This is an optimization exercise on Yosys and OpenROAD, whose aim is small area, not a production implementation.
Where RTL was checked, it was by simulation tests only, not by an equivalence proof against the original.
Not every run is shown, and edits may drop behaviour that the tests do not exercise.
Only the layout flow was run in runs 2, 4 to 8 and 13; the RTL was not checked for function there.
No activity file was given, so power comes from the tool's default toggle rates.

==> run.sh <==
#!/bin/bash
# synth_recipe.tcl (not shown) runs the flow's synth.tcl, then flattens the netlist and writes it again
# the make line also repeats each setting of config.mk as NAME=value (left out here)
make -C /OpenROAD-flow-scripts/flow DESIGN_CONFIG=/design/flow/config.mk WORK_HOME=/design/flow/orfs CLKGATE_MAP_FILE= SYNTH_SCRIPT=/design/flow/synth_recipe.tcl finish
==> config.mk <==
export PLATFORM = sky130hd
export DESIGN_NAME = RISCV
export DESIGN_NICKNAME = RISCV
export VERILOG_FILES = /design/flow/design.v
export SDC_FILE = /design/flow/constraint.sdc
export NUM_CORES = 4
export LEC_CHECK = 0
export CAP_MARGIN = 20
export CORE_MARGIN = 2
export CORE_UTILIZATION = 40
export SLEW_MARGIN = 20
==> constraint.sdc <==
create_clock -name core_clock -period 10.0 [get_ports {clock}]
set_input_delay 2.0000 -clock core_clock [delete_from_list [all_inputs] [get_ports {clock}]]
set_output_delay 2.0000 -clock core_clock [all_outputs]
set_load 0.01 [all_outputs]
==> design.v <==
module Rx(
  input        clock,
  input        reset,
  input        io_rxd,  
  input        io_channel_ready,  
  output       io_channel_valid,  
  output [7:0] io_channel_bits  
);
  reg  rxReg_REG;  
  reg  rxReg;  
  reg  falling_REG;  
  wire  falling = ~rxReg & falling_REG;  
  reg [7:0] shiftReg;  
  reg [19:0] cntReg;  
  reg [3:0] bitsReg;  
  reg  valReg;  
  wire [19:0] _cntReg_T_1 = cntReg - 20'h1;  
  wire [7:0] _shiftReg_T_1 = {rxReg,shiftReg[7:1]};  
  wire [3:0] _bitsReg_T_1 = bitsReg - 4'h1;  
  wire  _GEN_0 = bitsReg == 4'h1 | valReg;  
  assign io_channel_valid = valReg;  
  assign io_channel_bits = shiftReg;  
  always @(posedge clock) begin
    if (reset) begin  
      rxReg_REG <= 1'h0;  
    end else begin
      rxReg_REG <= io_rxd;  
    end
    if (reset) begin  
      rxReg <= 1'h0;  
    end else begin
      rxReg <= rxReg_REG;  
    end
    falling_REG <= rxReg;  
    if (reset) begin  
      shiftReg <= 8'h0;  
    end else if (!(cntReg != 20'h0)) begin  
      if (bitsReg != 4'h0) begin  
        shiftReg <= _shiftReg_T_1;  
      end
    end
    if (reset) begin  
      cntReg <= 20'h363;  
    end else if (cntReg != 20'h0) begin  
      cntReg <= _cntReg_T_1;  
    end else if (bitsReg != 4'h0) begin  
      cntReg <= 20'h363;  
    end else if (falling) begin  
      cntReg <= 20'h514;  
    end
    if (reset) begin  
      bitsReg <= 4'h0;  
    end else if (!(cntReg != 20'h0)) begin  
      if (bitsReg != 4'h0) begin  
        bitsReg <= _bitsReg_T_1;  
      end else if (falling) begin  
        bitsReg <= 4'h8;  
      end
    end
    if (reset) begin  
      valReg <= 1'h0;  
    end else if (valReg & io_channel_ready) begin  
      valReg <= 1'h0;  
    end else if (!(cntReg != 20'h0)) begin  
      if (bitsReg != 4'h0) begin  
        valReg <= _GEN_0;
      end
    end
  end
endmodule
module Tx(
  input        clock,
  input        reset,
  output       io_txd,  
  output       io_channel_ready,  
  input        io_channel_valid,  
  input  [7:0] io_channel_bits  
);
  reg [10:0] shiftReg;  
  reg [19:0] cntReg;  
  reg [3:0] bitsReg;  
  wire  _io_channel_ready_T = cntReg == 20'h0;  
  wire [9:0] shift = shiftReg[10:1];  
  wire [10:0] _shiftReg_T_1 = {1'h1,shift};  
  wire [3:0] _bitsReg_T_1 = bitsReg - 4'h1;  
  wire [10:0] _shiftReg_T_3 = {2'h3,io_channel_bits,1'h0};  
  wire [19:0] _cntReg_T_1 = cntReg - 20'h1;  
  assign io_txd = shiftReg[0];  
  assign io_channel_ready = cntReg == 20'h0 & bitsReg == 4'h0;  
  always @(posedge clock) begin
    if (reset) begin  
      shiftReg <= 11'h7ff;  
    end else if (_io_channel_ready_T) begin  
      if (bitsReg != 4'h0) begin  
        shiftReg <= _shiftReg_T_1;  
      end else if (io_channel_valid) begin  
        shiftReg <= _shiftReg_T_3;  
      end else begin
        shiftReg <= 11'h7ff;  
      end
    end
    if (reset) begin  
      cntReg <= 20'h0;  
    end else if (_io_channel_ready_T) begin  
      cntReg <= 20'h363;  
    end else begin
      cntReg <= _cntReg_T_1;  
    end
    if (reset) begin  
      bitsReg <= 4'h0;  
    end else if (_io_channel_ready_T) begin  
      if (bitsReg != 4'h0) begin  
        bitsReg <= _bitsReg_T_1;  
      end else if (io_channel_valid) begin  
        bitsReg <= 4'hb;  
      end
    end
  end
endmodule
module Buffer(
  input        clock,
  input        reset,
  output       io_in_ready,  
  input        io_in_valid,  
  input  [7:0] io_in_bits,  
  input        io_out_ready,  
  output       io_out_valid,  
  output [7:0] io_out_bits  
);
  reg  stateReg;  
  reg [7:0] dataReg;  
  wire  _io_in_ready_T = ~stateReg;  
  wire  _GEN_1 = io_in_valid | stateReg;  
  assign io_in_ready = ~stateReg;  
  assign io_out_valid = stateReg;  
  assign io_out_bits = dataReg;  
  always @(posedge clock) begin
    if (reset) begin  
      stateReg <= 1'h0;  
    end else if (_io_in_ready_T) begin  
      stateReg <= _GEN_1;
    end else if (io_out_ready) begin  
      stateReg <= 1'h0;  
    end
    if (reset) begin  
      dataReg <= 8'h0;  
    end else if (_io_in_ready_T) begin  
      if (io_in_valid) begin  
        dataReg <= io_in_bits;  
      end
    end
  end
endmodule
module BufferedTx(
  input        clock,
  input        reset,
  output       io_txd,  
  output       io_channel_ready,  
  input        io_channel_valid,  
  input  [7:0] io_channel_bits  
);
  wire  tx_clock;  
  wire  tx_reset;  
  wire  tx_io_txd;  
  wire  tx_io_channel_ready;  
  wire  tx_io_channel_valid;  
  wire [7:0] tx_io_channel_bits;  
  wire  buf__clock;  
  wire  buf__reset;  
  wire  buf__io_in_ready;  
  wire  buf__io_in_valid;  
  wire [7:0] buf__io_in_bits;  
  wire  buf__io_out_ready;  
  wire  buf__io_out_valid;  
  wire [7:0] buf__io_out_bits;  
  Tx tx (  
    .clock(tx_clock),
    .reset(tx_reset),
    .io_txd(tx_io_txd),
    .io_channel_ready(tx_io_channel_ready),
    .io_channel_valid(tx_io_channel_valid),
    .io_channel_bits(tx_io_channel_bits)
  );
  Buffer buf_ (  
    .clock(buf__clock),
    .reset(buf__reset),
    .io_in_ready(buf__io_in_ready),
    .io_in_valid(buf__io_in_valid),
    .io_in_bits(buf__io_in_bits),
    .io_out_ready(buf__io_out_ready),
    .io_out_valid(buf__io_out_valid),
    .io_out_bits(buf__io_out_bits)
  );
  assign io_txd = tx_io_txd;  
  assign io_channel_ready = buf__io_in_ready;  
  assign tx_clock = clock;
  assign tx_reset = reset;
  assign tx_io_channel_valid = buf__io_out_valid;  
  assign tx_io_channel_bits = buf__io_out_bits;  
  assign buf__clock = clock;
  assign buf__reset = reset;
  assign buf__io_in_valid = io_channel_valid;  
  assign buf__io_in_bits = io_channel_bits;  
  assign buf__io_out_ready = tx_io_channel_ready;  
endmodule
module Queue(
  input   clock,
  input   reset,
  output  io_enq_ready,  
  input   io_enq_valid  
);
  reg [4:0] enq_ptr_value;  
  reg  maybe_full;  
  wire  ptr_match = enq_ptr_value == 5'h0;  
  wire  full = ptr_match & maybe_full;  
  wire  do_enq = io_enq_ready & io_enq_valid;  
  wire [4:0] _value_T_1 = enq_ptr_value + 5'h1;  
  assign io_enq_ready = ~full;  
  always @(posedge clock) begin
    if (reset) begin  
      enq_ptr_value <= 5'h0;  
    end else if (do_enq) begin  
      enq_ptr_value <= _value_T_1;  
    end
    if (reset) begin  
      maybe_full <= 1'h0;  
    end else if (do_enq) begin  
      maybe_full <= do_enq;  
    end
  end
endmodule
module Uart(
  input        clock,
  input        reset,
  input        io_rx,  
  input        io_sendResponse,  
  input  [3:0] io_responseType,  
  input        io_captureEnable,  
  input        io_clearBuffer,  
  output       io_tx  
);
  wire  rxm_clock;  
  wire  rxm_reset;  
  wire  rxm_io_rxd;  
  wire  rxm_io_channel_ready;  
  wire  rxm_io_channel_valid;  
  wire [7:0] rxm_io_channel_bits;  
  wire  txm_clock;  
  wire  txm_reset;  
  wire  txm_io_txd;  
  wire  txm_io_channel_ready;  
  wire  txm_io_channel_valid;  
  wire [7:0] txm_io_channel_bits;  
  wire  inQ_clock;  
  wire  inQ_reset;  
  wire  inQ_io_enq_ready;  
  wire  inQ_io_enq_valid;  
  reg [7:0] rxStored_0;  
  reg [7:0] rxStored_1;  
  reg [7:0] rxStored_2;  
  reg [7:0] rxStored_3;  
  reg [7:0] rxStored_4;  
  reg [7:0] rxStored_5;  
  reg [7:0] rxStored_6;  
  reg [7:0] rxStored_7;  
  reg [7:0] rxStored_8;  
  reg [7:0] rxStored_9;  
  reg [7:0] rxStored_10;  
  reg [7:0] rxStored_11;  
  reg [7:0] rxStored_12;  
  reg [7:0] rxStored_13;  
  reg [7:0] rxStored_14;  
  reg [7:0] rxStored_15;  
  reg [7:0] rxStored_16;  
  reg [7:0] rxStored_17;  
  reg [7:0] rxStored_18;  
  reg [7:0] rxStored_19;  
  reg [7:0] rxStored_20;  
  reg [7:0] rxStored_21;  
  reg [7:0] rxStored_22;  
  reg [7:0] rxStored_23;  
  reg [7:0] rxStored_24;  
  reg [7:0] rxStored_25;  
  reg [7:0] rxStored_26;  
  reg [7:0] rxStored_27;  
  reg [7:0] rxStored_28;  
  reg [7:0] rxStored_29;  
  reg [7:0] rxStored_30;  
  reg [7:0] rxStored_31;  
  reg [5:0] rxCount;  
  wire  rxFire = rxm_io_channel_valid & rxm_io_channel_ready;  
  wire [7:0] _rxStored_T_3 = rxm_io_channel_bits;  
  wire [5:0] _rxCount_T_1 = rxCount + 6'h1;  
  wire [3:0] _msgSel_T_1 = io_responseType <= 4'h2 ? io_responseType : 4'h3;  
  reg [5:0] idx;  
  reg  sending;  
  reg  sendPrev;  
  wire  sendRise = io_sendResponse & ~sendPrev;  
  wire  _GEN_66 = sendRise & ~sending | sending;  
  wire [5:0] _GEN_67 = sendRise & ~sending ? 6'h0 : idx;  
  wire [1:0] msgSel = _msgSel_T_1[1:0];  
  wire [7:0] _GEN_69 = 2'h0 == msgSel & 6'h1 == idx ? 8'h72 : 8'h50;  
  wire [7:0] _GEN_70 = 2'h0 == msgSel & 6'h2 == idx ? 8'h6f : _GEN_69;  
  wire [7:0] _GEN_71 = 2'h0 == msgSel & 6'h3 == idx ? 8'h67 : _GEN_70;  
  wire [7:0] _GEN_72 = 2'h0 == msgSel & 6'h4 == idx ? 8'h72 : _GEN_71;  
  wire [7:0] _GEN_73 = 2'h0 == msgSel & 6'h5 == idx ? 8'h61 : _GEN_72;  
  wire [7:0] _GEN_74 = 2'h0 == msgSel & 6'h6 == idx ? 8'h6d : _GEN_73;  
  wire [7:0] _GEN_75 = 2'h0 == msgSel & 6'h7 == idx ? 8'h20 : _GEN_74;  
  wire [7:0] _GEN_76 = 2'h0 == msgSel & 6'h8 == idx ? 8'h52 : _GEN_75;  
  wire [7:0] _GEN_77 = 2'h0 == msgSel & 6'h9 == idx ? 8'h65 : _GEN_76;  
  wire [7:0] _GEN_78 = 2'h0 == msgSel & 6'ha == idx ? 8'h63 : _GEN_77;  
  wire [7:0] _GEN_79 = 2'h0 == msgSel & 6'hb == idx ? 8'h65 : _GEN_78;  
  wire [7:0] _GEN_80 = 2'h0 == msgSel & 6'hc == idx ? 8'h69 : _GEN_79;  
  wire [7:0] _GEN_81 = 2'h0 == msgSel & 6'hd == idx ? 8'h76 : _GEN_80;  
  wire [7:0] _GEN_82 = 2'h0 == msgSel & 6'he == idx ? 8'h65 : _GEN_81;  
  wire [7:0] _GEN_83 = 2'h0 == msgSel & 6'hf == idx ? 8'h64 : _GEN_82;  
  wire [7:0] _GEN_84 = 2'h0 == msgSel & 6'h10 == idx ? 8'h21 : _GEN_83;  
  wire [7:0] _GEN_85 = 2'h0 == msgSel & 6'h11 == idx ? 8'hd : _GEN_84;  
  wire [7:0] _GEN_86 = 2'h0 == msgSel & 6'h12 == idx ? 8'ha : _GEN_85;  
  wire [7:0] _GEN_87 = 2'h0 == msgSel & 6'h13 == idx ? 8'h20 : _GEN_86;  
  wire [7:0] _GEN_88 = 2'h0 == msgSel & 6'h14 == idx ? 8'h20 : _GEN_87;  
  wire [7:0] _GEN_89 = 2'h0 == msgSel & 6'h15 == idx ? 8'h20 : _GEN_88;  
  wire [7:0] _GEN_90 = 2'h0 == msgSel & 6'h16 == idx ? 8'h20 : _GEN_89;  
  wire [7:0] _GEN_91 = 2'h0 == msgSel & 6'h17 == idx ? 8'h20 : _GEN_90;  
  wire [7:0] _GEN_92 = 2'h0 == msgSel & 6'h18 == idx ? 8'h20 : _GEN_91;  
  wire [7:0] _GEN_93 = 2'h0 == msgSel & 6'h19 == idx ? 8'h20 : _GEN_92;  
  wire [7:0] _GEN_94 = 2'h0 == msgSel & 6'h1a == idx ? 8'h20 : _GEN_93;  
  wire [7:0] _GEN_95 = 2'h0 == msgSel & 6'h1b == idx ? 8'h20 : _GEN_94;  
  wire [7:0] _GEN_96 = 2'h0 == msgSel & 6'h1c == idx ? 8'h20 : _GEN_95;  
  wire [7:0] _GEN_97 = 2'h0 == msgSel & 6'h1d == idx ? 8'h20 : _GEN_96;  
  wire [7:0] _GEN_98 = 2'h0 == msgSel & 6'h1e == idx ? 8'h20 : _GEN_97;  
  wire [7:0] _GEN_99 = 2'h0 == msgSel & 6'h1f == idx ? 8'h20 : _GEN_98;  
  wire [7:0] _GEN_100 = 2'h0 == msgSel & 6'h20 == idx ? 8'h20 : _GEN_99;  
  wire [7:0] _GEN_101 = 2'h0 == msgSel & 6'h21 == idx ? 8'h20 : _GEN_100;  
  wire [7:0] _GEN_102 = 2'h0 == msgSel & 6'h22 == idx ? 8'h20 : _GEN_101;  
  wire [7:0] _GEN_103 = 2'h0 == msgSel & 6'h23 == idx ? 8'h20 : _GEN_102;  
  wire [7:0] _GEN_104 = 2'h0 == msgSel & 6'h24 == idx ? 8'h20 : _GEN_103;  
  wire [7:0] _GEN_105 = 2'h0 == msgSel & 6'h25 == idx ? 8'h20 : _GEN_104;  
  wire [7:0] _GEN_106 = 2'h0 == msgSel & 6'h26 == idx ? 8'h20 : _GEN_105;  
  wire [7:0] _GEN_107 = 2'h0 == msgSel & 6'h27 == idx ? 8'h20 : _GEN_106;  
  wire [7:0] _GEN_108 = 2'h0 == msgSel & 6'h28 == idx ? 8'h20 : _GEN_107;  
  wire [7:0] _GEN_109 = 2'h0 == msgSel & 6'h29 == idx ? 8'h20 : _GEN_108;  
  wire [7:0] _GEN_110 = 2'h0 == msgSel & 6'h2a == idx ? 8'h20 : _GEN_109;  
  wire [7:0] _GEN_111 = 2'h0 == msgSel & 6'h2b == idx ? 8'h20 : _GEN_110;  
  wire [7:0] _GEN_112 = 2'h0 == msgSel & 6'h2c == idx ? 8'h20 : _GEN_111;  
  wire [7:0] _GEN_113 = 2'h0 == msgSel & 6'h2d == idx ? 8'h20 : _GEN_112;  
  wire [7:0] _GEN_114 = 2'h0 == msgSel & 6'h2e == idx ? 8'h20 : _GEN_113;  
  wire [7:0] _GEN_115 = 2'h0 == msgSel & 6'h2f == idx ? 8'h20 : _GEN_114;  
  wire [7:0] _GEN_116 = 2'h0 == msgSel & 6'h30 == idx ? 8'h20 : _GEN_115;  
  wire [7:0] _GEN_117 = 2'h0 == msgSel & 6'h31 == idx ? 8'h20 : _GEN_116;  
  wire [7:0] _GEN_118 = 2'h0 == msgSel & 6'h32 == idx ? 8'h20 : _GEN_117;  
  wire [7:0] _GEN_119 = 2'h0 == msgSel & 6'h33 == idx ? 8'h20 : _GEN_118;  
  wire [7:0] _GEN_120 = 2'h0 == msgSel & 6'h34 == idx ? 8'h20 : _GEN_119;  
  wire [7:0] _GEN_121 = 2'h0 == msgSel & 6'h35 == idx ? 8'h20 : _GEN_120;  
  wire [7:0] _GEN_122 = 2'h0 == msgSel & 6'h36 == idx ? 8'h20 : _GEN_121;  
  wire [7:0] _GEN_123 = 2'h0 == msgSel & 6'h37 == idx ? 8'h20 : _GEN_122;  
  wire [7:0] _GEN_124 = 2'h0 == msgSel & 6'h38 == idx ? 8'h20 : _GEN_123;  
  wire [7:0] _GEN_125 = 2'h0 == msgSel & 6'h39 == idx ? 8'h20 : _GEN_124;  
  wire [7:0] _GEN_126 = 2'h0 == msgSel & 6'h3a == idx ? 8'h20 : _GEN_125;  
  wire [7:0] _GEN_127 = 2'h0 == msgSel & 6'h3b == idx ? 8'h20 : _GEN_126;  
  wire [7:0] _GEN_128 = 2'h0 == msgSel & 6'h3c == idx ? 8'h20 : _GEN_127;  
  wire [7:0] _GEN_129 = 2'h0 == msgSel & 6'h3d == idx ? 8'h20 : _GEN_128;  
  wire [7:0] _GEN_130 = 2'h0 == msgSel & 6'h3e == idx ? 8'h20 : _GEN_129;  
  wire [7:0] _GEN_131 = 2'h0 == msgSel & 6'h3f == idx ? 8'h20 : _GEN_130;  
  wire [7:0] _GEN_132 = 2'h1 == msgSel & 6'h0 == idx ? 8'h44 : _GEN_131;  
  wire [7:0] _GEN_133 = 2'h1 == msgSel & 6'h1 == idx ? 8'h75 : _GEN_132;  
  wire [7:0] _GEN_134 = 2'h1 == msgSel & 6'h2 == idx ? 8'h6d : _GEN_133;  
  wire [7:0] _GEN_135 = 2'h1 == msgSel & 6'h3 == idx ? 8'h6d : _GEN_134;  
  wire [7:0] _GEN_136 = 2'h1 == msgSel & 6'h4 == idx ? 8'h79 : _GEN_135;  
  wire [7:0] _GEN_137 = 2'h1 == msgSel & 6'h5 == idx ? 8'h20 : _GEN_136;  
  wire [7:0] _GEN_138 = 2'h1 == msgSel & 6'h6 == idx ? 8'h50 : _GEN_137;  
  wire [7:0] _GEN_139 = 2'h1 == msgSel & 6'h7 == idx ? 8'h72 : _GEN_138;  
  wire [7:0] _GEN_140 = 2'h1 == msgSel & 6'h8 == idx ? 8'h6f : _GEN_139;  
  wire [7:0] _GEN_141 = 2'h1 == msgSel & 6'h9 == idx ? 8'h66 : _GEN_140;  
  wire [7:0] _GEN_142 = 2'h1 == msgSel & 6'ha == idx ? 8'h69 : _GEN_141;  
  wire [7:0] _GEN_143 = 2'h1 == msgSel & 6'hb == idx ? 8'h6c : _GEN_142;  
  wire [7:0] _GEN_144 = 2'h1 == msgSel & 6'hc == idx ? 8'h69 : _GEN_143;  
  wire [7:0] _GEN_145 = 2'h1 == msgSel & 6'hd == idx ? 8'h6e : _GEN_144;  
  wire [7:0] _GEN_146 = 2'h1 == msgSel & 6'he == idx ? 8'h67 : _GEN_145;  
  wire [7:0] _GEN_147 = 2'h1 == msgSel & 6'hf == idx ? 8'h20 : _GEN_146;  
  wire [7:0] _GEN_148 = 2'h1 == msgSel & 6'h10 == idx ? 8'h44 : _GEN_147;  
  wire [7:0] _GEN_149 = 2'h1 == msgSel & 6'h11 == idx ? 8'h61 : _GEN_148;  
  wire [7:0] _GEN_150 = 2'h1 == msgSel & 6'h12 == idx ? 8'h74 : _GEN_149;  
  wire [7:0] _GEN_151 = 2'h1 == msgSel & 6'h13 == idx ? 8'h61 : _GEN_150;  
  wire [7:0] _GEN_152 = 2'h1 == msgSel & 6'h14 == idx ? 8'h21 : _GEN_151;  
  wire [7:0] _GEN_153 = 2'h1 == msgSel & 6'h15 == idx ? 8'h20 : _GEN_152;  
  wire [7:0] _GEN_154 = 2'h1 == msgSel & 6'h16 == idx ? 8'h28 : _GEN_153;  
  wire [7:0] _GEN_155 = 2'h1 == msgSel & 6'h17 == idx ? 8'h4e : _GEN_154;  
  wire [7:0] _GEN_156 = 2'h1 == msgSel & 6'h18 == idx ? 8'h6f : _GEN_155;  
  wire [7:0] _GEN_157 = 2'h1 == msgSel & 6'h19 == idx ? 8'h74 : _GEN_156;  
  wire [7:0] _GEN_158 = 2'h1 == msgSel & 6'h1a == idx ? 8'h20 : _GEN_157;  
  wire [7:0] _GEN_159 = 2'h1 == msgSel & 6'h1b == idx ? 8'h49 : _GEN_158;  
  wire [7:0] _GEN_160 = 2'h1 == msgSel & 6'h1c == idx ? 8'h6d : _GEN_159;  
  wire [7:0] _GEN_161 = 2'h1 == msgSel & 6'h1d == idx ? 8'h70 : _GEN_160;  
  wire [7:0] _GEN_162 = 2'h1 == msgSel & 6'h1e == idx ? 8'h6c : _GEN_161;  
  wire [7:0] _GEN_163 = 2'h1 == msgSel & 6'h1f == idx ? 8'h65 : _GEN_162;  
  wire [7:0] _GEN_164 = 2'h1 == msgSel & 6'h20 == idx ? 8'h6d : _GEN_163;  
  wire [7:0] _GEN_165 = 2'h1 == msgSel & 6'h21 == idx ? 8'h65 : _GEN_164;  
  wire [7:0] _GEN_166 = 2'h1 == msgSel & 6'h22 == idx ? 8'h6e : _GEN_165;  
  wire [7:0] _GEN_167 = 2'h1 == msgSel & 6'h23 == idx ? 8'h74 : _GEN_166;  
  wire [7:0] _GEN_168 = 2'h1 == msgSel & 6'h24 == idx ? 8'h65 : _GEN_167;  
  wire [7:0] _GEN_169 = 2'h1 == msgSel & 6'h25 == idx ? 8'h64 : _GEN_168;  
  wire [7:0] _GEN_170 = 2'h1 == msgSel & 6'h26 == idx ? 8'h20 : _GEN_169;  
  wire [7:0] _GEN_171 = 2'h1 == msgSel & 6'h27 == idx ? 8'h59 : _GEN_170;  
  wire [7:0] _GEN_172 = 2'h1 == msgSel & 6'h28 == idx ? 8'h65 : _GEN_171;  
  wire [7:0] _GEN_173 = 2'h1 == msgSel & 6'h29 == idx ? 8'h74 : _GEN_172;  
  wire [7:0] _GEN_174 = 2'h1 == msgSel & 6'h2a == idx ? 8'h21 : _GEN_173;  
  wire [7:0] _GEN_175 = 2'h1 == msgSel & 6'h2b == idx ? 8'h29 : _GEN_174;  
  wire [7:0] _GEN_176 = 2'h1 == msgSel & 6'h2c == idx ? 8'hd : _GEN_175;  
  wire [7:0] _GEN_177 = 2'h1 == msgSel & 6'h2d == idx ? 8'ha : _GEN_176;  
  wire [7:0] _GEN_178 = 2'h1 == msgSel & 6'h2e == idx ? 8'h20 : _GEN_177;  
  wire [7:0] _GEN_179 = 2'h1 == msgSel & 6'h2f == idx ? 8'h20 : _GEN_178;  
  wire [7:0] _GEN_180 = 2'h1 == msgSel & 6'h30 == idx ? 8'h20 : _GEN_179;  
  wire [7:0] _GEN_181 = 2'h1 == msgSel & 6'h31 == idx ? 8'h20 : _GEN_180;  
  wire [7:0] _GEN_182 = 2'h1 == msgSel & 6'h32 == idx ? 8'h20 : _GEN_181;  
  wire [7:0] _GEN_183 = 2'h1 == msgSel & 6'h33 == idx ? 8'h20 : _GEN_182;  
  wire [7:0] _GEN_184 = 2'h1 == msgSel & 6'h34 == idx ? 8'h20 : _GEN_183;  
  wire [7:0] _GEN_185 = 2'h1 == msgSel & 6'h35 == idx ? 8'h20 : _GEN_184;  
  wire [7:0] _GEN_186 = 2'h1 == msgSel & 6'h36 == idx ? 8'h20 : _GEN_185;  
  wire [7:0] _GEN_187 = 2'h1 == msgSel & 6'h37 == idx ? 8'h20 : _GEN_186;  
  wire [7:0] _GEN_188 = 2'h1 == msgSel & 6'h38 == idx ? 8'h20 : _GEN_187;  
  wire [7:0] _GEN_189 = 2'h1 == msgSel & 6'h39 == idx ? 8'h20 : _GEN_188;  
  wire [7:0] _GEN_190 = 2'h1 == msgSel & 6'h3a == idx ? 8'h20 : _GEN_189;  
  wire [7:0] _GEN_191 = 2'h1 == msgSel & 6'h3b == idx ? 8'h20 : _GEN_190;  
  wire [7:0] _GEN_192 = 2'h1 == msgSel & 6'h3c == idx ? 8'h20 : _GEN_191;  
  wire [7:0] _GEN_193 = 2'h1 == msgSel & 6'h3d == idx ? 8'h20 : _GEN_192;  
  wire [7:0] _GEN_194 = 2'h1 == msgSel & 6'h3e == idx ? 8'h20 : _GEN_193;  
  wire [7:0] _GEN_195 = 2'h1 == msgSel & 6'h3f == idx ? 8'h20 : _GEN_194;  
  wire [7:0] _GEN_196 = 2'h2 == msgSel & 6'h0 == idx ? rxStored_0 : _GEN_195;  
  wire [7:0] _GEN_197 = 2'h2 == msgSel & 6'h1 == idx ? rxStored_1 : _GEN_196;  
  wire [7:0] _GEN_198 = 2'h2 == msgSel & 6'h2 == idx ? rxStored_2 : _GEN_197;  
  wire [7:0] _GEN_199 = 2'h2 == msgSel & 6'h3 == idx ? rxStored_3 : _GEN_198;  
  wire [7:0] _GEN_200 = 2'h2 == msgSel & 6'h4 == idx ? rxStored_4 : _GEN_199;  
  wire [7:0] _GEN_201 = 2'h2 == msgSel & 6'h5 == idx ? rxStored_5 : _GEN_200;  
  wire [7:0] _GEN_202 = 2'h2 == msgSel & 6'h6 == idx ? rxStored_6 : _GEN_201;  
  wire [7:0] _GEN_203 = 2'h2 == msgSel & 6'h7 == idx ? rxStored_7 : _GEN_202;  
  wire [7:0] _GEN_204 = 2'h2 == msgSel & 6'h8 == idx ? rxStored_8 : _GEN_203;  
  wire [7:0] _GEN_205 = 2'h2 == msgSel & 6'h9 == idx ? rxStored_9 : _GEN_204;  
  wire [7:0] _GEN_206 = 2'h2 == msgSel & 6'ha == idx ? rxStored_10 : _GEN_205;  
  wire [7:0] _GEN_207 = 2'h2 == msgSel & 6'hb == idx ? rxStored_11 : _GEN_206;  
  wire [7:0] _GEN_208 = 2'h2 == msgSel & 6'hc == idx ? rxStored_12 : _GEN_207;  
  wire [7:0] _GEN_209 = 2'h2 == msgSel & 6'hd == idx ? rxStored_13 : _GEN_208;  
  wire [7:0] _GEN_210 = 2'h2 == msgSel & 6'he == idx ? rxStored_14 : _GEN_209;  
  wire [7:0] _GEN_211 = 2'h2 == msgSel & 6'hf == idx ? rxStored_15 : _GEN_210;  
  wire [7:0] _GEN_212 = 2'h2 == msgSel & 6'h10 == idx ? rxStored_16 : _GEN_211;  
  wire [7:0] _GEN_213 = 2'h2 == msgSel & 6'h11 == idx ? rxStored_17 : _GEN_212;  
  wire [7:0] _GEN_214 = 2'h2 == msgSel & 6'h12 == idx ? rxStored_18 : _GEN_213;  
  wire [7:0] _GEN_215 = 2'h2 == msgSel & 6'h13 == idx ? rxStored_19 : _GEN_214;  
  wire [7:0] _GEN_216 = 2'h2 == msgSel & 6'h14 == idx ? rxStored_20 : _GEN_215;  
  wire [7:0] _GEN_217 = 2'h2 == msgSel & 6'h15 == idx ? rxStored_21 : _GEN_216;  
  wire [7:0] _GEN_218 = 2'h2 == msgSel & 6'h16 == idx ? rxStored_22 : _GEN_217;  
  wire [7:0] _GEN_219 = 2'h2 == msgSel & 6'h17 == idx ? rxStored_23 : _GEN_218;  
  wire [7:0] _GEN_220 = 2'h2 == msgSel & 6'h18 == idx ? rxStored_24 : _GEN_219;  
  wire [7:0] _GEN_221 = 2'h2 == msgSel & 6'h19 == idx ? rxStored_25 : _GEN_220;  
  wire [7:0] _GEN_222 = 2'h2 == msgSel & 6'h1a == idx ? rxStored_26 : _GEN_221;  
  wire [7:0] _GEN_223 = 2'h2 == msgSel & 6'h1b == idx ? rxStored_27 : _GEN_222;  
  wire [7:0] _GEN_224 = 2'h2 == msgSel & 6'h1c == idx ? rxStored_28 : _GEN_223;  
  wire [7:0] _GEN_225 = 2'h2 == msgSel & 6'h1d == idx ? rxStored_29 : _GEN_224;  
  wire [7:0] _GEN_226 = 2'h2 == msgSel & 6'h1e == idx ? rxStored_30 : _GEN_225;  
  wire [7:0] _GEN_227 = 2'h2 == msgSel & 6'h1f == idx ? rxStored_31 : _GEN_226;  
  wire [7:0] _GEN_228 = 2'h2 == msgSel & 6'h20 == idx ? 8'h0 : _GEN_227;  
  wire [7:0] _GEN_229 = 2'h2 == msgSel & 6'h21 == idx ? 8'h0 : _GEN_228;  
  wire [7:0] _GEN_230 = 2'h2 == msgSel & 6'h22 == idx ? 8'h0 : _GEN_229;  
  wire [7:0] _GEN_231 = 2'h2 == msgSel & 6'h23 == idx ? 8'h0 : _GEN_230;  
  wire [7:0] _GEN_232 = 2'h2 == msgSel & 6'h24 == idx ? 8'h0 : _GEN_231;  
  wire [7:0] _GEN_233 = 2'h2 == msgSel & 6'h25 == idx ? 8'h0 : _GEN_232;  
  wire [7:0] _GEN_234 = 2'h2 == msgSel & 6'h26 == idx ? 8'h0 : _GEN_233;  
  wire [7:0] _GEN_235 = 2'h2 == msgSel & 6'h27 == idx ? 8'h0 : _GEN_234;  
  wire [7:0] _GEN_236 = 2'h2 == msgSel & 6'h28 == idx ? 8'h0 : _GEN_235;  
  wire [7:0] _GEN_237 = 2'h2 == msgSel & 6'h29 == idx ? 8'h0 : _GEN_236;  
  wire [7:0] _GEN_238 = 2'h2 == msgSel & 6'h2a == idx ? 8'h0 : _GEN_237;  
  wire [7:0] _GEN_239 = 2'h2 == msgSel & 6'h2b == idx ? 8'h0 : _GEN_238;  
  wire [7:0] _GEN_240 = 2'h2 == msgSel & 6'h2c == idx ? 8'h0 : _GEN_239;  
  wire [7:0] _GEN_241 = 2'h2 == msgSel & 6'h2d == idx ? 8'h0 : _GEN_240;  
  wire [7:0] _GEN_242 = 2'h2 == msgSel & 6'h2e == idx ? 8'h0 : _GEN_241;  
  wire [7:0] _GEN_243 = 2'h2 == msgSel & 6'h2f == idx ? 8'h0 : _GEN_242;  
  wire [7:0] _GEN_244 = 2'h2 == msgSel & 6'h30 == idx ? 8'h0 : _GEN_243;  
  wire [7:0] _GEN_245 = 2'h2 == msgSel & 6'h31 == idx ? 8'h0 : _GEN_244;  
  wire [7:0] _GEN_246 = 2'h2 == msgSel & 6'h32 == idx ? 8'h0 : _GEN_245;  
  wire [7:0] _GEN_247 = 2'h2 == msgSel & 6'h33 == idx ? 8'h0 : _GEN_246;  
  wire [7:0] _GEN_248 = 2'h2 == msgSel & 6'h34 == idx ? 8'h0 : _GEN_247;  
  wire [7:0] _GEN_249 = 2'h2 == msgSel & 6'h35 == idx ? 8'h0 : _GEN_248;  
  wire [7:0] _GEN_250 = 2'h2 == msgSel & 6'h36 == idx ? 8'h0 : _GEN_249;  
  wire [7:0] _GEN_251 = 2'h2 == msgSel & 6'h37 == idx ? 8'h0 : _GEN_250;  
  wire [7:0] _GEN_252 = 2'h2 == msgSel & 6'h38 == idx ? 8'h0 : _GEN_251;  
  wire [7:0] _GEN_253 = 2'h2 == msgSel & 6'h39 == idx ? 8'h0 : _GEN_252;  
  wire [7:0] _GEN_254 = 2'h2 == msgSel & 6'h3a == idx ? 8'h0 : _GEN_253;  
  wire [7:0] _GEN_255 = 2'h2 == msgSel & 6'h3b == idx ? 8'h0 : _GEN_254;  
  wire [7:0] _GEN_256 = 2'h2 == msgSel & 6'h3c == idx ? 8'h0 : _GEN_255;  
  wire [7:0] _GEN_257 = 2'h2 == msgSel & 6'h3d == idx ? 8'h0 : _GEN_256;  
  wire [7:0] _GEN_258 = 2'h2 == msgSel & 6'h3e == idx ? 8'h0 : _GEN_257;  
  wire [7:0] _GEN_259 = 2'h2 == msgSel & 6'h3f == idx ? 8'h0 : _GEN_258;  
  wire [7:0] _GEN_260 = 2'h3 == msgSel & 6'h0 == idx ? 8'h49 : _GEN_259;  
  wire [7:0] _GEN_261 = 2'h3 == msgSel & 6'h1 == idx ? 8'h6e : _GEN_260;  
  wire [7:0] _GEN_262 = 2'h3 == msgSel & 6'h2 == idx ? 8'h76 : _GEN_261;  
  wire [7:0] _GEN_263 = 2'h3 == msgSel & 6'h3 == idx ? 8'h61 : _GEN_262;  
  wire [7:0] _GEN_264 = 2'h3 == msgSel & 6'h4 == idx ? 8'h6c : _GEN_263;  
  wire [7:0] _GEN_265 = 2'h3 == msgSel & 6'h5 == idx ? 8'h69 : _GEN_264;  
  wire [7:0] _GEN_266 = 2'h3 == msgSel & 6'h6 == idx ? 8'h64 : _GEN_265;  
  wire [7:0] _GEN_267 = 2'h3 == msgSel & 6'h7 == idx ? 8'h20 : _GEN_266;  
  wire [7:0] _GEN_268 = 2'h3 == msgSel & 6'h8 == idx ? 8'h52 : _GEN_267;  
  wire [7:0] _GEN_269 = 2'h3 == msgSel & 6'h9 == idx ? 8'h65 : _GEN_268;  
  wire [7:0] _GEN_270 = 2'h3 == msgSel & 6'ha == idx ? 8'h73 : _GEN_269;  
  wire [7:0] _GEN_271 = 2'h3 == msgSel & 6'hb == idx ? 8'h70 : _GEN_270;  
  wire [7:0] _GEN_272 = 2'h3 == msgSel & 6'hc == idx ? 8'h6f : _GEN_271;  
  wire [7:0] _GEN_273 = 2'h3 == msgSel & 6'hd == idx ? 8'h6e : _GEN_272;  
  wire [7:0] _GEN_274 = 2'h3 == msgSel & 6'he == idx ? 8'h73 : _GEN_273;  
  wire [7:0] _GEN_275 = 2'h3 == msgSel & 6'hf == idx ? 8'h65 : _GEN_274;  
  wire [7:0] _GEN_276 = 2'h3 == msgSel & 6'h10 == idx ? 8'h20 : _GEN_275;  
  wire [7:0] _GEN_277 = 2'h3 == msgSel & 6'h11 == idx ? 8'h54 : _GEN_276;  
  wire [7:0] _GEN_278 = 2'h3 == msgSel & 6'h12 == idx ? 8'h79 : _GEN_277;  
  wire [7:0] _GEN_279 = 2'h3 == msgSel & 6'h13 == idx ? 8'h70 : _GEN_278;  
  wire [7:0] _GEN_280 = 2'h3 == msgSel & 6'h14 == idx ? 8'h65 : _GEN_279;  
  wire [7:0] _GEN_281 = 2'h3 == msgSel & 6'h15 == idx ? 8'h21 : _GEN_280;  
  wire [7:0] _GEN_282 = 2'h3 == msgSel & 6'h16 == idx ? 8'hd : _GEN_281;  
  wire [7:0] _GEN_283 = 2'h3 == msgSel & 6'h17 == idx ? 8'ha : _GEN_282;  
  wire [7:0] _GEN_284 = 2'h3 == msgSel & 6'h18 == idx ? 8'h20 : _GEN_283;  
  wire [7:0] _GEN_285 = 2'h3 == msgSel & 6'h19 == idx ? 8'h20 : _GEN_284;  
  wire [7:0] _GEN_286 = 2'h3 == msgSel & 6'h1a == idx ? 8'h20 : _GEN_285;  
  wire [7:0] _GEN_287 = 2'h3 == msgSel & 6'h1b == idx ? 8'h20 : _GEN_286;  
  wire [7:0] _GEN_288 = 2'h3 == msgSel & 6'h1c == idx ? 8'h20 : _GEN_287;  
  wire [7:0] _GEN_289 = 2'h3 == msgSel & 6'h1d == idx ? 8'h20 : _GEN_288;  
  wire [7:0] _GEN_290 = 2'h3 == msgSel & 6'h1e == idx ? 8'h20 : _GEN_289;  
  wire [7:0] _GEN_291 = 2'h3 == msgSel & 6'h1f == idx ? 8'h20 : _GEN_290;  
  wire [7:0] _GEN_292 = 2'h3 == msgSel & 6'h20 == idx ? 8'h20 : _GEN_291;  
  wire [7:0] _GEN_293 = 2'h3 == msgSel & 6'h21 == idx ? 8'h20 : _GEN_292;  
  wire [7:0] _GEN_294 = 2'h3 == msgSel & 6'h22 == idx ? 8'h20 : _GEN_293;  
  wire [7:0] _GEN_295 = 2'h3 == msgSel & 6'h23 == idx ? 8'h20 : _GEN_294;  
  wire [7:0] _GEN_296 = 2'h3 == msgSel & 6'h24 == idx ? 8'h20 : _GEN_295;  
  wire [7:0] _GEN_297 = 2'h3 == msgSel & 6'h25 == idx ? 8'h20 : _GEN_296;  
  wire [7:0] _GEN_298 = 2'h3 == msgSel & 6'h26 == idx ? 8'h20 : _GEN_297;  
  wire [7:0] _GEN_299 = 2'h3 == msgSel & 6'h27 == idx ? 8'h20 : _GEN_298;  
  wire [7:0] _GEN_300 = 2'h3 == msgSel & 6'h28 == idx ? 8'h20 : _GEN_299;  
  wire [7:0] _GEN_301 = 2'h3 == msgSel & 6'h29 == idx ? 8'h20 : _GEN_300;  
  wire [7:0] _GEN_302 = 2'h3 == msgSel & 6'h2a == idx ? 8'h20 : _GEN_301;  
  wire [7:0] _GEN_303 = 2'h3 == msgSel & 6'h2b == idx ? 8'h20 : _GEN_302;  
  wire [7:0] _GEN_304 = 2'h3 == msgSel & 6'h2c == idx ? 8'h20 : _GEN_303;  
  wire [7:0] _GEN_305 = 2'h3 == msgSel & 6'h2d == idx ? 8'h20 : _GEN_304;  
  wire [7:0] _GEN_306 = 2'h3 == msgSel & 6'h2e == idx ? 8'h20 : _GEN_305;  
  wire [7:0] _GEN_307 = 2'h3 == msgSel & 6'h2f == idx ? 8'h20 : _GEN_306;  
  wire [7:0] _GEN_308 = 2'h3 == msgSel & 6'h30 == idx ? 8'h20 : _GEN_307;  
  wire [7:0] _GEN_309 = 2'h3 == msgSel & 6'h31 == idx ? 8'h20 : _GEN_308;  
  wire [7:0] _GEN_310 = 2'h3 == msgSel & 6'h32 == idx ? 8'h20 : _GEN_309;  
  wire [7:0] _GEN_311 = 2'h3 == msgSel & 6'h33 == idx ? 8'h20 : _GEN_310;  
  wire [7:0] _GEN_312 = 2'h3 == msgSel & 6'h34 == idx ? 8'h20 : _GEN_311;  
  wire [7:0] _GEN_313 = 2'h3 == msgSel & 6'h35 == idx ? 8'h20 : _GEN_312;  
  wire [7:0] _GEN_314 = 2'h3 == msgSel & 6'h36 == idx ? 8'h20 : _GEN_313;  
  wire [7:0] _GEN_315 = 2'h3 == msgSel & 6'h37 == idx ? 8'h20 : _GEN_314;  
  wire [7:0] _GEN_316 = 2'h3 == msgSel & 6'h38 == idx ? 8'h20 : _GEN_315;  
  wire [7:0] _GEN_317 = 2'h3 == msgSel & 6'h39 == idx ? 8'h20 : _GEN_316;  
  wire [7:0] _GEN_318 = 2'h3 == msgSel & 6'h3a == idx ? 8'h20 : _GEN_317;  
  wire [7:0] _GEN_319 = 2'h3 == msgSel & 6'h3b == idx ? 8'h20 : _GEN_318;  
  wire [7:0] _GEN_320 = 2'h3 == msgSel & 6'h3c == idx ? 8'h20 : _GEN_319;  
  wire [7:0] _GEN_321 = 2'h3 == msgSel & 6'h3d == idx ? 8'h20 : _GEN_320;  
  wire [7:0] _GEN_322 = 2'h3 == msgSel & 6'h3e == idx ? 8'h20 : _GEN_321;  
  wire [7:0] _GEN_323 = 2'h3 == msgSel & 6'h3f == idx ? 8'h20 : _GEN_322;  
  wire [5:0] _T_7 = rxCount - 6'h1;  
  wire [5:0] _idx_T_1 = idx + 6'h1;  
  Rx rxm (  
    .clock(rxm_clock),
    .reset(rxm_reset),
    .io_rxd(rxm_io_rxd),
    .io_channel_ready(rxm_io_channel_ready),
    .io_channel_valid(rxm_io_channel_valid),
    .io_channel_bits(rxm_io_channel_bits)
  );
  BufferedTx txm (  
    .clock(txm_clock),
    .reset(txm_reset),
    .io_txd(txm_io_txd),
    .io_channel_ready(txm_io_channel_ready),
    .io_channel_valid(txm_io_channel_valid),
    .io_channel_bits(txm_io_channel_bits)
  );
  Queue inQ (  
    .clock(inQ_clock),
    .reset(inQ_reset),
    .io_enq_ready(inQ_io_enq_ready),
    .io_enq_valid(inQ_io_enq_valid)
  );
  assign io_tx = txm_io_txd;  
  assign rxm_clock = clock;
  assign rxm_reset = reset;
  assign rxm_io_rxd = io_rx;  
  assign rxm_io_channel_ready = io_captureEnable ? inQ_io_enq_ready : 1'h1;  
  assign txm_clock = clock;
  assign txm_reset = reset;
  assign txm_io_channel_valid = sending;  
  assign txm_io_channel_bits = sending ? _GEN_323 : 8'h0;  
  assign inQ_clock = clock;
  assign inQ_reset = reset;
  assign inQ_io_enq_valid = rxm_io_channel_valid & io_captureEnable;  
  always @(posedge clock) begin
    if (reset) begin  
      rxStored_0 <= 8'h0;  
    end else if (io_captureEnable & rxFire & rxCount < 6'h20) begin  
      if (5'h0 == rxCount[4:0]) begin  
        rxStored_0 <= _rxStored_T_3;  
      end
    end
    if (reset) begin  
      rxStored_1 <= 8'h0;  
    end else if (io_captureEnable & rxFire & rxCount < 6'h20) begin  
      if (5'h1 == rxCount[4:0]) begin  
        rxStored_1 <= _rxStored_T_3;  
      end
    end
    if (reset) begin  
      rxStored_2 <= 8'h0;  
    end else if (io_captureEnable & rxFire & rxCount < 6'h20) begin  
      if (5'h2 == rxCount[4:0]) begin  
        rxStored_2 <= _rxStored_T_3;  
      end
    end
    if (reset) begin  
      rxStored_3 <= 8'h0;  
    end else if (io_captureEnable & rxFire & rxCount < 6'h20) begin  
      if (5'h3 == rxCount[4:0]) begin  
        rxStored_3 <= _rxStored_T_3;  
      end
    end
    if (reset) begin  
      rxStored_4 <= 8'h0;  
    end else if (io_captureEnable & rxFire & rxCount < 6'h20) begin  
      if (5'h4 == rxCount[4:0]) begin  
        rxStored_4 <= _rxStored_T_3;  
      end
    end
    if (reset) begin  
      rxStored_5 <= 8'h0;  
    end else if (io_captureEnable & rxFire & rxCount < 6'h20) begin  
      if (5'h5 == rxCount[4:0]) begin  
        rxStored_5 <= _rxStored_T_3;  
      end
    end
    if (reset) begin  
      rxStored_6 <= 8'h0;  
    end else if (io_captureEnable & rxFire & rxCount < 6'h20) begin  
      if (5'h6 == rxCount[4:0]) begin  
        rxStored_6 <= _rxStored_T_3;  
      end
    end
    if (reset) begin  
      rxStored_7 <= 8'h0;  
    end else if (io_captureEnable & rxFire & rxCount < 6'h20) begin  
      if (5'h7 == rxCount[4:0]) begin  
        rxStored_7 <= _rxStored_T_3;  
      end
    end
    if (reset) begin  
      rxStored_8 <= 8'h0;  
    end else if (io_captureEnable & rxFire & rxCount < 6'h20) begin  
      if (5'h8 == rxCount[4:0]) begin  
        rxStored_8 <= _rxStored_T_3;  
      end
    end
    if (reset) begin  
      rxStored_9 <= 8'h0;  
    end else if (io_captureEnable & rxFire & rxCount < 6'h20) begin  
      if (5'h9 == rxCount[4:0]) begin  
        rxStored_9 <= _rxStored_T_3;  
      end
    end
    if (reset) begin  
      rxStored_10 <= 8'h0;  
    end else if (io_captureEnable & rxFire & rxCount < 6'h20) begin  
      if (5'ha == rxCount[4:0]) begin  
        rxStored_10 <= _rxStored_T_3;  
      end
    end
    if (reset) begin  
      rxStored_11 <= 8'h0;  
    end else if (io_captureEnable & rxFire & rxCount < 6'h20) begin  
      if (5'hb == rxCount[4:0]) begin  
        rxStored_11 <= _rxStored_T_3;  
      end
    end
    if (reset) begin  
      rxStored_12 <= 8'h0;  
    end else if (io_captureEnable & rxFire & rxCount < 6'h20) begin  
      if (5'hc == rxCount[4:0]) begin  
        rxStored_12 <= _rxStored_T_3;  
      end
    end
    if (reset) begin  
      rxStored_13 <= 8'h0;  
    end else if (io_captureEnable & rxFire & rxCount < 6'h20) begin  
      if (5'hd == rxCount[4:0]) begin  
        rxStored_13 <= _rxStored_T_3;  
      end
    end
    if (reset) begin  
      rxStored_14 <= 8'h0;  
    end else if (io_captureEnable & rxFire & rxCount < 6'h20) begin  
      if (5'he == rxCount[4:0]) begin  
        rxStored_14 <= _rxStored_T_3;  
      end
    end
    if (reset) begin  
      rxStored_15 <= 8'h0;  
    end else if (io_captureEnable & rxFire & rxCount < 6'h20) begin  
      if (5'hf == rxCount[4:0]) begin  
        rxStored_15 <= _rxStored_T_3;  
      end
    end
    if (reset) begin  
      rxStored_16 <= 8'h0;  
    end else if (io_captureEnable & rxFire & rxCount < 6'h20) begin  
      if (5'h10 == rxCount[4:0]) begin  
        rxStored_16 <= _rxStored_T_3;  
      end
    end
    if (reset) begin  
      rxStored_17 <= 8'h0;  
    end else if (io_captureEnable & rxFire & rxCount < 6'h20) begin  
      if (5'h11 == rxCount[4:0]) begin  
        rxStored_17 <= _rxStored_T_3;  
      end
    end
    if (reset) begin  
      rxStored_18 <= 8'h0;  
    end else if (io_captureEnable & rxFire & rxCount < 6'h20) begin  
      if (5'h12 == rxCount[4:0]) begin  
        rxStored_18 <= _rxStored_T_3;  
      end
    end
    if (reset) begin  
      rxStored_19 <= 8'h0;  
    end else if (io_captureEnable & rxFire & rxCount < 6'h20) begin  
      if (5'h13 == rxCount[4:0]) begin  
        rxStored_19 <= _rxStored_T_3;  
      end
    end
    if (reset) begin  
      rxStored_20 <= 8'h0;  
    end else if (io_captureEnable & rxFire & rxCount < 6'h20) begin  
      if (5'h14 == rxCount[4:0]) begin  
        rxStored_20 <= _rxStored_T_3;  
      end
    end
    if (reset) begin  
      rxStored_21 <= 8'h0;  
    end else if (io_captureEnable & rxFire & rxCount < 6'h20) begin  
      if (5'h15 == rxCount[4:0]) begin  
        rxStored_21 <= _rxStored_T_3;  
      end
    end
    if (reset) begin  
      rxStored_22 <= 8'h0;  
    end else if (io_captureEnable & rxFire & rxCount < 6'h20) begin  
      if (5'h16 == rxCount[4:0]) begin  
        rxStored_22 <= _rxStored_T_3;  
      end
    end
    if (reset) begin  
      rxStored_23 <= 8'h0;  
    end else if (io_captureEnable & rxFire & rxCount < 6'h20) begin  
      if (5'h17 == rxCount[4:0]) begin  
        rxStored_23 <= _rxStored_T_3;  
      end
    end
    if (reset) begin  
      rxStored_24 <= 8'h0;  
    end else if (io_captureEnable & rxFire & rxCount < 6'h20) begin  
      if (5'h18 == rxCount[4:0]) begin  
        rxStored_24 <= _rxStored_T_3;  
      end
    end
    if (reset) begin  
      rxStored_25 <= 8'h0;  
    end else if (io_captureEnable & rxFire & rxCount < 6'h20) begin  
      if (5'h19 == rxCount[4:0]) begin  
        rxStored_25 <= _rxStored_T_3;  
      end
    end
    if (reset) begin  
      rxStored_26 <= 8'h0;  
    end else if (io_captureEnable & rxFire & rxCount < 6'h20) begin  
      if (5'h1a == rxCount[4:0]) begin  
        rxStored_26 <= _rxStored_T_3;  
      end
    end
    if (reset) begin  
      rxStored_27 <= 8'h0;  
    end else if (io_captureEnable & rxFire & rxCount < 6'h20) begin  
      if (5'h1b == rxCount[4:0]) begin  
        rxStored_27 <= _rxStored_T_3;  
      end
    end
    if (reset) begin  
      rxStored_28 <= 8'h0;  
    end else if (io_captureEnable & rxFire & rxCount < 6'h20) begin  
      if (5'h1c == rxCount[4:0]) begin  
        rxStored_28 <= _rxStored_T_3;  
      end
    end
    if (reset) begin  
      rxStored_29 <= 8'h0;  
    end else if (io_captureEnable & rxFire & rxCount < 6'h20) begin  
      if (5'h1d == rxCount[4:0]) begin  
        rxStored_29 <= _rxStored_T_3;  
      end
    end
    if (reset) begin  
      rxStored_30 <= 8'h0;  
    end else if (io_captureEnable & rxFire & rxCount < 6'h20) begin  
      if (5'h1e == rxCount[4:0]) begin  
        rxStored_30 <= _rxStored_T_3;  
      end
    end
    if (reset) begin  
      rxStored_31 <= 8'h0;  
    end else if (io_captureEnable & rxFire & rxCount < 6'h20) begin  
      if (5'h1f == rxCount[4:0]) begin  
        rxStored_31 <= _rxStored_T_3;  
      end
    end
    if (reset) begin  
      rxCount <= 6'h0;  
    end else if (io_captureEnable & rxFire & rxCount < 6'h20) begin  
      rxCount <= _rxCount_T_1;  
    end else if (io_clearBuffer) begin  
      rxCount <= 6'h0;  
    end
    if (reset) begin  
      idx <= 6'h0;  
    end else if (sending) begin  
      if (txm_io_channel_ready) begin  
        if (idx == _T_7) begin  
          idx <= _GEN_67;
        end else begin
          idx <= _idx_T_1;  
        end
      end else begin
        idx <= _GEN_67;
      end
    end else begin
      idx <= _GEN_67;
    end
    if (reset) begin  
      sending <= 1'h0;  
    end else if (sending) begin  
      if (txm_io_channel_ready) begin  
        if (idx == _T_7) begin  
          sending <= 1'h0;  
        end else begin
          sending <= _GEN_66;
        end
      end else begin
        sending <= _GEN_66;
      end
    end else begin
      sending <= _GEN_66;
    end
    if (reset) begin  
      sendPrev <= 1'h0;  
    end else begin
      sendPrev <= io_sendResponse;  
    end
  end
endmodule
module RISCV(
  input   clock,
  input   reset,
  input   io_rx,  
  input   io_readyToReadProgram,  
  input   io_runProgram,  
  output  io_tx,  
  output  io_idleLED,  
  output  io_listeningLED,  
  output  io_runningLED  
);
  wire  uart_clock;  
  wire  uart_reset;  
  wire  uart_io_rx;  
  wire  uart_io_sendResponse;  
  wire [3:0] uart_io_responseType;  
  wire  uart_io_captureEnable;  
  wire  uart_io_clearBuffer;  
  wire  uart_io_tx;  
  reg [1:0] state;  
  reg [3:0] uartResponseType;  
  reg  readyPrev;  
  reg  runPrev;  
  wire  readyRise = io_readyToReadProgram & ~readyPrev;  
  wire  runRise = io_runProgram & ~runPrev;  
  reg  captureActive;  
  wire  _GEN_0 = readyRise | captureActive;  
  wire  _GEN_2057 = 2'h2 == state ? 1'h0 : 2'h1 == state;  
  Uart uart (  
    .clock(uart_clock),
    .reset(uart_reset),
    .io_rx(uart_io_rx),
    .io_sendResponse(uart_io_sendResponse),
    .io_responseType(uart_io_responseType),
    .io_captureEnable(uart_io_captureEnable),
    .io_clearBuffer(uart_io_clearBuffer),
    .io_tx(uart_io_tx)
  );
  assign io_tx = uart_io_tx;  
  assign io_idleLED = 2'h0 == state;  
  assign io_listeningLED = 2'h0 == state ? 1'h0 : 2'h2 == state;  
  assign io_runningLED = 2'h0 == state ? 1'h0 : _GEN_2057;  
  assign uart_clock = clock;
  assign uart_reset = reset;
  assign uart_io_rx = io_rx;  
  assign uart_io_sendResponse = io_runProgram;  
  assign uart_io_responseType = uartResponseType;  
  assign uart_io_captureEnable = captureActive;  
  assign uart_io_clearBuffer = io_readyToReadProgram & ~readyPrev;  
  always @(posedge clock) begin
    if (reset) begin  
      state <= 2'h0;  
    end else if (io_runProgram) begin  
      state <= 2'h1;  
    end else if (readyRise) begin  
      state <= 2'h2;  
    end
    if (reset) begin  
      uartResponseType <= 4'h0;  
    end else if (io_runProgram) begin  
      uartResponseType <= 4'h2;  
    end
    if (reset) begin  
      readyPrev <= 1'h0;  
    end else begin
      readyPrev <= io_readyToReadProgram;  
    end
    if (reset) begin  
      runPrev <= 1'h0;  
    end else begin
      runPrev <= io_runProgram;  
    end
    if (reset) begin  
      captureActive <= 1'h0;  
    end else if (runRise) begin  
      captureActive <= 1'h0;  
    end else begin
      captureActive <= _GEN_0;
    end
  end
endmodule
Run 1, worst path highlighted:
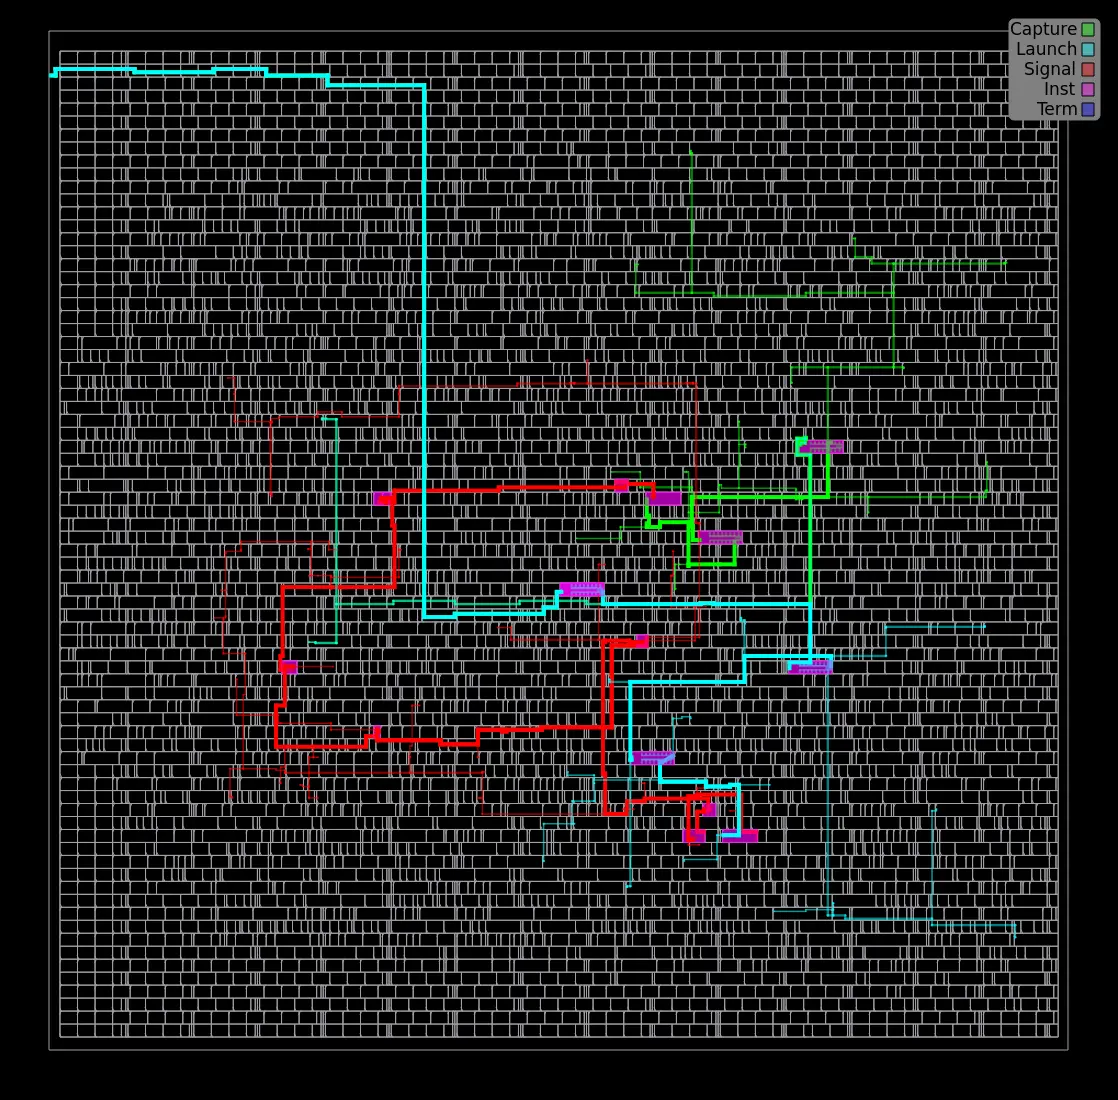
Non-Filler Instances: 2717
final worst slack: 5.98 ns
post-layout utilization of the core: 45.0%
post-route minimum period: 4.02 ns
setup TNS: 0 ns

Run 1, drive-strength map:
Drawn at 2 px/um.
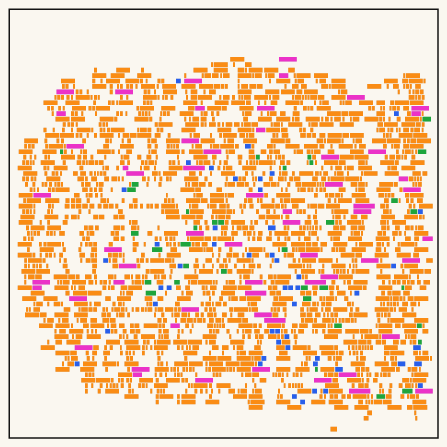
x3 and x4: shown in blue, cells 50, most used buf_4. x1 and smaller: shown in orange, cells 1988, most used dfxtp_1. x6 and larger: shown in magenta, cells 59, most used clkbuf_16. x2: shown in green, cells 35, most used nor2_2.

==> flow_summary.toml, run 1 <==
[worst_setup_path]
crit_family = "compound AO/OA/AOI/OAI gates"
crit_path_max_fanout = 28
worstPathCellList = "ha_1, buf_4, and2_1, nand2_1, a2111oi_0, o21ai_0, o21ai_0, a21o_1"

[grt]
grt_remaining_overflow = 0
grt_usage_pct = 25.7
grt_use_met1_pct = 34.3
grt_pass1_vias = 15400

[floorplan]
die_w_um = 214
initial_utilization_pct = 40.6
num_io_pins = 9
core_area_mm2 = 0.0433
design.die.area_mm2 = 0.0457

[cells_and_area]
multiInputGateArea_mm2 = 0.00964
fin_nets = 2126
multi_input_area_share_pct = 49.5
top_regs = "uart.rxm.cntReg (20), uart.txm.tx.cntReg (20), uart.txm.tx.shiftReg (9)"
nFlopsAndLatches = 359
seq_area_mm2 = 0.00719
clkCellAreaFrac_pct = 7.28

[power]
power.leakage_nw = 7.14
ir_worst_vdd_mv = 0.147

[run_status]
status = "timing/DRC/antenna clean"

[synthesis]
synth_commonest_cells = "dfxtp_1, nor2_1, nand2_1"
synth_cells = 2189
synth_top_area_share_pct = 40.9

[drt]
drt-initial-drc-count = 1946
drt-vias-per-instance = 6.03

[timing]
setup_viol = 0
max_freq_mhz = 249

[clocking]
tritoncts = "yes"
clk_latency_ns = 0.57

[placed_design]
dp_hpwl_um = 38600
portBuffers = 8
Run 1, I/O nets highlighted:
Drawn at 3 px/um.
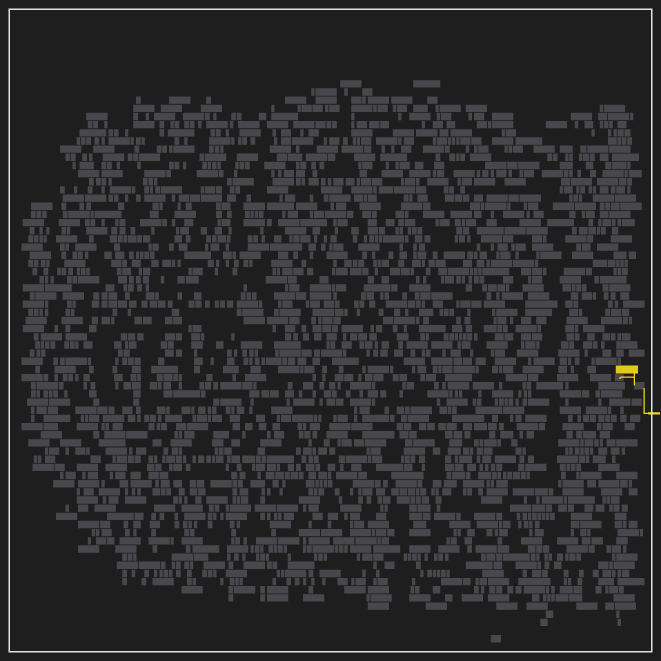
io_tx: shown in yellow, bits 1, direction output, edge right, end cells 1, buffers 1, wire 20.7 um.

[run 1: power breakdown]
group          internal, mW  total [mW]  switching, mW
Sequential             1.49        1.54         0.0463
Combinational         0.132       0.340          0.208
Clock                 0.967        1.60          0.632
[run 1: through the flow]
stage	setup slack, ns	cell area (um^2)	util [%]	instances
finish	5.98	19500	45.0	2717
global route	5.78	19500	45.0	2717
global placement	5.90	18000	41.7	2644
floorplan	6.77	17600	-	2189
detailed placement	5.88	18000	41.7	2644
CTS	6.09	19500	45.0	2716
[run 1: path summary, 6_finish.rpt]
check,start,depth (start not counted),end,slack [ns]
setup / recovery,uart.idx[1]$_SDFF_PP0_,8,uart.txm.buf_.dataReg[7]$_SDFFE_PP0P_,5.98
hold / removal,uart.rxm.rxReg$_SDFF_PP0_,0,uart.rxm.falling_REG$_DFF_P_,0.37
setup reg to reg,uart.idx[1]$_SDFF_PP0_,8,uart.txm.buf_.dataReg[7]$_SDFFE_PP0P_,5.98
hold reg to reg,uart.rxm.rxReg$_SDFF_PP0_,0,uart.rxm.falling_REG$_DFF_P_,0.37
## Run 2: files that changed since run 1, shown whole
==> design.v <==
module RISCV(
  input  clock,
  input  reset,
  input  io_rx,
  input  io_readyToReadProgram,
  input  io_runProgram,
  output io_tx,
  output io_idleLED,
  output io_listeningLED,
  output io_runningLED
);
  reg readyPrev, runPrev, stRun, stListen, capture;
  wire readyRise = io_readyToReadProgram & ~readyPrev;
  wire runRise = io_runProgram & ~runPrev;
  always @(posedge clock) begin
    if (reset) begin
      readyPrev <= 1'b0;
      runPrev <= 1'b0;
      stRun <= 1'b0;
      stListen <= 1'b0;
      capture <= 1'b0;
    end else begin
      readyPrev <= io_readyToReadProgram;
      runPrev <= io_runProgram;
      stRun <= io_runProgram | (stRun & ~readyRise);
      stListen <= ~io_runProgram & (readyRise | stListen);
      capture <= ~runRise & (readyRise | capture);
    end
  end
  assign io_idleLED = ~stRun & ~stListen;
  assign io_listeningLED = stListen;
  assign io_runningLED = stRun;
  reg s1, s2, fprev;
  reg [7:0] rsh;
  localparam [9:0] LZ = 10'h3ff, L867 = 10'h00c, L432 = 10'h042;
  reg [9:0] rcnt;
  reg [3:0] rbits;
  reg rval;
  wire rzero = rcnt == LZ;
  wire falling = ~s2 & fprev;
  reg [5:0] qc;           
  wire full = qc[5];
  wire doEnq = capture & rval & ~full;
  always @(posedge clock) begin
    s1 <= io_rx;
    s2 <= s1;
    fprev <= s2;
    if (rzero & rbits != 4'd0 & rbits != 4'd9)
      rsh <= {s2, rsh[7:1]};
    if (reset) begin
      rcnt <= L867;
      rbits <= 4'd0;
      rval <= 1'b0;
    end else begin
      if (!rzero)
        rcnt <= {rcnt[8:0], rcnt[9] ^ rcnt[6]};
      else if (rbits != 4'd0) begin
        rcnt <= L867;
        rbits <= rbits - 4'd1;
      end else if (falling) begin
        rcnt <= L432;
        rbits <= 4'd9;
      end
      if (rval & ~(capture & full))
        rval <= 1'b0;
      else if (rzero & rbits == 4'd1)
        rval <= 1'b1;
    end
  end
  reg [5:0] rc;
  reg cpend;
  wire wstay;
  wire clrReq = readyRise | cpend;
  always @(posedge clock) begin
    if (reset)
      qc <= 6'd0;
    else if (doEnq)
      qc <= qc + 6'd1;
    if (reset) begin
      rc <= 6'd0;
      cpend <= 1'b0;
    end else begin
      if (doEnq)
        rc <= rc + 6'd1;
      else if (clrReq & ~wstay)
        rc <= 6'd0;
      cpend <= ~doEnq & clrReq & wstay;
    end
  end
  reg [4:0] ph;
  reg clr;
  reg wpend;
  reg [255:0] ring;
  wire [4:0] phInc = ph + 5'd1;
  wire commit = wpend & (phInc == rc[4:0]);
  assign wstay = wpend & ~commit;
  wire [7:0] headOld = clr ? 8'd0 : ring[7:0];
  always @(posedge clock) begin
    ring <= {commit ? rsh : headOld, ring[255:8]};
    if (reset) begin
      ph <= 5'd0;
      clr <= 1'b1;
      wpend <= 1'b0;
    end else begin
      ph <= phInc;
      if (ph == 5'd31)
        clr <= 1'b0;
      if (doEnq)
        wpend <= 1'b1;
      else if (commit)
        wpend <= 1'b0;
    end
  end
  reg sending;
  reg [5:0] idx;
  reg bstate, bpend, braw;
  reg [7:0] bdata;
  wire issue = sending & ~bstate;
  wire [5:0] idxInc = idx + 6'd1;
  wire last = idxInc == (cpend ? 6'd0 : rc);
  always @(posedge clock) begin
    if (reset)
      sending <= 1'b0;
    else if (sending) begin
      if (~bstate & last)
        sending <= 1'b0;
    end else if (runRise)
      sending <= 1'b1;
    if (~sending & runRise)
      idx <= 6'd0;
    else if (issue & ~last)
      idx <= idxInc;
  end
  reg [9:0] tcnt;
  reg [3:0] tbits;
  reg [8:0] tsh;
  reg tpend, traw;
  wire tzero = tcnt == LZ;
  wire take = bstate & tzero & (tbits == 4'd0);
  wire fetchB = bpend & (bdata[4:0] == ph);
  wire fetchT = tpend & (tsh[5:1] == ph);
  wire [7:0] fvB = (braw & commit) ? rsh : headOld;
  wire [7:0] fvT = (traw & commit) ? rsh : headOld;
  always @(posedge clock) begin
    if (reset)
      bstate <= 1'b0;
    else if (~bstate)
      bstate <= sending;
    else if (tzero & (tbits == 4'd0))
      bstate <= 1'b0;
    if (issue) begin
      bdata <= {3'd0, idx[5] ? 5'd0 : idx[4:0]};
      bpend <= ~idx[5];
      braw <= wpend;
    end else if (fetchB) begin
      bdata <= fvB;
      bpend <= 1'b0;
    end
  end
  always @(posedge clock) begin
    if (reset) begin
      tcnt <= LZ;
      tbits <= 4'd0;
      tsh <= 9'h1ff;
      tpend <= 1'b0;
    end else begin
      tcnt <= tzero ? L867 : {tcnt[8:0], tcnt[9] ^ tcnt[6]};
      if (tzero & tbits != 4'd0) begin
        tsh <= {1'b1, tsh[8:1]};
        tbits <= tbits - 4'd1;
      end else if (take) begin
        tsh <= {fetchB ? fvB : bdata, 1'b0};
        tbits <= 4'd11;
        tpend <= bpend & ~fetchB;
        traw <= braw;
      end else if (fetchT) begin
        tsh[8:1] <= fvT;
        tpend <= 1'b0;
      end
    end
  end
  assign io_tx = tsh[0];
endmodule
==> config.mk <==
export PLATFORM = sky130hd
export DESIGN_NAME = RISCV
export DESIGN_NICKNAME = RISCV
export VERILOG_FILES = /design/flow/design.v
export SDC_FILE = /design/flow/constraint.sdc
export NUM_CORES = 4
export LEC_CHECK = 0
export CAP_MARGIN = 20
export CORE_MARGIN = 2
export CORE_UTILIZATION = 40
export CTS_BUF_LIST = sky130_fd_sc_hd__clkbuf_2 sky130_fd_sc_hd__clkbuf_4 sky130_fd_sc_hd__clkbuf_8
export SLEW_MARGIN = 20
Run 2, drive-strength map:
Drawn at 2 px/um.
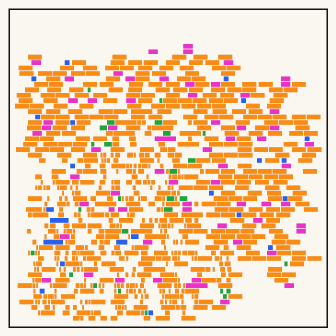
x1 and smaller: shown in orange, cells 692, most used dfxtp_1. x6 and larger: shown in magenta, cells 63, most used clkbuf_8. x3 and x4: shown in blue, cells 22, most used clkbuf_4. x2: shown in green, cells 26, most used clkinv_2.

Run 2, metal layers overlaid:
Drawn at 3 px/um.
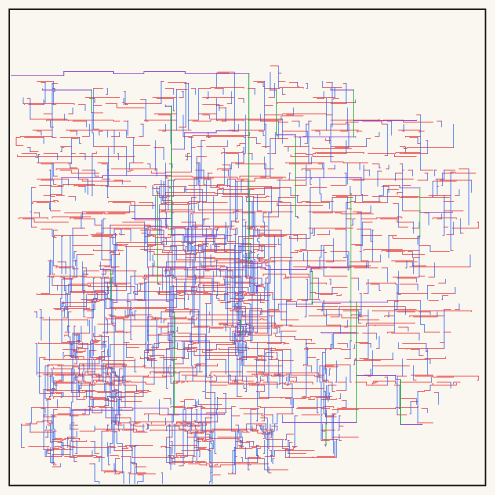
M1: shown in red, wire length 7430 um. M3: shown in purple, wire length 592 um. M2: shown in blue, wire length 5680 um. M4: shown in green, wire length 389 um.

==> flow_summary.toml, run 2 <==
[cells_and_area]
num_antenna_cells = 0
multiInputGateArea_mm2 = 0.00223
fin_nets = 776
top_regs = "ring (256), rcnt (10), tcnt (10)"

[run_status]
status = "timing/DRC/antenna clean"

[grt]
grt_use_met1_pct = 16.9
grt_remaining_overflow = 0
grt_usage_pct = 11.9
grt_pass1_vias = 4895

[power]
power.leakage_nw = 4.31
ir_worst_vdd_mv = 0.157

[synthesis]
synth_commonest_cells = "dfxtp_1, nor2_1, nand2_1"
synth_cells = 725
synth_top_area_share_pct = 71.3

[floorplan]
core_area_mm2 = 0.0234
initial_utilization_pct = 40.7
design.die.area_mm2 = 0.0250
num_io_pins = 9

[worst_hold_path]
hold_path_end = "ring[168]$_DFF_P_"
hp-start = "ring[176]$_DFF_P_"
min_delay_path_depth = 0

[placed_design]
portBuffers = 8
dp_hpwl_um = 8130
placed_area_mm2 = 0.00990

[worst_setup_path]
start_kind = "flop"
r2r_end = "tsh[7]$_SDFFE_PP1P_"
critPathCapture = "io_idleLED"
r2r.worst_path.cells = 9
worstPathCellList = "nor2_1, clkdlybuf4s50_1"
reg2reg_setup_slack_ns = 7.05
worstReg2RegStart = "ph[0]$_SDFF_PP0_"
startpoint = "stListen$_SDFF_PP0_"
crit_cells = 2
crit_path_max_fanout = 3

[drt]
drt-vias-per-instance = 4.39
maxUsedRoutingLayer = "met4"
drt-initial-drc-count = 159

[timing]
max_freq_mhz = 286
finalSetupTns_ns = 0

[clocking]
tritoncts = "yes"
clk_latency_ns = 0.55
Run 2, placement by cell class:
Drawn at 4 px/um.
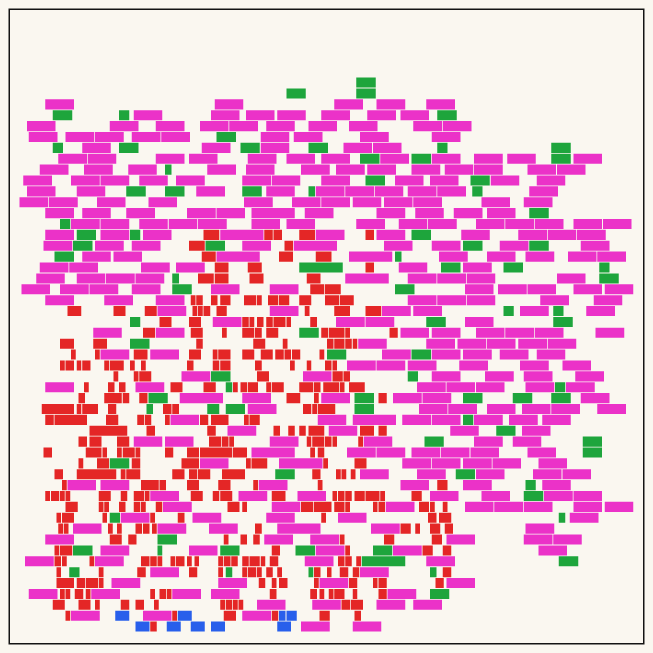
clock drivers and dummy loads: shown in green, cells 90, share of their area 10%. registers: shown in magenta, cells 350, share of their area 67%. remaining logic cells: shown in red, cells 354, share of their area 22%. remaining buffers and delay cells: shown in blue, cells 9, share of their area 0.78%.

Run 2, worst path highlighted:
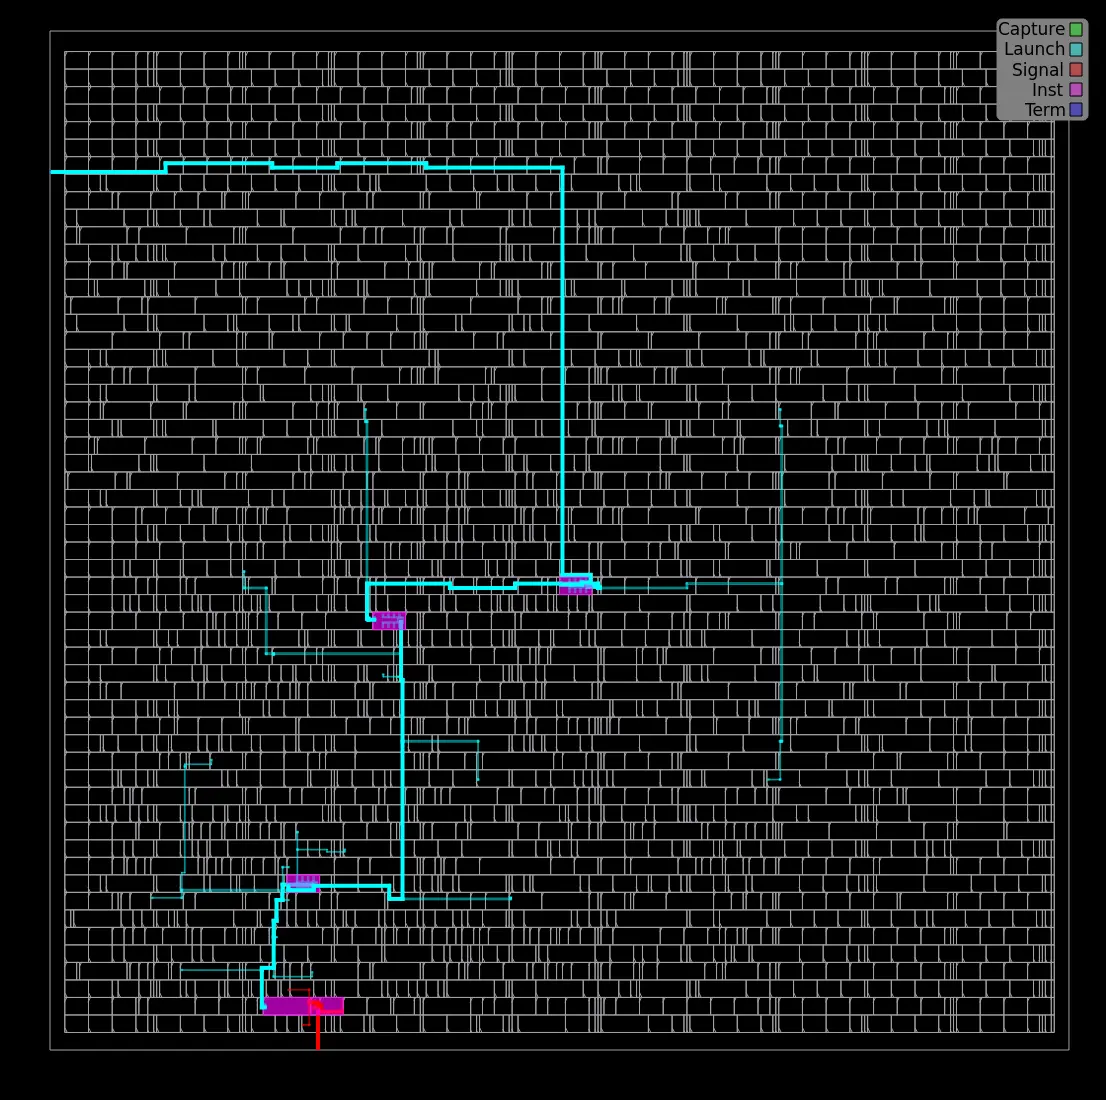
final worst slack: 6.51 ns
Non-Filler Instances: 1122
post-route minimum period: 3.49 ns
post-layout utilization of the core: 46.8%

-- run 2: kinds of logic (layout without fill, tap and decap cells) --
| family | count (synthesis) | count (layout) | synth area share [%] |
|---|---|---|---|
| flops | 350 | 350 | 74.8 |
| simple gates | 183 | 183 | 9.59 |
| compound gates | 90 | 90 | 6.85 |
| fa+ha+maj | 6 | 6 | 0.789 |
| mux | 27 | 27 | 2.96 |
| xor+xnor | 31 | 31 | 3.29 |
| buf+inv | 38 | 116 | 1.72 |
-- run 2: layout make-up --
cell class,instances,share of cell area (%)
clock buffer,75,8.56
multi-input combinational,337,20.4
sequential,350,64.9
inverter,17,0.582
tap,319,3.64
timing repair buffer,9,0.753
clock inverter,15,1.18
-- run 2: where the power goes --
part / internal [mW] / switching [mW]
clock network: 0.654 / 0.504
registers: 1.46 / 0.0415
logic: 0.103 / 0.131
total: 2.22 / 0.677
-- run 2: stage by stage --
stage          instances  hold WS (ns)  worst slack, ns
2_1_floorplan        725         0.310             7.09
3_3_place_gp        1032         0.310             6.58
3_5_place_dp        1032         0.312             6.58
4_1_cts             1122         0.325             6.47
5_1_grt             1122         0.322             6.39
6_report            1122         0.320             6.51
==> run 3: changes to the inputs <==
--- a/design.v
+++ b/design.v
@@ -34,3 +34,2 @@
   reg [7:0] rsh;
-  localparam [9:0] LZ = 10'h3ff, L867 = 10'h00c, L432 = 10'h042;
   reg [9:0] rcnt;
@@ -38,3 +37,3 @@
   reg rval;
-  wire rzero = rcnt == LZ;
+  wire rzero = rcnt == 10'd0;
   wire falling = ~s2 & fprev;
@@ -50,3 +49,3 @@
     if (reset) begin
-      rcnt <= L867;
+      rcnt <= 10'd867;
       rbits <= 4'd0;
@@ -55,8 +54,8 @@
       if (!rzero)
-        rcnt <= {rcnt[8:0], rcnt[9] ^ rcnt[6]};
+        rcnt <= rcnt - 10'd1;
       else if (rbits != 4'd0) begin
-        rcnt <= L867;
+        rcnt <= 10'd867;
         rbits <= rbits - 4'd1;
       end else if (falling) begin
-        rcnt <= L432;
+        rcnt <= 10'd432;
         rbits <= 4'd9;
@@ -70,5 +69,2 @@
   reg [5:0] rc;
-  reg cpend;
-  wire wstay;
-  wire clrReq = readyRise | cpend;
   always @(posedge clock) begin
@@ -78,12 +74,8 @@
       qc <= qc + 6'd1;
-    if (reset) begin
+    if (reset)
       rc <= 6'd0;
-      cpend <= 1'b0;
-    end else begin
-      if (doEnq)
-        rc <= rc + 6'd1;
-      else if (clrReq & ~wstay)
-        rc <= 6'd0;
-      cpend <= ~doEnq & clrReq & wstay;
-    end
+    else if (doEnq)
+      rc <= rc + 6'd1;
+    else if (readyRise)
+      rc <= 6'd0;
   end
@@ -92,6 +84,5 @@
   reg wpend;
+  reg [4:0] wpos;
   reg [255:0] ring;
-  wire [4:0] phInc = ph + 5'd1;
-  wire commit = wpend & (phInc == rc[4:0]);
-  assign wstay = wpend & ~commit;
+  wire commit = wpend & (ph == wpos);
   wire [7:0] headOld = clr ? 8'd0 : ring[7:0];
@@ -104,3 +95,3 @@
     end else begin
-      ph <= phInc;
+      ph <= ph + 5'd1;
       if (ph == 5'd31)
@@ -112,2 +103,4 @@
     end
+    if (doEnq)
+      wpos <= rc[4:0];
   end
@@ -119,3 +112,3 @@
   wire [5:0] idxInc = idx + 6'd1;
-  wire last = idxInc == (cpend ? 6'd0 : rc);
+  wire last = idxInc == rc;
   always @(posedge clock) begin
@@ -137,3 +130,3 @@
   reg tpend, traw;
-  wire tzero = tcnt == LZ;
+  wire tzero = tcnt == 10'd0;
   wire take = bstate & tzero & (tbits == 4'd0);
@@ -161,3 +154,3 @@
     if (reset) begin
-      tcnt <= LZ;
+      tcnt <= 10'd0;
       tbits <= 4'd0;
@@ -166,3 +159,3 @@
     end else begin
-      tcnt <= tzero ? L867 : {tcnt[8:0], tcnt[9] ^ tcnt[6]};
+      tcnt <= tzero ? 10'd867 : tcnt - 10'd1;
       if (tzero & tbits != 4'd0) begin
--- a/config.mk
+++ b/config.mk
@@ -10,3 +10,2 @@
 export CORE_UTILIZATION = 40
-export CTS_BUF_LIST = sky130_fd_sc_hd__clkbuf_2 sky130_fd_sc_hd__clkbuf_4 sky130_fd_sc_hd__clkbuf_8
 export SLEW_MARGIN = 20
Run 3, metal layers overlaid:
Drawn at 3 px/um.
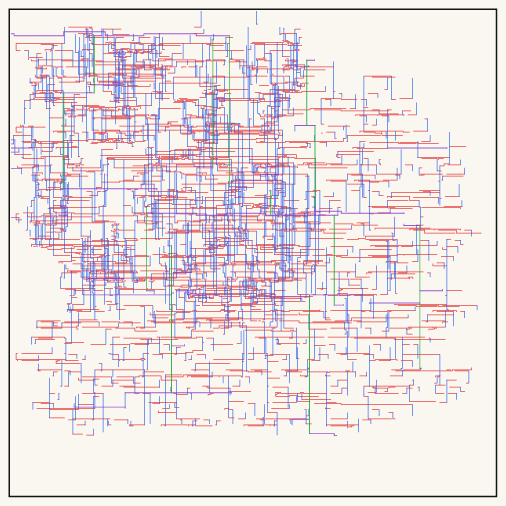
M2: shown in blue, wire length 6120 um. M1: shown in red, wire length 8110 um. M4: shown in green, wire length 401 um. M3: shown in purple, wire length 554 um.

Run 3, placed standard cells:
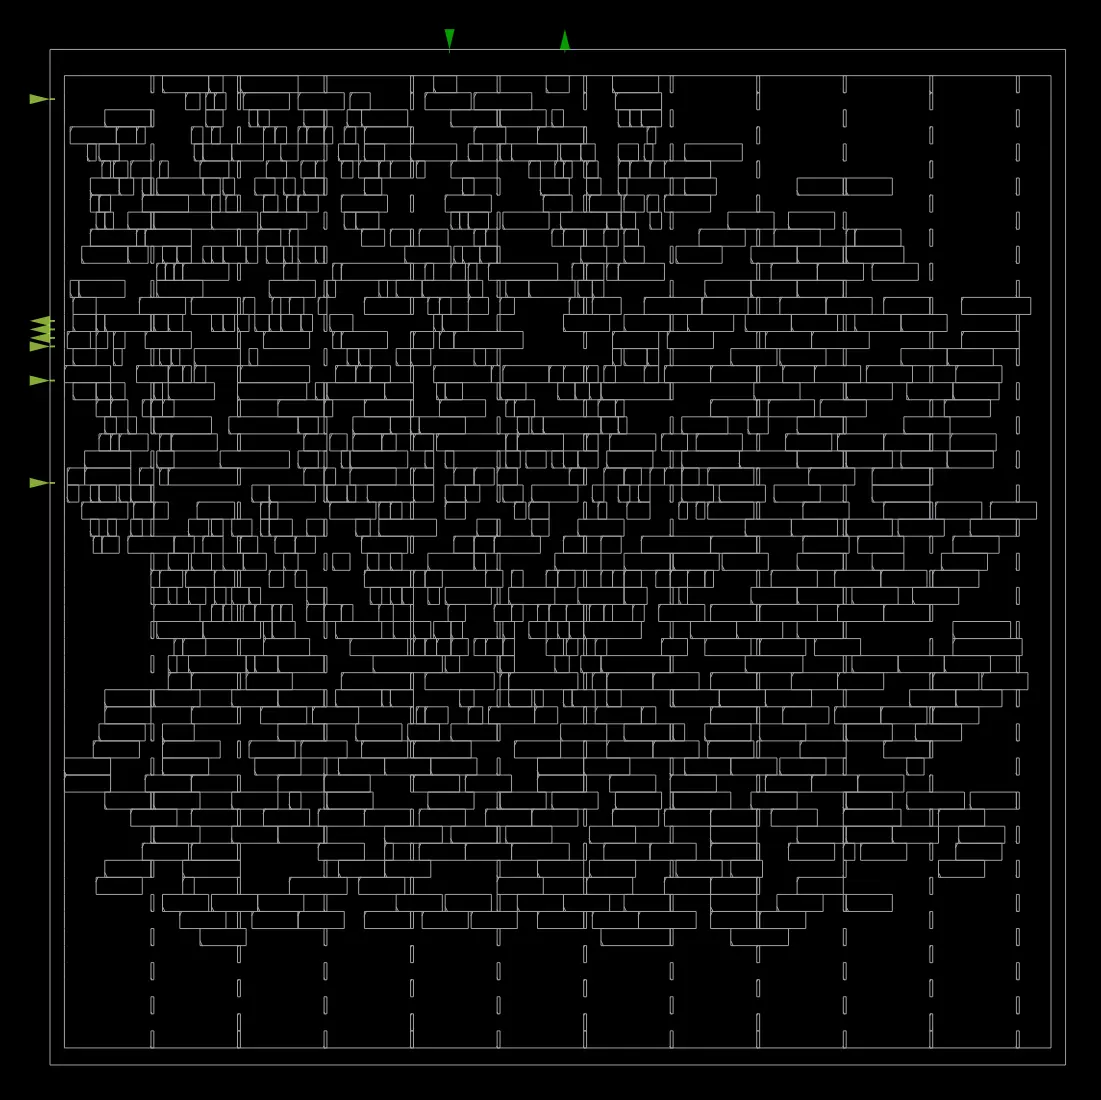
sequential cell area share: 62.5%
Tap Count: 324

==> flow_summary.toml, run 3 <==
[floorplan]
initial_utilization_pct = 40.9
core_area_mm2 = 0.0244
design.die.area_mm2 = 0.0262

[power]
p_int_mw = 2.40
power.leakage_nw = 4.64
ir_worst_vdd_mv = 0.119
clkPwrFrac_pct = 43.5
power_frac_seq_pct = 48.8
switching_share_pct = 22.9

[timing]
max_freq_mhz = 288
min_period_ns = 3.48
fin_hold_ws_ns = 0.312

[clocking]
clk_latency_ns = 0.51
tritoncts = "yes"

[worst_setup_path]
critPathCapture = "io_idleLED"
worstReg2RegStart = "rcnt[2]$_SDFFE_PP0P_"
start_kind = "flop"
r2r.worst_path.cells = 3
r2r_end = "rsh[6]$_DFFE_PP_"
crit_path_max_fanout = 3
startpoint = "stListen$_SDFF_PP0_"

[drt]
drt-initial-drc-count = 269
drt-vias-per-instance = 4.69

[synthesis]
synth_top_area_share_pct = 67.8
synth_commonest_cells = "dfxtp_1, nor2_1, a21oi_1"

[cells_and_area]
num_antenna_cells = 0
fin_nets = 823

[worst_hold_path]
hold_path_end = "ring[85]$_DFF_P_"
min_delay_path_depth = 0

[placed_design]
dp_hpwl_um = 8550
dpl.cell_count = 1094
placed_area_mm2 = 0.0103

[grt]
grt_remaining_overflow = 0
grt_usage_pct = 11.8

[run_status]
status = "timing/DRC/antenna clean"
Run 3, placement by cell class:
Drawn at 4 px/um.
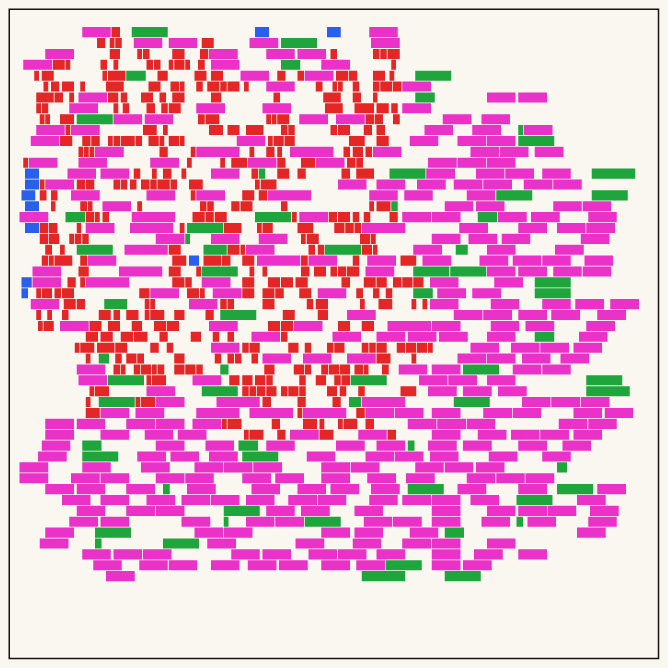
registers: shown in magenta, cells 354, share of their area 65%. remaining buffers and delay cells: shown in blue, cells 10, share of their area 0.81%. remaining logic cells: shown in red, cells 406, share of their area 23%. clock drivers and dummy loads: shown in green, cells 65, share of their area 11%.

Run 3, worst path highlighted:
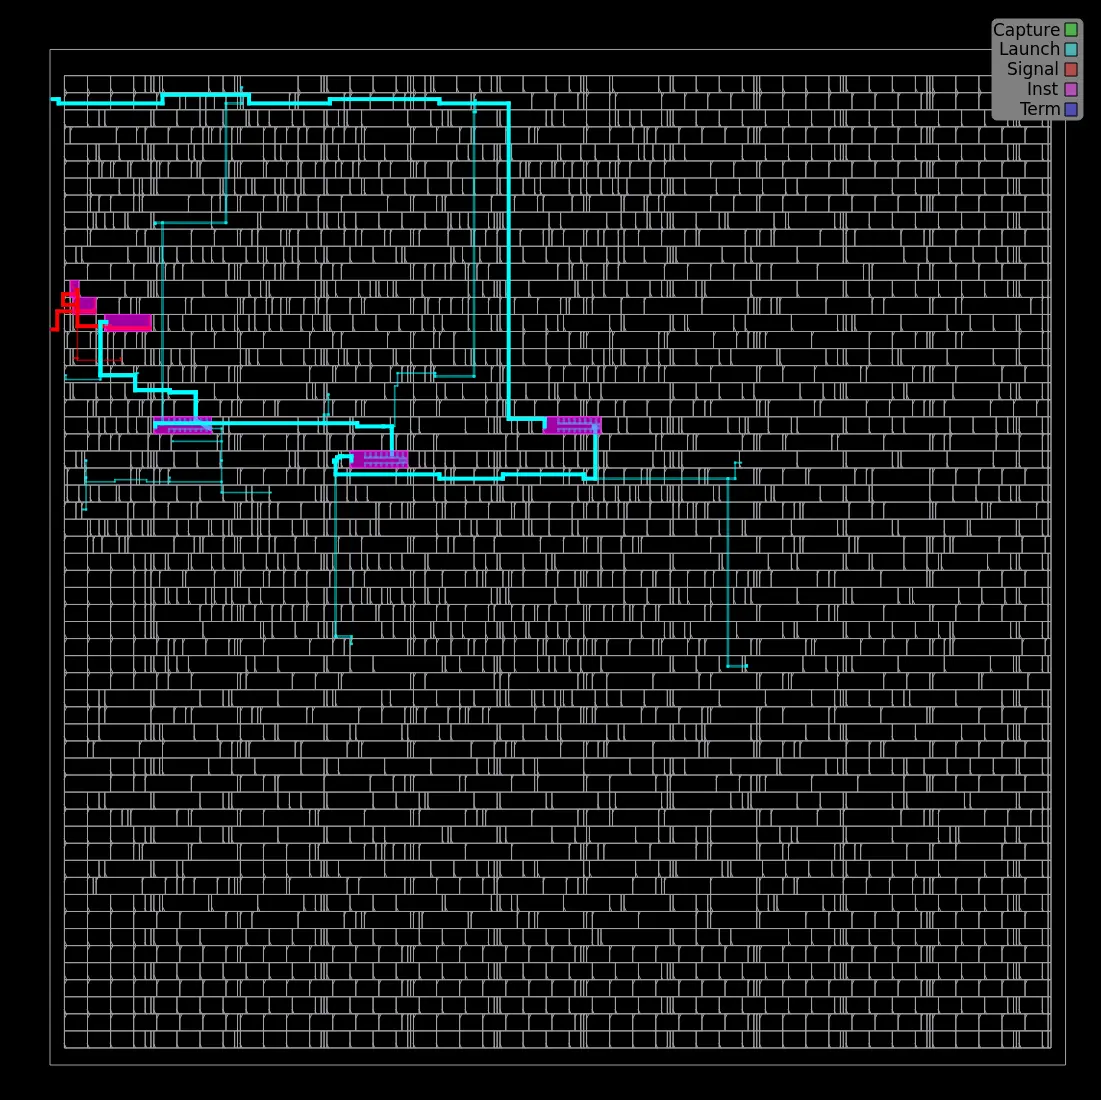
Non-Filler Instances: 1159
post-layout utilization of the core: 47.5%
final worst slack: 6.52 ns

==> run 3: logic make-up (layout without fill, tap and decap cells) <==
family,Yosys count,after routing,share of synthesized area (%)
adder cells (fa/ha/maj),10,10,1.25
multiplexers,18,18,1.84
XOR/XNOR,42,42,3.69
buffers and inverters,55,96,2.12
AND/OR/NAND/NOR,191,191,10.4
flip-flops,354,354,72.6
AO/OA/AOI/OAI,124,124,8.05
==> run 3: critical path, stage by stage, from the launching register on <==
cell and delay, ns:
dfxtp_1 0.33, nor2_1 0.10, clkdlybuf4s50_1 0.54
==> run 3: layout make-up <==
class / count / area, um^2
clock buffer: 49 / 1050
tap: 324 / 405
clock inverter: 16 / 191
inverter: 21 / 78.8
timing repair buffer: 10 / 90.1
multi-input combinational: 385 / 2530
sequential: 354 / 7250
fill: 2224 / 12800
==> run 3: power groups by stage <==
stage | clock [mW] | combinational (mW) | sequential, mW
finish | 1.35 | 0.237 | 1.52
global route | 1.45 | 0.270 | 1.52
CTS | 1.39 | 0.238 | 1.52
detailed placement | 0 | 0.236 | 1.55
global placement | 0 | 0.233 | 1.55
floorplan | 0 | 0.197 | 1.53
--- run 4 (changed files replaced; the others as in run 3) ---
removed: run.sh
==> design.v <==
module RISCV(
  input  clock,
  input  reset,
  input  io_rx,
  input  io_readyToReadProgram,
  input  io_runProgram,
  output io_tx,
  output io_idleLED,
  output io_listeningLED,
  output io_runningLED
);
  reg readyPrev, runPrev, stRun, stListen, capture;
  wire readyRise = io_readyToReadProgram & ~readyPrev;
  wire runRise = io_runProgram & ~runPrev;
  always @(posedge clock) begin
    if (reset) begin
      readyPrev <= 1'b0;
      runPrev <= 1'b0;
      stRun <= 1'b0;
      stListen <= 1'b0;
      capture <= 1'b0;
    end else begin
      readyPrev <= io_readyToReadProgram;
      runPrev <= io_runProgram;
      stRun <= io_runProgram | (stRun & ~readyRise);
      stListen <= ~io_runProgram & (readyRise | stListen);
      capture <= ~runRise & (readyRise | capture);
    end
  end
  assign io_idleLED = ~stRun & ~stListen;
  assign io_listeningLED = stListen;
  assign io_runningLED = stRun;
  reg s1, s2, fprev;
  reg [7:0] rsh;
  localparam [9:0] LZ = 10'h3ff, L867 = 10'h00c, L432 = 10'h042;
  reg [9:0] rcnt;
  reg [3:0] rbits;
  reg rval;
  wire rzero = rcnt == LZ;
  wire falling = ~s2 & fprev;
  reg [5:0] qc;           
  wire full = qc[5];
  wire doEnq = capture & rval & ~full;
  always @(posedge clock) begin
    s1 <= io_rx;
    s2 <= s1;
    fprev <= s2;
    if (rzero & rbits != 4'd0 & rbits != 4'd9)
      rsh <= {s2, rsh[7:1]};
    if (reset) begin
      rcnt <= L867;
      rbits <= 4'd0;
      rval <= 1'b0;
    end else begin
      if (!rzero)
        rcnt <= {rcnt[8:0], rcnt[9] ^ rcnt[6]};
      else if (rbits != 4'd0) begin
        rcnt <= L867;
        rbits <= rbits - 4'd1;
      end else if (falling) begin
        rcnt <= L432;
        rbits <= 4'd9;
      end
      if (rval & ~(capture & full))
        rval <= 1'b0;
      else if (rzero & rbits == 4'd1)
        rval <= 1'b1;
    end
  end
  reg [5:0] rc;
  reg cpend;
  wire wstay;
  wire clrReq = readyRise | cpend;
  always @(posedge clock) begin
    if (reset)
      qc <= 6'd0;
    else if (doEnq)
      qc <= qc + 6'd1;
    if (reset) begin
      rc <= 6'd0;
      cpend <= 1'b0;
    end else begin
      if (doEnq)
        rc <= rc + 6'd1;
      else if (clrReq & ~wstay)
        rc <= 6'd0;
      cpend <= ~doEnq & clrReq & wstay;
    end
  end
  reg [4:0] ph;
  reg clr;
  reg wpend;
  reg [255:0] ring;
  wire [4:0] phInc = ph + 5'd1;
  wire fetchB, fetchT, braw, traw;
  wire commit = wpend & (phInc == rc[4:0]) & ~(fetchB & ~braw) & ~(fetchT & ~traw);
  assign wstay = wpend & ~commit;
  wire [7:0] tail = commit ? rsh : clr ? 8'd0 : ring[7:0];
  always @(posedge clock) begin
    ring <= {tail, ring[255:8]};
    if (reset) begin
      ph <= 5'd0;
      clr <= 1'b1;
      wpend <= 1'b0;
    end else begin
      ph <= phInc;
      if (ph == 5'd31)
        clr <= 1'b0;
      if (doEnq)
        wpend <= 1'b1;
      else if (commit)
        wpend <= 1'b0;
    end
  end
  reg sending;
  reg [5:0] idx;
  reg bstate, bpend, brawR;
  assign braw = brawR;
  reg [7:0] bdata;
  wire issue = sending & ~bstate;
  wire [5:0] idxInc = idx + 6'd1;
  wire last = idxInc == (cpend ? 6'd0 : rc);
  always @(posedge clock) begin
    if (reset)
      sending <= 1'b0;
    else if (sending) begin
      if (~bstate & last)
        sending <= 1'b0;
    end else if (runRise)
      sending <= 1'b1;
    if (~sending & runRise)
      idx <= 6'd0;
    else if (issue & ~last)
      idx <= idxInc;
  end
  reg [9:0] tcnt;
  reg [3:0] tbits;
  reg [8:0] tsh;
  reg tpend, trawR;
  assign traw = trawR;
  wire tzero = tcnt == LZ;
  wire take = bstate & tzero & (tbits == 4'd0);
  assign fetchB = bpend & (bdata[4:0] == ph);
  assign fetchT = tpend & (tsh[5:1] == ph);
  always @(posedge clock) begin
    if (reset)
      bstate <= 1'b0;
    else if (~bstate)
      bstate <= sending;
    else if (tzero & (tbits == 4'd0))
      bstate <= 1'b0;
    if (issue) begin
      bdata <= {3'd0, idx[5] ? 5'd0 : idx[4:0]};
      bpend <= ~idx[5];
      brawR <= wpend;
    end else if (fetchB) begin
      bdata <= tail;
      bpend <= 1'b0;
    end
  end
  always @(posedge clock) begin
    if (reset) begin
      tcnt <= LZ;
      tbits <= 4'd0;
      tsh <= 9'h1ff;
      tpend <= 1'b0;
    end else begin
      tcnt <= tzero ? L867 : {tcnt[8:0], tcnt[9] ^ tcnt[6]};
      if (tzero & tbits != 4'd0) begin
        tsh <= {1'b1, tsh[8:1]};
        tbits <= tbits - 4'd1;
      end else if (take) begin
        tsh <= {fetchB ? tail : bdata, 1'b0};
        tbits <= 4'd11;
        tpend <= bpend & ~fetchB;
        trawR <= brawR;
      end else if (fetchT) begin
        tsh[8:1] <= tail;
        tpend <= 1'b0;
      end
    end
  end
  assign io_tx = tsh[0];
endmodule
==> flow/run.sh <==
#!/bin/bash
# Standard layout; clock tree synthesis without dummy loads, with larger
# sink clusters, built from small clock buffers.
export CTS_ARGS="-sink_clustering_enable -repair_clock_nets -dont_use_dummy_load -sink_clustering_size 20 -sink_clustering_max_diameter 60 -buf_list {sky130_fd_sc_hd__clkbuf_4 sky130_fd_sc_hd__clkbuf_8}"
bash standard.sh finish > standard.log 2>&1
==> standard.sh <==
#!/bin/bash
# synth_recipe.tcl (not shown) runs the flow's synth.tcl, then flattens the netlist and writes it again
# the make line also repeats each setting of config.mk as NAME=value (left out here)
make -C /OpenROAD-flow-scripts/flow DESIGN_CONFIG=/design/flow/config.mk WORK_HOME=/design/flow/orfs CLKGATE_MAP_FILE= SYNTH_SCRIPT=/design/flow/synth_recipe.tcl "${@:-finish}"
Run 4, placement by cell class:
Drawn at 4 px/um.
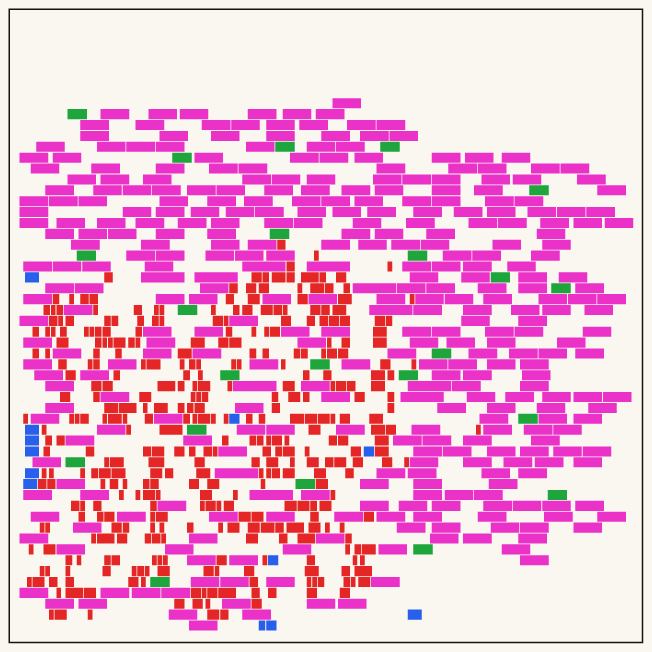
clock-net drivers: shown in green, cells 22, share of their area 3.1%. remaining logic cells: shown in red, cells 363, share of their area 23%. remaining buffers and delay cells: shown in blue, cells 12, share of their area 1.1%. registers: shown in magenta, cells 350, share of their area 73%.

Run 4, metal layers overlaid:
Drawn at 3 px/um.
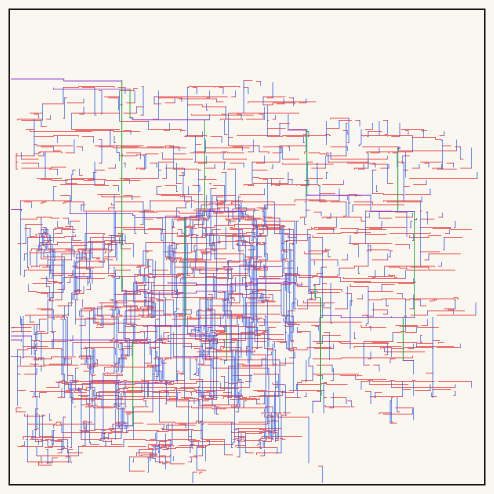
M3: shown in purple, wire length 503 um. M1: shown in red, wire length 7070 um. M2: shown in blue, wire length 5400 um. M4: shown in green, wire length 321 um.

==> flow_summary.toml, run 4 <==
[cells_and_area]
buffer_area_share_pct = 1.03
buffers = 12
fin_nets = 760
clkCellAreaFrac_pct = 2.98
multiInputGateArea_mm2 = 0.00219
nFlopsAndLatches = 350

[grt]
grt_use_met1_pct = 16.6
grt_pass1_vias = 4769

[floorplan]
num_io_pins = 9
die_w_um = 158

[synthesis]
synth_cells = 743

[placed_design]
portBuffers = 8

[drt]
drt-vias-per-instance = 4.57
maxUsedRoutingLayer = "met4"

[worst_setup_path]
r2r.worst_path.cells = 9
crit_path_max_fanout = 3
critPathCapture = "io_idleLED"
start_kind = "flop"
startpoint = "stListen$_SDFF_PP0_"

[clocking]
clk_latency_ns = 0.55
tritoncts = "yes"

[timing]
setup_viol = 0

[run_status]
status = "timing/DRC/antenna clean"

[power]
ir_worst_vdd_mv = 0.114

[worst_hold_path]
hp-start = "ring[214]$_DFF_P_"
min_delay_path_depth = 0
Run 4, drive-strength map:
Drawn at 2 px/um.
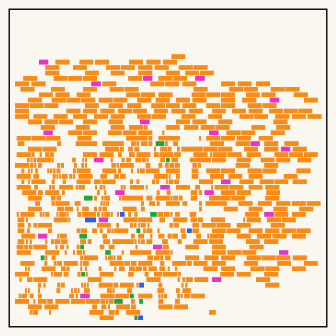
x6 and larger: shown in magenta, cells 22, most used clkbuf_8. x3 and x4: shown in blue, cells 5, most used buf_4. x2: shown in green, cells 14, most used or2_2. x1 and smaller: shown in orange, cells 706, most used dfxtp_1.

Run 4, worst path highlighted:
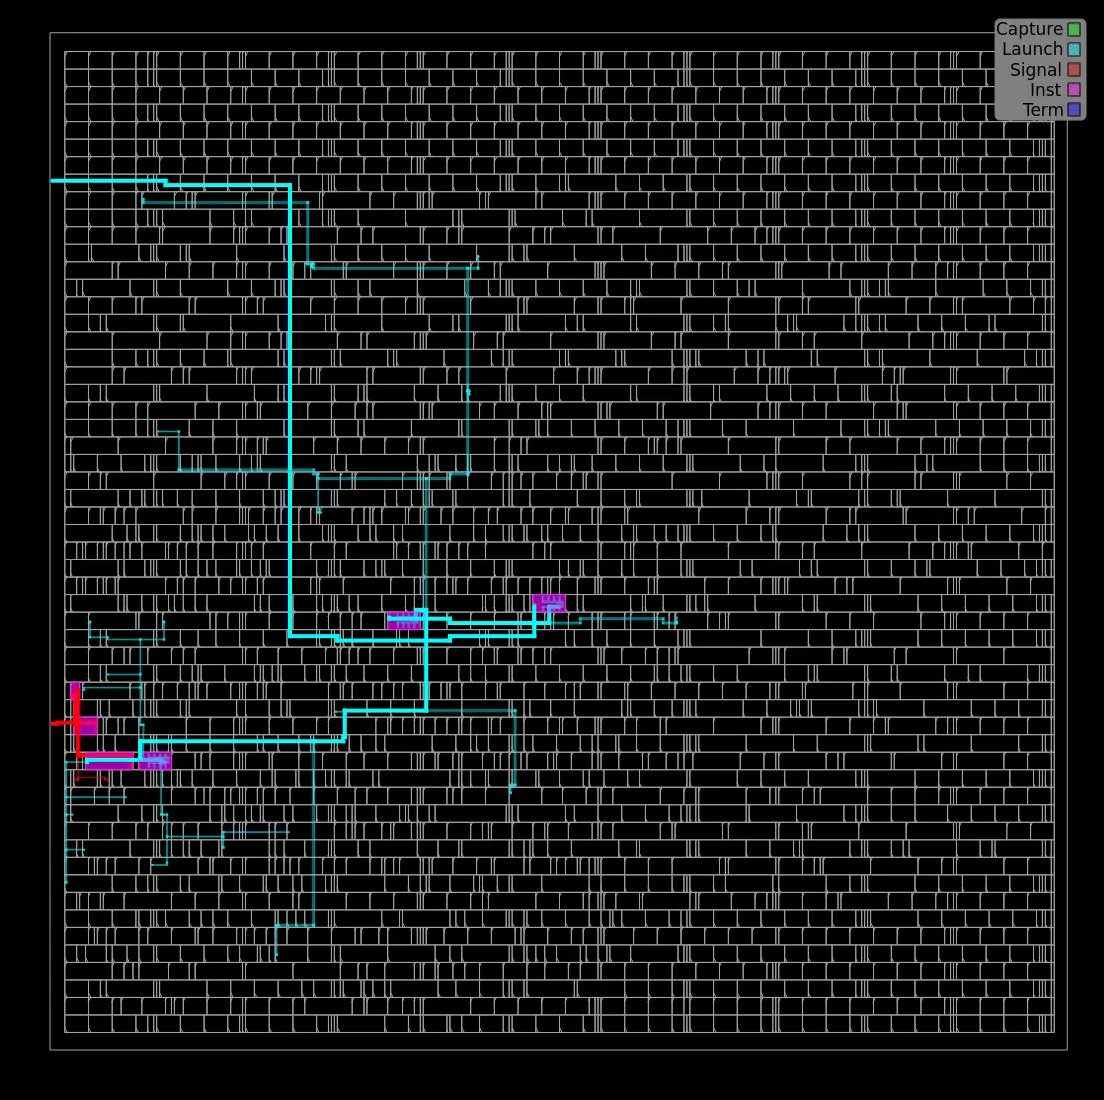
post-route minimum period: 3.52 ns
final worst slack: 6.48 ns
Non-Filler Instances: 1066
post-layout utilization of the core: 43.5%

==> run 4: worst reg2reg max path, delay by kind of cell, from the launching register on <==
kind / cells / cell delay, ns
compound gates: 3 / 0.96
fa+ha+maj: 2 / 0.56
flops: 1 / 0.41
xor+xnor: 1 / 0.12
simple gates: 3 / 1.02
==> run 4: cell families (layout without fill, tap and decap cells) <==
logic type,after synthesis,after routing,share of synthesized area [%]
AOI/OAI and AO/OA,117,117,8.93
xor gates and xnor gates,30,30,2.77
adders and majority gates,6,6,0.792
buffers and inverters,45,49,1.85
DFF,350,350,75.1
muxes,6,6,0.633
and+or+nand+nor,189,189,9.96
==> run 4: report_power, final <==
part           leakage, nW  internal [mW]  switching (mW)
clock                0.158          0.199           0.378
combinational        0.872          0.114           0.133
sequential            2.84           1.46          0.0468
total                 3.87           1.77           0.558
==> run 4: metrics by stage <==
step           util, %  std cells  hold WS (ns)  area (um^2)
4_1_cts           43.5       1066         0.312        10200
2_1_floorplan        -        743         0.310         9480
6_report          43.5       1066         0.307        10200
3_3_place_gp      42.2       1044         0.311         9870
5_1_grt           43.5       1066         0.306        10200
3_5_place_dp      42.2       1044         0.312         9870
--- run 5 (changed files replaced; the others as in run 4) ---
==> design.v <==
module RISCV(
  input  clock,
  input  reset,
  input  io_rx,
  input  io_readyToReadProgram,
  input  io_runProgram,
  output io_tx,
  output io_idleLED,
  output io_listeningLED,
  output io_runningLED
);
  function [4:0] dbNext(input [4:0] s);
    dbNext = {s[3:0], s[4] ^ s[2] ^ (s[3:0] == 4'd0)};
  endfunction
  function [5:0] cnt6Next(input [5:0] s);
    cnt6Next = {s[5] ^ (s[4:0] == 5'b10000), dbNext(s[4:0])};
  endfunction
  function [3:0] bitNext(input [3:0] s);
    bitNext = {s[2:0], s[3] ^ s[2]};
  endfunction
  localparam [9:0] LZ = 10'h3ff, L867 = 10'h00c, L432 = 10'h042;
  function [9:0] timNext(input [9:0] s);
    timNext = {s[8:0], s[9] ^ s[6]};
  endfunction
  localparam [3:0] RB9 = 4'd13, RB1 = 4'd8, RB0 = 4'd1;
  localparam [3:0] TB11 = 4'd3, TB0 = 4'd1;
  reg readyPrev, runPrev, stRun, stListen, capture;
  wire readyRise = io_readyToReadProgram & ~readyPrev;
  wire runRise = io_runProgram & ~runPrev;
  always @(posedge clock) begin
    if (reset) begin
      readyPrev <= 1'b0;
      runPrev <= 1'b0;
      stRun <= 1'b0;
      stListen <= 1'b0;
      capture <= 1'b0;
    end else begin
      readyPrev <= io_readyToReadProgram;
      runPrev <= io_runProgram;
      stRun <= io_runProgram | (stRun & ~readyRise);
      stListen <= ~io_runProgram & (readyRise | stListen);
      capture <= ~runRise & (readyRise | capture);
    end
  end
  assign io_idleLED = ~stRun & ~stListen;
  assign io_listeningLED = stListen;
  assign io_runningLED = stRun;
  reg s1, s2, fprev;
  reg [7:0] rsh;
  reg [9:0] rcnt;
  reg [3:0] rbits;
  reg rval;
  wire rzero = rcnt == LZ;
  wire falling = ~s2 & fprev;
  reg [5:0] qc;           
  wire full = qc[5];
  wire doEnq = capture & rval & ~full;
  always @(posedge clock) begin
    s1 <= io_rx;
    s2 <= s1;
    fprev <= s2;
    if (rzero & rbits != RB0 & rbits != RB9)
      rsh <= {s2, rsh[7:1]};
    if (reset) begin
      rcnt <= L867;
      rbits <= RB0;
      rval <= 1'b0;
    end else begin
      if (!rzero)
        rcnt <= timNext(rcnt);
      else if (rbits != RB0) begin
        rcnt <= L867;
        rbits <= bitNext(rbits);
      end else if (falling) begin
        rcnt <= L432;
        rbits <= RB9;
      end
      if (rval & ~(capture & full))
        rval <= 1'b0;
      else if (rzero & rbits == RB1)
        rval <= 1'b1;
    end
  end
  reg [5:0] rc;
  reg cpend;
  wire wstay;
  wire clrReq = readyRise | cpend;
  always @(posedge clock) begin
    if (reset)
      qc <= 6'd0;
    else if (doEnq)
      qc <= cnt6Next(qc);
    if (reset) begin
      rc <= 6'd0;
      cpend <= 1'b0;
    end else begin
      if (doEnq)
        rc <= cnt6Next(rc);
      else if (clrReq & ~wstay)
        rc <= 6'd0;
      cpend <= ~doEnq & clrReq & wstay;
    end
  end
  reg [4:0] ph;
  reg clr;
  reg wpend;
  reg [255:0] ring;
  wire [4:0] phNext = dbNext(ph);
  wire commit = wpend & (phNext == rc[4:0]);
  assign wstay = wpend & ~commit;
  wire [7:0] headOld = clr ? 8'd0 : ring[7:0];
  always @(posedge clock) begin
    ring <= {commit ? rsh : headOld, ring[255:8]};
    if (reset) begin
      ph <= 5'd0;
      clr <= 1'b1;
      wpend <= 1'b0;
    end else begin
      ph <= phNext;
      if (ph == 5'b10000)
        clr <= 1'b0;
      if (doEnq)
        wpend <= 1'b1;
      else if (commit)
        wpend <= 1'b0;
    end
  end
  reg sending;
  reg [5:0] idx;
  reg bstate, bpend;
  reg [7:0] bdata;
  wire issue = sending & ~bstate;
  wire [5:0] idxNext = cnt6Next(idx);
  wire eqLow = idxNext[4:0] == rc[4:0];
  wire last = cpend ? (idxNext == 6'd0) : (eqLow & (idxNext[5] == rc[5]));
  wire wmatch = wpend & eqLow;
  always @(posedge clock) begin
    if (reset)
      sending <= 1'b0;
    else if (sending) begin
      if (~bstate & last)
        sending <= 1'b0;
    end else if (runRise)
      sending <= 1'b1;
    if (~sending & runRise)
      idx <= 6'd0;
    else if (issue & ~last)
      idx <= idxNext;
  end
  reg [9:0] tcnt;
  reg [3:0] tbits;
  reg [8:0] tsh;
  reg tpend;
  wire tzero = tcnt == LZ;
  wire tready = tzero & (tbits == TB0);
  wire take = bstate & tready;
  wire fetchB = bpend & (bdata[4:0] == ph);
  wire fetchT = tpend & (tsh[5:1] == ph);
  always @(posedge clock) begin
    if (reset)
      bstate <= 1'b0;
    else if (~bstate)
      bstate <= sending;
    else if (tready)
      bstate <= 1'b0;
    if (issue) begin
      bdata <= idx[5] ? 8'd0 : wmatch ? rsh : {3'd0, idx[4:0]};
      bpend <= ~idx[5] & ~wmatch;
    end else if (fetchB) begin
      bdata <= headOld;
      bpend <= 1'b0;
    end
  end
  always @(posedge clock) begin
    if (reset) begin
      tcnt <= LZ;
      tbits <= TB0;
      tsh <= 9'h1ff;
      tpend <= 1'b0;
    end else begin
      tcnt <= tzero ? L867 : timNext(tcnt);
      if (tzero & tbits != TB0) begin
        tsh <= {1'b1, tsh[8:1]};
        tbits <= bitNext(tbits);
      end else if (take) begin
        tsh <= {fetchB ? headOld : bdata, 1'b0};
        tbits <= TB11;
        tpend <= bpend & ~fetchB;
      end else if (fetchT) begin
        tsh[8:1] <= headOld;
        tpend <= 1'b0;
      end
    end
  end
  assign io_tx = tsh[0];
endmodule
==> flow/run.sh <==
#!/bin/bash
# The standard layout (standard.sh, standard synthesis unchanged) with
# two changes to how the layout is built:
#  - clock tree synthesis adds no dummy loads and clusters up to 20 flip-flops
#    per leaf buffer, using small clock buffers;
#  - the port buffers the standard flow inserts use the smallest buffer.
export CTS_ARGS="-sink_clustering_enable -repair_clock_nets -dont_use_dummy_load -sink_clustering_size 20 -sink_clustering_max_diameter 60 -buf_list {sky130_fd_sc_hd__clkbuf_4 sky130_fd_sc_hd__clkbuf_8}"
export BUFFER_PORTS_ARGS="-buffer_cell sky130_fd_sc_hd__buf_1"
bash standard.sh finish > standard.log 2>&1
Run 5, placed standard cells:
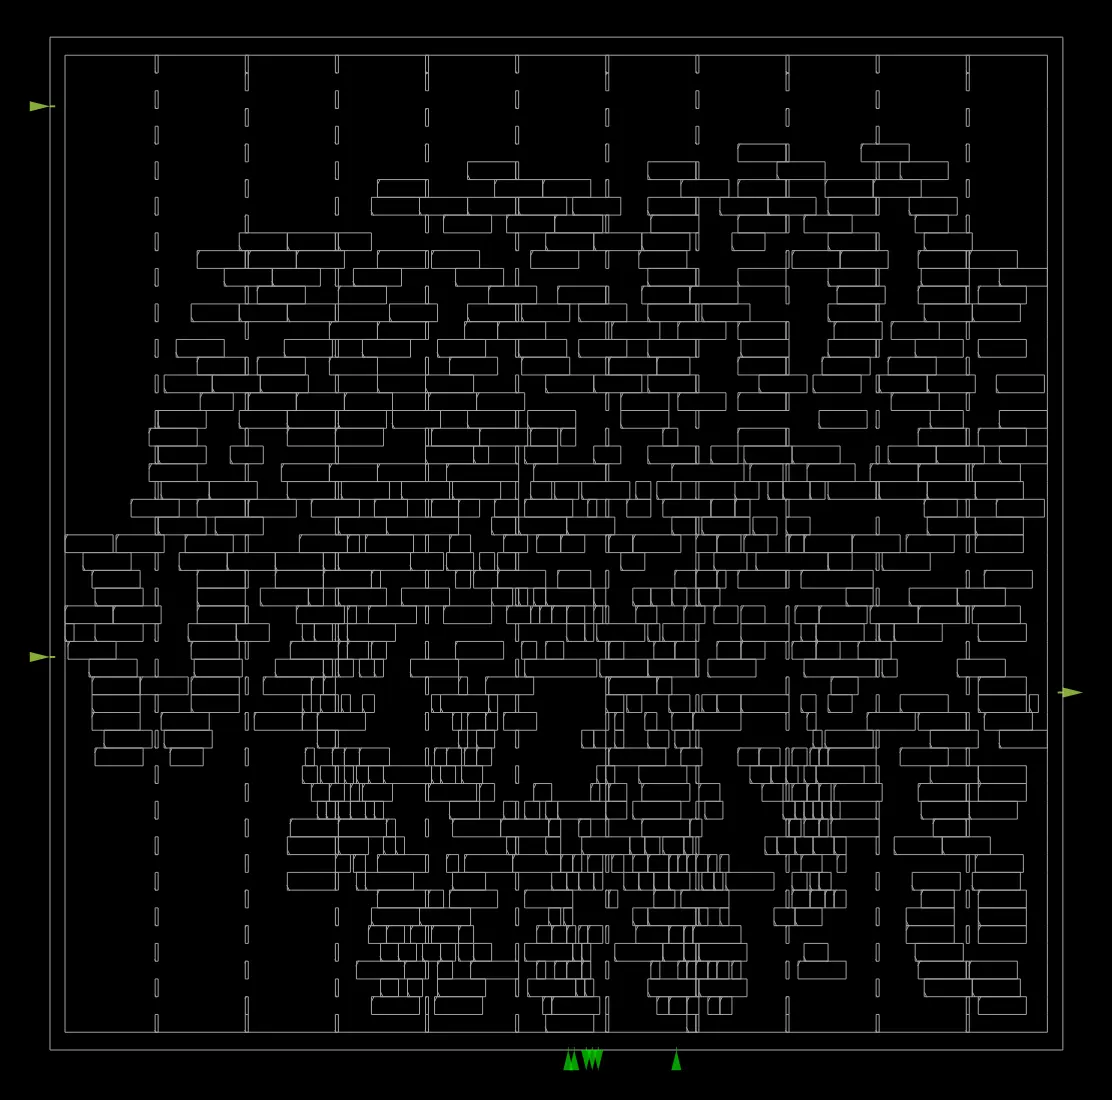
row cnt: 55
Non-Filler Instances: 964

Run 5, I/O nets highlighted:
Drawn at 4 px/um.
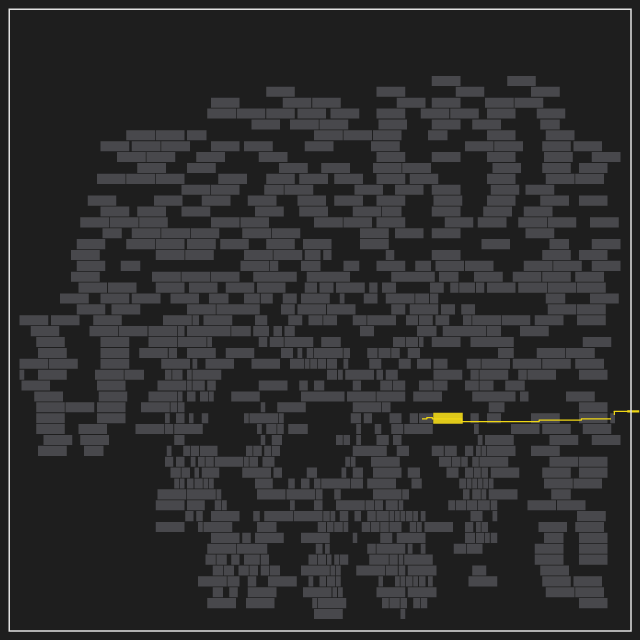
io_tx: shown in yellow, bits 1, direction output, edge right, end cells 1, buffers 1, wire 53.6 um.

==> flow_summary.toml, run 5 <==
[run_status]
status = "timing/DRC/antenna clean"

[cells_and_area]
postLayoutCellArea_mm2 = 0.00976
fin_nets = 690

[placed_design]
dp_hpwl_um = 7930
dp_slack_ns = 6.74
placed_area_mm2 = 0.00944
dpl.cell_count = 941
portBuffers = 8

[synthesis]
synth_cells = 665
synth_top_family_by_area = "simple AND/OR/NAND/NOR gates"
synth_commonest_cells = "dfxtp_1, nand2_1, nor2_1"
synth-simple-area-share_pct = 8.88
synth_compound_area_share_pct = 6.65
synth_fa_ha_area_share_pct = 0.548

[power]
p_comb_mw = 0.194
ir_worst_vdd_mv = 0.0951
power.switching_mw = 0.521
power.leakage_nw = 3.72
power_frac_seq_pct = 65.4
pg_seq_mw = 1.47
p_int_mw = 1.73
clkPwrFrac_pct = 25.9
power_frac_comb_pct = 8.7
switching_share_pct = 23.2

[grt]
grt_remaining_overflow = 0
grt_usage_pct = 11.3
grt_pass1_vias = 4597
grt_use_met1_pct = 15.9

[timing]
fin_hold_ws_ns = 0.306
max_freq_mhz = 320
finalSetupTns_ns = 0

[worst_setup_path]
start_kind = "flop"
worstPathCellList = "nor2_1, buf_1"
reg2reg_setup_slack_ns = 7.32
startpoint = "stListen$_SDFF_PP0_"
worstReg2RegStart = "idx[1]$_SDFFE_PP0P_"
critPathCapture = "io_idleLED"
r2r.worst_path.cells = 5
crit_cells = 2

[clocking]
clk_latency_ns = 0.54

[floorplan]
num_io_pins = 9
design.die.area_mm2 = 0.0241
core_area_mm2 = 0.0225
initial_utilization_pct = 40.6

[drt]
drt-initial-drc-count = 306
Run 5, metal layers overlaid:
Drawn at 3 px/um.
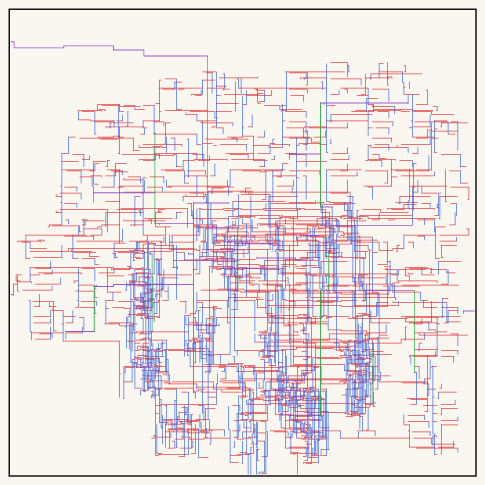
M1: shown in red, wire length 6640 um. M3: shown in purple, wire length 442 um. M2: shown in blue, wire length 5580 um. M4: shown in green, wire length 367 um.

Run 5, worst path highlighted:
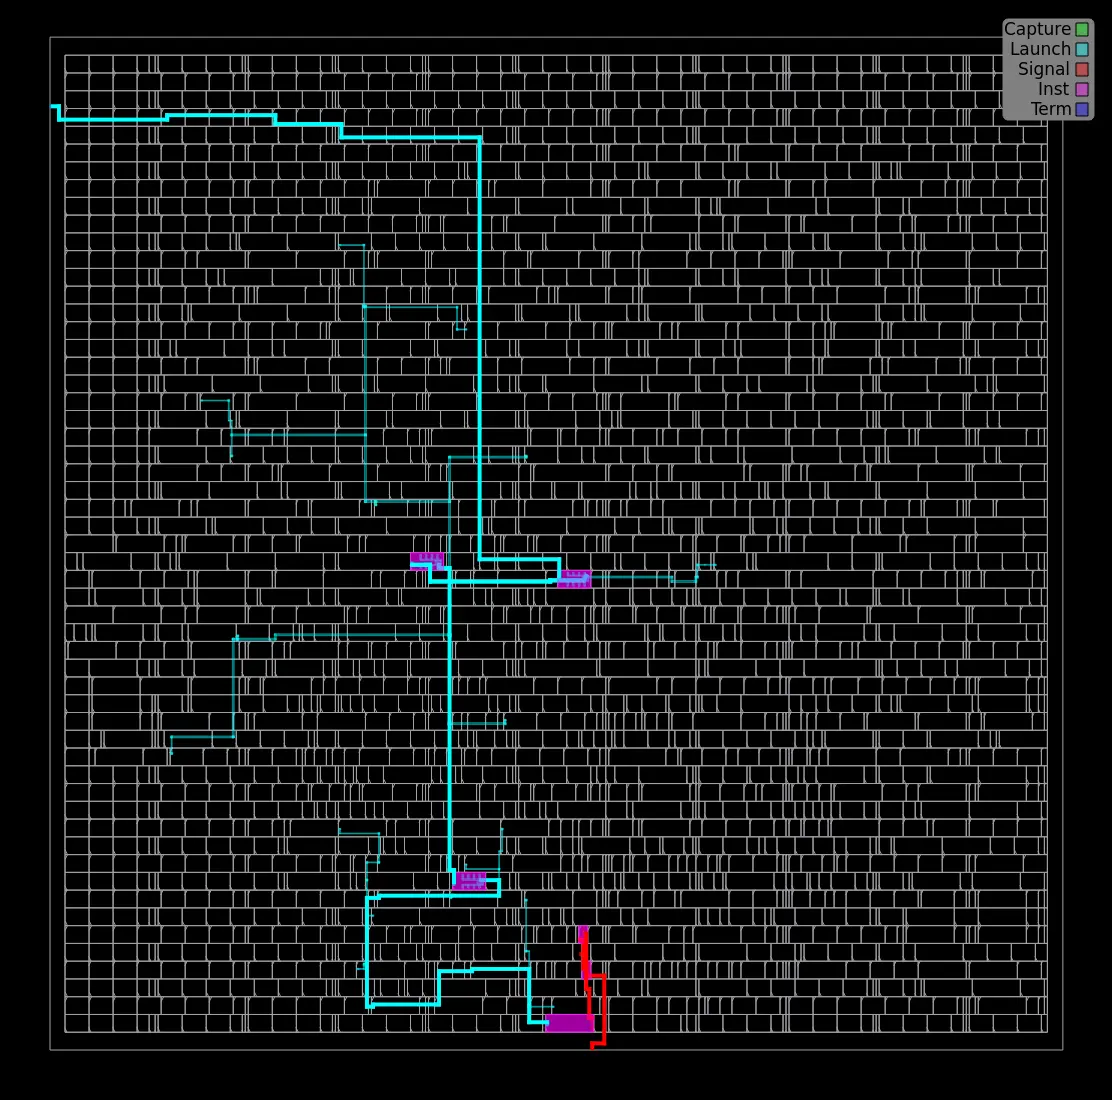
post-layout utilization of the core: 43.4%
post-route minimum period: 3.13 ns
final worst slack: 6.87 ns

run 5: cell types whose count changed after synthesis, sizes merged, moves of 11 or more:
cell,delta
a211oi,-11
o22ai,+11
o311a,-12
o31ai,-15
clkbuf,-12
nor2b,+13
a221o,+13
nor2,-21
run 5: worst min-delay path by stage:
| stage | startpoint | endpoint | depth (start not counted) |
|---|---|---|---|
| after floorplan | ring[8]$_DFF_P_ | ring[0]$_DFF_P_ | 0 |
| after global placement | ring[15]$_DFF_P_ | ring[7]$_DFF_P_ | 0 |
| after detailed placement | ring[101]$_DFF_P_ | ring[93]$_DFF_P_ | 0 |
| after CTS | ring[94]$_DFF_P_ | ring[86]$_DFF_P_ | 0 |
| after global routing | ring[242]$_DFF_P_ | ring[234]$_DFF_P_ | 0 |
| final | ring[214]$_DFF_P_ | ring[206]$_DFF_P_ | 0 |
run 5: layout make-up:
class,count,area (um^2),area share (%)
tap,285,357,3.65
inverter,9,33.8,0.346
timing repair buffer,11,53.8,0.551
sequential,348,7060,72.3
clock buffer,23,317,3.24
multi-input combinational,288,1940,19.9
==> run 6: changes to the inputs <==
==> flow/run.sh (replaced) <==
#!/bin/bash
# The standard layout (standard.sh, standard synthesis unchanged) with
# two changes to how the layout is built:
#  - clock tree synthesis adds no dummy loads and clusters up to 24 flip-flops
#    per leaf buffer, using small clock buffers;
#  - the port buffers the standard flow inserts use the smallest buffer.
export CTS_ARGS="-sink_clustering_enable -repair_clock_nets -dont_use_dummy_load -sink_clustering_size 24 -sink_clustering_max_diameter 50 -buf_list {sky130_fd_sc_hd__clkbuf_4 sky130_fd_sc_hd__clkbuf_8}"
export BUFFER_PORTS_ARGS="-buffer_cell sky130_fd_sc_hd__buf_1"
bash standard.sh finish > standard.log 2>&1
Run 6, I/O nets highlighted:
Drawn at 4 px/um.
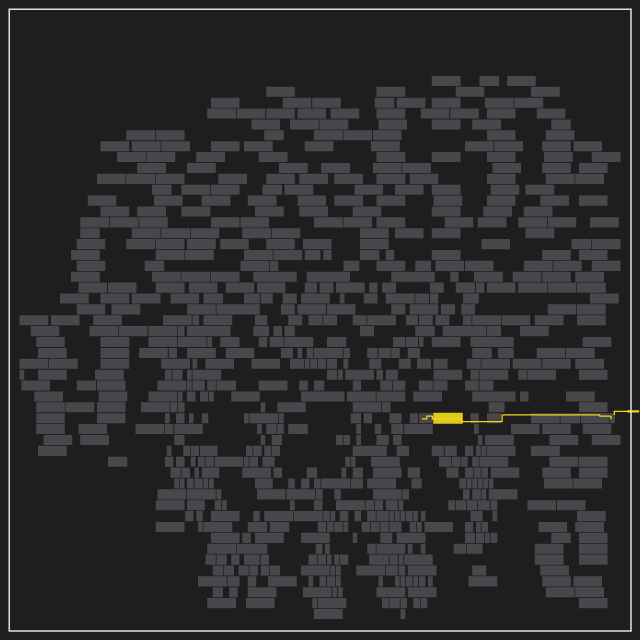
io_tx: shown in yellow, bits 1, direction output, edge right, end cells 1, buffers 1, wire 56.3 um.

Run 6, placed standard cells:
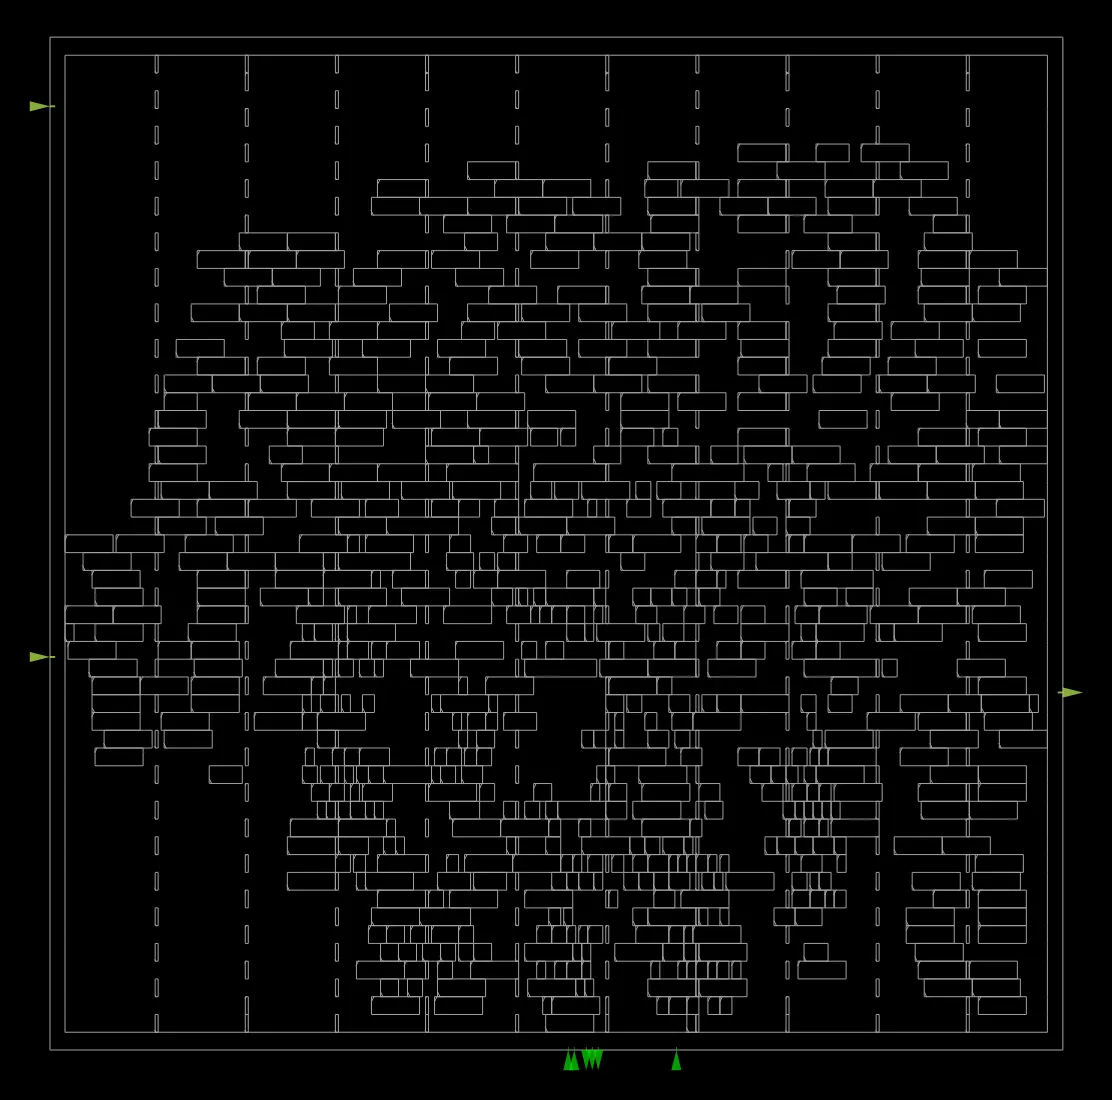
sequential cell area share: 72.1%
post-layout utilization of the core: 43.5%

==> flow_summary.toml, run 6 <==
[run_status]
status = "timing/DRC/antenna clean"

[cells_and_area]
fillers = 2015
seq_area_mm2 = 0.00706
top_regs = "ring (256), rcnt (10), tcnt (10)"

[power]
switching_share_pct = 23.1
power_frac_comb_pct = 8.6
power.leakage_nw = 3.74
power.switching_mw = 0.524
pg_seq_mw = 1.47
clkPwrFrac_pct = 26.6
power_frac_seq_pct = 64.9

[floorplan]
die_w_um = 155
row_count = 55
num_io_pins = 9

[worst_hold_path]
hp-start = "ring[119]$_DFF_P_"
min_delay_path_depth = 0

[timing]
fin_hold_ws_ns = 0.284
max_freq_mhz = 322
setup_viol = 0
fin_ws_ns = 6.90
finalSetupTns_ns = 0

[grt]
grt_use_met1_pct = 15.8
grt_remaining_overflow = 0
grt_pass1_vias = 4585

[placed_design]
dp_hpwl_um = 7930
dp_slack_ns = 6.74

[clocking]
clk_latency_ns = 0.55
tritoncts = "yes"

[worst_setup_path]
crit_slowest_cell = "dfxtp_1"
worstReg2RegStart = "idx[0]$_SDFFE_PP0P_"
startpoint = "stListen$_SDFF_PP0_"
crit_family = "flip-flops"
worstPathCellList = "nor2_1, buf_1"
r2r_end = "idx[2]$_SDFFE_PP0P_"
critPathCapture = "io_idleLED"
crit_path_max_fanout = 3
r2r.worst_path.cells = 5
slowest_delay_ns = 0.32

[synthesis]
synth_commonest_cells = "dfxtp_1, nand2_1, nor2_1"
synth_top_area_share_pct = 74.3

[drt]
drt-vias-per-instance = 4.65
Run 6, drive-strength map:
Drawn at 2 px/um.
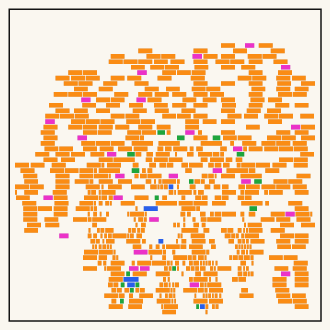
x3 and x4: shown in blue, cells 6, most used buf_4. x1 and smaller: shown in orange, cells 632, most used dfxtp_1. x6 and larger: shown in magenta, cells 26, most used clkbuf_8. x2: shown in green, cells 17, most used mux2_2.

Run 6, placement by cell class:
Drawn at 4 px/um.
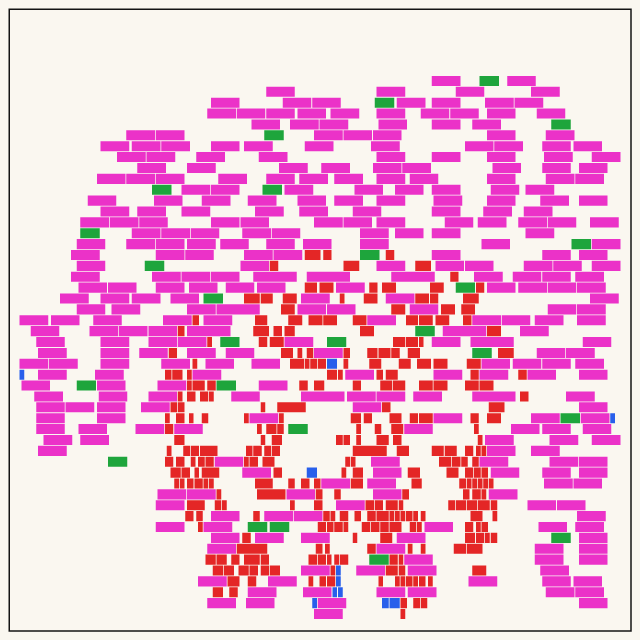
remaining buffers and delay cells: shown in blue, cells 11, share of their area 0.57%. registers: shown in magenta, cells 348, share of their area 75%. clock-net drivers: shown in green, cells 25, share of their area 3.6%. remaining logic cells: shown in red, cells 297, share of their area 21%.

==> run 6: cell counts after synthesis <==
No cell type changed its count.
==> run 6: cells by family (layout without fill, tap and decap cells) <==
| kind of cell | Yosys count | in the layout | synth area share (%) |
|---|---|---|---|
| flops | 348 | 348 | 77.3 |
| simple gates | 151 | 151 | 8.88 |
| compound gates | 85 | 85 | 6.65 |
| buf+inv | 29 | 45 | 1.45 |
| xor+xnor | 25 | 25 | 2.56 |
| mux | 23 | 23 | 2.63 |
| fa+ha+maj | 4 | 4 | 0.548 |
==> run 6: final cells by class <==
class                           instances  share of cell area [%]
Tap cell                              285                    3.64
Multi-Input combinational cell        288                    19.8
Clock buffer                           25                    3.52
Timing Repair Buffer                   11                   0.550
Inverter                                9                   0.345
Sequential cell                       348                    72.1
==> run 6: per-stage QoR <==
stage / cells / cell area, um^2
finish: 966 / 9790
global route: 966 / 9790
floorplan: 665 / 9130
detailed placement: 941 / 9440
global placement: 941 / 9440
CTS: 966 / 9790
==> run 7: changes to the inputs <==
--- a/design.v
+++ b/design.v
@@ -151,3 +151,3 @@
   reg [3:0] tbits;
-  reg [8:0] tsh;
+  reg [7:0] tsh;           
   reg tpend;
@@ -157,3 +157,4 @@
   wire fetchB = bpend & (bdata[4:0] == ph);
-  wire fetchT = tpend & (tsh[5:1] == ph);
+  wire fetchT = tpend & (tsh[4:0] == ph);
+  wire tstart = tbits == TB11;
   always @(posedge clock) begin
@@ -177,3 +178,3 @@
       tbits <= TB0;
-      tsh <= 9'h1ff;
+      tsh <= 8'hff;
       tpend <= 1'b0;
@@ -182,6 +183,7 @@
       if (tzero & tbits != TB0) begin
-        tsh <= {1'b1, tsh[8:1]};
+        if (~tstart)
+          tsh <= {1'b1, tsh[7:1]};
         tbits <= bitNext(tbits);
       end else if (take) begin
-        tsh <= {fetchB ? headOld : bdata, 1'b0};
+        tsh <= fetchB ? headOld : bdata;
         tbits <= TB11;
@@ -189,3 +191,3 @@
       end else if (fetchT) begin
-        tsh[8:1] <= headOld;
+        tsh <= headOld;
         tpend <= 1'b0;
@@ -194,3 +196,3 @@
   end
-  assign io_tx = tsh[0];
+  assign io_tx = tsh[0] & ~tstart;
 endmodule
==> flow/run.sh (replaced) <==
#!/bin/bash
# The standard layout (standard.sh, standard synthesis unchanged) with
# two changes to how the layout is built:
#  - clock tree synthesis adds no dummy loads and clusters up to 12 flip-flops
#    per leaf buffer, using small clock buffers;
#  - the port buffers the standard flow inserts use the smallest buffer.
export CTS_ARGS="-sink_clustering_enable -repair_clock_nets -dont_use_dummy_load -sink_clustering_size 12 -sink_clustering_max_diameter 40 -buf_list {sky130_fd_sc_hd__clkbuf_4}"
export BUFFER_PORTS_ARGS="-buffer_cell sky130_fd_sc_hd__buf_1"
bash standard.sh finish > standard.log 2>&1
Run 7, worst path highlighted:
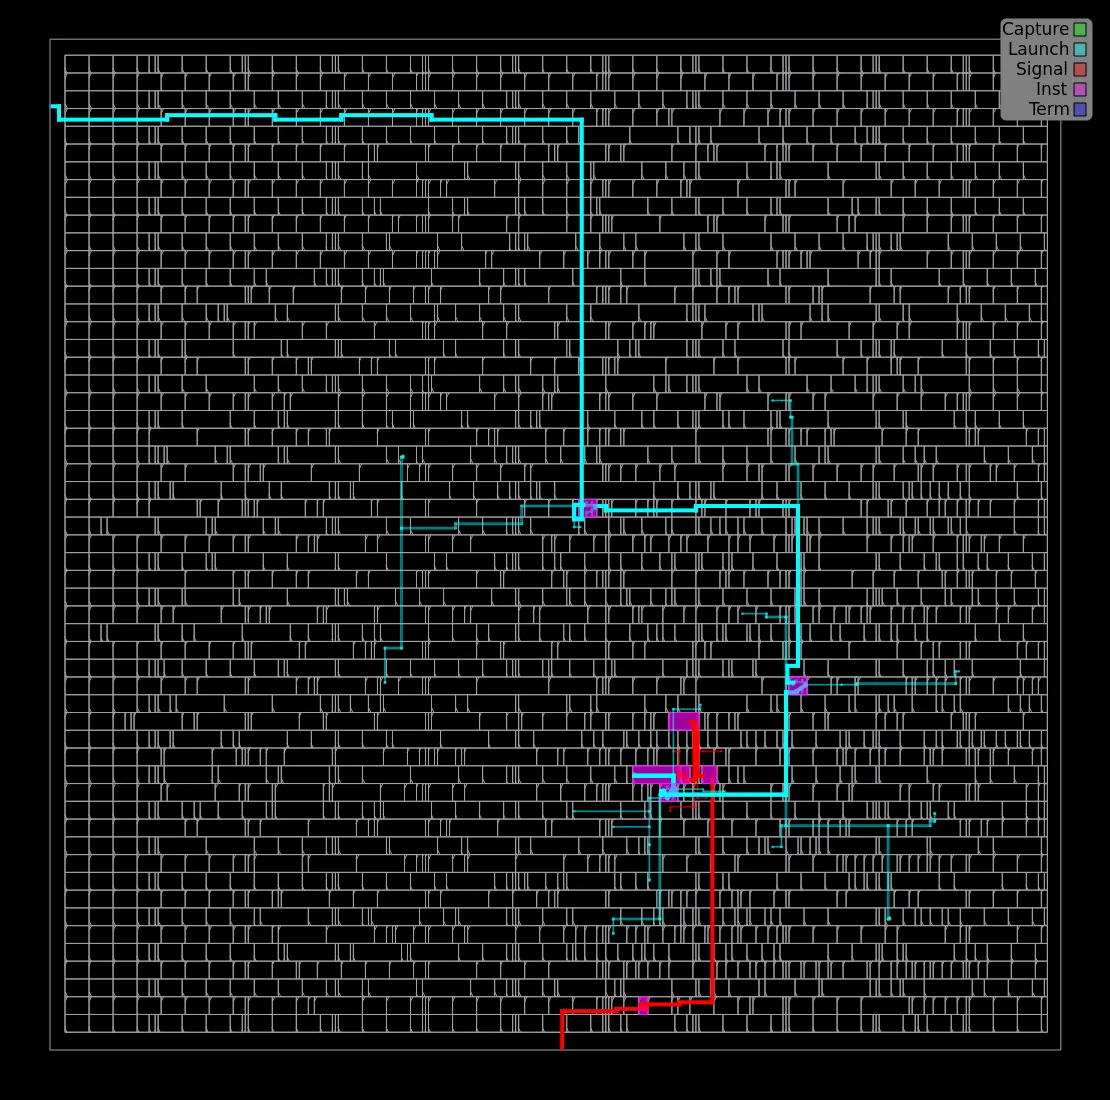
post-layout utilization of the core: 43.1%
post-route minimum period: 3.66 ns

Run 7, metal layers overlaid:
Drawn at 3 px/um.
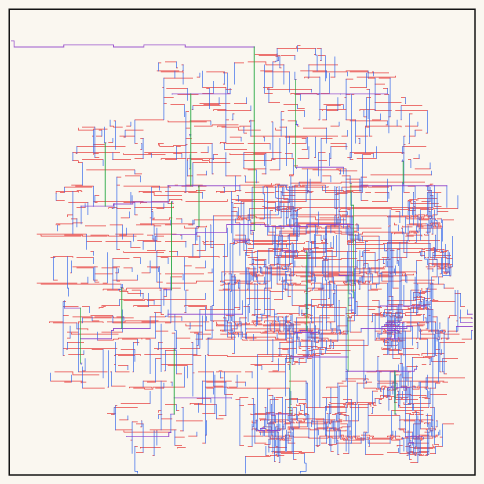
M2: shown in blue, wire length 5710 um. M3: shown in purple, wire length 567 um. M4: shown in green, wire length 377 um. M1: shown in red, wire length 6450 um.

==> flow_summary.toml, run 7 <==
[worst_setup_path]
crit_slowest_cell = "dfxtp_1"
reg2reg_setup_slack_ns = 7.29
crit_cells = 4
r2r.worst_path.cells = 6
worstReg2RegStart = "idx[1]$_SDFFE_PP0P_"
crit_path_max_fanout = 4
start_kind = "flop"
startpoint = "tbits[2]$_SDFFE_PP0P_"
cp_num_buf_inv = 2
worstPathCellList = "inv_1, ha_1, a31oi_1, buf_1"

[worst_hold_path]
min_delay_path_depth = 0

[cells_and_area]
multiInputGateArea_mm2 = 0.00191
multi_input_gates = 305
seq_area_mm2 = 0.00704
clockBufferCount = 40
fin_nets = 725
top_regs = "ring (256), rcnt (10), tcnt (10)"

[clocking]
tritoncts = "yes"
clk_latency_ns = 0.62

[timing]
fin_ws_ns = 6.34
setup_viol = 0
finalSetupTns_ns = 0
fin_hold_ws_ns = 0.278

[floorplan]
initial_utilization_pct = 40.4
design.die.area_mm2 = 0.0240

[placed_design]
portBuffers = 8

[power]
p_int_mw = 1.68
p_comb_mw = 0.170
power_frac_comb_pct = 7.7
power_frac_seq_pct = 66.6
power.leakage_nw = 3.77

[grt]
grt_remaining_overflow = 0

[drt]
drt-initial-drc-count = 294
drt-vias-per-instance = 4.70

[run_status]
status = "timing/DRC/antenna clean"
Run 7, placed standard cells:
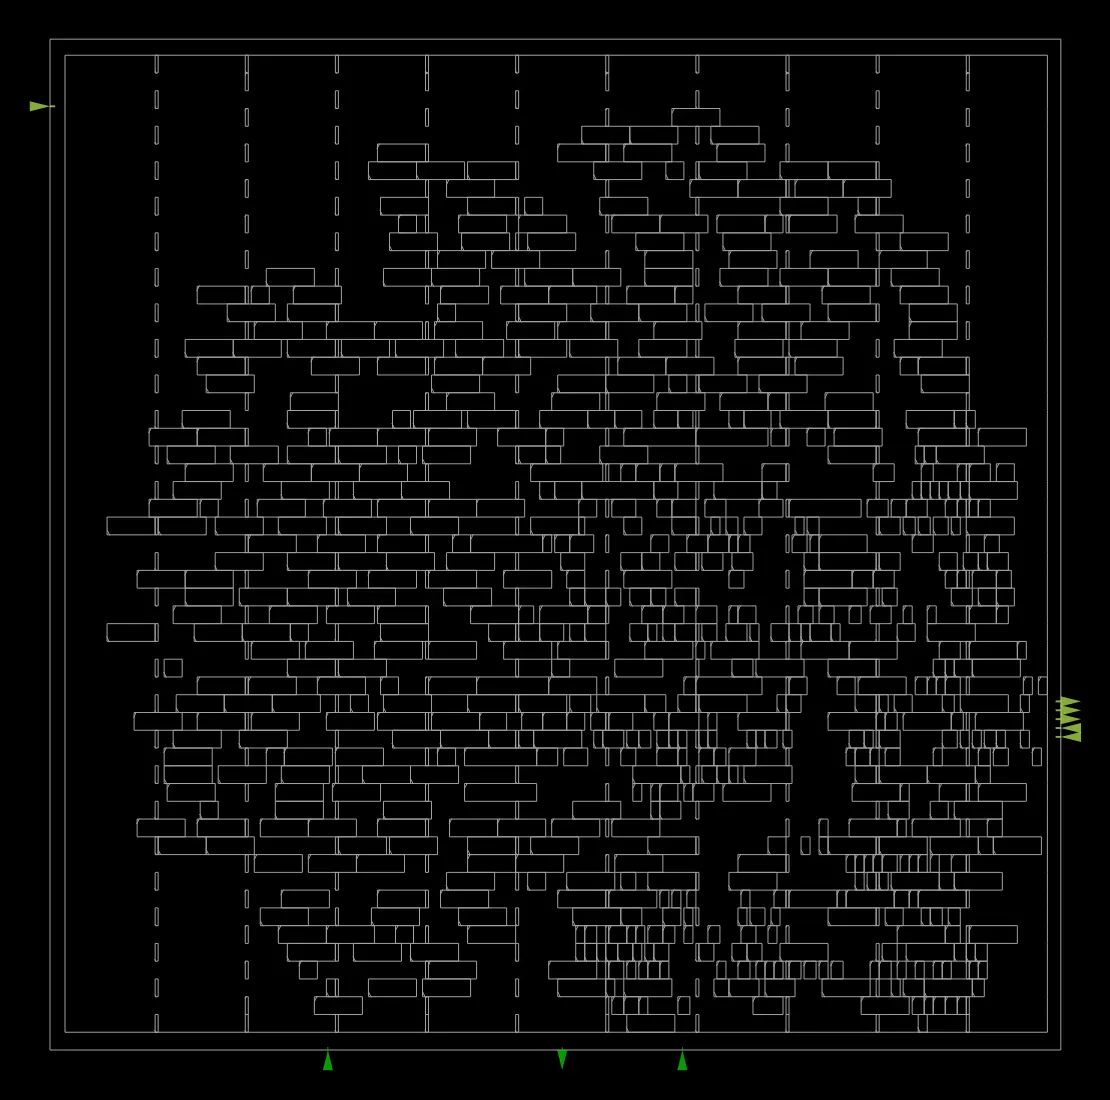
Tap Count: 285
sequential cell area share: 72.6%
Non-Filler Instances: 1000
# fillers: 2053

Run 7, I/O nets highlighted:
Drawn at 4 px/um.
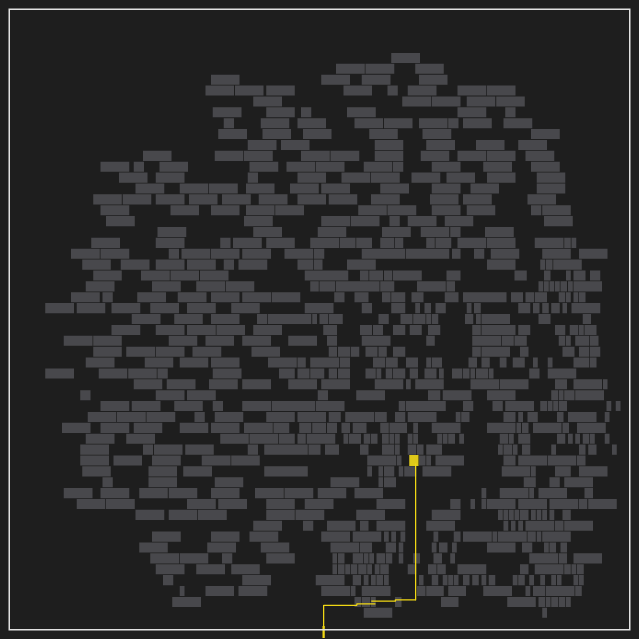
io_tx: shown in yellow, bits 1, direction output, edge bottom, end cells 1, buffers 1, wire 64.2 um.

[run 7: cell count changes in the layout (fill, tap and decap cells not counted), sizes merged, moves of 5 or more]
| cell | previous run | this run |
|---|---|---|
| a21o | 10 | 0 |
| clkbuf | 26 | 41 |
| nand2b | 12 | 3 |
| xnor2 | 14 | 8 |
| a221o | 15 | 1 |
| xor2 | 10 | 16 |
| nand2 | 36 | 60 |
| nor2 | 32 | 38 |
| a211o | 0 | 5 |
[run 7: cell families (layout without fill, tap and decap cells)]
family | after synthesis | in the layout | share of synthesized area (%)
DFF | 347 | 347 | 77.4
muxes | 22 | 22 | 2.53
buffers and inverters | 35 | 62 | 1.62
other | 0 | 1 | 0
and+or+nand+nor | 166 | 166 | 8.65
adders and majority gates | 4 | 4 | 0.550
AOI/OAI and AO/OA | 88 | 88 | 6.69
xor gates and xnor gates | 25 | 25 | 2.57
[run 7: per-layer routing]
metal | wire [um] | share of wire [%] | GRT usage [%]
met5 | 0 | 0 | 0
met4 | 376 | 2.9 | 5.42
met3 | 566 | 4.3 | 3.08
met2 | 5710 | 44 | 16.8
met1 | 6450 | 49 | 15.3
==> run 8: changes to the inputs <==
==> flow/run.sh (replaced) <==
#!/bin/bash
# The standard layout (standard.sh) with three changes to how the layout
# is made; the design, clock period and constraints are the standard flow's.
#  1. Synthesis is the standard script (synth_recipe.tcl) with one change:
#     the combinational logic is mapped by ABC with flow/abc_area.script, an
#     area-oriented script (delay-relaxed &nf mapping, then downsizing),
#     instead of ORFS's speed script.  Flip-flops are mapped before ABC runs,
#     so the registers, their names and cells are those of standard synthesis.
#  2. Clock tree synthesis adds no dummy loads and clusters up to 12
#     flip-flops on each clkbuf_4.
#  3. Port buffers use the smallest buffer, sky130_fd_sc_hd__buf_1.
# Each tool's output is in orfs/logs (one log per step) and flow.log.
set -euo pipefail
HERE=$(pwd)
{ head -n 1 synth_recipe.tcl; cat flow/abc_override.tcl; tail -n +2 synth_recipe.tcl; } > my_synth.tcl
sed "s#SYNTH_SCRIPT=[^ ]*synth_recipe.tcl#SYNTH_SCRIPT=$HERE/my_synth.tcl#" standard.sh > my_standard.sh
grep -q "SYNTH_SCRIPT=$HERE/my_synth.tcl" my_standard.sh
export MY_ABC_SCRIPT=$HERE/flow/abc_area.script
export CTS_ARGS="-sink_clustering_enable -repair_clock_nets -dont_use_dummy_load -sink_clustering_size 12 -sink_clustering_max_diameter 40 -buf_list {sky130_fd_sc_hd__clkbuf_4}"
export BUFFER_PORTS_ARGS="-buffer_cell sky130_fd_sc_hd__buf_1"
bash my_standard.sh finish > flow.log 2>&1
==> flow/abc_area.script (new file) <==
&get -n
&st
&dch
&nf -R 1000
&put
topo
dnsize -c
==> flow/abc_override.tcl (new file) <==
# Give Yosys's abc call (the mapping of the combinational logic) the
# area-oriented script flow/abc_area.script instead of ORFS's speed script.
# Flip-flops are mapped before this step, so they are the standard ones.
proc abc {args} {
  set i [lsearch $args -script]
  if { $i >= 0 } {
    set args [lreplace $args [expr {$i + 1}] [expr {$i + 1}] $::env(MY_ABC_SCRIPT)]
  }
  yosys abc {*}$args
}
Run 8, placement by cell class:
Drawn at 4 px/um.
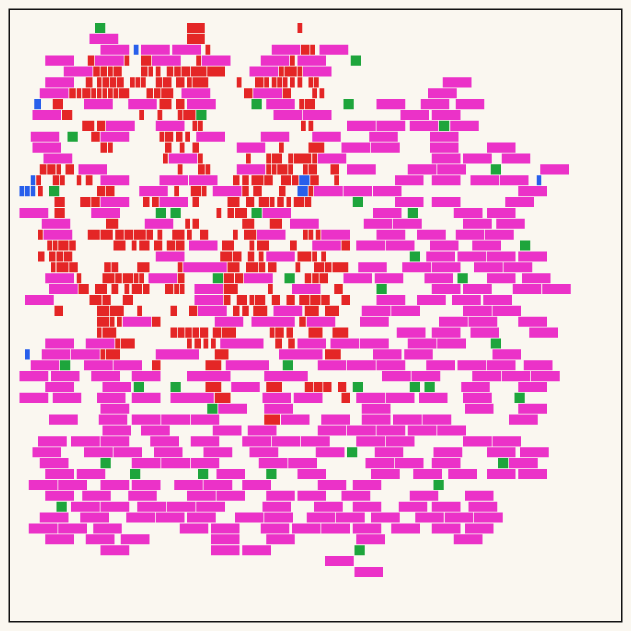
registers: shown in magenta, cells 347, share of their area 77%. clock-net drivers: shown in green, cells 39, share of their area 3.2%. remaining logic cells: shown in red, cells 308, share of their area 20%. remaining buffers and delay cells: shown in blue, cells 10, share of their area 0.50%.

Run 8, worst path highlighted:
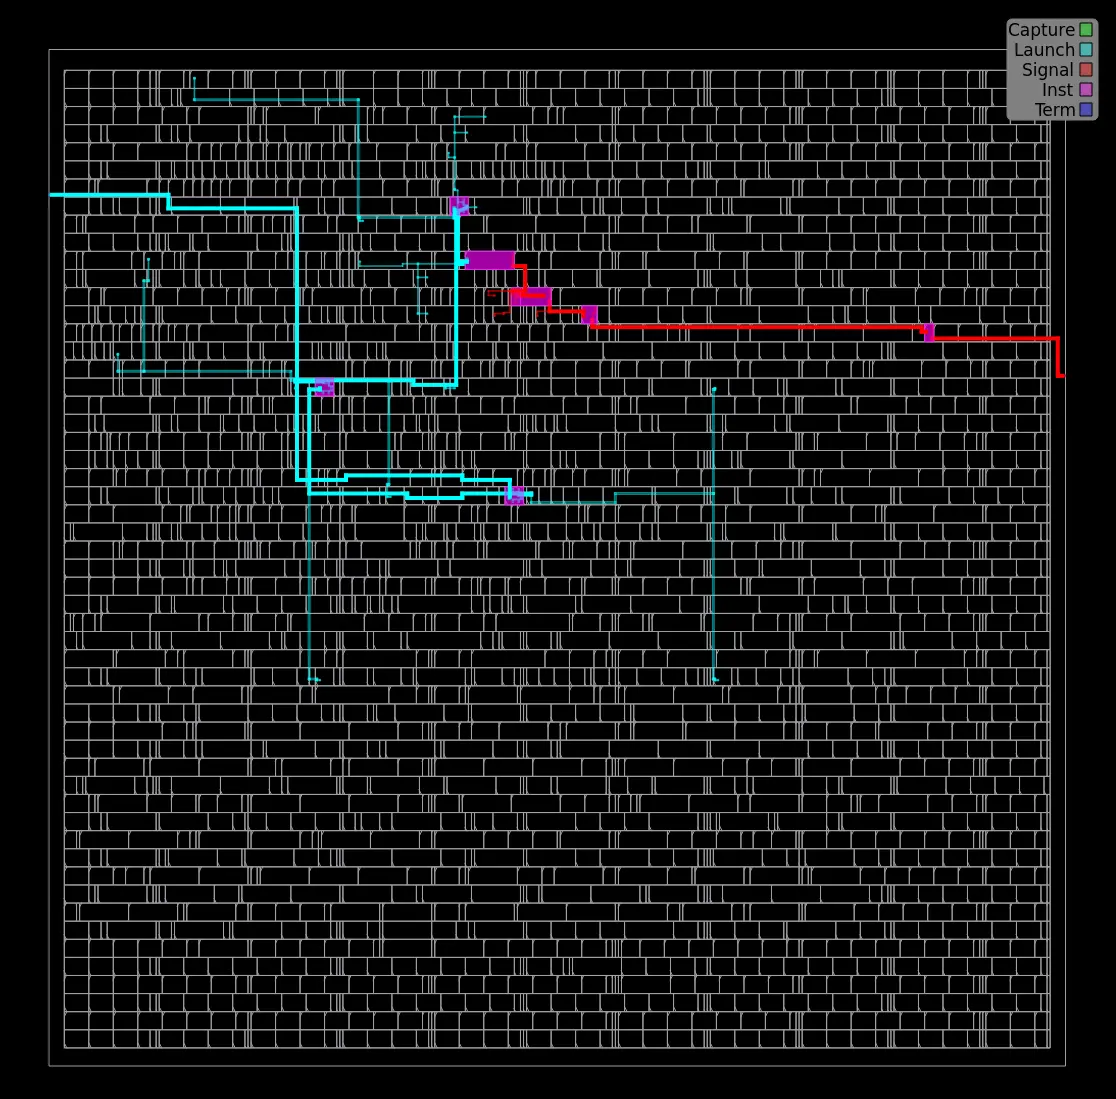
post-route minimum period: 3.77 ns
final worst slack: 6.23 ns
Non-Filler Instances: 984
post-layout utilization of the core: 43.8%

==> flow_summary.toml, run 8 <==
[run_status]
status = "timing/DRC/antenna clean"

[floorplan]
num_io_pins = 9
core_area_mm2 = 0.0218
design.die.area_mm2 = 0.0233
die_w_um = 153
initial_utilization_pct = 40.7

[clocking]
clk_latency_ns = 0.62
tritoncts = "yes"

[drt]
dr_wl_met3_um = 601
drt-initial-drc-count = 279
drt-vias-per-instance = 4.62
wl_met1_um = 6410
met2WireLength_um = 5440
maxUsedRoutingLayer = "met4"

[timing]
finalSetupTns_ns = 0

[worst_setup_path]
r2r.worst_path.cells = 9
startpoint = "tbits[2]$_SDFFE_PP0P_"
reg2reg_setup_slack_ns = 7.15
slowest_delay_ns = 0.37
critPathCapture = "io_tx"
worstPathCellList = "clkinv_1, ha_1, a31oi_1, buf_1"

[power]
pg_seq_mw = 1.47
clkPwrFrac_pct = 25.4
power.switching_mw = 0.538
power_frac_seq_pct = 66.1
power_frac_comb_pct = 8.6
power.group.top = "registers"
switching_share_pct = 24.2
power.leakage_nw = 3.75

[cells_and_area]
num_antenna_cells = 0
top_regs = "ring (256), rcnt (10), tcnt (10)"
fillers = 2005

[grt]
grt_usage_pct = 11.5
grt_use_met1_pct = 15.7
grt_use_met3_pct = 2.90
grt_pass1_vias = 4635

[worst_hold_path]
hp-start = "ring[240]$_DFF_P_"
min_delay_path_depth = 0

[placed_design]
dp_hpwl_um = 7920
dp_slack_ns = 6.09
Run 8, drive-strength map:
Drawn at 2 px/um.
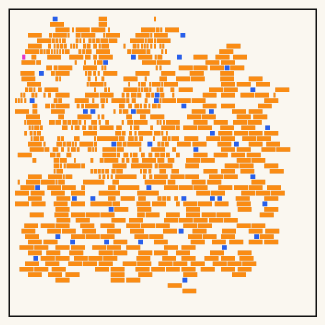
x1 and smaller: shown in orange, cells 662, most used dfxtp_1. x2: shown in magenta, cells 1, most used clkbuf_2. x3 and x4: shown in blue, cells 41, most used clkbuf_4.

Run 8, metal layers overlaid:
Drawn at 3 px/um.
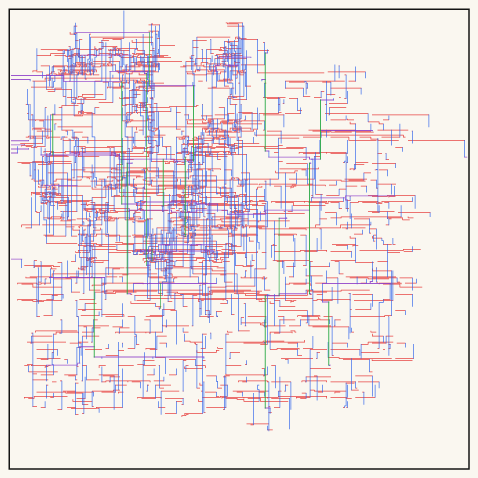
M4: shown in green, wire length 466 um. M1: shown in red, wire length 6410 um. M2: shown in blue, wire length 5440 um. M3: shown in purple, wire length 601 um.

[run 8: changes by cell type in the layout (fill, tap and decap cells not counted), sizes merged, moves of 6 or more]
cell,change
clkinv,+9
inv,-13
a22oi,+7
nand2,-15
nor2,+13
a211oi,+6
[run 8: cell type report]
cell class              count  area (um^2)  share of cell area (%)
flip-flops and latches    347         7040                    73.8
well taps                 280          350                    3.67
clock buffers              39          293                    3.07
inverters                  10         37.5                   0.394
repair buffers             10         46.3                   0.485
multi-input cells         298         1770                    18.6
[run 8: critical path: cells and delay by family (launching register included)]
family | cells | cell delay (ns)
buf+inv | 2 | 0.29
flops | 1 | 0.37
compound gates | 1 | 0.29
fa+ha+maj | 1 | 0.21
[run 8: per-stage QoR]
step	area (um^2)	hold slack [ns]
floorplan	8850	0.310
global placement	9250	0.312
detailed placement	9250	0.312
CTS	9540	0.306
global route	9540	0.304
finish	9540	0.304
[run 8: cells by family after synthesis]
group | Yosys count | share of synthesized area [%]
muxes | 20 | 2.38
adders and majority gates | 4 | 0.566
buffers and inverters | 10 | 0.424
xor gates and xnor gates | 25 | 2.47
and+or+nand+nor | 163 | 8.58
DFF | 347 | 79.5
AOI/OAI and AO/OA | 86 | 6.05
==> run 9: changes to the inputs <==
--- a/design.v
+++ b/design.v
@@ -157,3 +157,3 @@
   wire fetchB = bpend & (bdata[4:0] == ph);
-  wire fetchT = tpend & (tsh[4:0] == ph);
+  wire fetchT = tpend & (ph == 5'd0);
   wire tstart = tbits == TB11;
Run 9, drive-strength map:
Drawn at 2 px/um.
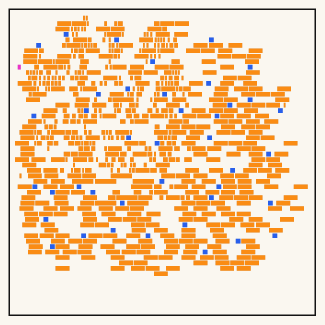
x2: shown in magenta, cells 1, most used clkbuf_2. x3 and x4: shown in blue, cells 40, most used clkbuf_4. x1 and smaller: shown in orange, cells 651, most used dfxtp_1.

Run 9, metal layers overlaid:
Drawn at 3 px/um.
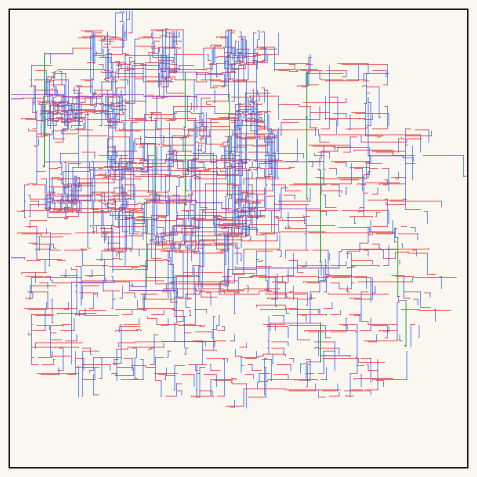
M1: shown in red, wire length 6280 um. M3: shown in purple, wire length 522 um. M4: shown in green, wire length 281 um. M2: shown in blue, wire length 5620 um.

==> flow_summary.toml, run 9 <==
[worst_setup_path]
slowest_delay_ns = 0.39
r2r_end = "tsh[0]$_SDFFE_PP1P_"
worstPathCellList = "clkinv_1, ha_1, a31oi_1, buf_1"
critPathCapture = "io_tx"
crit_cells = 4
start_kind = "flop"
worstReg2RegStart = "tcnt[3]$_SDFF_PP1_"
cp_num_buf_inv = 2
crit_path_max_fanout = 3

[power]
power.group.top = "registers"
p_int_mw = 1.69
power.leakage_nw = 3.75
p_clk_mw = 0.562
power.switching_mw = 0.531
power_frac_comb_pct = 8.6
clkPwrFrac_pct = 25.3

[cells_and_area]
final_core_util_pct = 43.7

[drt]
drt-initial-drc-count = 230
drt-vias-per-instance = 4.61

[timing]
max_freq_mhz = 266
fin_ws_ns = 6.24
setup_viol = 0
finalSetupTns_ns = 0

[placed_design]
dp_slack_ns = 6.04

[floorplan]
core_area_mm2 = 0.0217
num_io_pins = 9
initial_utilization_pct = 40.6

[worst_hold_path]
hp-start = "ring[114]$_DFF_P_"
min_delay_path_depth = 0

[synthesis]
synth_cells = 644

[grt]
grt_pass1_vias = 4458

[run_status]
status = "timing/DRC/antenna clean"

[clocking]
tritoncts = "yes"
Run 9, I/O nets highlighted:
Drawn at 4 px/um.
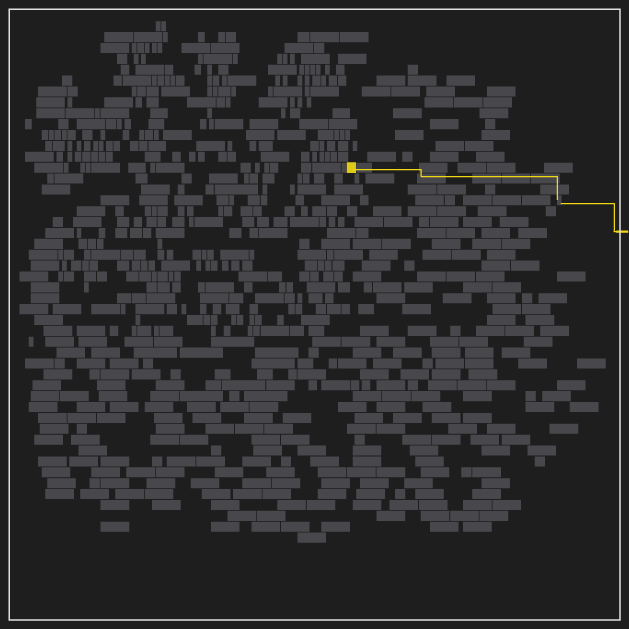
io_tx: shown in yellow, bits 1, direction output, edge right, end cells 1, buffers 1, wire 80.0 um.

Run 9, placement by cell class:
Drawn at 4 px/um.
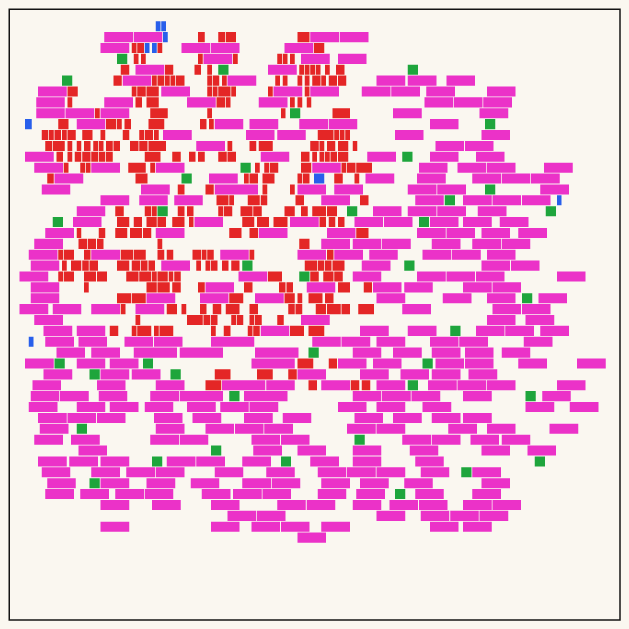
clock-net drivers: shown in green, cells 39, share of their area 3.2%. remaining buffers and delay cells: shown in blue, cells 9, share of their area 0.42%. remaining logic cells: shown in red, cells 297, share of their area 19%. registers: shown in magenta, cells 347, share of their area 77%.

==> run 9: logic make-up (layout without fill, tap and decap cells) <==
| logic type | count (synthesis) | in the layout | synth area share, % |
|---|---|---|---|
| adder cells (fa/ha/maj) | 4 | 4 | 0.569 |
| flip-flops | 347 | 347 | 80.0 |
| buffers and inverters | 9 | 57 | 0.384 |
| XOR/XNOR | 20 | 20 | 1.99 |
| AO/OA/AOI/OAI | 91 | 91 | 6.51 |
| AND/OR/NAND/NOR | 153 | 153 | 8.16 |
| multiplexers | 20 | 20 | 2.39 |
==> run 9: per-layer routing <==
| metal | GRT usage [%] | share of wire [%] | vias up |
|---|---|---|---|
| li1 | - | - | 2270 |
| met1 | 15.5 | 49 | 2112 |
| met2 | 16.9 | 44 | 74 |
| met3 | 2.93 | 4.1 | 28 |
| met4 | 4.36 | 2.2 | 0 |
| met5 | 0 | 0 | - |
==> run 9: final cells by class <==
| cell class | instances | area, um^2 |
|---|---|---|
| timing repair buffer | 9 | 38.8 |
| clock buffer | 39 | 293 |
| multi-input combinational | 288 | 1730 |
| inverter | 9 | 33.8 |
| sequential | 347 | 7040 |
| fill | 1970 | 12200 |
| tap | 280 | 350 |
==> run 10: changes to the inputs <==
--- a/flow/run.sh
+++ b/flow/run.sh
@@ -18,3 +18,3 @@
 export MY_ABC_SCRIPT=$HERE/flow/abc_area.script
-export CTS_ARGS="-sink_clustering_enable -repair_clock_nets -dont_use_dummy_load -sink_clustering_size 12 -sink_clustering_max_diameter 40 -buf_list {sky130_fd_sc_hd__clkbuf_4}"
+export CTS_ARGS="-sink_clustering_enable -repair_clock_nets -dont_use_dummy_load -sink_clustering_size 8 -sink_clustering_max_diameter 30 -buf_list {sky130_fd_sc_hd__clkbuf_2 sky130_fd_sc_hd__clkbuf_4}"
 export BUFFER_PORTS_ARGS="-buffer_cell sky130_fd_sc_hd__buf_1"
Run 10, placed standard cells:
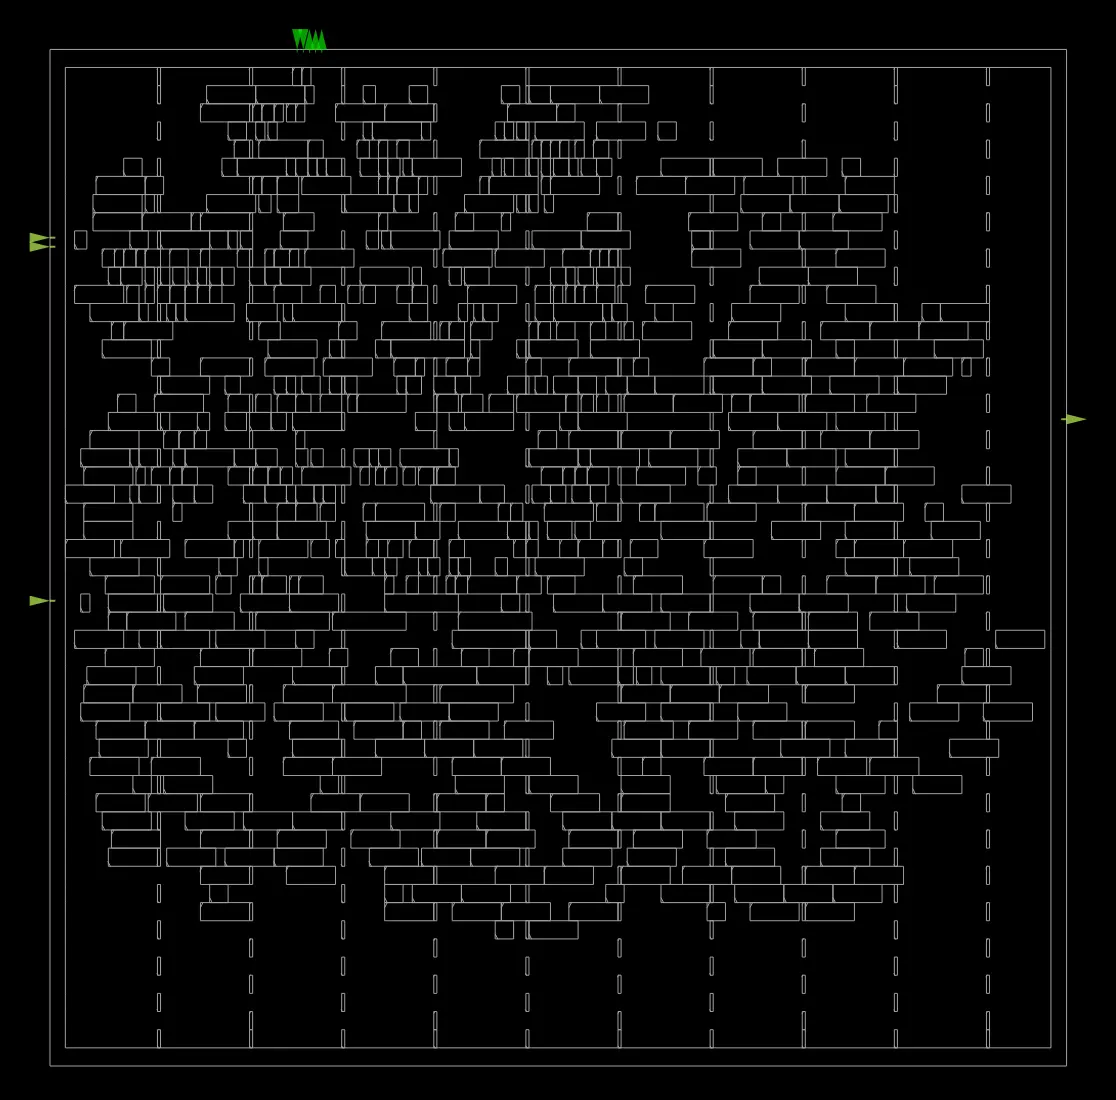
num sequential: 347
# fillers: 1963
post-layout utilization of the core: 44.2%
row cnt: 54

Run 10, drive-strength map:
Drawn at 2 px/um.
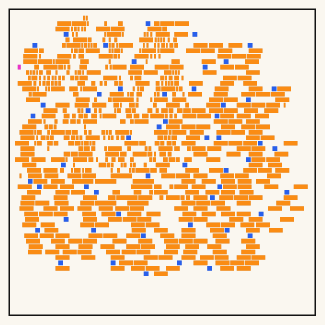
x3 and x4: shown in blue, cells 53, most used clkbuf_4. x2: shown in magenta, cells 1, most used clkbuf_2. x1 and smaller: shown in orange, cells 651, most used dfxtp_1.

==> flow_summary.toml, run 10 <==
[worst_setup_path]
slowest_delay_ns = 0.37
crit_path_max_fanout = 3
start_kind = "flop"
worstPathCellList = "clkinv_1, ha_1, a31oi_1, buf_1"
reg2reg_setup_slack_ns = 7.20
crit_family = "flip-flops"
r2r.worst_path.cells = 8
crit_cells = 4
r2r_end = "tsh[5]$_SDFFE_PP1P_"
critPathCapture = "io_tx"
cp_num_buf_inv = 2
worstReg2RegStart = "tcnt[0]$_SDFF_PP1_"

[drt]
drt-initial-drc-count = 231
met2WireLength_um = 5550
drt-vias-per-instance = 4.63
wl_met1_um = 6430
dr_wl_met3_um = 599

[grt]
grt_usage_pct = 11.2
top_usage_layer = "met2"
grt_start_max_net_pins = 45
grt_use_met2_pct = 16.5
grt_remaining_overflow = 0

[worst_hold_path]
hp-start = "ring[56]$_DFF_P_"
hold_path_end = "ring[48]$_DFF_P_"
min_delay_path_depth = 0

[timing]
max_freq_mhz = 264
setup_viol = 0
finalSetupTns_ns = 0

[power]
switching_share_pct = 23.8
power_frac_comb_pct = 8.3
power_frac_seq_pct = 64.0
p_int_mw = 1.75
power.leakage_nw = 3.81
ir_worst_vdd_mv = 0.141
power.switching_mw = 0.545

[placed_design]
dpl.cell_count = 933
placed_area_mm2 = 0.00919
dp_hpwl_um = 7740
dp_slack_ns = 6.04
portBuffers = 8

[floorplan]
core_area_mm2 = 0.0217
initial_utilization_pct = 40.6
die_w_um = 152
design.die.area_mm2 = 0.0232
num_io_pins = 9

[cells_and_area]
top_regs = "ring (256), rcnt (10), tcnt (10)"
num_antenna_cells = 0
postLayoutCellArea_mm2 = 0.00958

[synthesis]
synth_top_area_share_pct = 76.9
synth_cells = 644
synth_commonest_cells = "dfxtp_1, nor2_1, nand2_1"

[clocking]
clk_latency_ns = 0.64
tritoncts = "yes"

[run_status]
status = "timing/DRC/antenna clean"
Run 10, worst path highlighted:
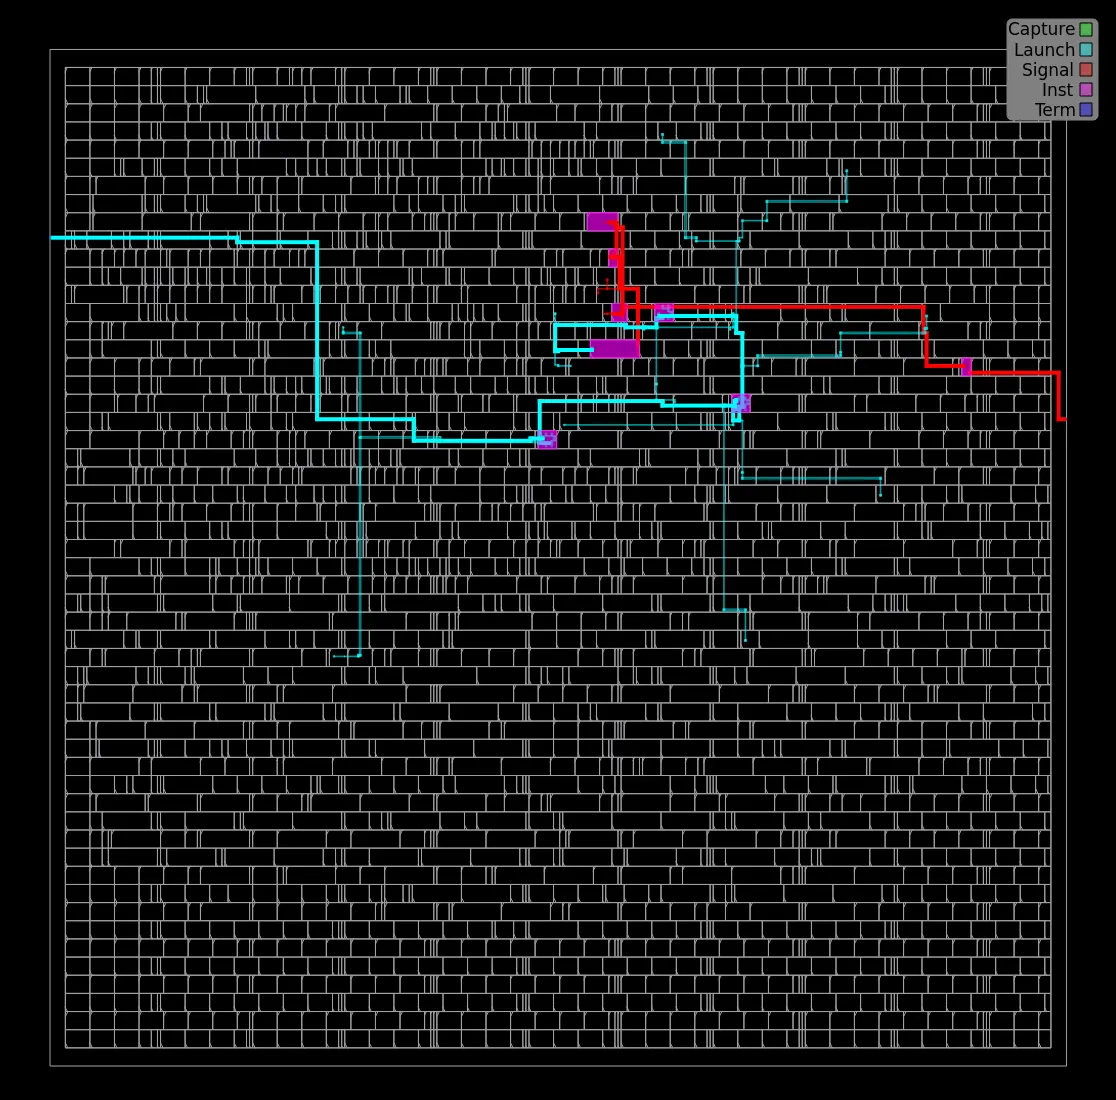
final worst slack: 6.22 ns
post-route minimum period: 3.78 ns
Non-Filler Instances: 985

Run 10, placement by cell class:
Drawn at 4 px/um.
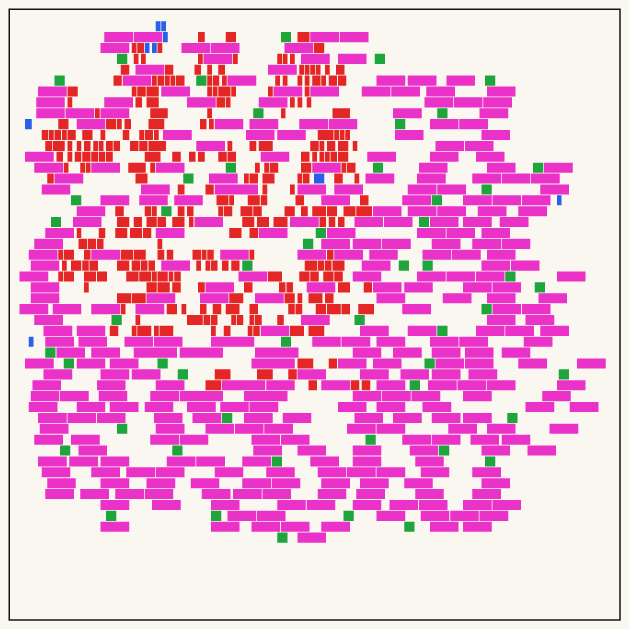
clock-net drivers: shown in green, cells 52, share of their area 4.2%. remaining logic cells: shown in red, cells 297, share of their area 19%. registers: shown in magenta, cells 347, share of their area 76%. remaining buffers and delay cells: shown in blue, cells 9, share of their area 0.42%.

-- run 10: cell types whose count changed in the layout (fill, tap and decap cells not counted) --
cell      before  now
clkbuf_4      39   52
-- run 10: logic make-up (layout without fill, tap and decap cells) --
kind of cell / Yosys count / after routing / share of synthesized area (%)
muxes: 20 / 20 / 2.39
DFF: 347 / 347 / 80.0
and+or+nand+nor: 153 / 153 / 8.16
AOI/OAI and AO/OA: 91 / 91 / 6.51
buffers and inverters: 9 / 70 / 0.384
xor gates and xnor gates: 20 / 20 / 1.99
adders and majority gates: 4 / 4 / 0.569
-- run 10: power groups by stage --
stage                     Combinational, mW  Clock [mW]  Sequential [mW]
after floorplan                       0.147           0             1.49
after global placement                0.180           0             1.50
after detailed placement              0.189           0             1.50
after CTS                             0.190       0.678             1.47
after global routing                  0.216       0.735             1.47
final                                 0.190       0.634             1.47
-- run 10: cell type report --
cell class | count | area [um^2]
fill | 1963 | 12100
sequential | 347 | 7040
multi-input combinational | 288 | 1730
clock buffer | 52 | 390
tap | 280 | 350
timing repair buffer | 9 | 38.8
inverter | 9 | 33.8
==> run 11: changes to the inputs <==
--- a/flow/run.sh
+++ b/flow/run.sh
@@ -18,3 +18,3 @@
 export MY_ABC_SCRIPT=$HERE/flow/abc_area.script
-export CTS_ARGS="-sink_clustering_enable -repair_clock_nets -dont_use_dummy_load -sink_clustering_size 8 -sink_clustering_max_diameter 30 -buf_list {sky130_fd_sc_hd__clkbuf_2 sky130_fd_sc_hd__clkbuf_4}"
+export CTS_ARGS="-sink_clustering_enable -repair_clock_nets -dont_use_dummy_load -sink_clustering_size 13 -sink_clustering_max_diameter 40 -buf_list {sky130_fd_sc_hd__clkbuf_4}"
 export BUFFER_PORTS_ARGS="-buffer_cell sky130_fd_sc_hd__buf_1"
Run 11, placement by cell class:
Drawn at 4 px/um.
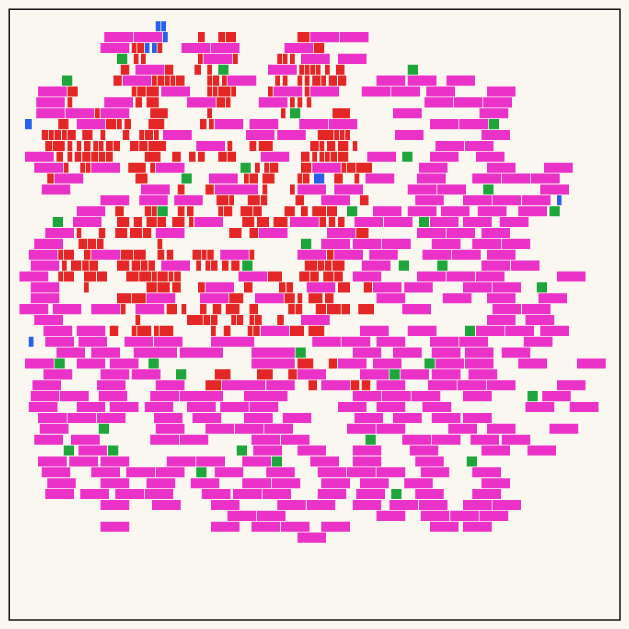
remaining buffers and delay cells: shown in blue, cells 9, share of their area 0.43%. clock-net drivers: shown in green, cells 37, share of their area 3.0%. remaining logic cells: shown in red, cells 297, share of their area 19%. registers: shown in magenta, cells 347, share of their area 77%.

Run 11, worst path highlighted:
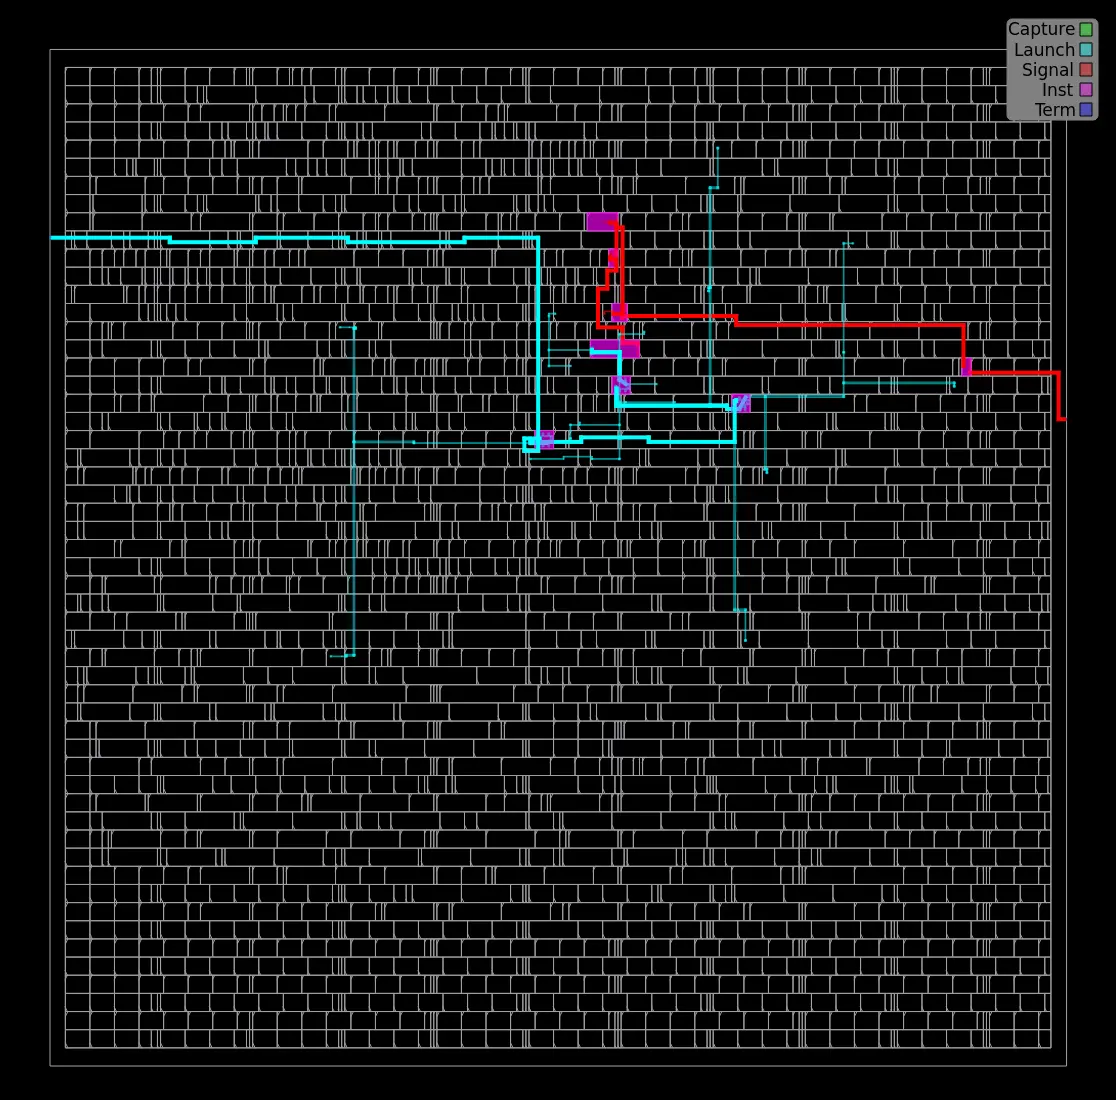
final worst slack: 6.23 ns
post-route minimum period: 3.77 ns
post-layout utilization of the core: 43.6%

==> flow_summary.toml, run 11 <==
[run_status]
status = "timing/DRC/antenna clean"

[floorplan]
num_io_pins = 9
design.die.area_mm2 = 0.0232
die_w_um = 152

[worst_setup_path]
r2r.worst_path.cells = 8
reg2reg_setup_slack_ns = 7.20
worstPathCellList = "clkinv_1, ha_1, a31oi_1, buf_1"
slowest_delay_ns = 0.39
start_kind = "flop"
crit_slowest_cell = "dfxtp_1"
startpoint = "tbits[2]$_SDFFE_PP0P_"
worstReg2RegStart = "tcnt[0]$_SDFF_PP1_"
critPathCapture = "io_tx"
crit_family = "flip-flops"
cp_num_buf_inv = 2

[synthesis]
synth_commonest_cells = "dfxtp_1, nor2_1, nand2_1"
synth_cells = 644

[drt]
dr_wl_met3_um = 513
wl_met1_um = 6420
drt-vias-per-instance = 4.60
drt-initial-drc-count = 223
maxUsedRoutingLayer = "met4"

[grt]
grt_pass1_vias = 4400
top_usage_layer = "met2"
grt_use_met1_pct = 15.6
grt_start_max_net_pins = 45
grt_usage_pct = 11.1
grt_remaining_overflow = 0
grt_use_met3_pct = 2.93
grt_use_met2_pct = 16.7

[placed_design]
portBuffers = 8
dp_hpwl_um = 7740
dp_slack_ns = 6.04

[clocking]
clk_latency_ns = 0.63
tritoncts = "yes"

[timing]
setup_viol = 0
max_freq_mhz = 265
finalSetupTns_ns = 0
hold_viol_final = 0

[cells_and_area]
seq_area_mm2 = 0.00704
num_antenna_cells = 0
fin_nets = 701
multiInputGateArea_mm2 = 0.00173

[power]
ir_worst_vdd_mv = 0.122
power.leakage_nw = 3.74

[worst_hold_path]
hold_path_end = "ring[176]$_DFF_P_"
min_delay_path_depth = 0
Run 11, I/O nets highlighted:
Drawn at 4 px/um.
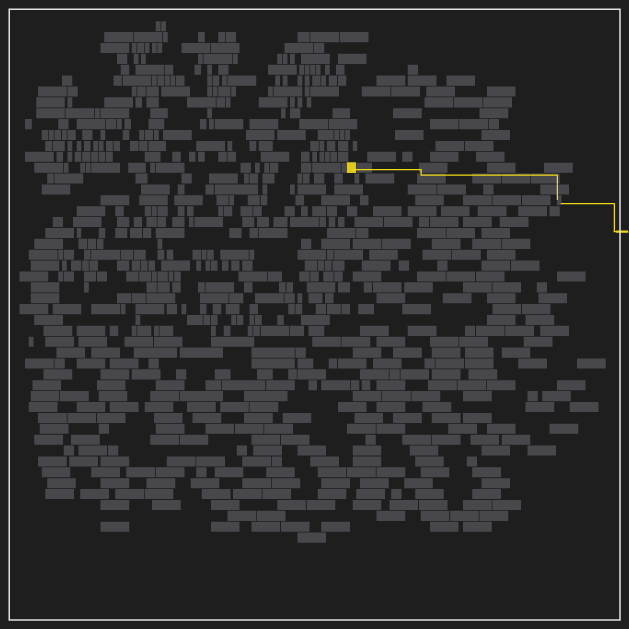
io_tx: shown in yellow, bits 1, direction output, edge right, end cells 1, buffers 1, wire 80.0 um.

Run 11, placed standard cells:
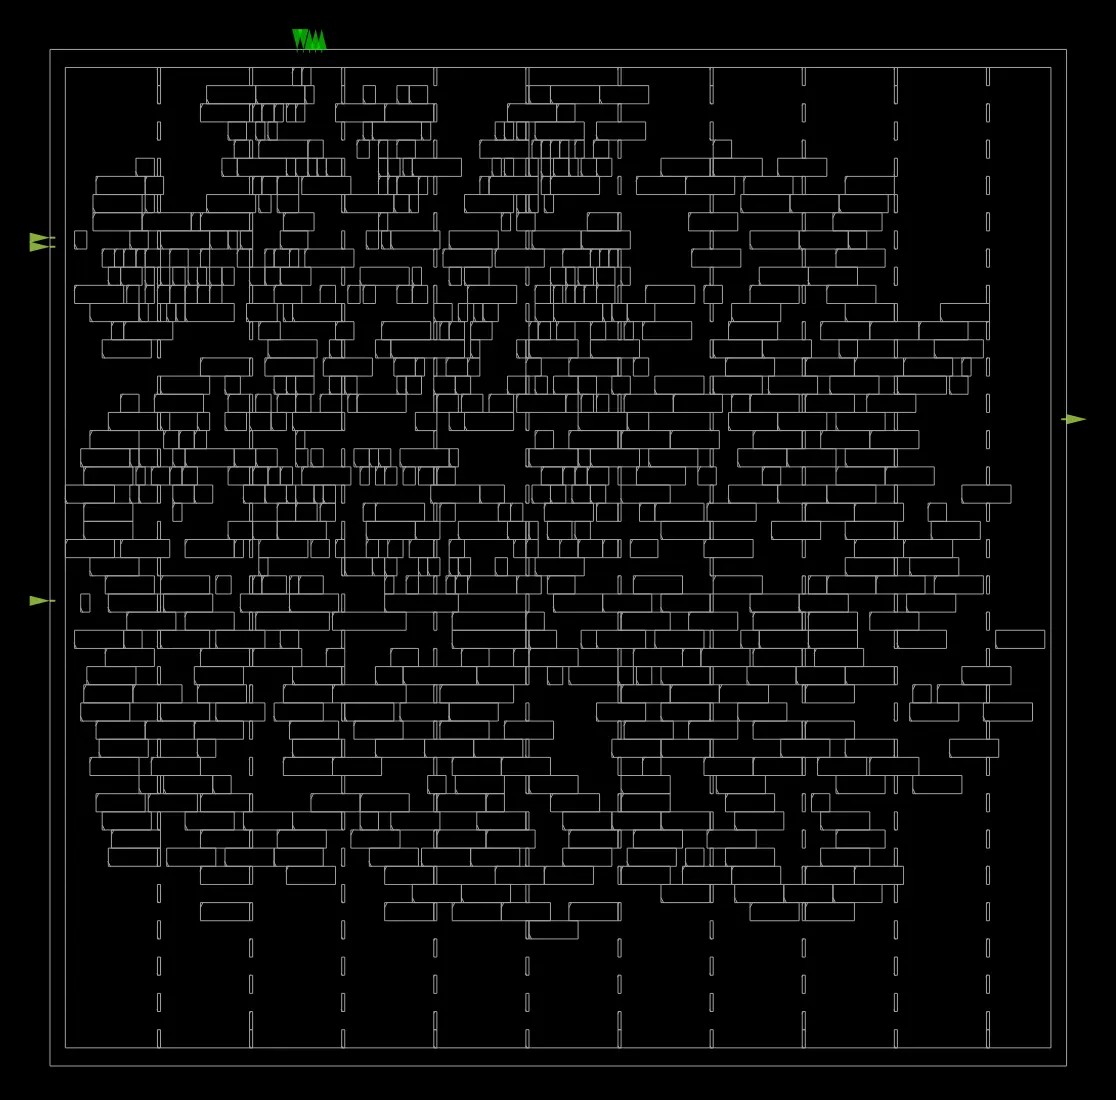
core area: 0.0217 mm^2
Non-Filler Instances: 970
sequential cell area share: 74.4%
# fillers: 1960

## run 11: cell counts after synthesis
No cell type changed its count.
## run 11: final cells by class
type / count / area share [%]
timing repair buffer: 9 / 0.410
tap: 280 / 3.70
inverter: 9 / 0.357
clock buffer: 37 / 2.93
sequential: 347 / 74.4
multi-input combinational: 288 / 18.2
## run 11: power by group
part           internal, mW  switching [mW]  total (mW)
clock network         0.172           0.381       0.553
registers              1.43          0.0357        1.47
logic                0.0754           0.114       0.190
total                  1.68           0.531        2.21
## run 11: stage by stage
step | hold slack, ns | instances | util (%) | instance area [um^2]
after global routing | 0.284 | 970 | 43.6 | 9460
final | 0.283 | 970 | 43.6 | 9460
after global placement | 0.310 | 933 | 42.4 | 9190
after detailed placement | 0.312 | 933 | 42.4 | 9190
after CTS | 0.290 | 970 | 43.6 | 9460
after floorplan | 0.310 | 644 | - | 8800
## run 11: cell families after synthesis
kind of cell | count (synthesis) | synth area share (%)
AOI/OAI and AO/OA | 91 | 6.51
xor gates and xnor gates | 20 | 1.99
adders and majority gates | 4 | 0.569
buffers and inverters | 9 | 0.384
DFF | 347 | 80.0
muxes | 20 | 2.39
and+or+nand+nor | 153 | 8.16
==> run 12: changes to the inputs <==
--- a/flow/run.sh
+++ b/flow/run.sh
@@ -18,3 +18,3 @@
 export MY_ABC_SCRIPT=$HERE/flow/abc_area.script
-export CTS_ARGS="-sink_clustering_enable -repair_clock_nets -dont_use_dummy_load -sink_clustering_size 13 -sink_clustering_max_diameter 40 -buf_list {sky130_fd_sc_hd__clkbuf_4}"
+export CTS_ARGS="-sink_clustering_enable -repair_clock_nets -dont_use_dummy_load -sink_clustering_size 14 -sink_clustering_max_diameter 25 -buf_list {sky130_fd_sc_hd__clkbuf_4}"
 export BUFFER_PORTS_ARGS="-buffer_cell sky130_fd_sc_hd__buf_1"
Run 12, worst path highlighted:
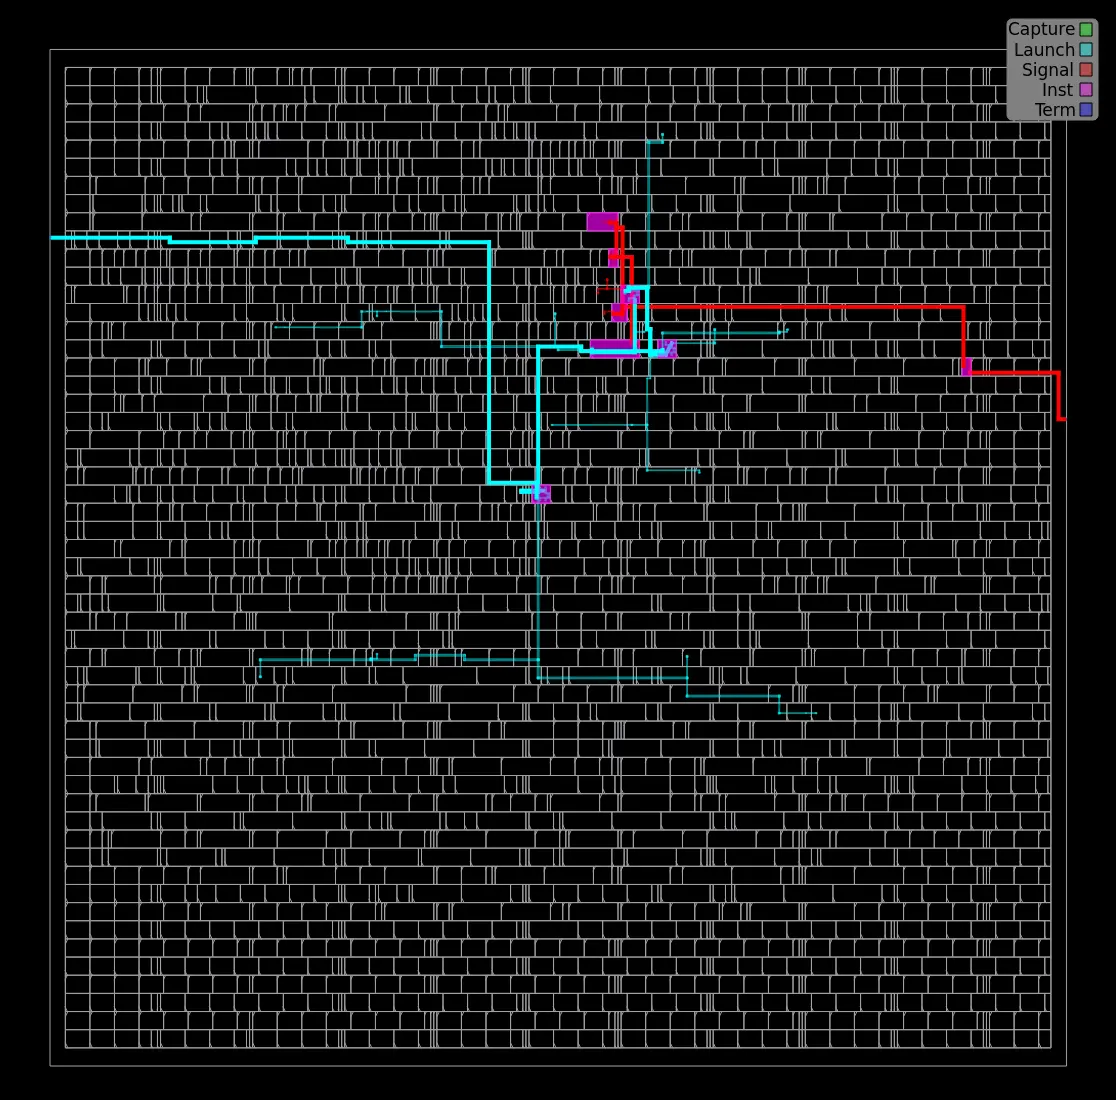
post-route minimum period: 3.73 ns
post-layout utilization of the core: 44.6%

Run 12, placement by cell class:
Drawn at 4 px/um.
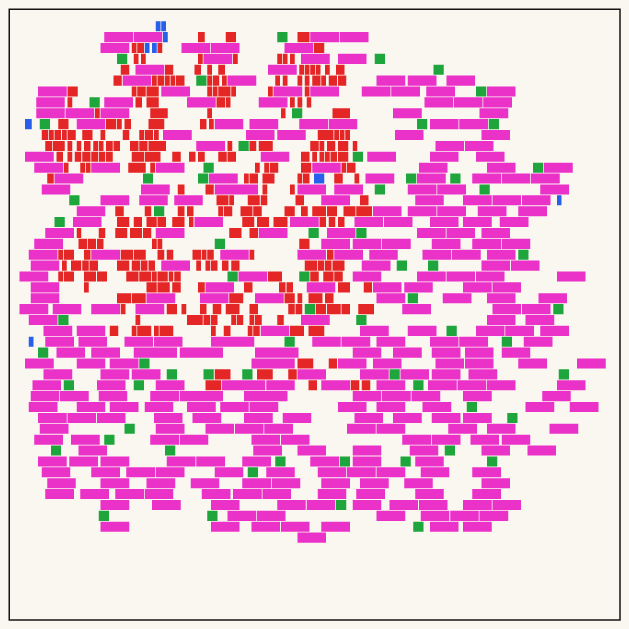
remaining logic cells: shown in red, cells 297, share of their area 19%. remaining buffers and delay cells: shown in blue, cells 9, share of their area 0.42%. clock-net drivers: shown in green, cells 66, share of their area 5.3%. registers: shown in magenta, cells 347, share of their area 75%.

==> flow_summary.toml, run 12 <==
[floorplan]
design.die.area_mm2 = 0.0232
core_area_mm2 = 0.0217
initial_utilization_pct = 40.6
die_w_um = 152
row_count = 54
num_io_pins = 9

[grt]
grt_use_met1_pct = 15.3
grt_use_met2_pct = 16.8
grt_remaining_overflow = 0
grt_usage_pct = 11.6
grt_pass1_vias = 4659
grt_start_max_net_pins = 45
top_usage_layer = "met2"

[power]
power_frac_seq_pct = 61.8
p_clk_mw = 0.717
pg_seq_mw = 1.47
p_int_mw = 1.81
power.group.top = "registers"
clkPwrFrac_pct = 30.2
powerDensity_mw_per_mm2 = 245
p_comb_mw = 0.190
power.leakage_nw = 3.88
ir_worst_vdd_mv = 0.105

[worst_setup_path]
startpoint = "tbits[2]$_SDFFE_PP0P_"
reg2reg_setup_slack_ns = 7.17
critPathCapture = "io_tx"
worstReg2RegStart = "tcnt[4]$_SDFF_PP1_"
r2r.worst_path.cells = 8
r2r_end = "tsh[0]$_SDFFE_PP1P_"

[synthesis]
async_reset_ff_share_pct = 0
synth_cells = 644
synth_top_area_share_pct = 76.9
synth_commonest_cells = "dfxtp_1, nor2_1, nand2_1"

[cells_and_area]
postLayoutCellArea_mm2 = 0.00968
multiInputGateArea_mm2 = 0.00173
seq_area_mm2 = 0.00704
fin_nets = 730
top_regs = "ring (256), rcnt (10), tcnt (10)"

[placed_design]
placed_area_mm2 = 0.00919
portBuffers = 8
dp_hpwl_um = 7740
dp_slack_ns = 6.04

[timing]
finalSetupTns_ns = 0
max_freq_mhz = 268
fin_ws_ns = 6.27
hold_viol_final = 0
setup_viol = 0

[clocking]
cts_hold_buffers = 0
clk_latency_ns = 0.63
clkTransAtPathRegs_ns = 0.08
tritoncts = "yes"

[worst_hold_path]
hp-start = "ring[240]$_DFF_P_"
hold_path_end = "ring[232]$_DFF_P_"
min_delay_path_depth = 0

[run_status]
status = "timing/DRC/antenna clean"

[drt]
wl_met1_um = 6530
dr_wl_met3_um = 469
maxUsedRoutingLayer = "met4"
drt-vias-per-instance = 4.59
drt-initial-drc-count = 225
Run 12, drive-strength map:
Drawn at 2 px/um.
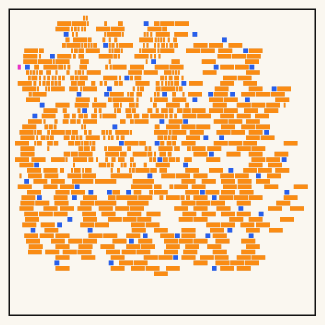
x1 and smaller: shown in orange, cells 651, most used dfxtp_1. x3 and x4: shown in blue, cells 67, most used clkbuf_4. x2: shown in magenta, cells 1, most used clkbuf_2.

Run 12, placed standard cells:
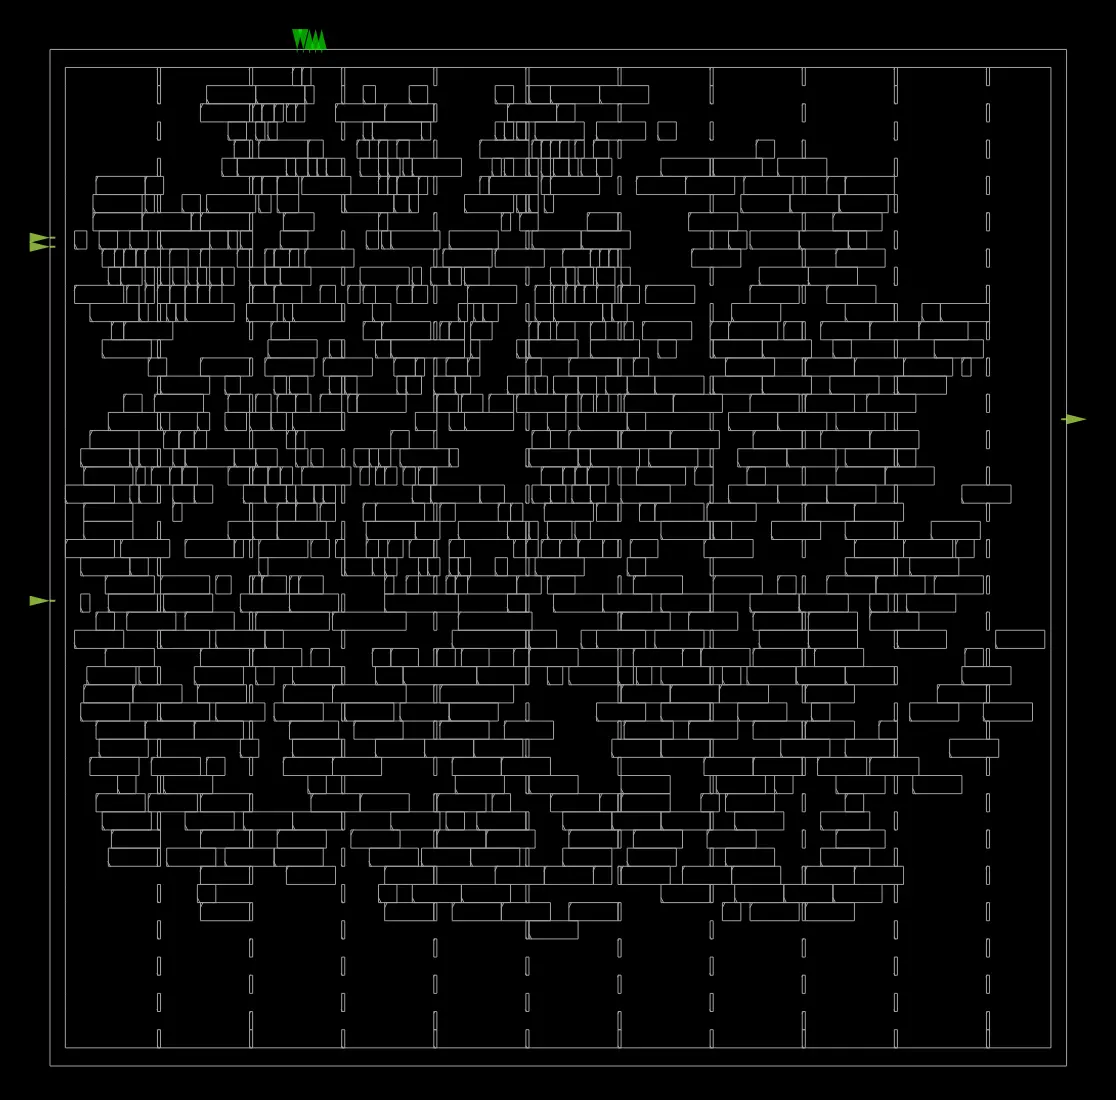
Non-Filler Instances: 999
sequential cell area share: 72.7%
# fillers: 1961
Tap Count: 280

[run 12: critical path: stages, from the launching register on]
cell	delay (ns)
dfxtp_1	0.36
clkinv_1	0.08
ha_1	0.22
a31oi_1	0.30
buf_1	0.21
[run 12: layout make-up]
cell class / instances / area share, %
flip-flops and latches: 347 / 72.7
multi-input cells: 288 / 17.8
clock buffers: 66 / 5.12
repair buffers: 9 / 0.401
inverters: 9 / 0.349
well taps: 280 / 3.62
[run 12: per-stage QoR]
stage | power, mW | hold WS, ns | cells | utilization, %
after floorplan | 1.64 | 0.310 | 644 | -
after global placement | 1.68 | 0.310 | 933 | 42.4
after detailed placement | 1.69 | 0.312 | 933 | 42.4
after CTS | 2.42 | 0.249 | 999 | 44.6
after global routing | 2.52 | 0.253 | 999 | 44.6
final | 2.38 | 0.261 | 999 | 44.6
[run 12: cell families after synthesis]
| group | after synthesis | share of synthesized area (%) |
|---|---|---|
| compound gates | 91 | 6.51 |
| buf+inv | 9 | 0.384 |
| mux | 20 | 2.39 |
| fa+ha+maj | 4 | 0.569 |
| xor+xnor | 20 | 1.99 |
| flops | 347 | 80.0 |
| simple gates | 153 | 8.16 |
==> run 13: changes to the inputs <==
--- a/design.v
+++ b/design.v
@@ -108,7 +108,8 @@
   wire [4:0] phNext = dbNext(ph);
-  wire commit = wpend & (phNext == rc[4:0]);
+  wire fetchB, fetchT;
+  wire commit = wpend & (phNext == rc[4:0]) & ~fetchB & ~fetchT;
   assign wstay = wpend & ~commit;
-  wire [7:0] headOld = clr ? 8'd0 : ring[7:0];
-  always @(posedge clock) begin
-    ring <= {commit ? rsh : headOld, ring[255:8]};
+  wire [7:0] tail = commit ? rsh : clr ? 8'd0 : ring[7:0];
+  always @(posedge clock) begin
+    ring <= {tail, ring[255:8]};
     if (reset) begin
@@ -144,3 +145,3 @@
       sending <= 1'b1;
-    if (~sending & runRise)
+    if (~sending)
       idx <= 6'd0;
@@ -156,5 +157,7 @@
   wire take = bstate & tready;
-  wire fetchB = bpend & (bdata[4:0] == ph);
-  wire fetchT = tpend & (ph == 5'd0);
+  assign fetchB = bpend & (bdata[4:0] == ph);
+  assign fetchT = tpend & (ph == 5'd0);
   wire tstart = tbits == TB11;
+  wire [7:0] bdataD = issue ? (idx[5] ? 8'd0 : wmatch ? rsh : {3'd0, idx[4:0]})
+                    : fetchB ? tail : bdata;
   always @(posedge clock) begin
@@ -166,9 +169,7 @@
       bstate <= 1'b0;
-    if (issue) begin
-      bdata <= idx[5] ? 8'd0 : wmatch ? rsh : {3'd0, idx[4:0]};
+    bdata <= bdataD;
+    if (issue)
       bpend <= ~idx[5] & ~wmatch;
-    end else if (fetchB) begin
-      bdata <= headOld;
+    else if (fetchB)
       bpend <= 1'b0;
-    end
   end
@@ -178,3 +179,2 @@
       tbits <= TB0;
-      tsh <= 8'hff;
       tpend <= 1'b0;
@@ -182,17 +182,19 @@
       tcnt <= tzero ? L867 : timNext(tcnt);
-      if (tzero & tbits != TB0) begin
-        if (~tstart)
-          tsh <= {1'b1, tsh[7:1]};
+      if (tzero & tbits != TB0)
         tbits <= bitNext(tbits);
-      end else if (take) begin
-        tsh <= fetchB ? headOld : bdata;
+      else if (take) begin
         tbits <= TB11;
         tpend <= bpend & ~fetchB;
-      end else if (fetchT) begin
-        tsh <= headOld;
+      end else if (fetchT)
         tpend <= 1'b0;
-      end
-    end
-  end
-  assign io_tx = tsh[0] & ~tstart;
+    end
+    if (tzero & tbits != TB0) begin
+      if (~tstart)
+        tsh <= {1'b1, tsh[7:1]};
+    end else if (take)
+      tsh <= bdataD;       
+    else if (fetchT)
+      tsh <= tail;
+  end
+  assign io_tx = (tbits == TB0) | (tsh[0] & ~tstart);
 endmodule
--- a/flow/run.sh
+++ b/flow/run.sh
@@ -5,3 +5,3 @@
 #     the combinational logic is mapped by ABC with flow/abc_area.script, an
-#     area-oriented script (delay-relaxed &nf mapping, then downsizing),
+#     area-oriented script (dch, amap area mapping, then downsizing),
 #     instead of ORFS's speed script.  Flip-flops are mapped before ABC runs,
@@ -18,3 +18,3 @@
 export MY_ABC_SCRIPT=$HERE/flow/abc_area.script
-export CTS_ARGS="-sink_clustering_enable -repair_clock_nets -dont_use_dummy_load -sink_clustering_size 14 -sink_clustering_max_diameter 25 -buf_list {sky130_fd_sc_hd__clkbuf_4}"
+export CTS_ARGS="-sink_clustering_enable -repair_clock_nets -dont_use_dummy_load -sink_clustering_size 12 -sink_clustering_max_diameter 40 -buf_list {sky130_fd_sc_hd__clkbuf_4}"
 export BUFFER_PORTS_ARGS="-buffer_cell sky130_fd_sc_hd__buf_1"
==> flow/abc_area.script (replaced) <==
strash
dch
amap
topo
dnsize -c
Run 13, placement by cell class:
Drawn at 4 px/um.
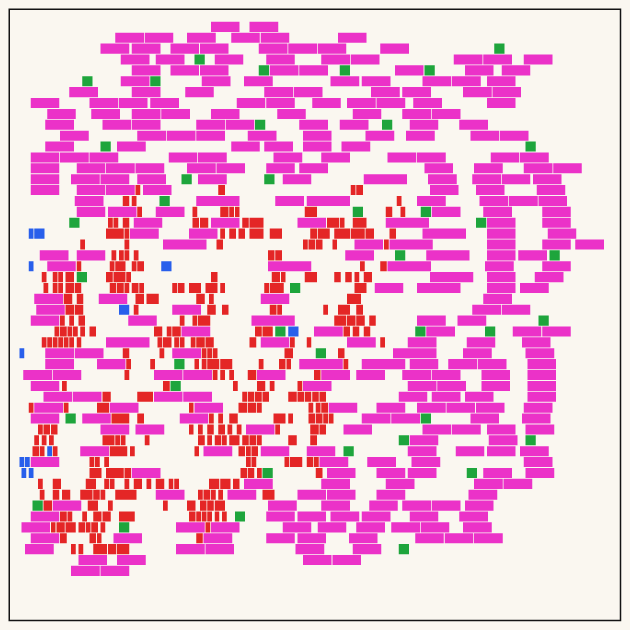
registers: shown in magenta, cells 347, share of their area 78%. remaining logic cells: shown in red, cells 329, share of their area 19%. remaining buffers and delay cells: shown in blue, cells 12, share of their area 0.65%. clock-net drivers: shown in green, cells 40, share of their area 3.3%.

Run 13, drive-strength map:
Drawn at 2 px/um.
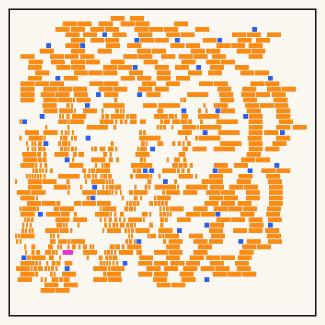
x1 and smaller: shown in orange, cells 683, most used dfxtp_1. x2: shown in magenta, cells 1, most used a311oi_2. x3 and x4: shown in blue, cells 44, most used clkbuf_4.

==> flow_summary.toml, run 13 <==
[run_status]
status = "timing/DRC/antenna clean"

[timing]
setup_viol = 0
finalSetupTns_ns = 0
fin_hold_ws_ns = 0.297
hold_viol_final = 0
max_freq_mhz = 225

[worst_hold_path]
hold_path_end = "ring[104]$_DFF_P_"
min_delay_path_depth = 0
hp-start = "ring[112]$_DFF_P_"

[worst_setup_path]
worstReg2RegStart = "ph[2]$_SDFF_PP0_"
start_kind = "flop"
r2r.worst_path.cells = 12
critPathCapture = "tsh[4]$_DFFE_PP_"
startpoint = "ph[2]$_SDFF_PP0_"
r2r_end = "tsh[4]$_DFFE_PP_"

[synthesis]
syn_area_per_cell_um2 = 13.0
synth_cells = 676
synth_commonest_cells = "dfxtp_1, nor2_1, clkinv_1"
async_reset_ff_share_pct = 0

[power]
power.leakage_nw = 3.62
power.group.top = "registers"
clkPwrFrac_pct = 25.7
p_int_mw = 1.69
power_frac_seq_pct = 66.1
pg_seq_mw = 1.47
ir_worst_vdd_mv = 0.107
power_frac_comb_pct = 8.2
powerDensity_mw_per_mm2 = 234
power.switching_mw = 0.533
total_power_mw = 2.23

[cells_and_area]
multi_input_area_share_pct = 16.0
sh_seq_area_pct = 74.7
clockBufferCount = 40
nFlopsAndLatches = 347
buffers = 12
seq_area_mm2 = 0.00712
fin_nets = 739
postLayoutCellArea_mm2 = 0.00953
num_antenna_cells = 0
multi_input_gates = 280
nNonClkInverters = 49
buffer_area_share_pct = 0.630
top_regs = "ring (256), rcnt (10), tcnt (10)"
dominant_cells = "flip-flops and latches"

[floorplan]
design.die.area_mm2 = 0.0232
n_tap_cell = 280
num_io_pins = 9
row_count = 54
core_area_mm2 = 0.0218
initial_utilization_pct = 40.5

[clocking]
tritoncts = "yes"

[placed_design]
portBuffers = 8
dp_slack_ns = 5.59
placed_area_mm2 = 0.00923

[grt]
grt_start_max_net_pins = 42
grt_remaining_overflow = 0
grt_usage_pct = 12.9

[drt]
drt-vias-per-instance = 4.80
drt-initial-drc-count = 293
Run 13, I/O nets highlighted:
Drawn at 4 px/um.
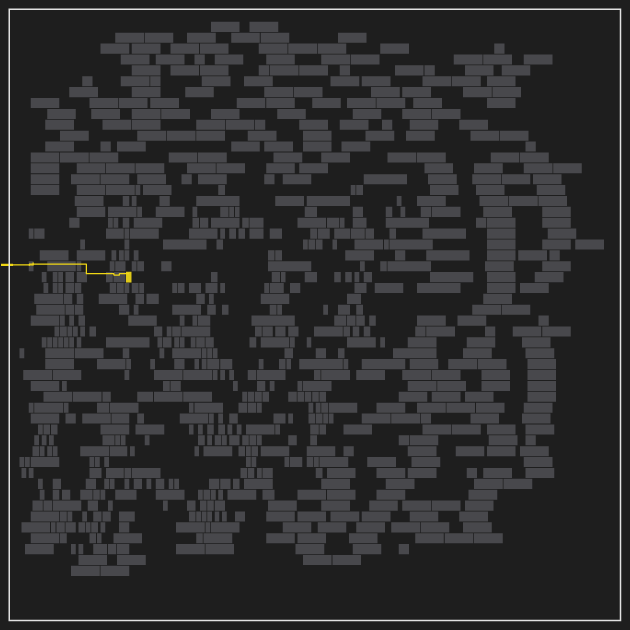
io_tx: shown in yellow, bits 1, direction output, edge left, end cells 1, buffers 1, wire 34.0 um.

Run 13, worst path highlighted:
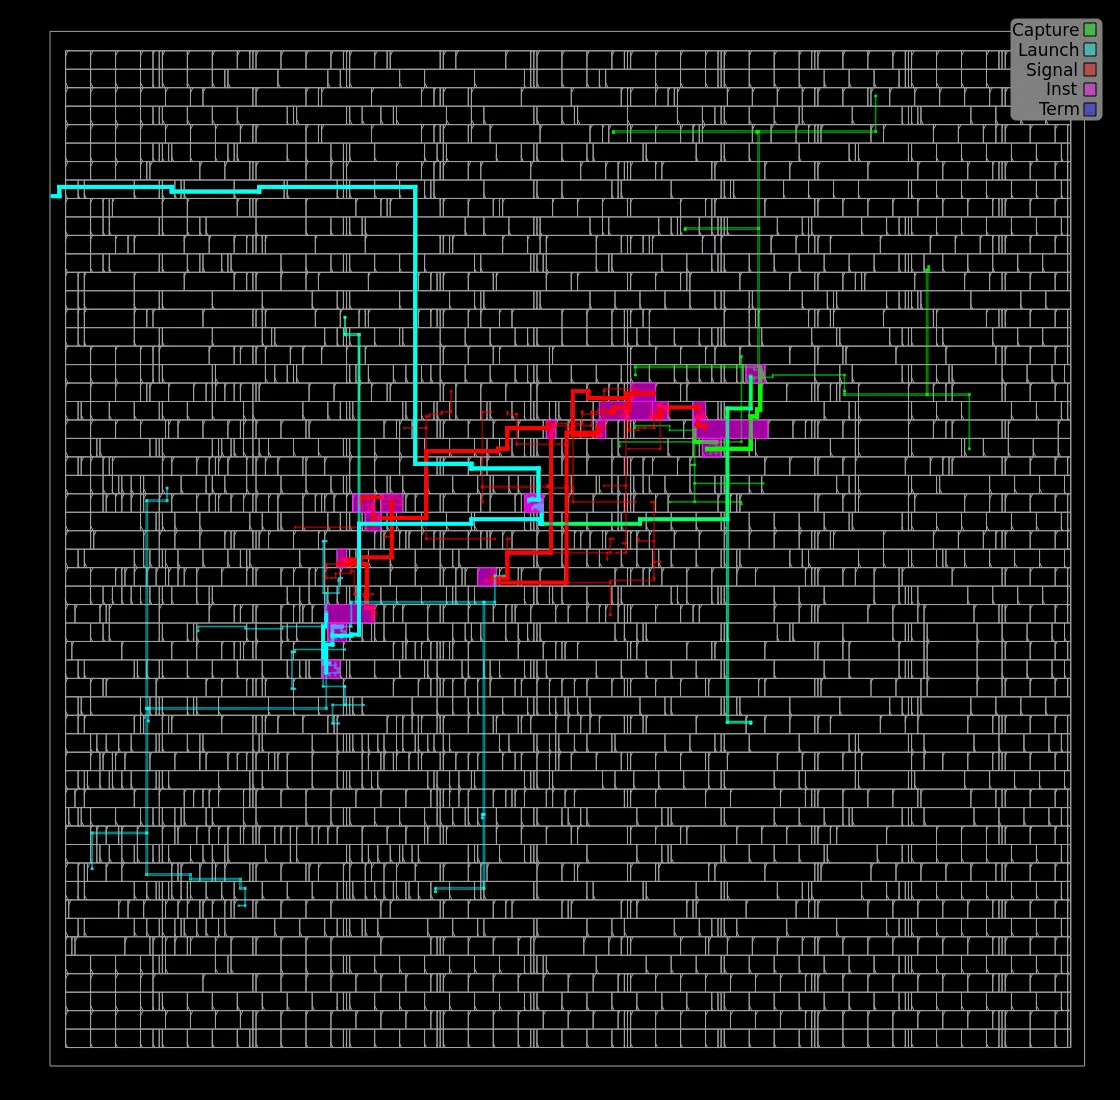
Non-Filler Instances: 1008
post-layout utilization of the core: 43.8%
final worst slack: 5.56 ns

==> run 13: cell types whose count changed in the layout (fill, tap and decap cells not counted), moves of 16 or more <==
cell	delta
clkinv_1	+40
clkbuf_4	-26
nor2b_1	-16
nor2_1	+16
o21ai_0	+16
xor2_1	-17
==> run 13: worst max-delay path, stage by stage, from the launching register on <==
cell	delay, ns
dfxtp_1	0.40
clkinv_1	0.16
a221oi_1	0.27
nand4b_1	0.17
nor2b_1	0.69
clkinv_1	0.41
o211ai_1	0.50
clkinv_1	0.48
a32o_1	0.36
o221a_1	0.20
a221o_1	0.28
o22ai_1	0.11
o21ai_0	0.09
==> run 13: routing by layer <==
metal | vias to the layer above | wire (um) | GRT usage (%)
met1 | 2277 | 6820 | 17.6
met2 | 116 | 6090 | 19.5
met5 | - | 0 | 0
met3 | 39 | 785 | 2.87
met4 | 0 | 481 | 6.08
li1 | 2410 | - | -
==> run 13: cell families (layout without fill, tap and decap cells) <==
logic type,after synthesis,after routing,share of synthesized area [%]
and+or+nand+nor,154,154,7.72
AOI/OAI and AO/OA,122,122,8.90
buffers and inverters,49,101,2.09
DFF,347,347,80.7
adders and majority gates,4,4,0.568
==> run 14: changes to the inputs <==
--- a/design.v
+++ b/design.v
@@ -24,3 +24,3 @@
   endfunction
-  localparam [3:0] RB9 = 4'd13, RB1 = 4'd8, RB0 = 4'd1;
+  localparam [3:0] RB9 = 4'd13, RB1 = 4'd8, RB0 = 4'd1, RBX = 4'd2;
   localparam [3:0] TB11 = 4'd3, TB0 = 4'd1;
@@ -61,3 +61,3 @@
     fprev <= s2;
-    if (rzero & rbits != RB0 & rbits != RB9)
+    if (rzero & rbits != RB0 & rbits != RB9 & rbits != RBX)
       rsh <= {s2, rsh[7:1]};
@@ -68,11 +68,15 @@
     end else begin
-      if (!rzero)
-        rcnt <= timNext(rcnt);
-      else if (rbits != RB0) begin
+      if (rbits == RBX | (rbits == RB0 & rzero)) begin
+        if (falling) begin
+          rcnt <= L432;
+          rbits <= RB9;
+        end else begin
+          rcnt <= timNext(rcnt);
+          rbits <= RBX;
+        end
+      end else if (rzero) begin
         rcnt <= L867;
         rbits <= bitNext(rbits);
-      end else if (falling) begin
-        rcnt <= L432;
-        rbits <= RB9;
-      end
+      end else
+        rcnt <= timNext(rcnt);
       if (rval & ~(capture & full))
--- a/flow/run.sh
+++ b/flow/run.sh
@@ -5,3 +5,3 @@
 #     the combinational logic is mapped by ABC with flow/abc_area.script, an
-#     area-oriented script (dch, amap area mapping, then downsizing),
+#     area-oriented script (delay-relaxed &nf mapping, then downsizing),
 #     instead of ORFS's speed script.  Flip-flops are mapped before ABC runs,
==> flow/abc_area.script (replaced) <==
&get -n
&st
&dch
&nf -R 1000
&put
topo
dnsize -c
Run 14, metal layers overlaid:
Drawn at 3 px/um.
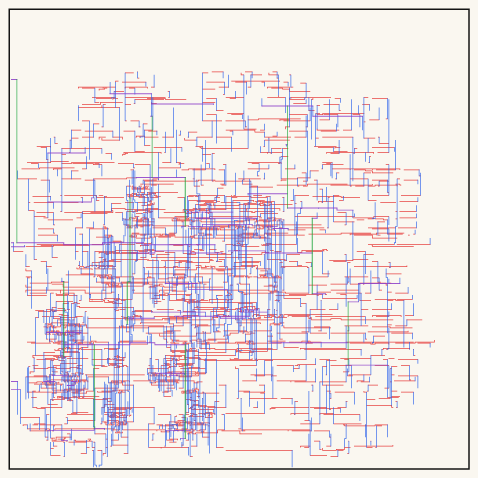
M2: shown in blue, wire length 5600 um. M1: shown in red, wire length 6290 um. M4: shown in green, wire length 299 um. M3: shown in purple, wire length 633 um.

Run 14, drive-strength map:
Drawn at 2 px/um.
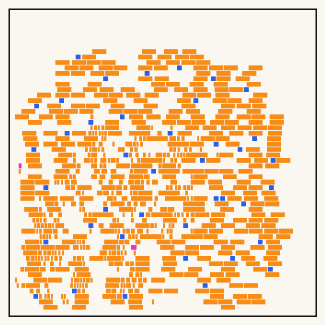
x2: shown in magenta, cells 2. x3 and x4: shown in blue, cells 40, most used clkbuf_4. x1 and smaller: shown in orange, cells 669, most used dfxtp_1.

==> flow_summary.toml, run 14 <==
[synthesis]
async_reset_ff_share_pct = 0
syn_area_per_cell_um2 = 13.3
synth_top_area_share_pct = 74.7
synth_cells = 663
synth_commonest_cells = "dfxtp_1, nor2_1, nand2_1"

[floorplan]
n_tap_cell = 280
num_io_pins = 9
die_w_um = 153
design.die.area_mm2 = 0.0233
initial_utilization_pct = 40.7
row_count = 54
core_area_mm2 = 0.0218

[cells_and_area]
multi_input_area_share_pct = 17.3
dominant_cells = "flip-flops and latches"
fillers = 1996
num_antenna_cells = 2
clkCellAreaFrac_pct = 3.15
multi_input_gates = 295
buffer_area_share_pct = 0.328
fin_nets = 722
nFlopsAndLatches = 347

[power]
ir_worst_vdd_mv = 0.0924
total_power_mw = 2.19
powerDensity_mw_per_mm2 = 230

[drt]
dr_wl_met3_um = 632
met2WireLength_um = 5600
drt-vias-per-instance = 4.65
wl_met1_um = 6290
maxUsedRoutingLayer = "met4"

[grt]
grt_start_max_net_pins = 49
grt_remaining_overflow = 0
grt_usage_pct = 11.3
grt_pass1_vias = 4593
top_usage_layer = "met2"
grt_use_met1_pct = 15.5

[worst_setup_path]
r2r.worst_path.cells = 11
slowest_delay_ns = 0.43
crit_family = "simple AND/OR/NAND/NOR gates"
crit_slowest_cell = "nor2_1"
crit_cells = 6
start_kind = "flop"
cp_num_buf_inv = 2
crit_path_max_fanout = 9

[timing]
setup_viol = 0
hold_viol_final = 0
max_freq_mhz = 251

[run_status]
status = "timing/DRC/antenna clean"

[worst_hold_path]
min_delay_path_depth = 0

[clocking]
tritoncts = "yes"
cts_hold_buffers = 0
clk_latency_ns = 0.61

[placed_design]
placed_area_mm2 = 0.00923
Run 14, I/O nets highlighted:
Drawn at 4 px/um.
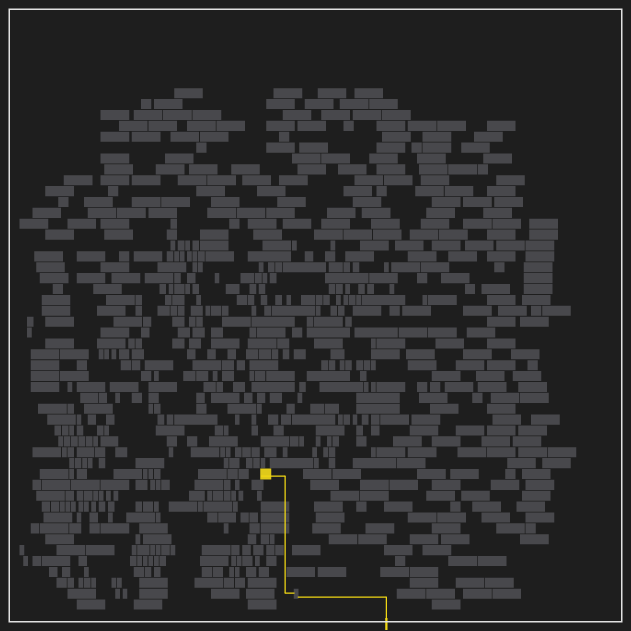
io_tx: shown in yellow, bits 1, direction output, edge bottom, end cells 1, buffers 1, wire 65.2 um.

Run 14, worst path highlighted:
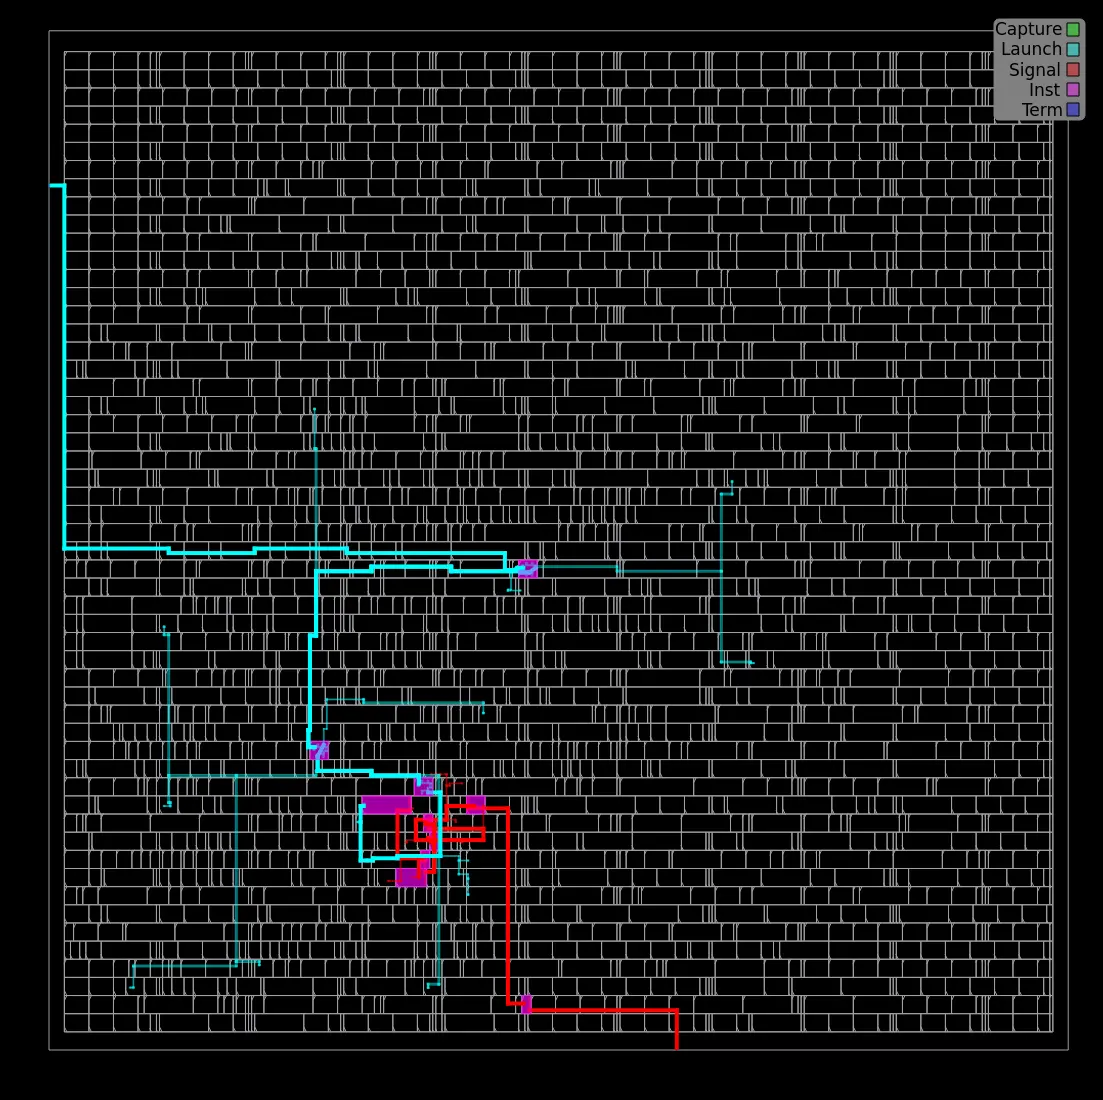
final worst slack: 6.02 ns
post-layout utilization of the core: 43.8%
Non-Filler Instances: 993
post-route minimum period: 3.98 ns

run 14: changes by cell type after synthesis, sizes merged, moves of 6 or more:
cell / delta
a21o: +12
and2: +6
clkinv: -28
nor2: -13
nor2b: +8
o22ai: -15
xnor2: +10
xor2: +10
run 14: cell families (layout without fill, tap and decap cells):
group	Yosys count	after routing	synth area share (%)
AOI/OAI and AO/OA	105	105	7.27
xor gates and xnor gates	20	20	1.98
adders and majority gates	4	4	0.566
buffers and inverters	21	69	0.891
DFF	347	347	80.4
other	0	2	0
and+or+nand+nor	166	166	8.85
run 14: worst paths after layout:
check | from | end | slack [ns]
setup / recovery | tbits[2]$_SDFFE_PP0P_ | io_tx | 6.02
hold / removal | ring[127]$_DFF_P_ | ring[119]$_DFF_P_ | 0.27
setup reg to reg | ph[0]$_SDFF_PP0_ | tsh[3]$_DFFE_PP_ | 6.58
hold reg to reg | ring[127]$_DFF_P_ | ring[119]$_DFF_P_ | 0.27
run 14: where the power goes:
part | internal (mW) | switching (mW) | total (mW)
registers | 1.44 | 0.0291 | 1.47
logic | 0.0612 | 0.0929 | 0.154
clock network | 0.186 | 0.384 | 0.569
total | 1.68 | 0.506 | 2.19

==> gallery <==
Drive-strength map.
Drawn at 2 px/um.
image #1
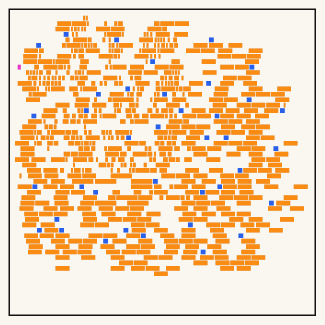
image #2
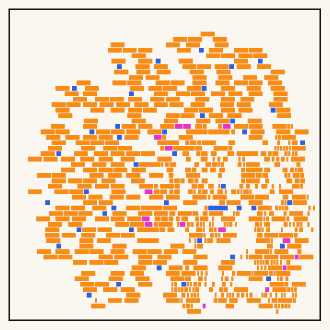
image #3
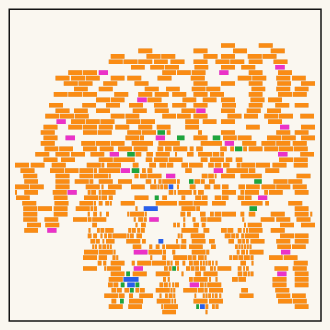
Run 7 is image #2.
Run 11 is image #1.
Run 5 is image #3.

Key to image #3:
x3 and x4: shown in blue, cells 6, most used buf_4. x1 and smaller: shown in orange, cells 632, most used dfxtp_1. x2: shown in green, cells 17, most used mux2_2. x6 and larger: shown in magenta, cells 24, most used clkbuf_8.


==> layout pictures side by side <==
I/O nets highlighted.
Drawn at 4 px/um.
panel A
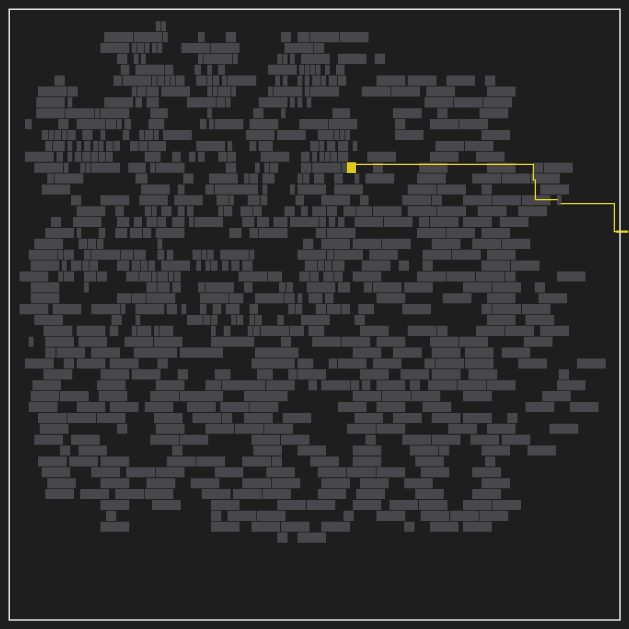
panel B
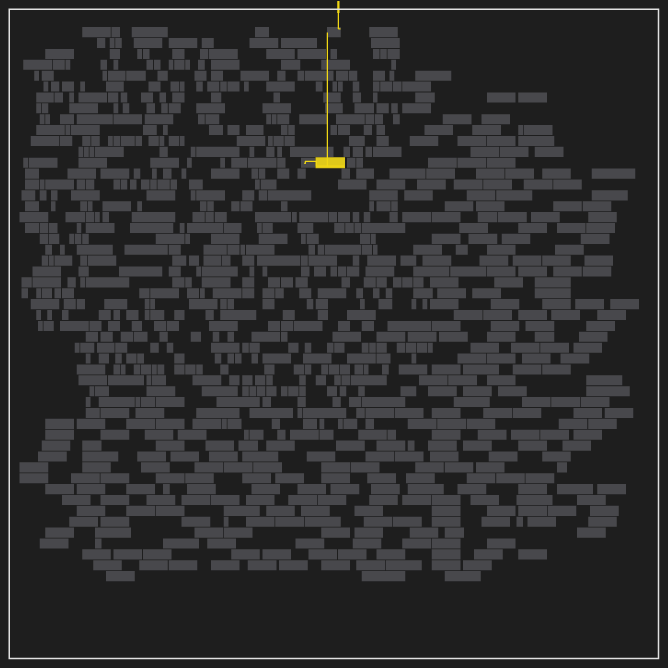
panel C
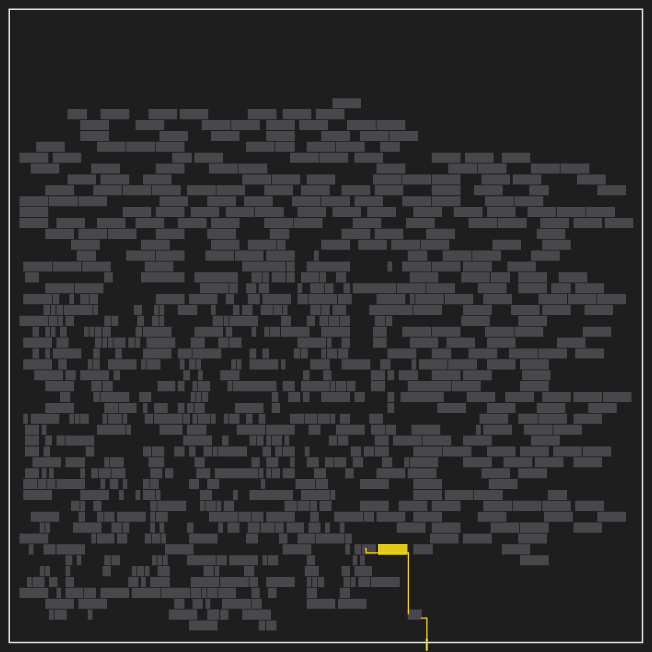
panel D
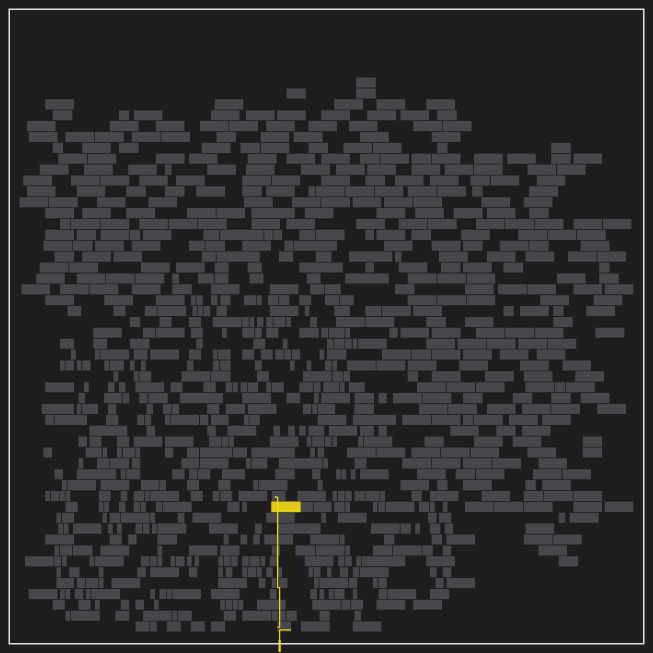
panel B -> run 3
panel D -> run 2
panel C -> run 4
panel A -> run 10

Key to panel C:
io_tx: shown in yellow, bits 1, direction output, edge bottom, end cells 1, buffers 1, wire 34.1 um.

## static timing again, ports no longer ideal
The flow's constraints put no driver on any port. The routed layouts listed below were extracted and timed again, unchanged, in two steps.
Step 1, drivers: a clkbuf_16 drives clock and a buf_2 each remaining input, both assumed.
Step 2, shift: input delay + t, output delay - t, t = (earliest + latest rising clock arrival at the registers) / 2. This alone moves slack from input paths to output paths.
Three values: ideal ports, drivers, drivers and shift; two values: the first two.
| run | t (ns) | slack for setup (ns) | worst setup path after step 2 | pins driven straight from the clock port |
|---|---|---|---|---|
| run 1 | 0.613 | 5.980 / 5.980 / 5.782 | input to register | 1 |
| run 2 | 0.585 | 6.508 / 6.467 / 6.540 | input to register | 1 |
| run 3 | 0.544 | 6.525 / 6.481 / 6.716 | input to register | 1 |
| run 4 | 0.571 | 6.482 / 6.440 / 6.368 | input to register | 1 |
| run 5 | 0.556 | 6.872 / 6.832 / 6.713 | input to register | 1 |
| run 6 | 0.570 | 6.897 / 6.857 / 6.730 | input to register | 1 |
| run 7 | 0.627 | 6.336 / 6.298 / 5.987 | input to register | 1 |
| run 8 | 0.635 | 6.229 / 6.193 / 6.028 | input to register | 1 |
| run 9 | 0.629 | 6.243 / 6.207 / 6.033 | input to register | 1 |
| run 10 | 0.641 | 6.219 / 6.186 / 6.021 | input to register | 1 |
| run 11 | 0.622 | 6.230 / 6.194 / 6.014 | input to register | 1 |
| run 12 | 0.641 | 6.265 / 6.230 / 5.964 | input to register | 1 |
| run 13 | 0.648 | 5.564 / 5.564 / 5.564 | register to register | 1 |
| run 14 | 0.633 | 6.018 / 5.981 / 6.355 | input to register | 1 |
After both steps setup and hold are still met in every run listed. For run 7, which loses most, drivers alone change the setup slack by -0.038 ns; drivers and shift together by -0.349 ns.
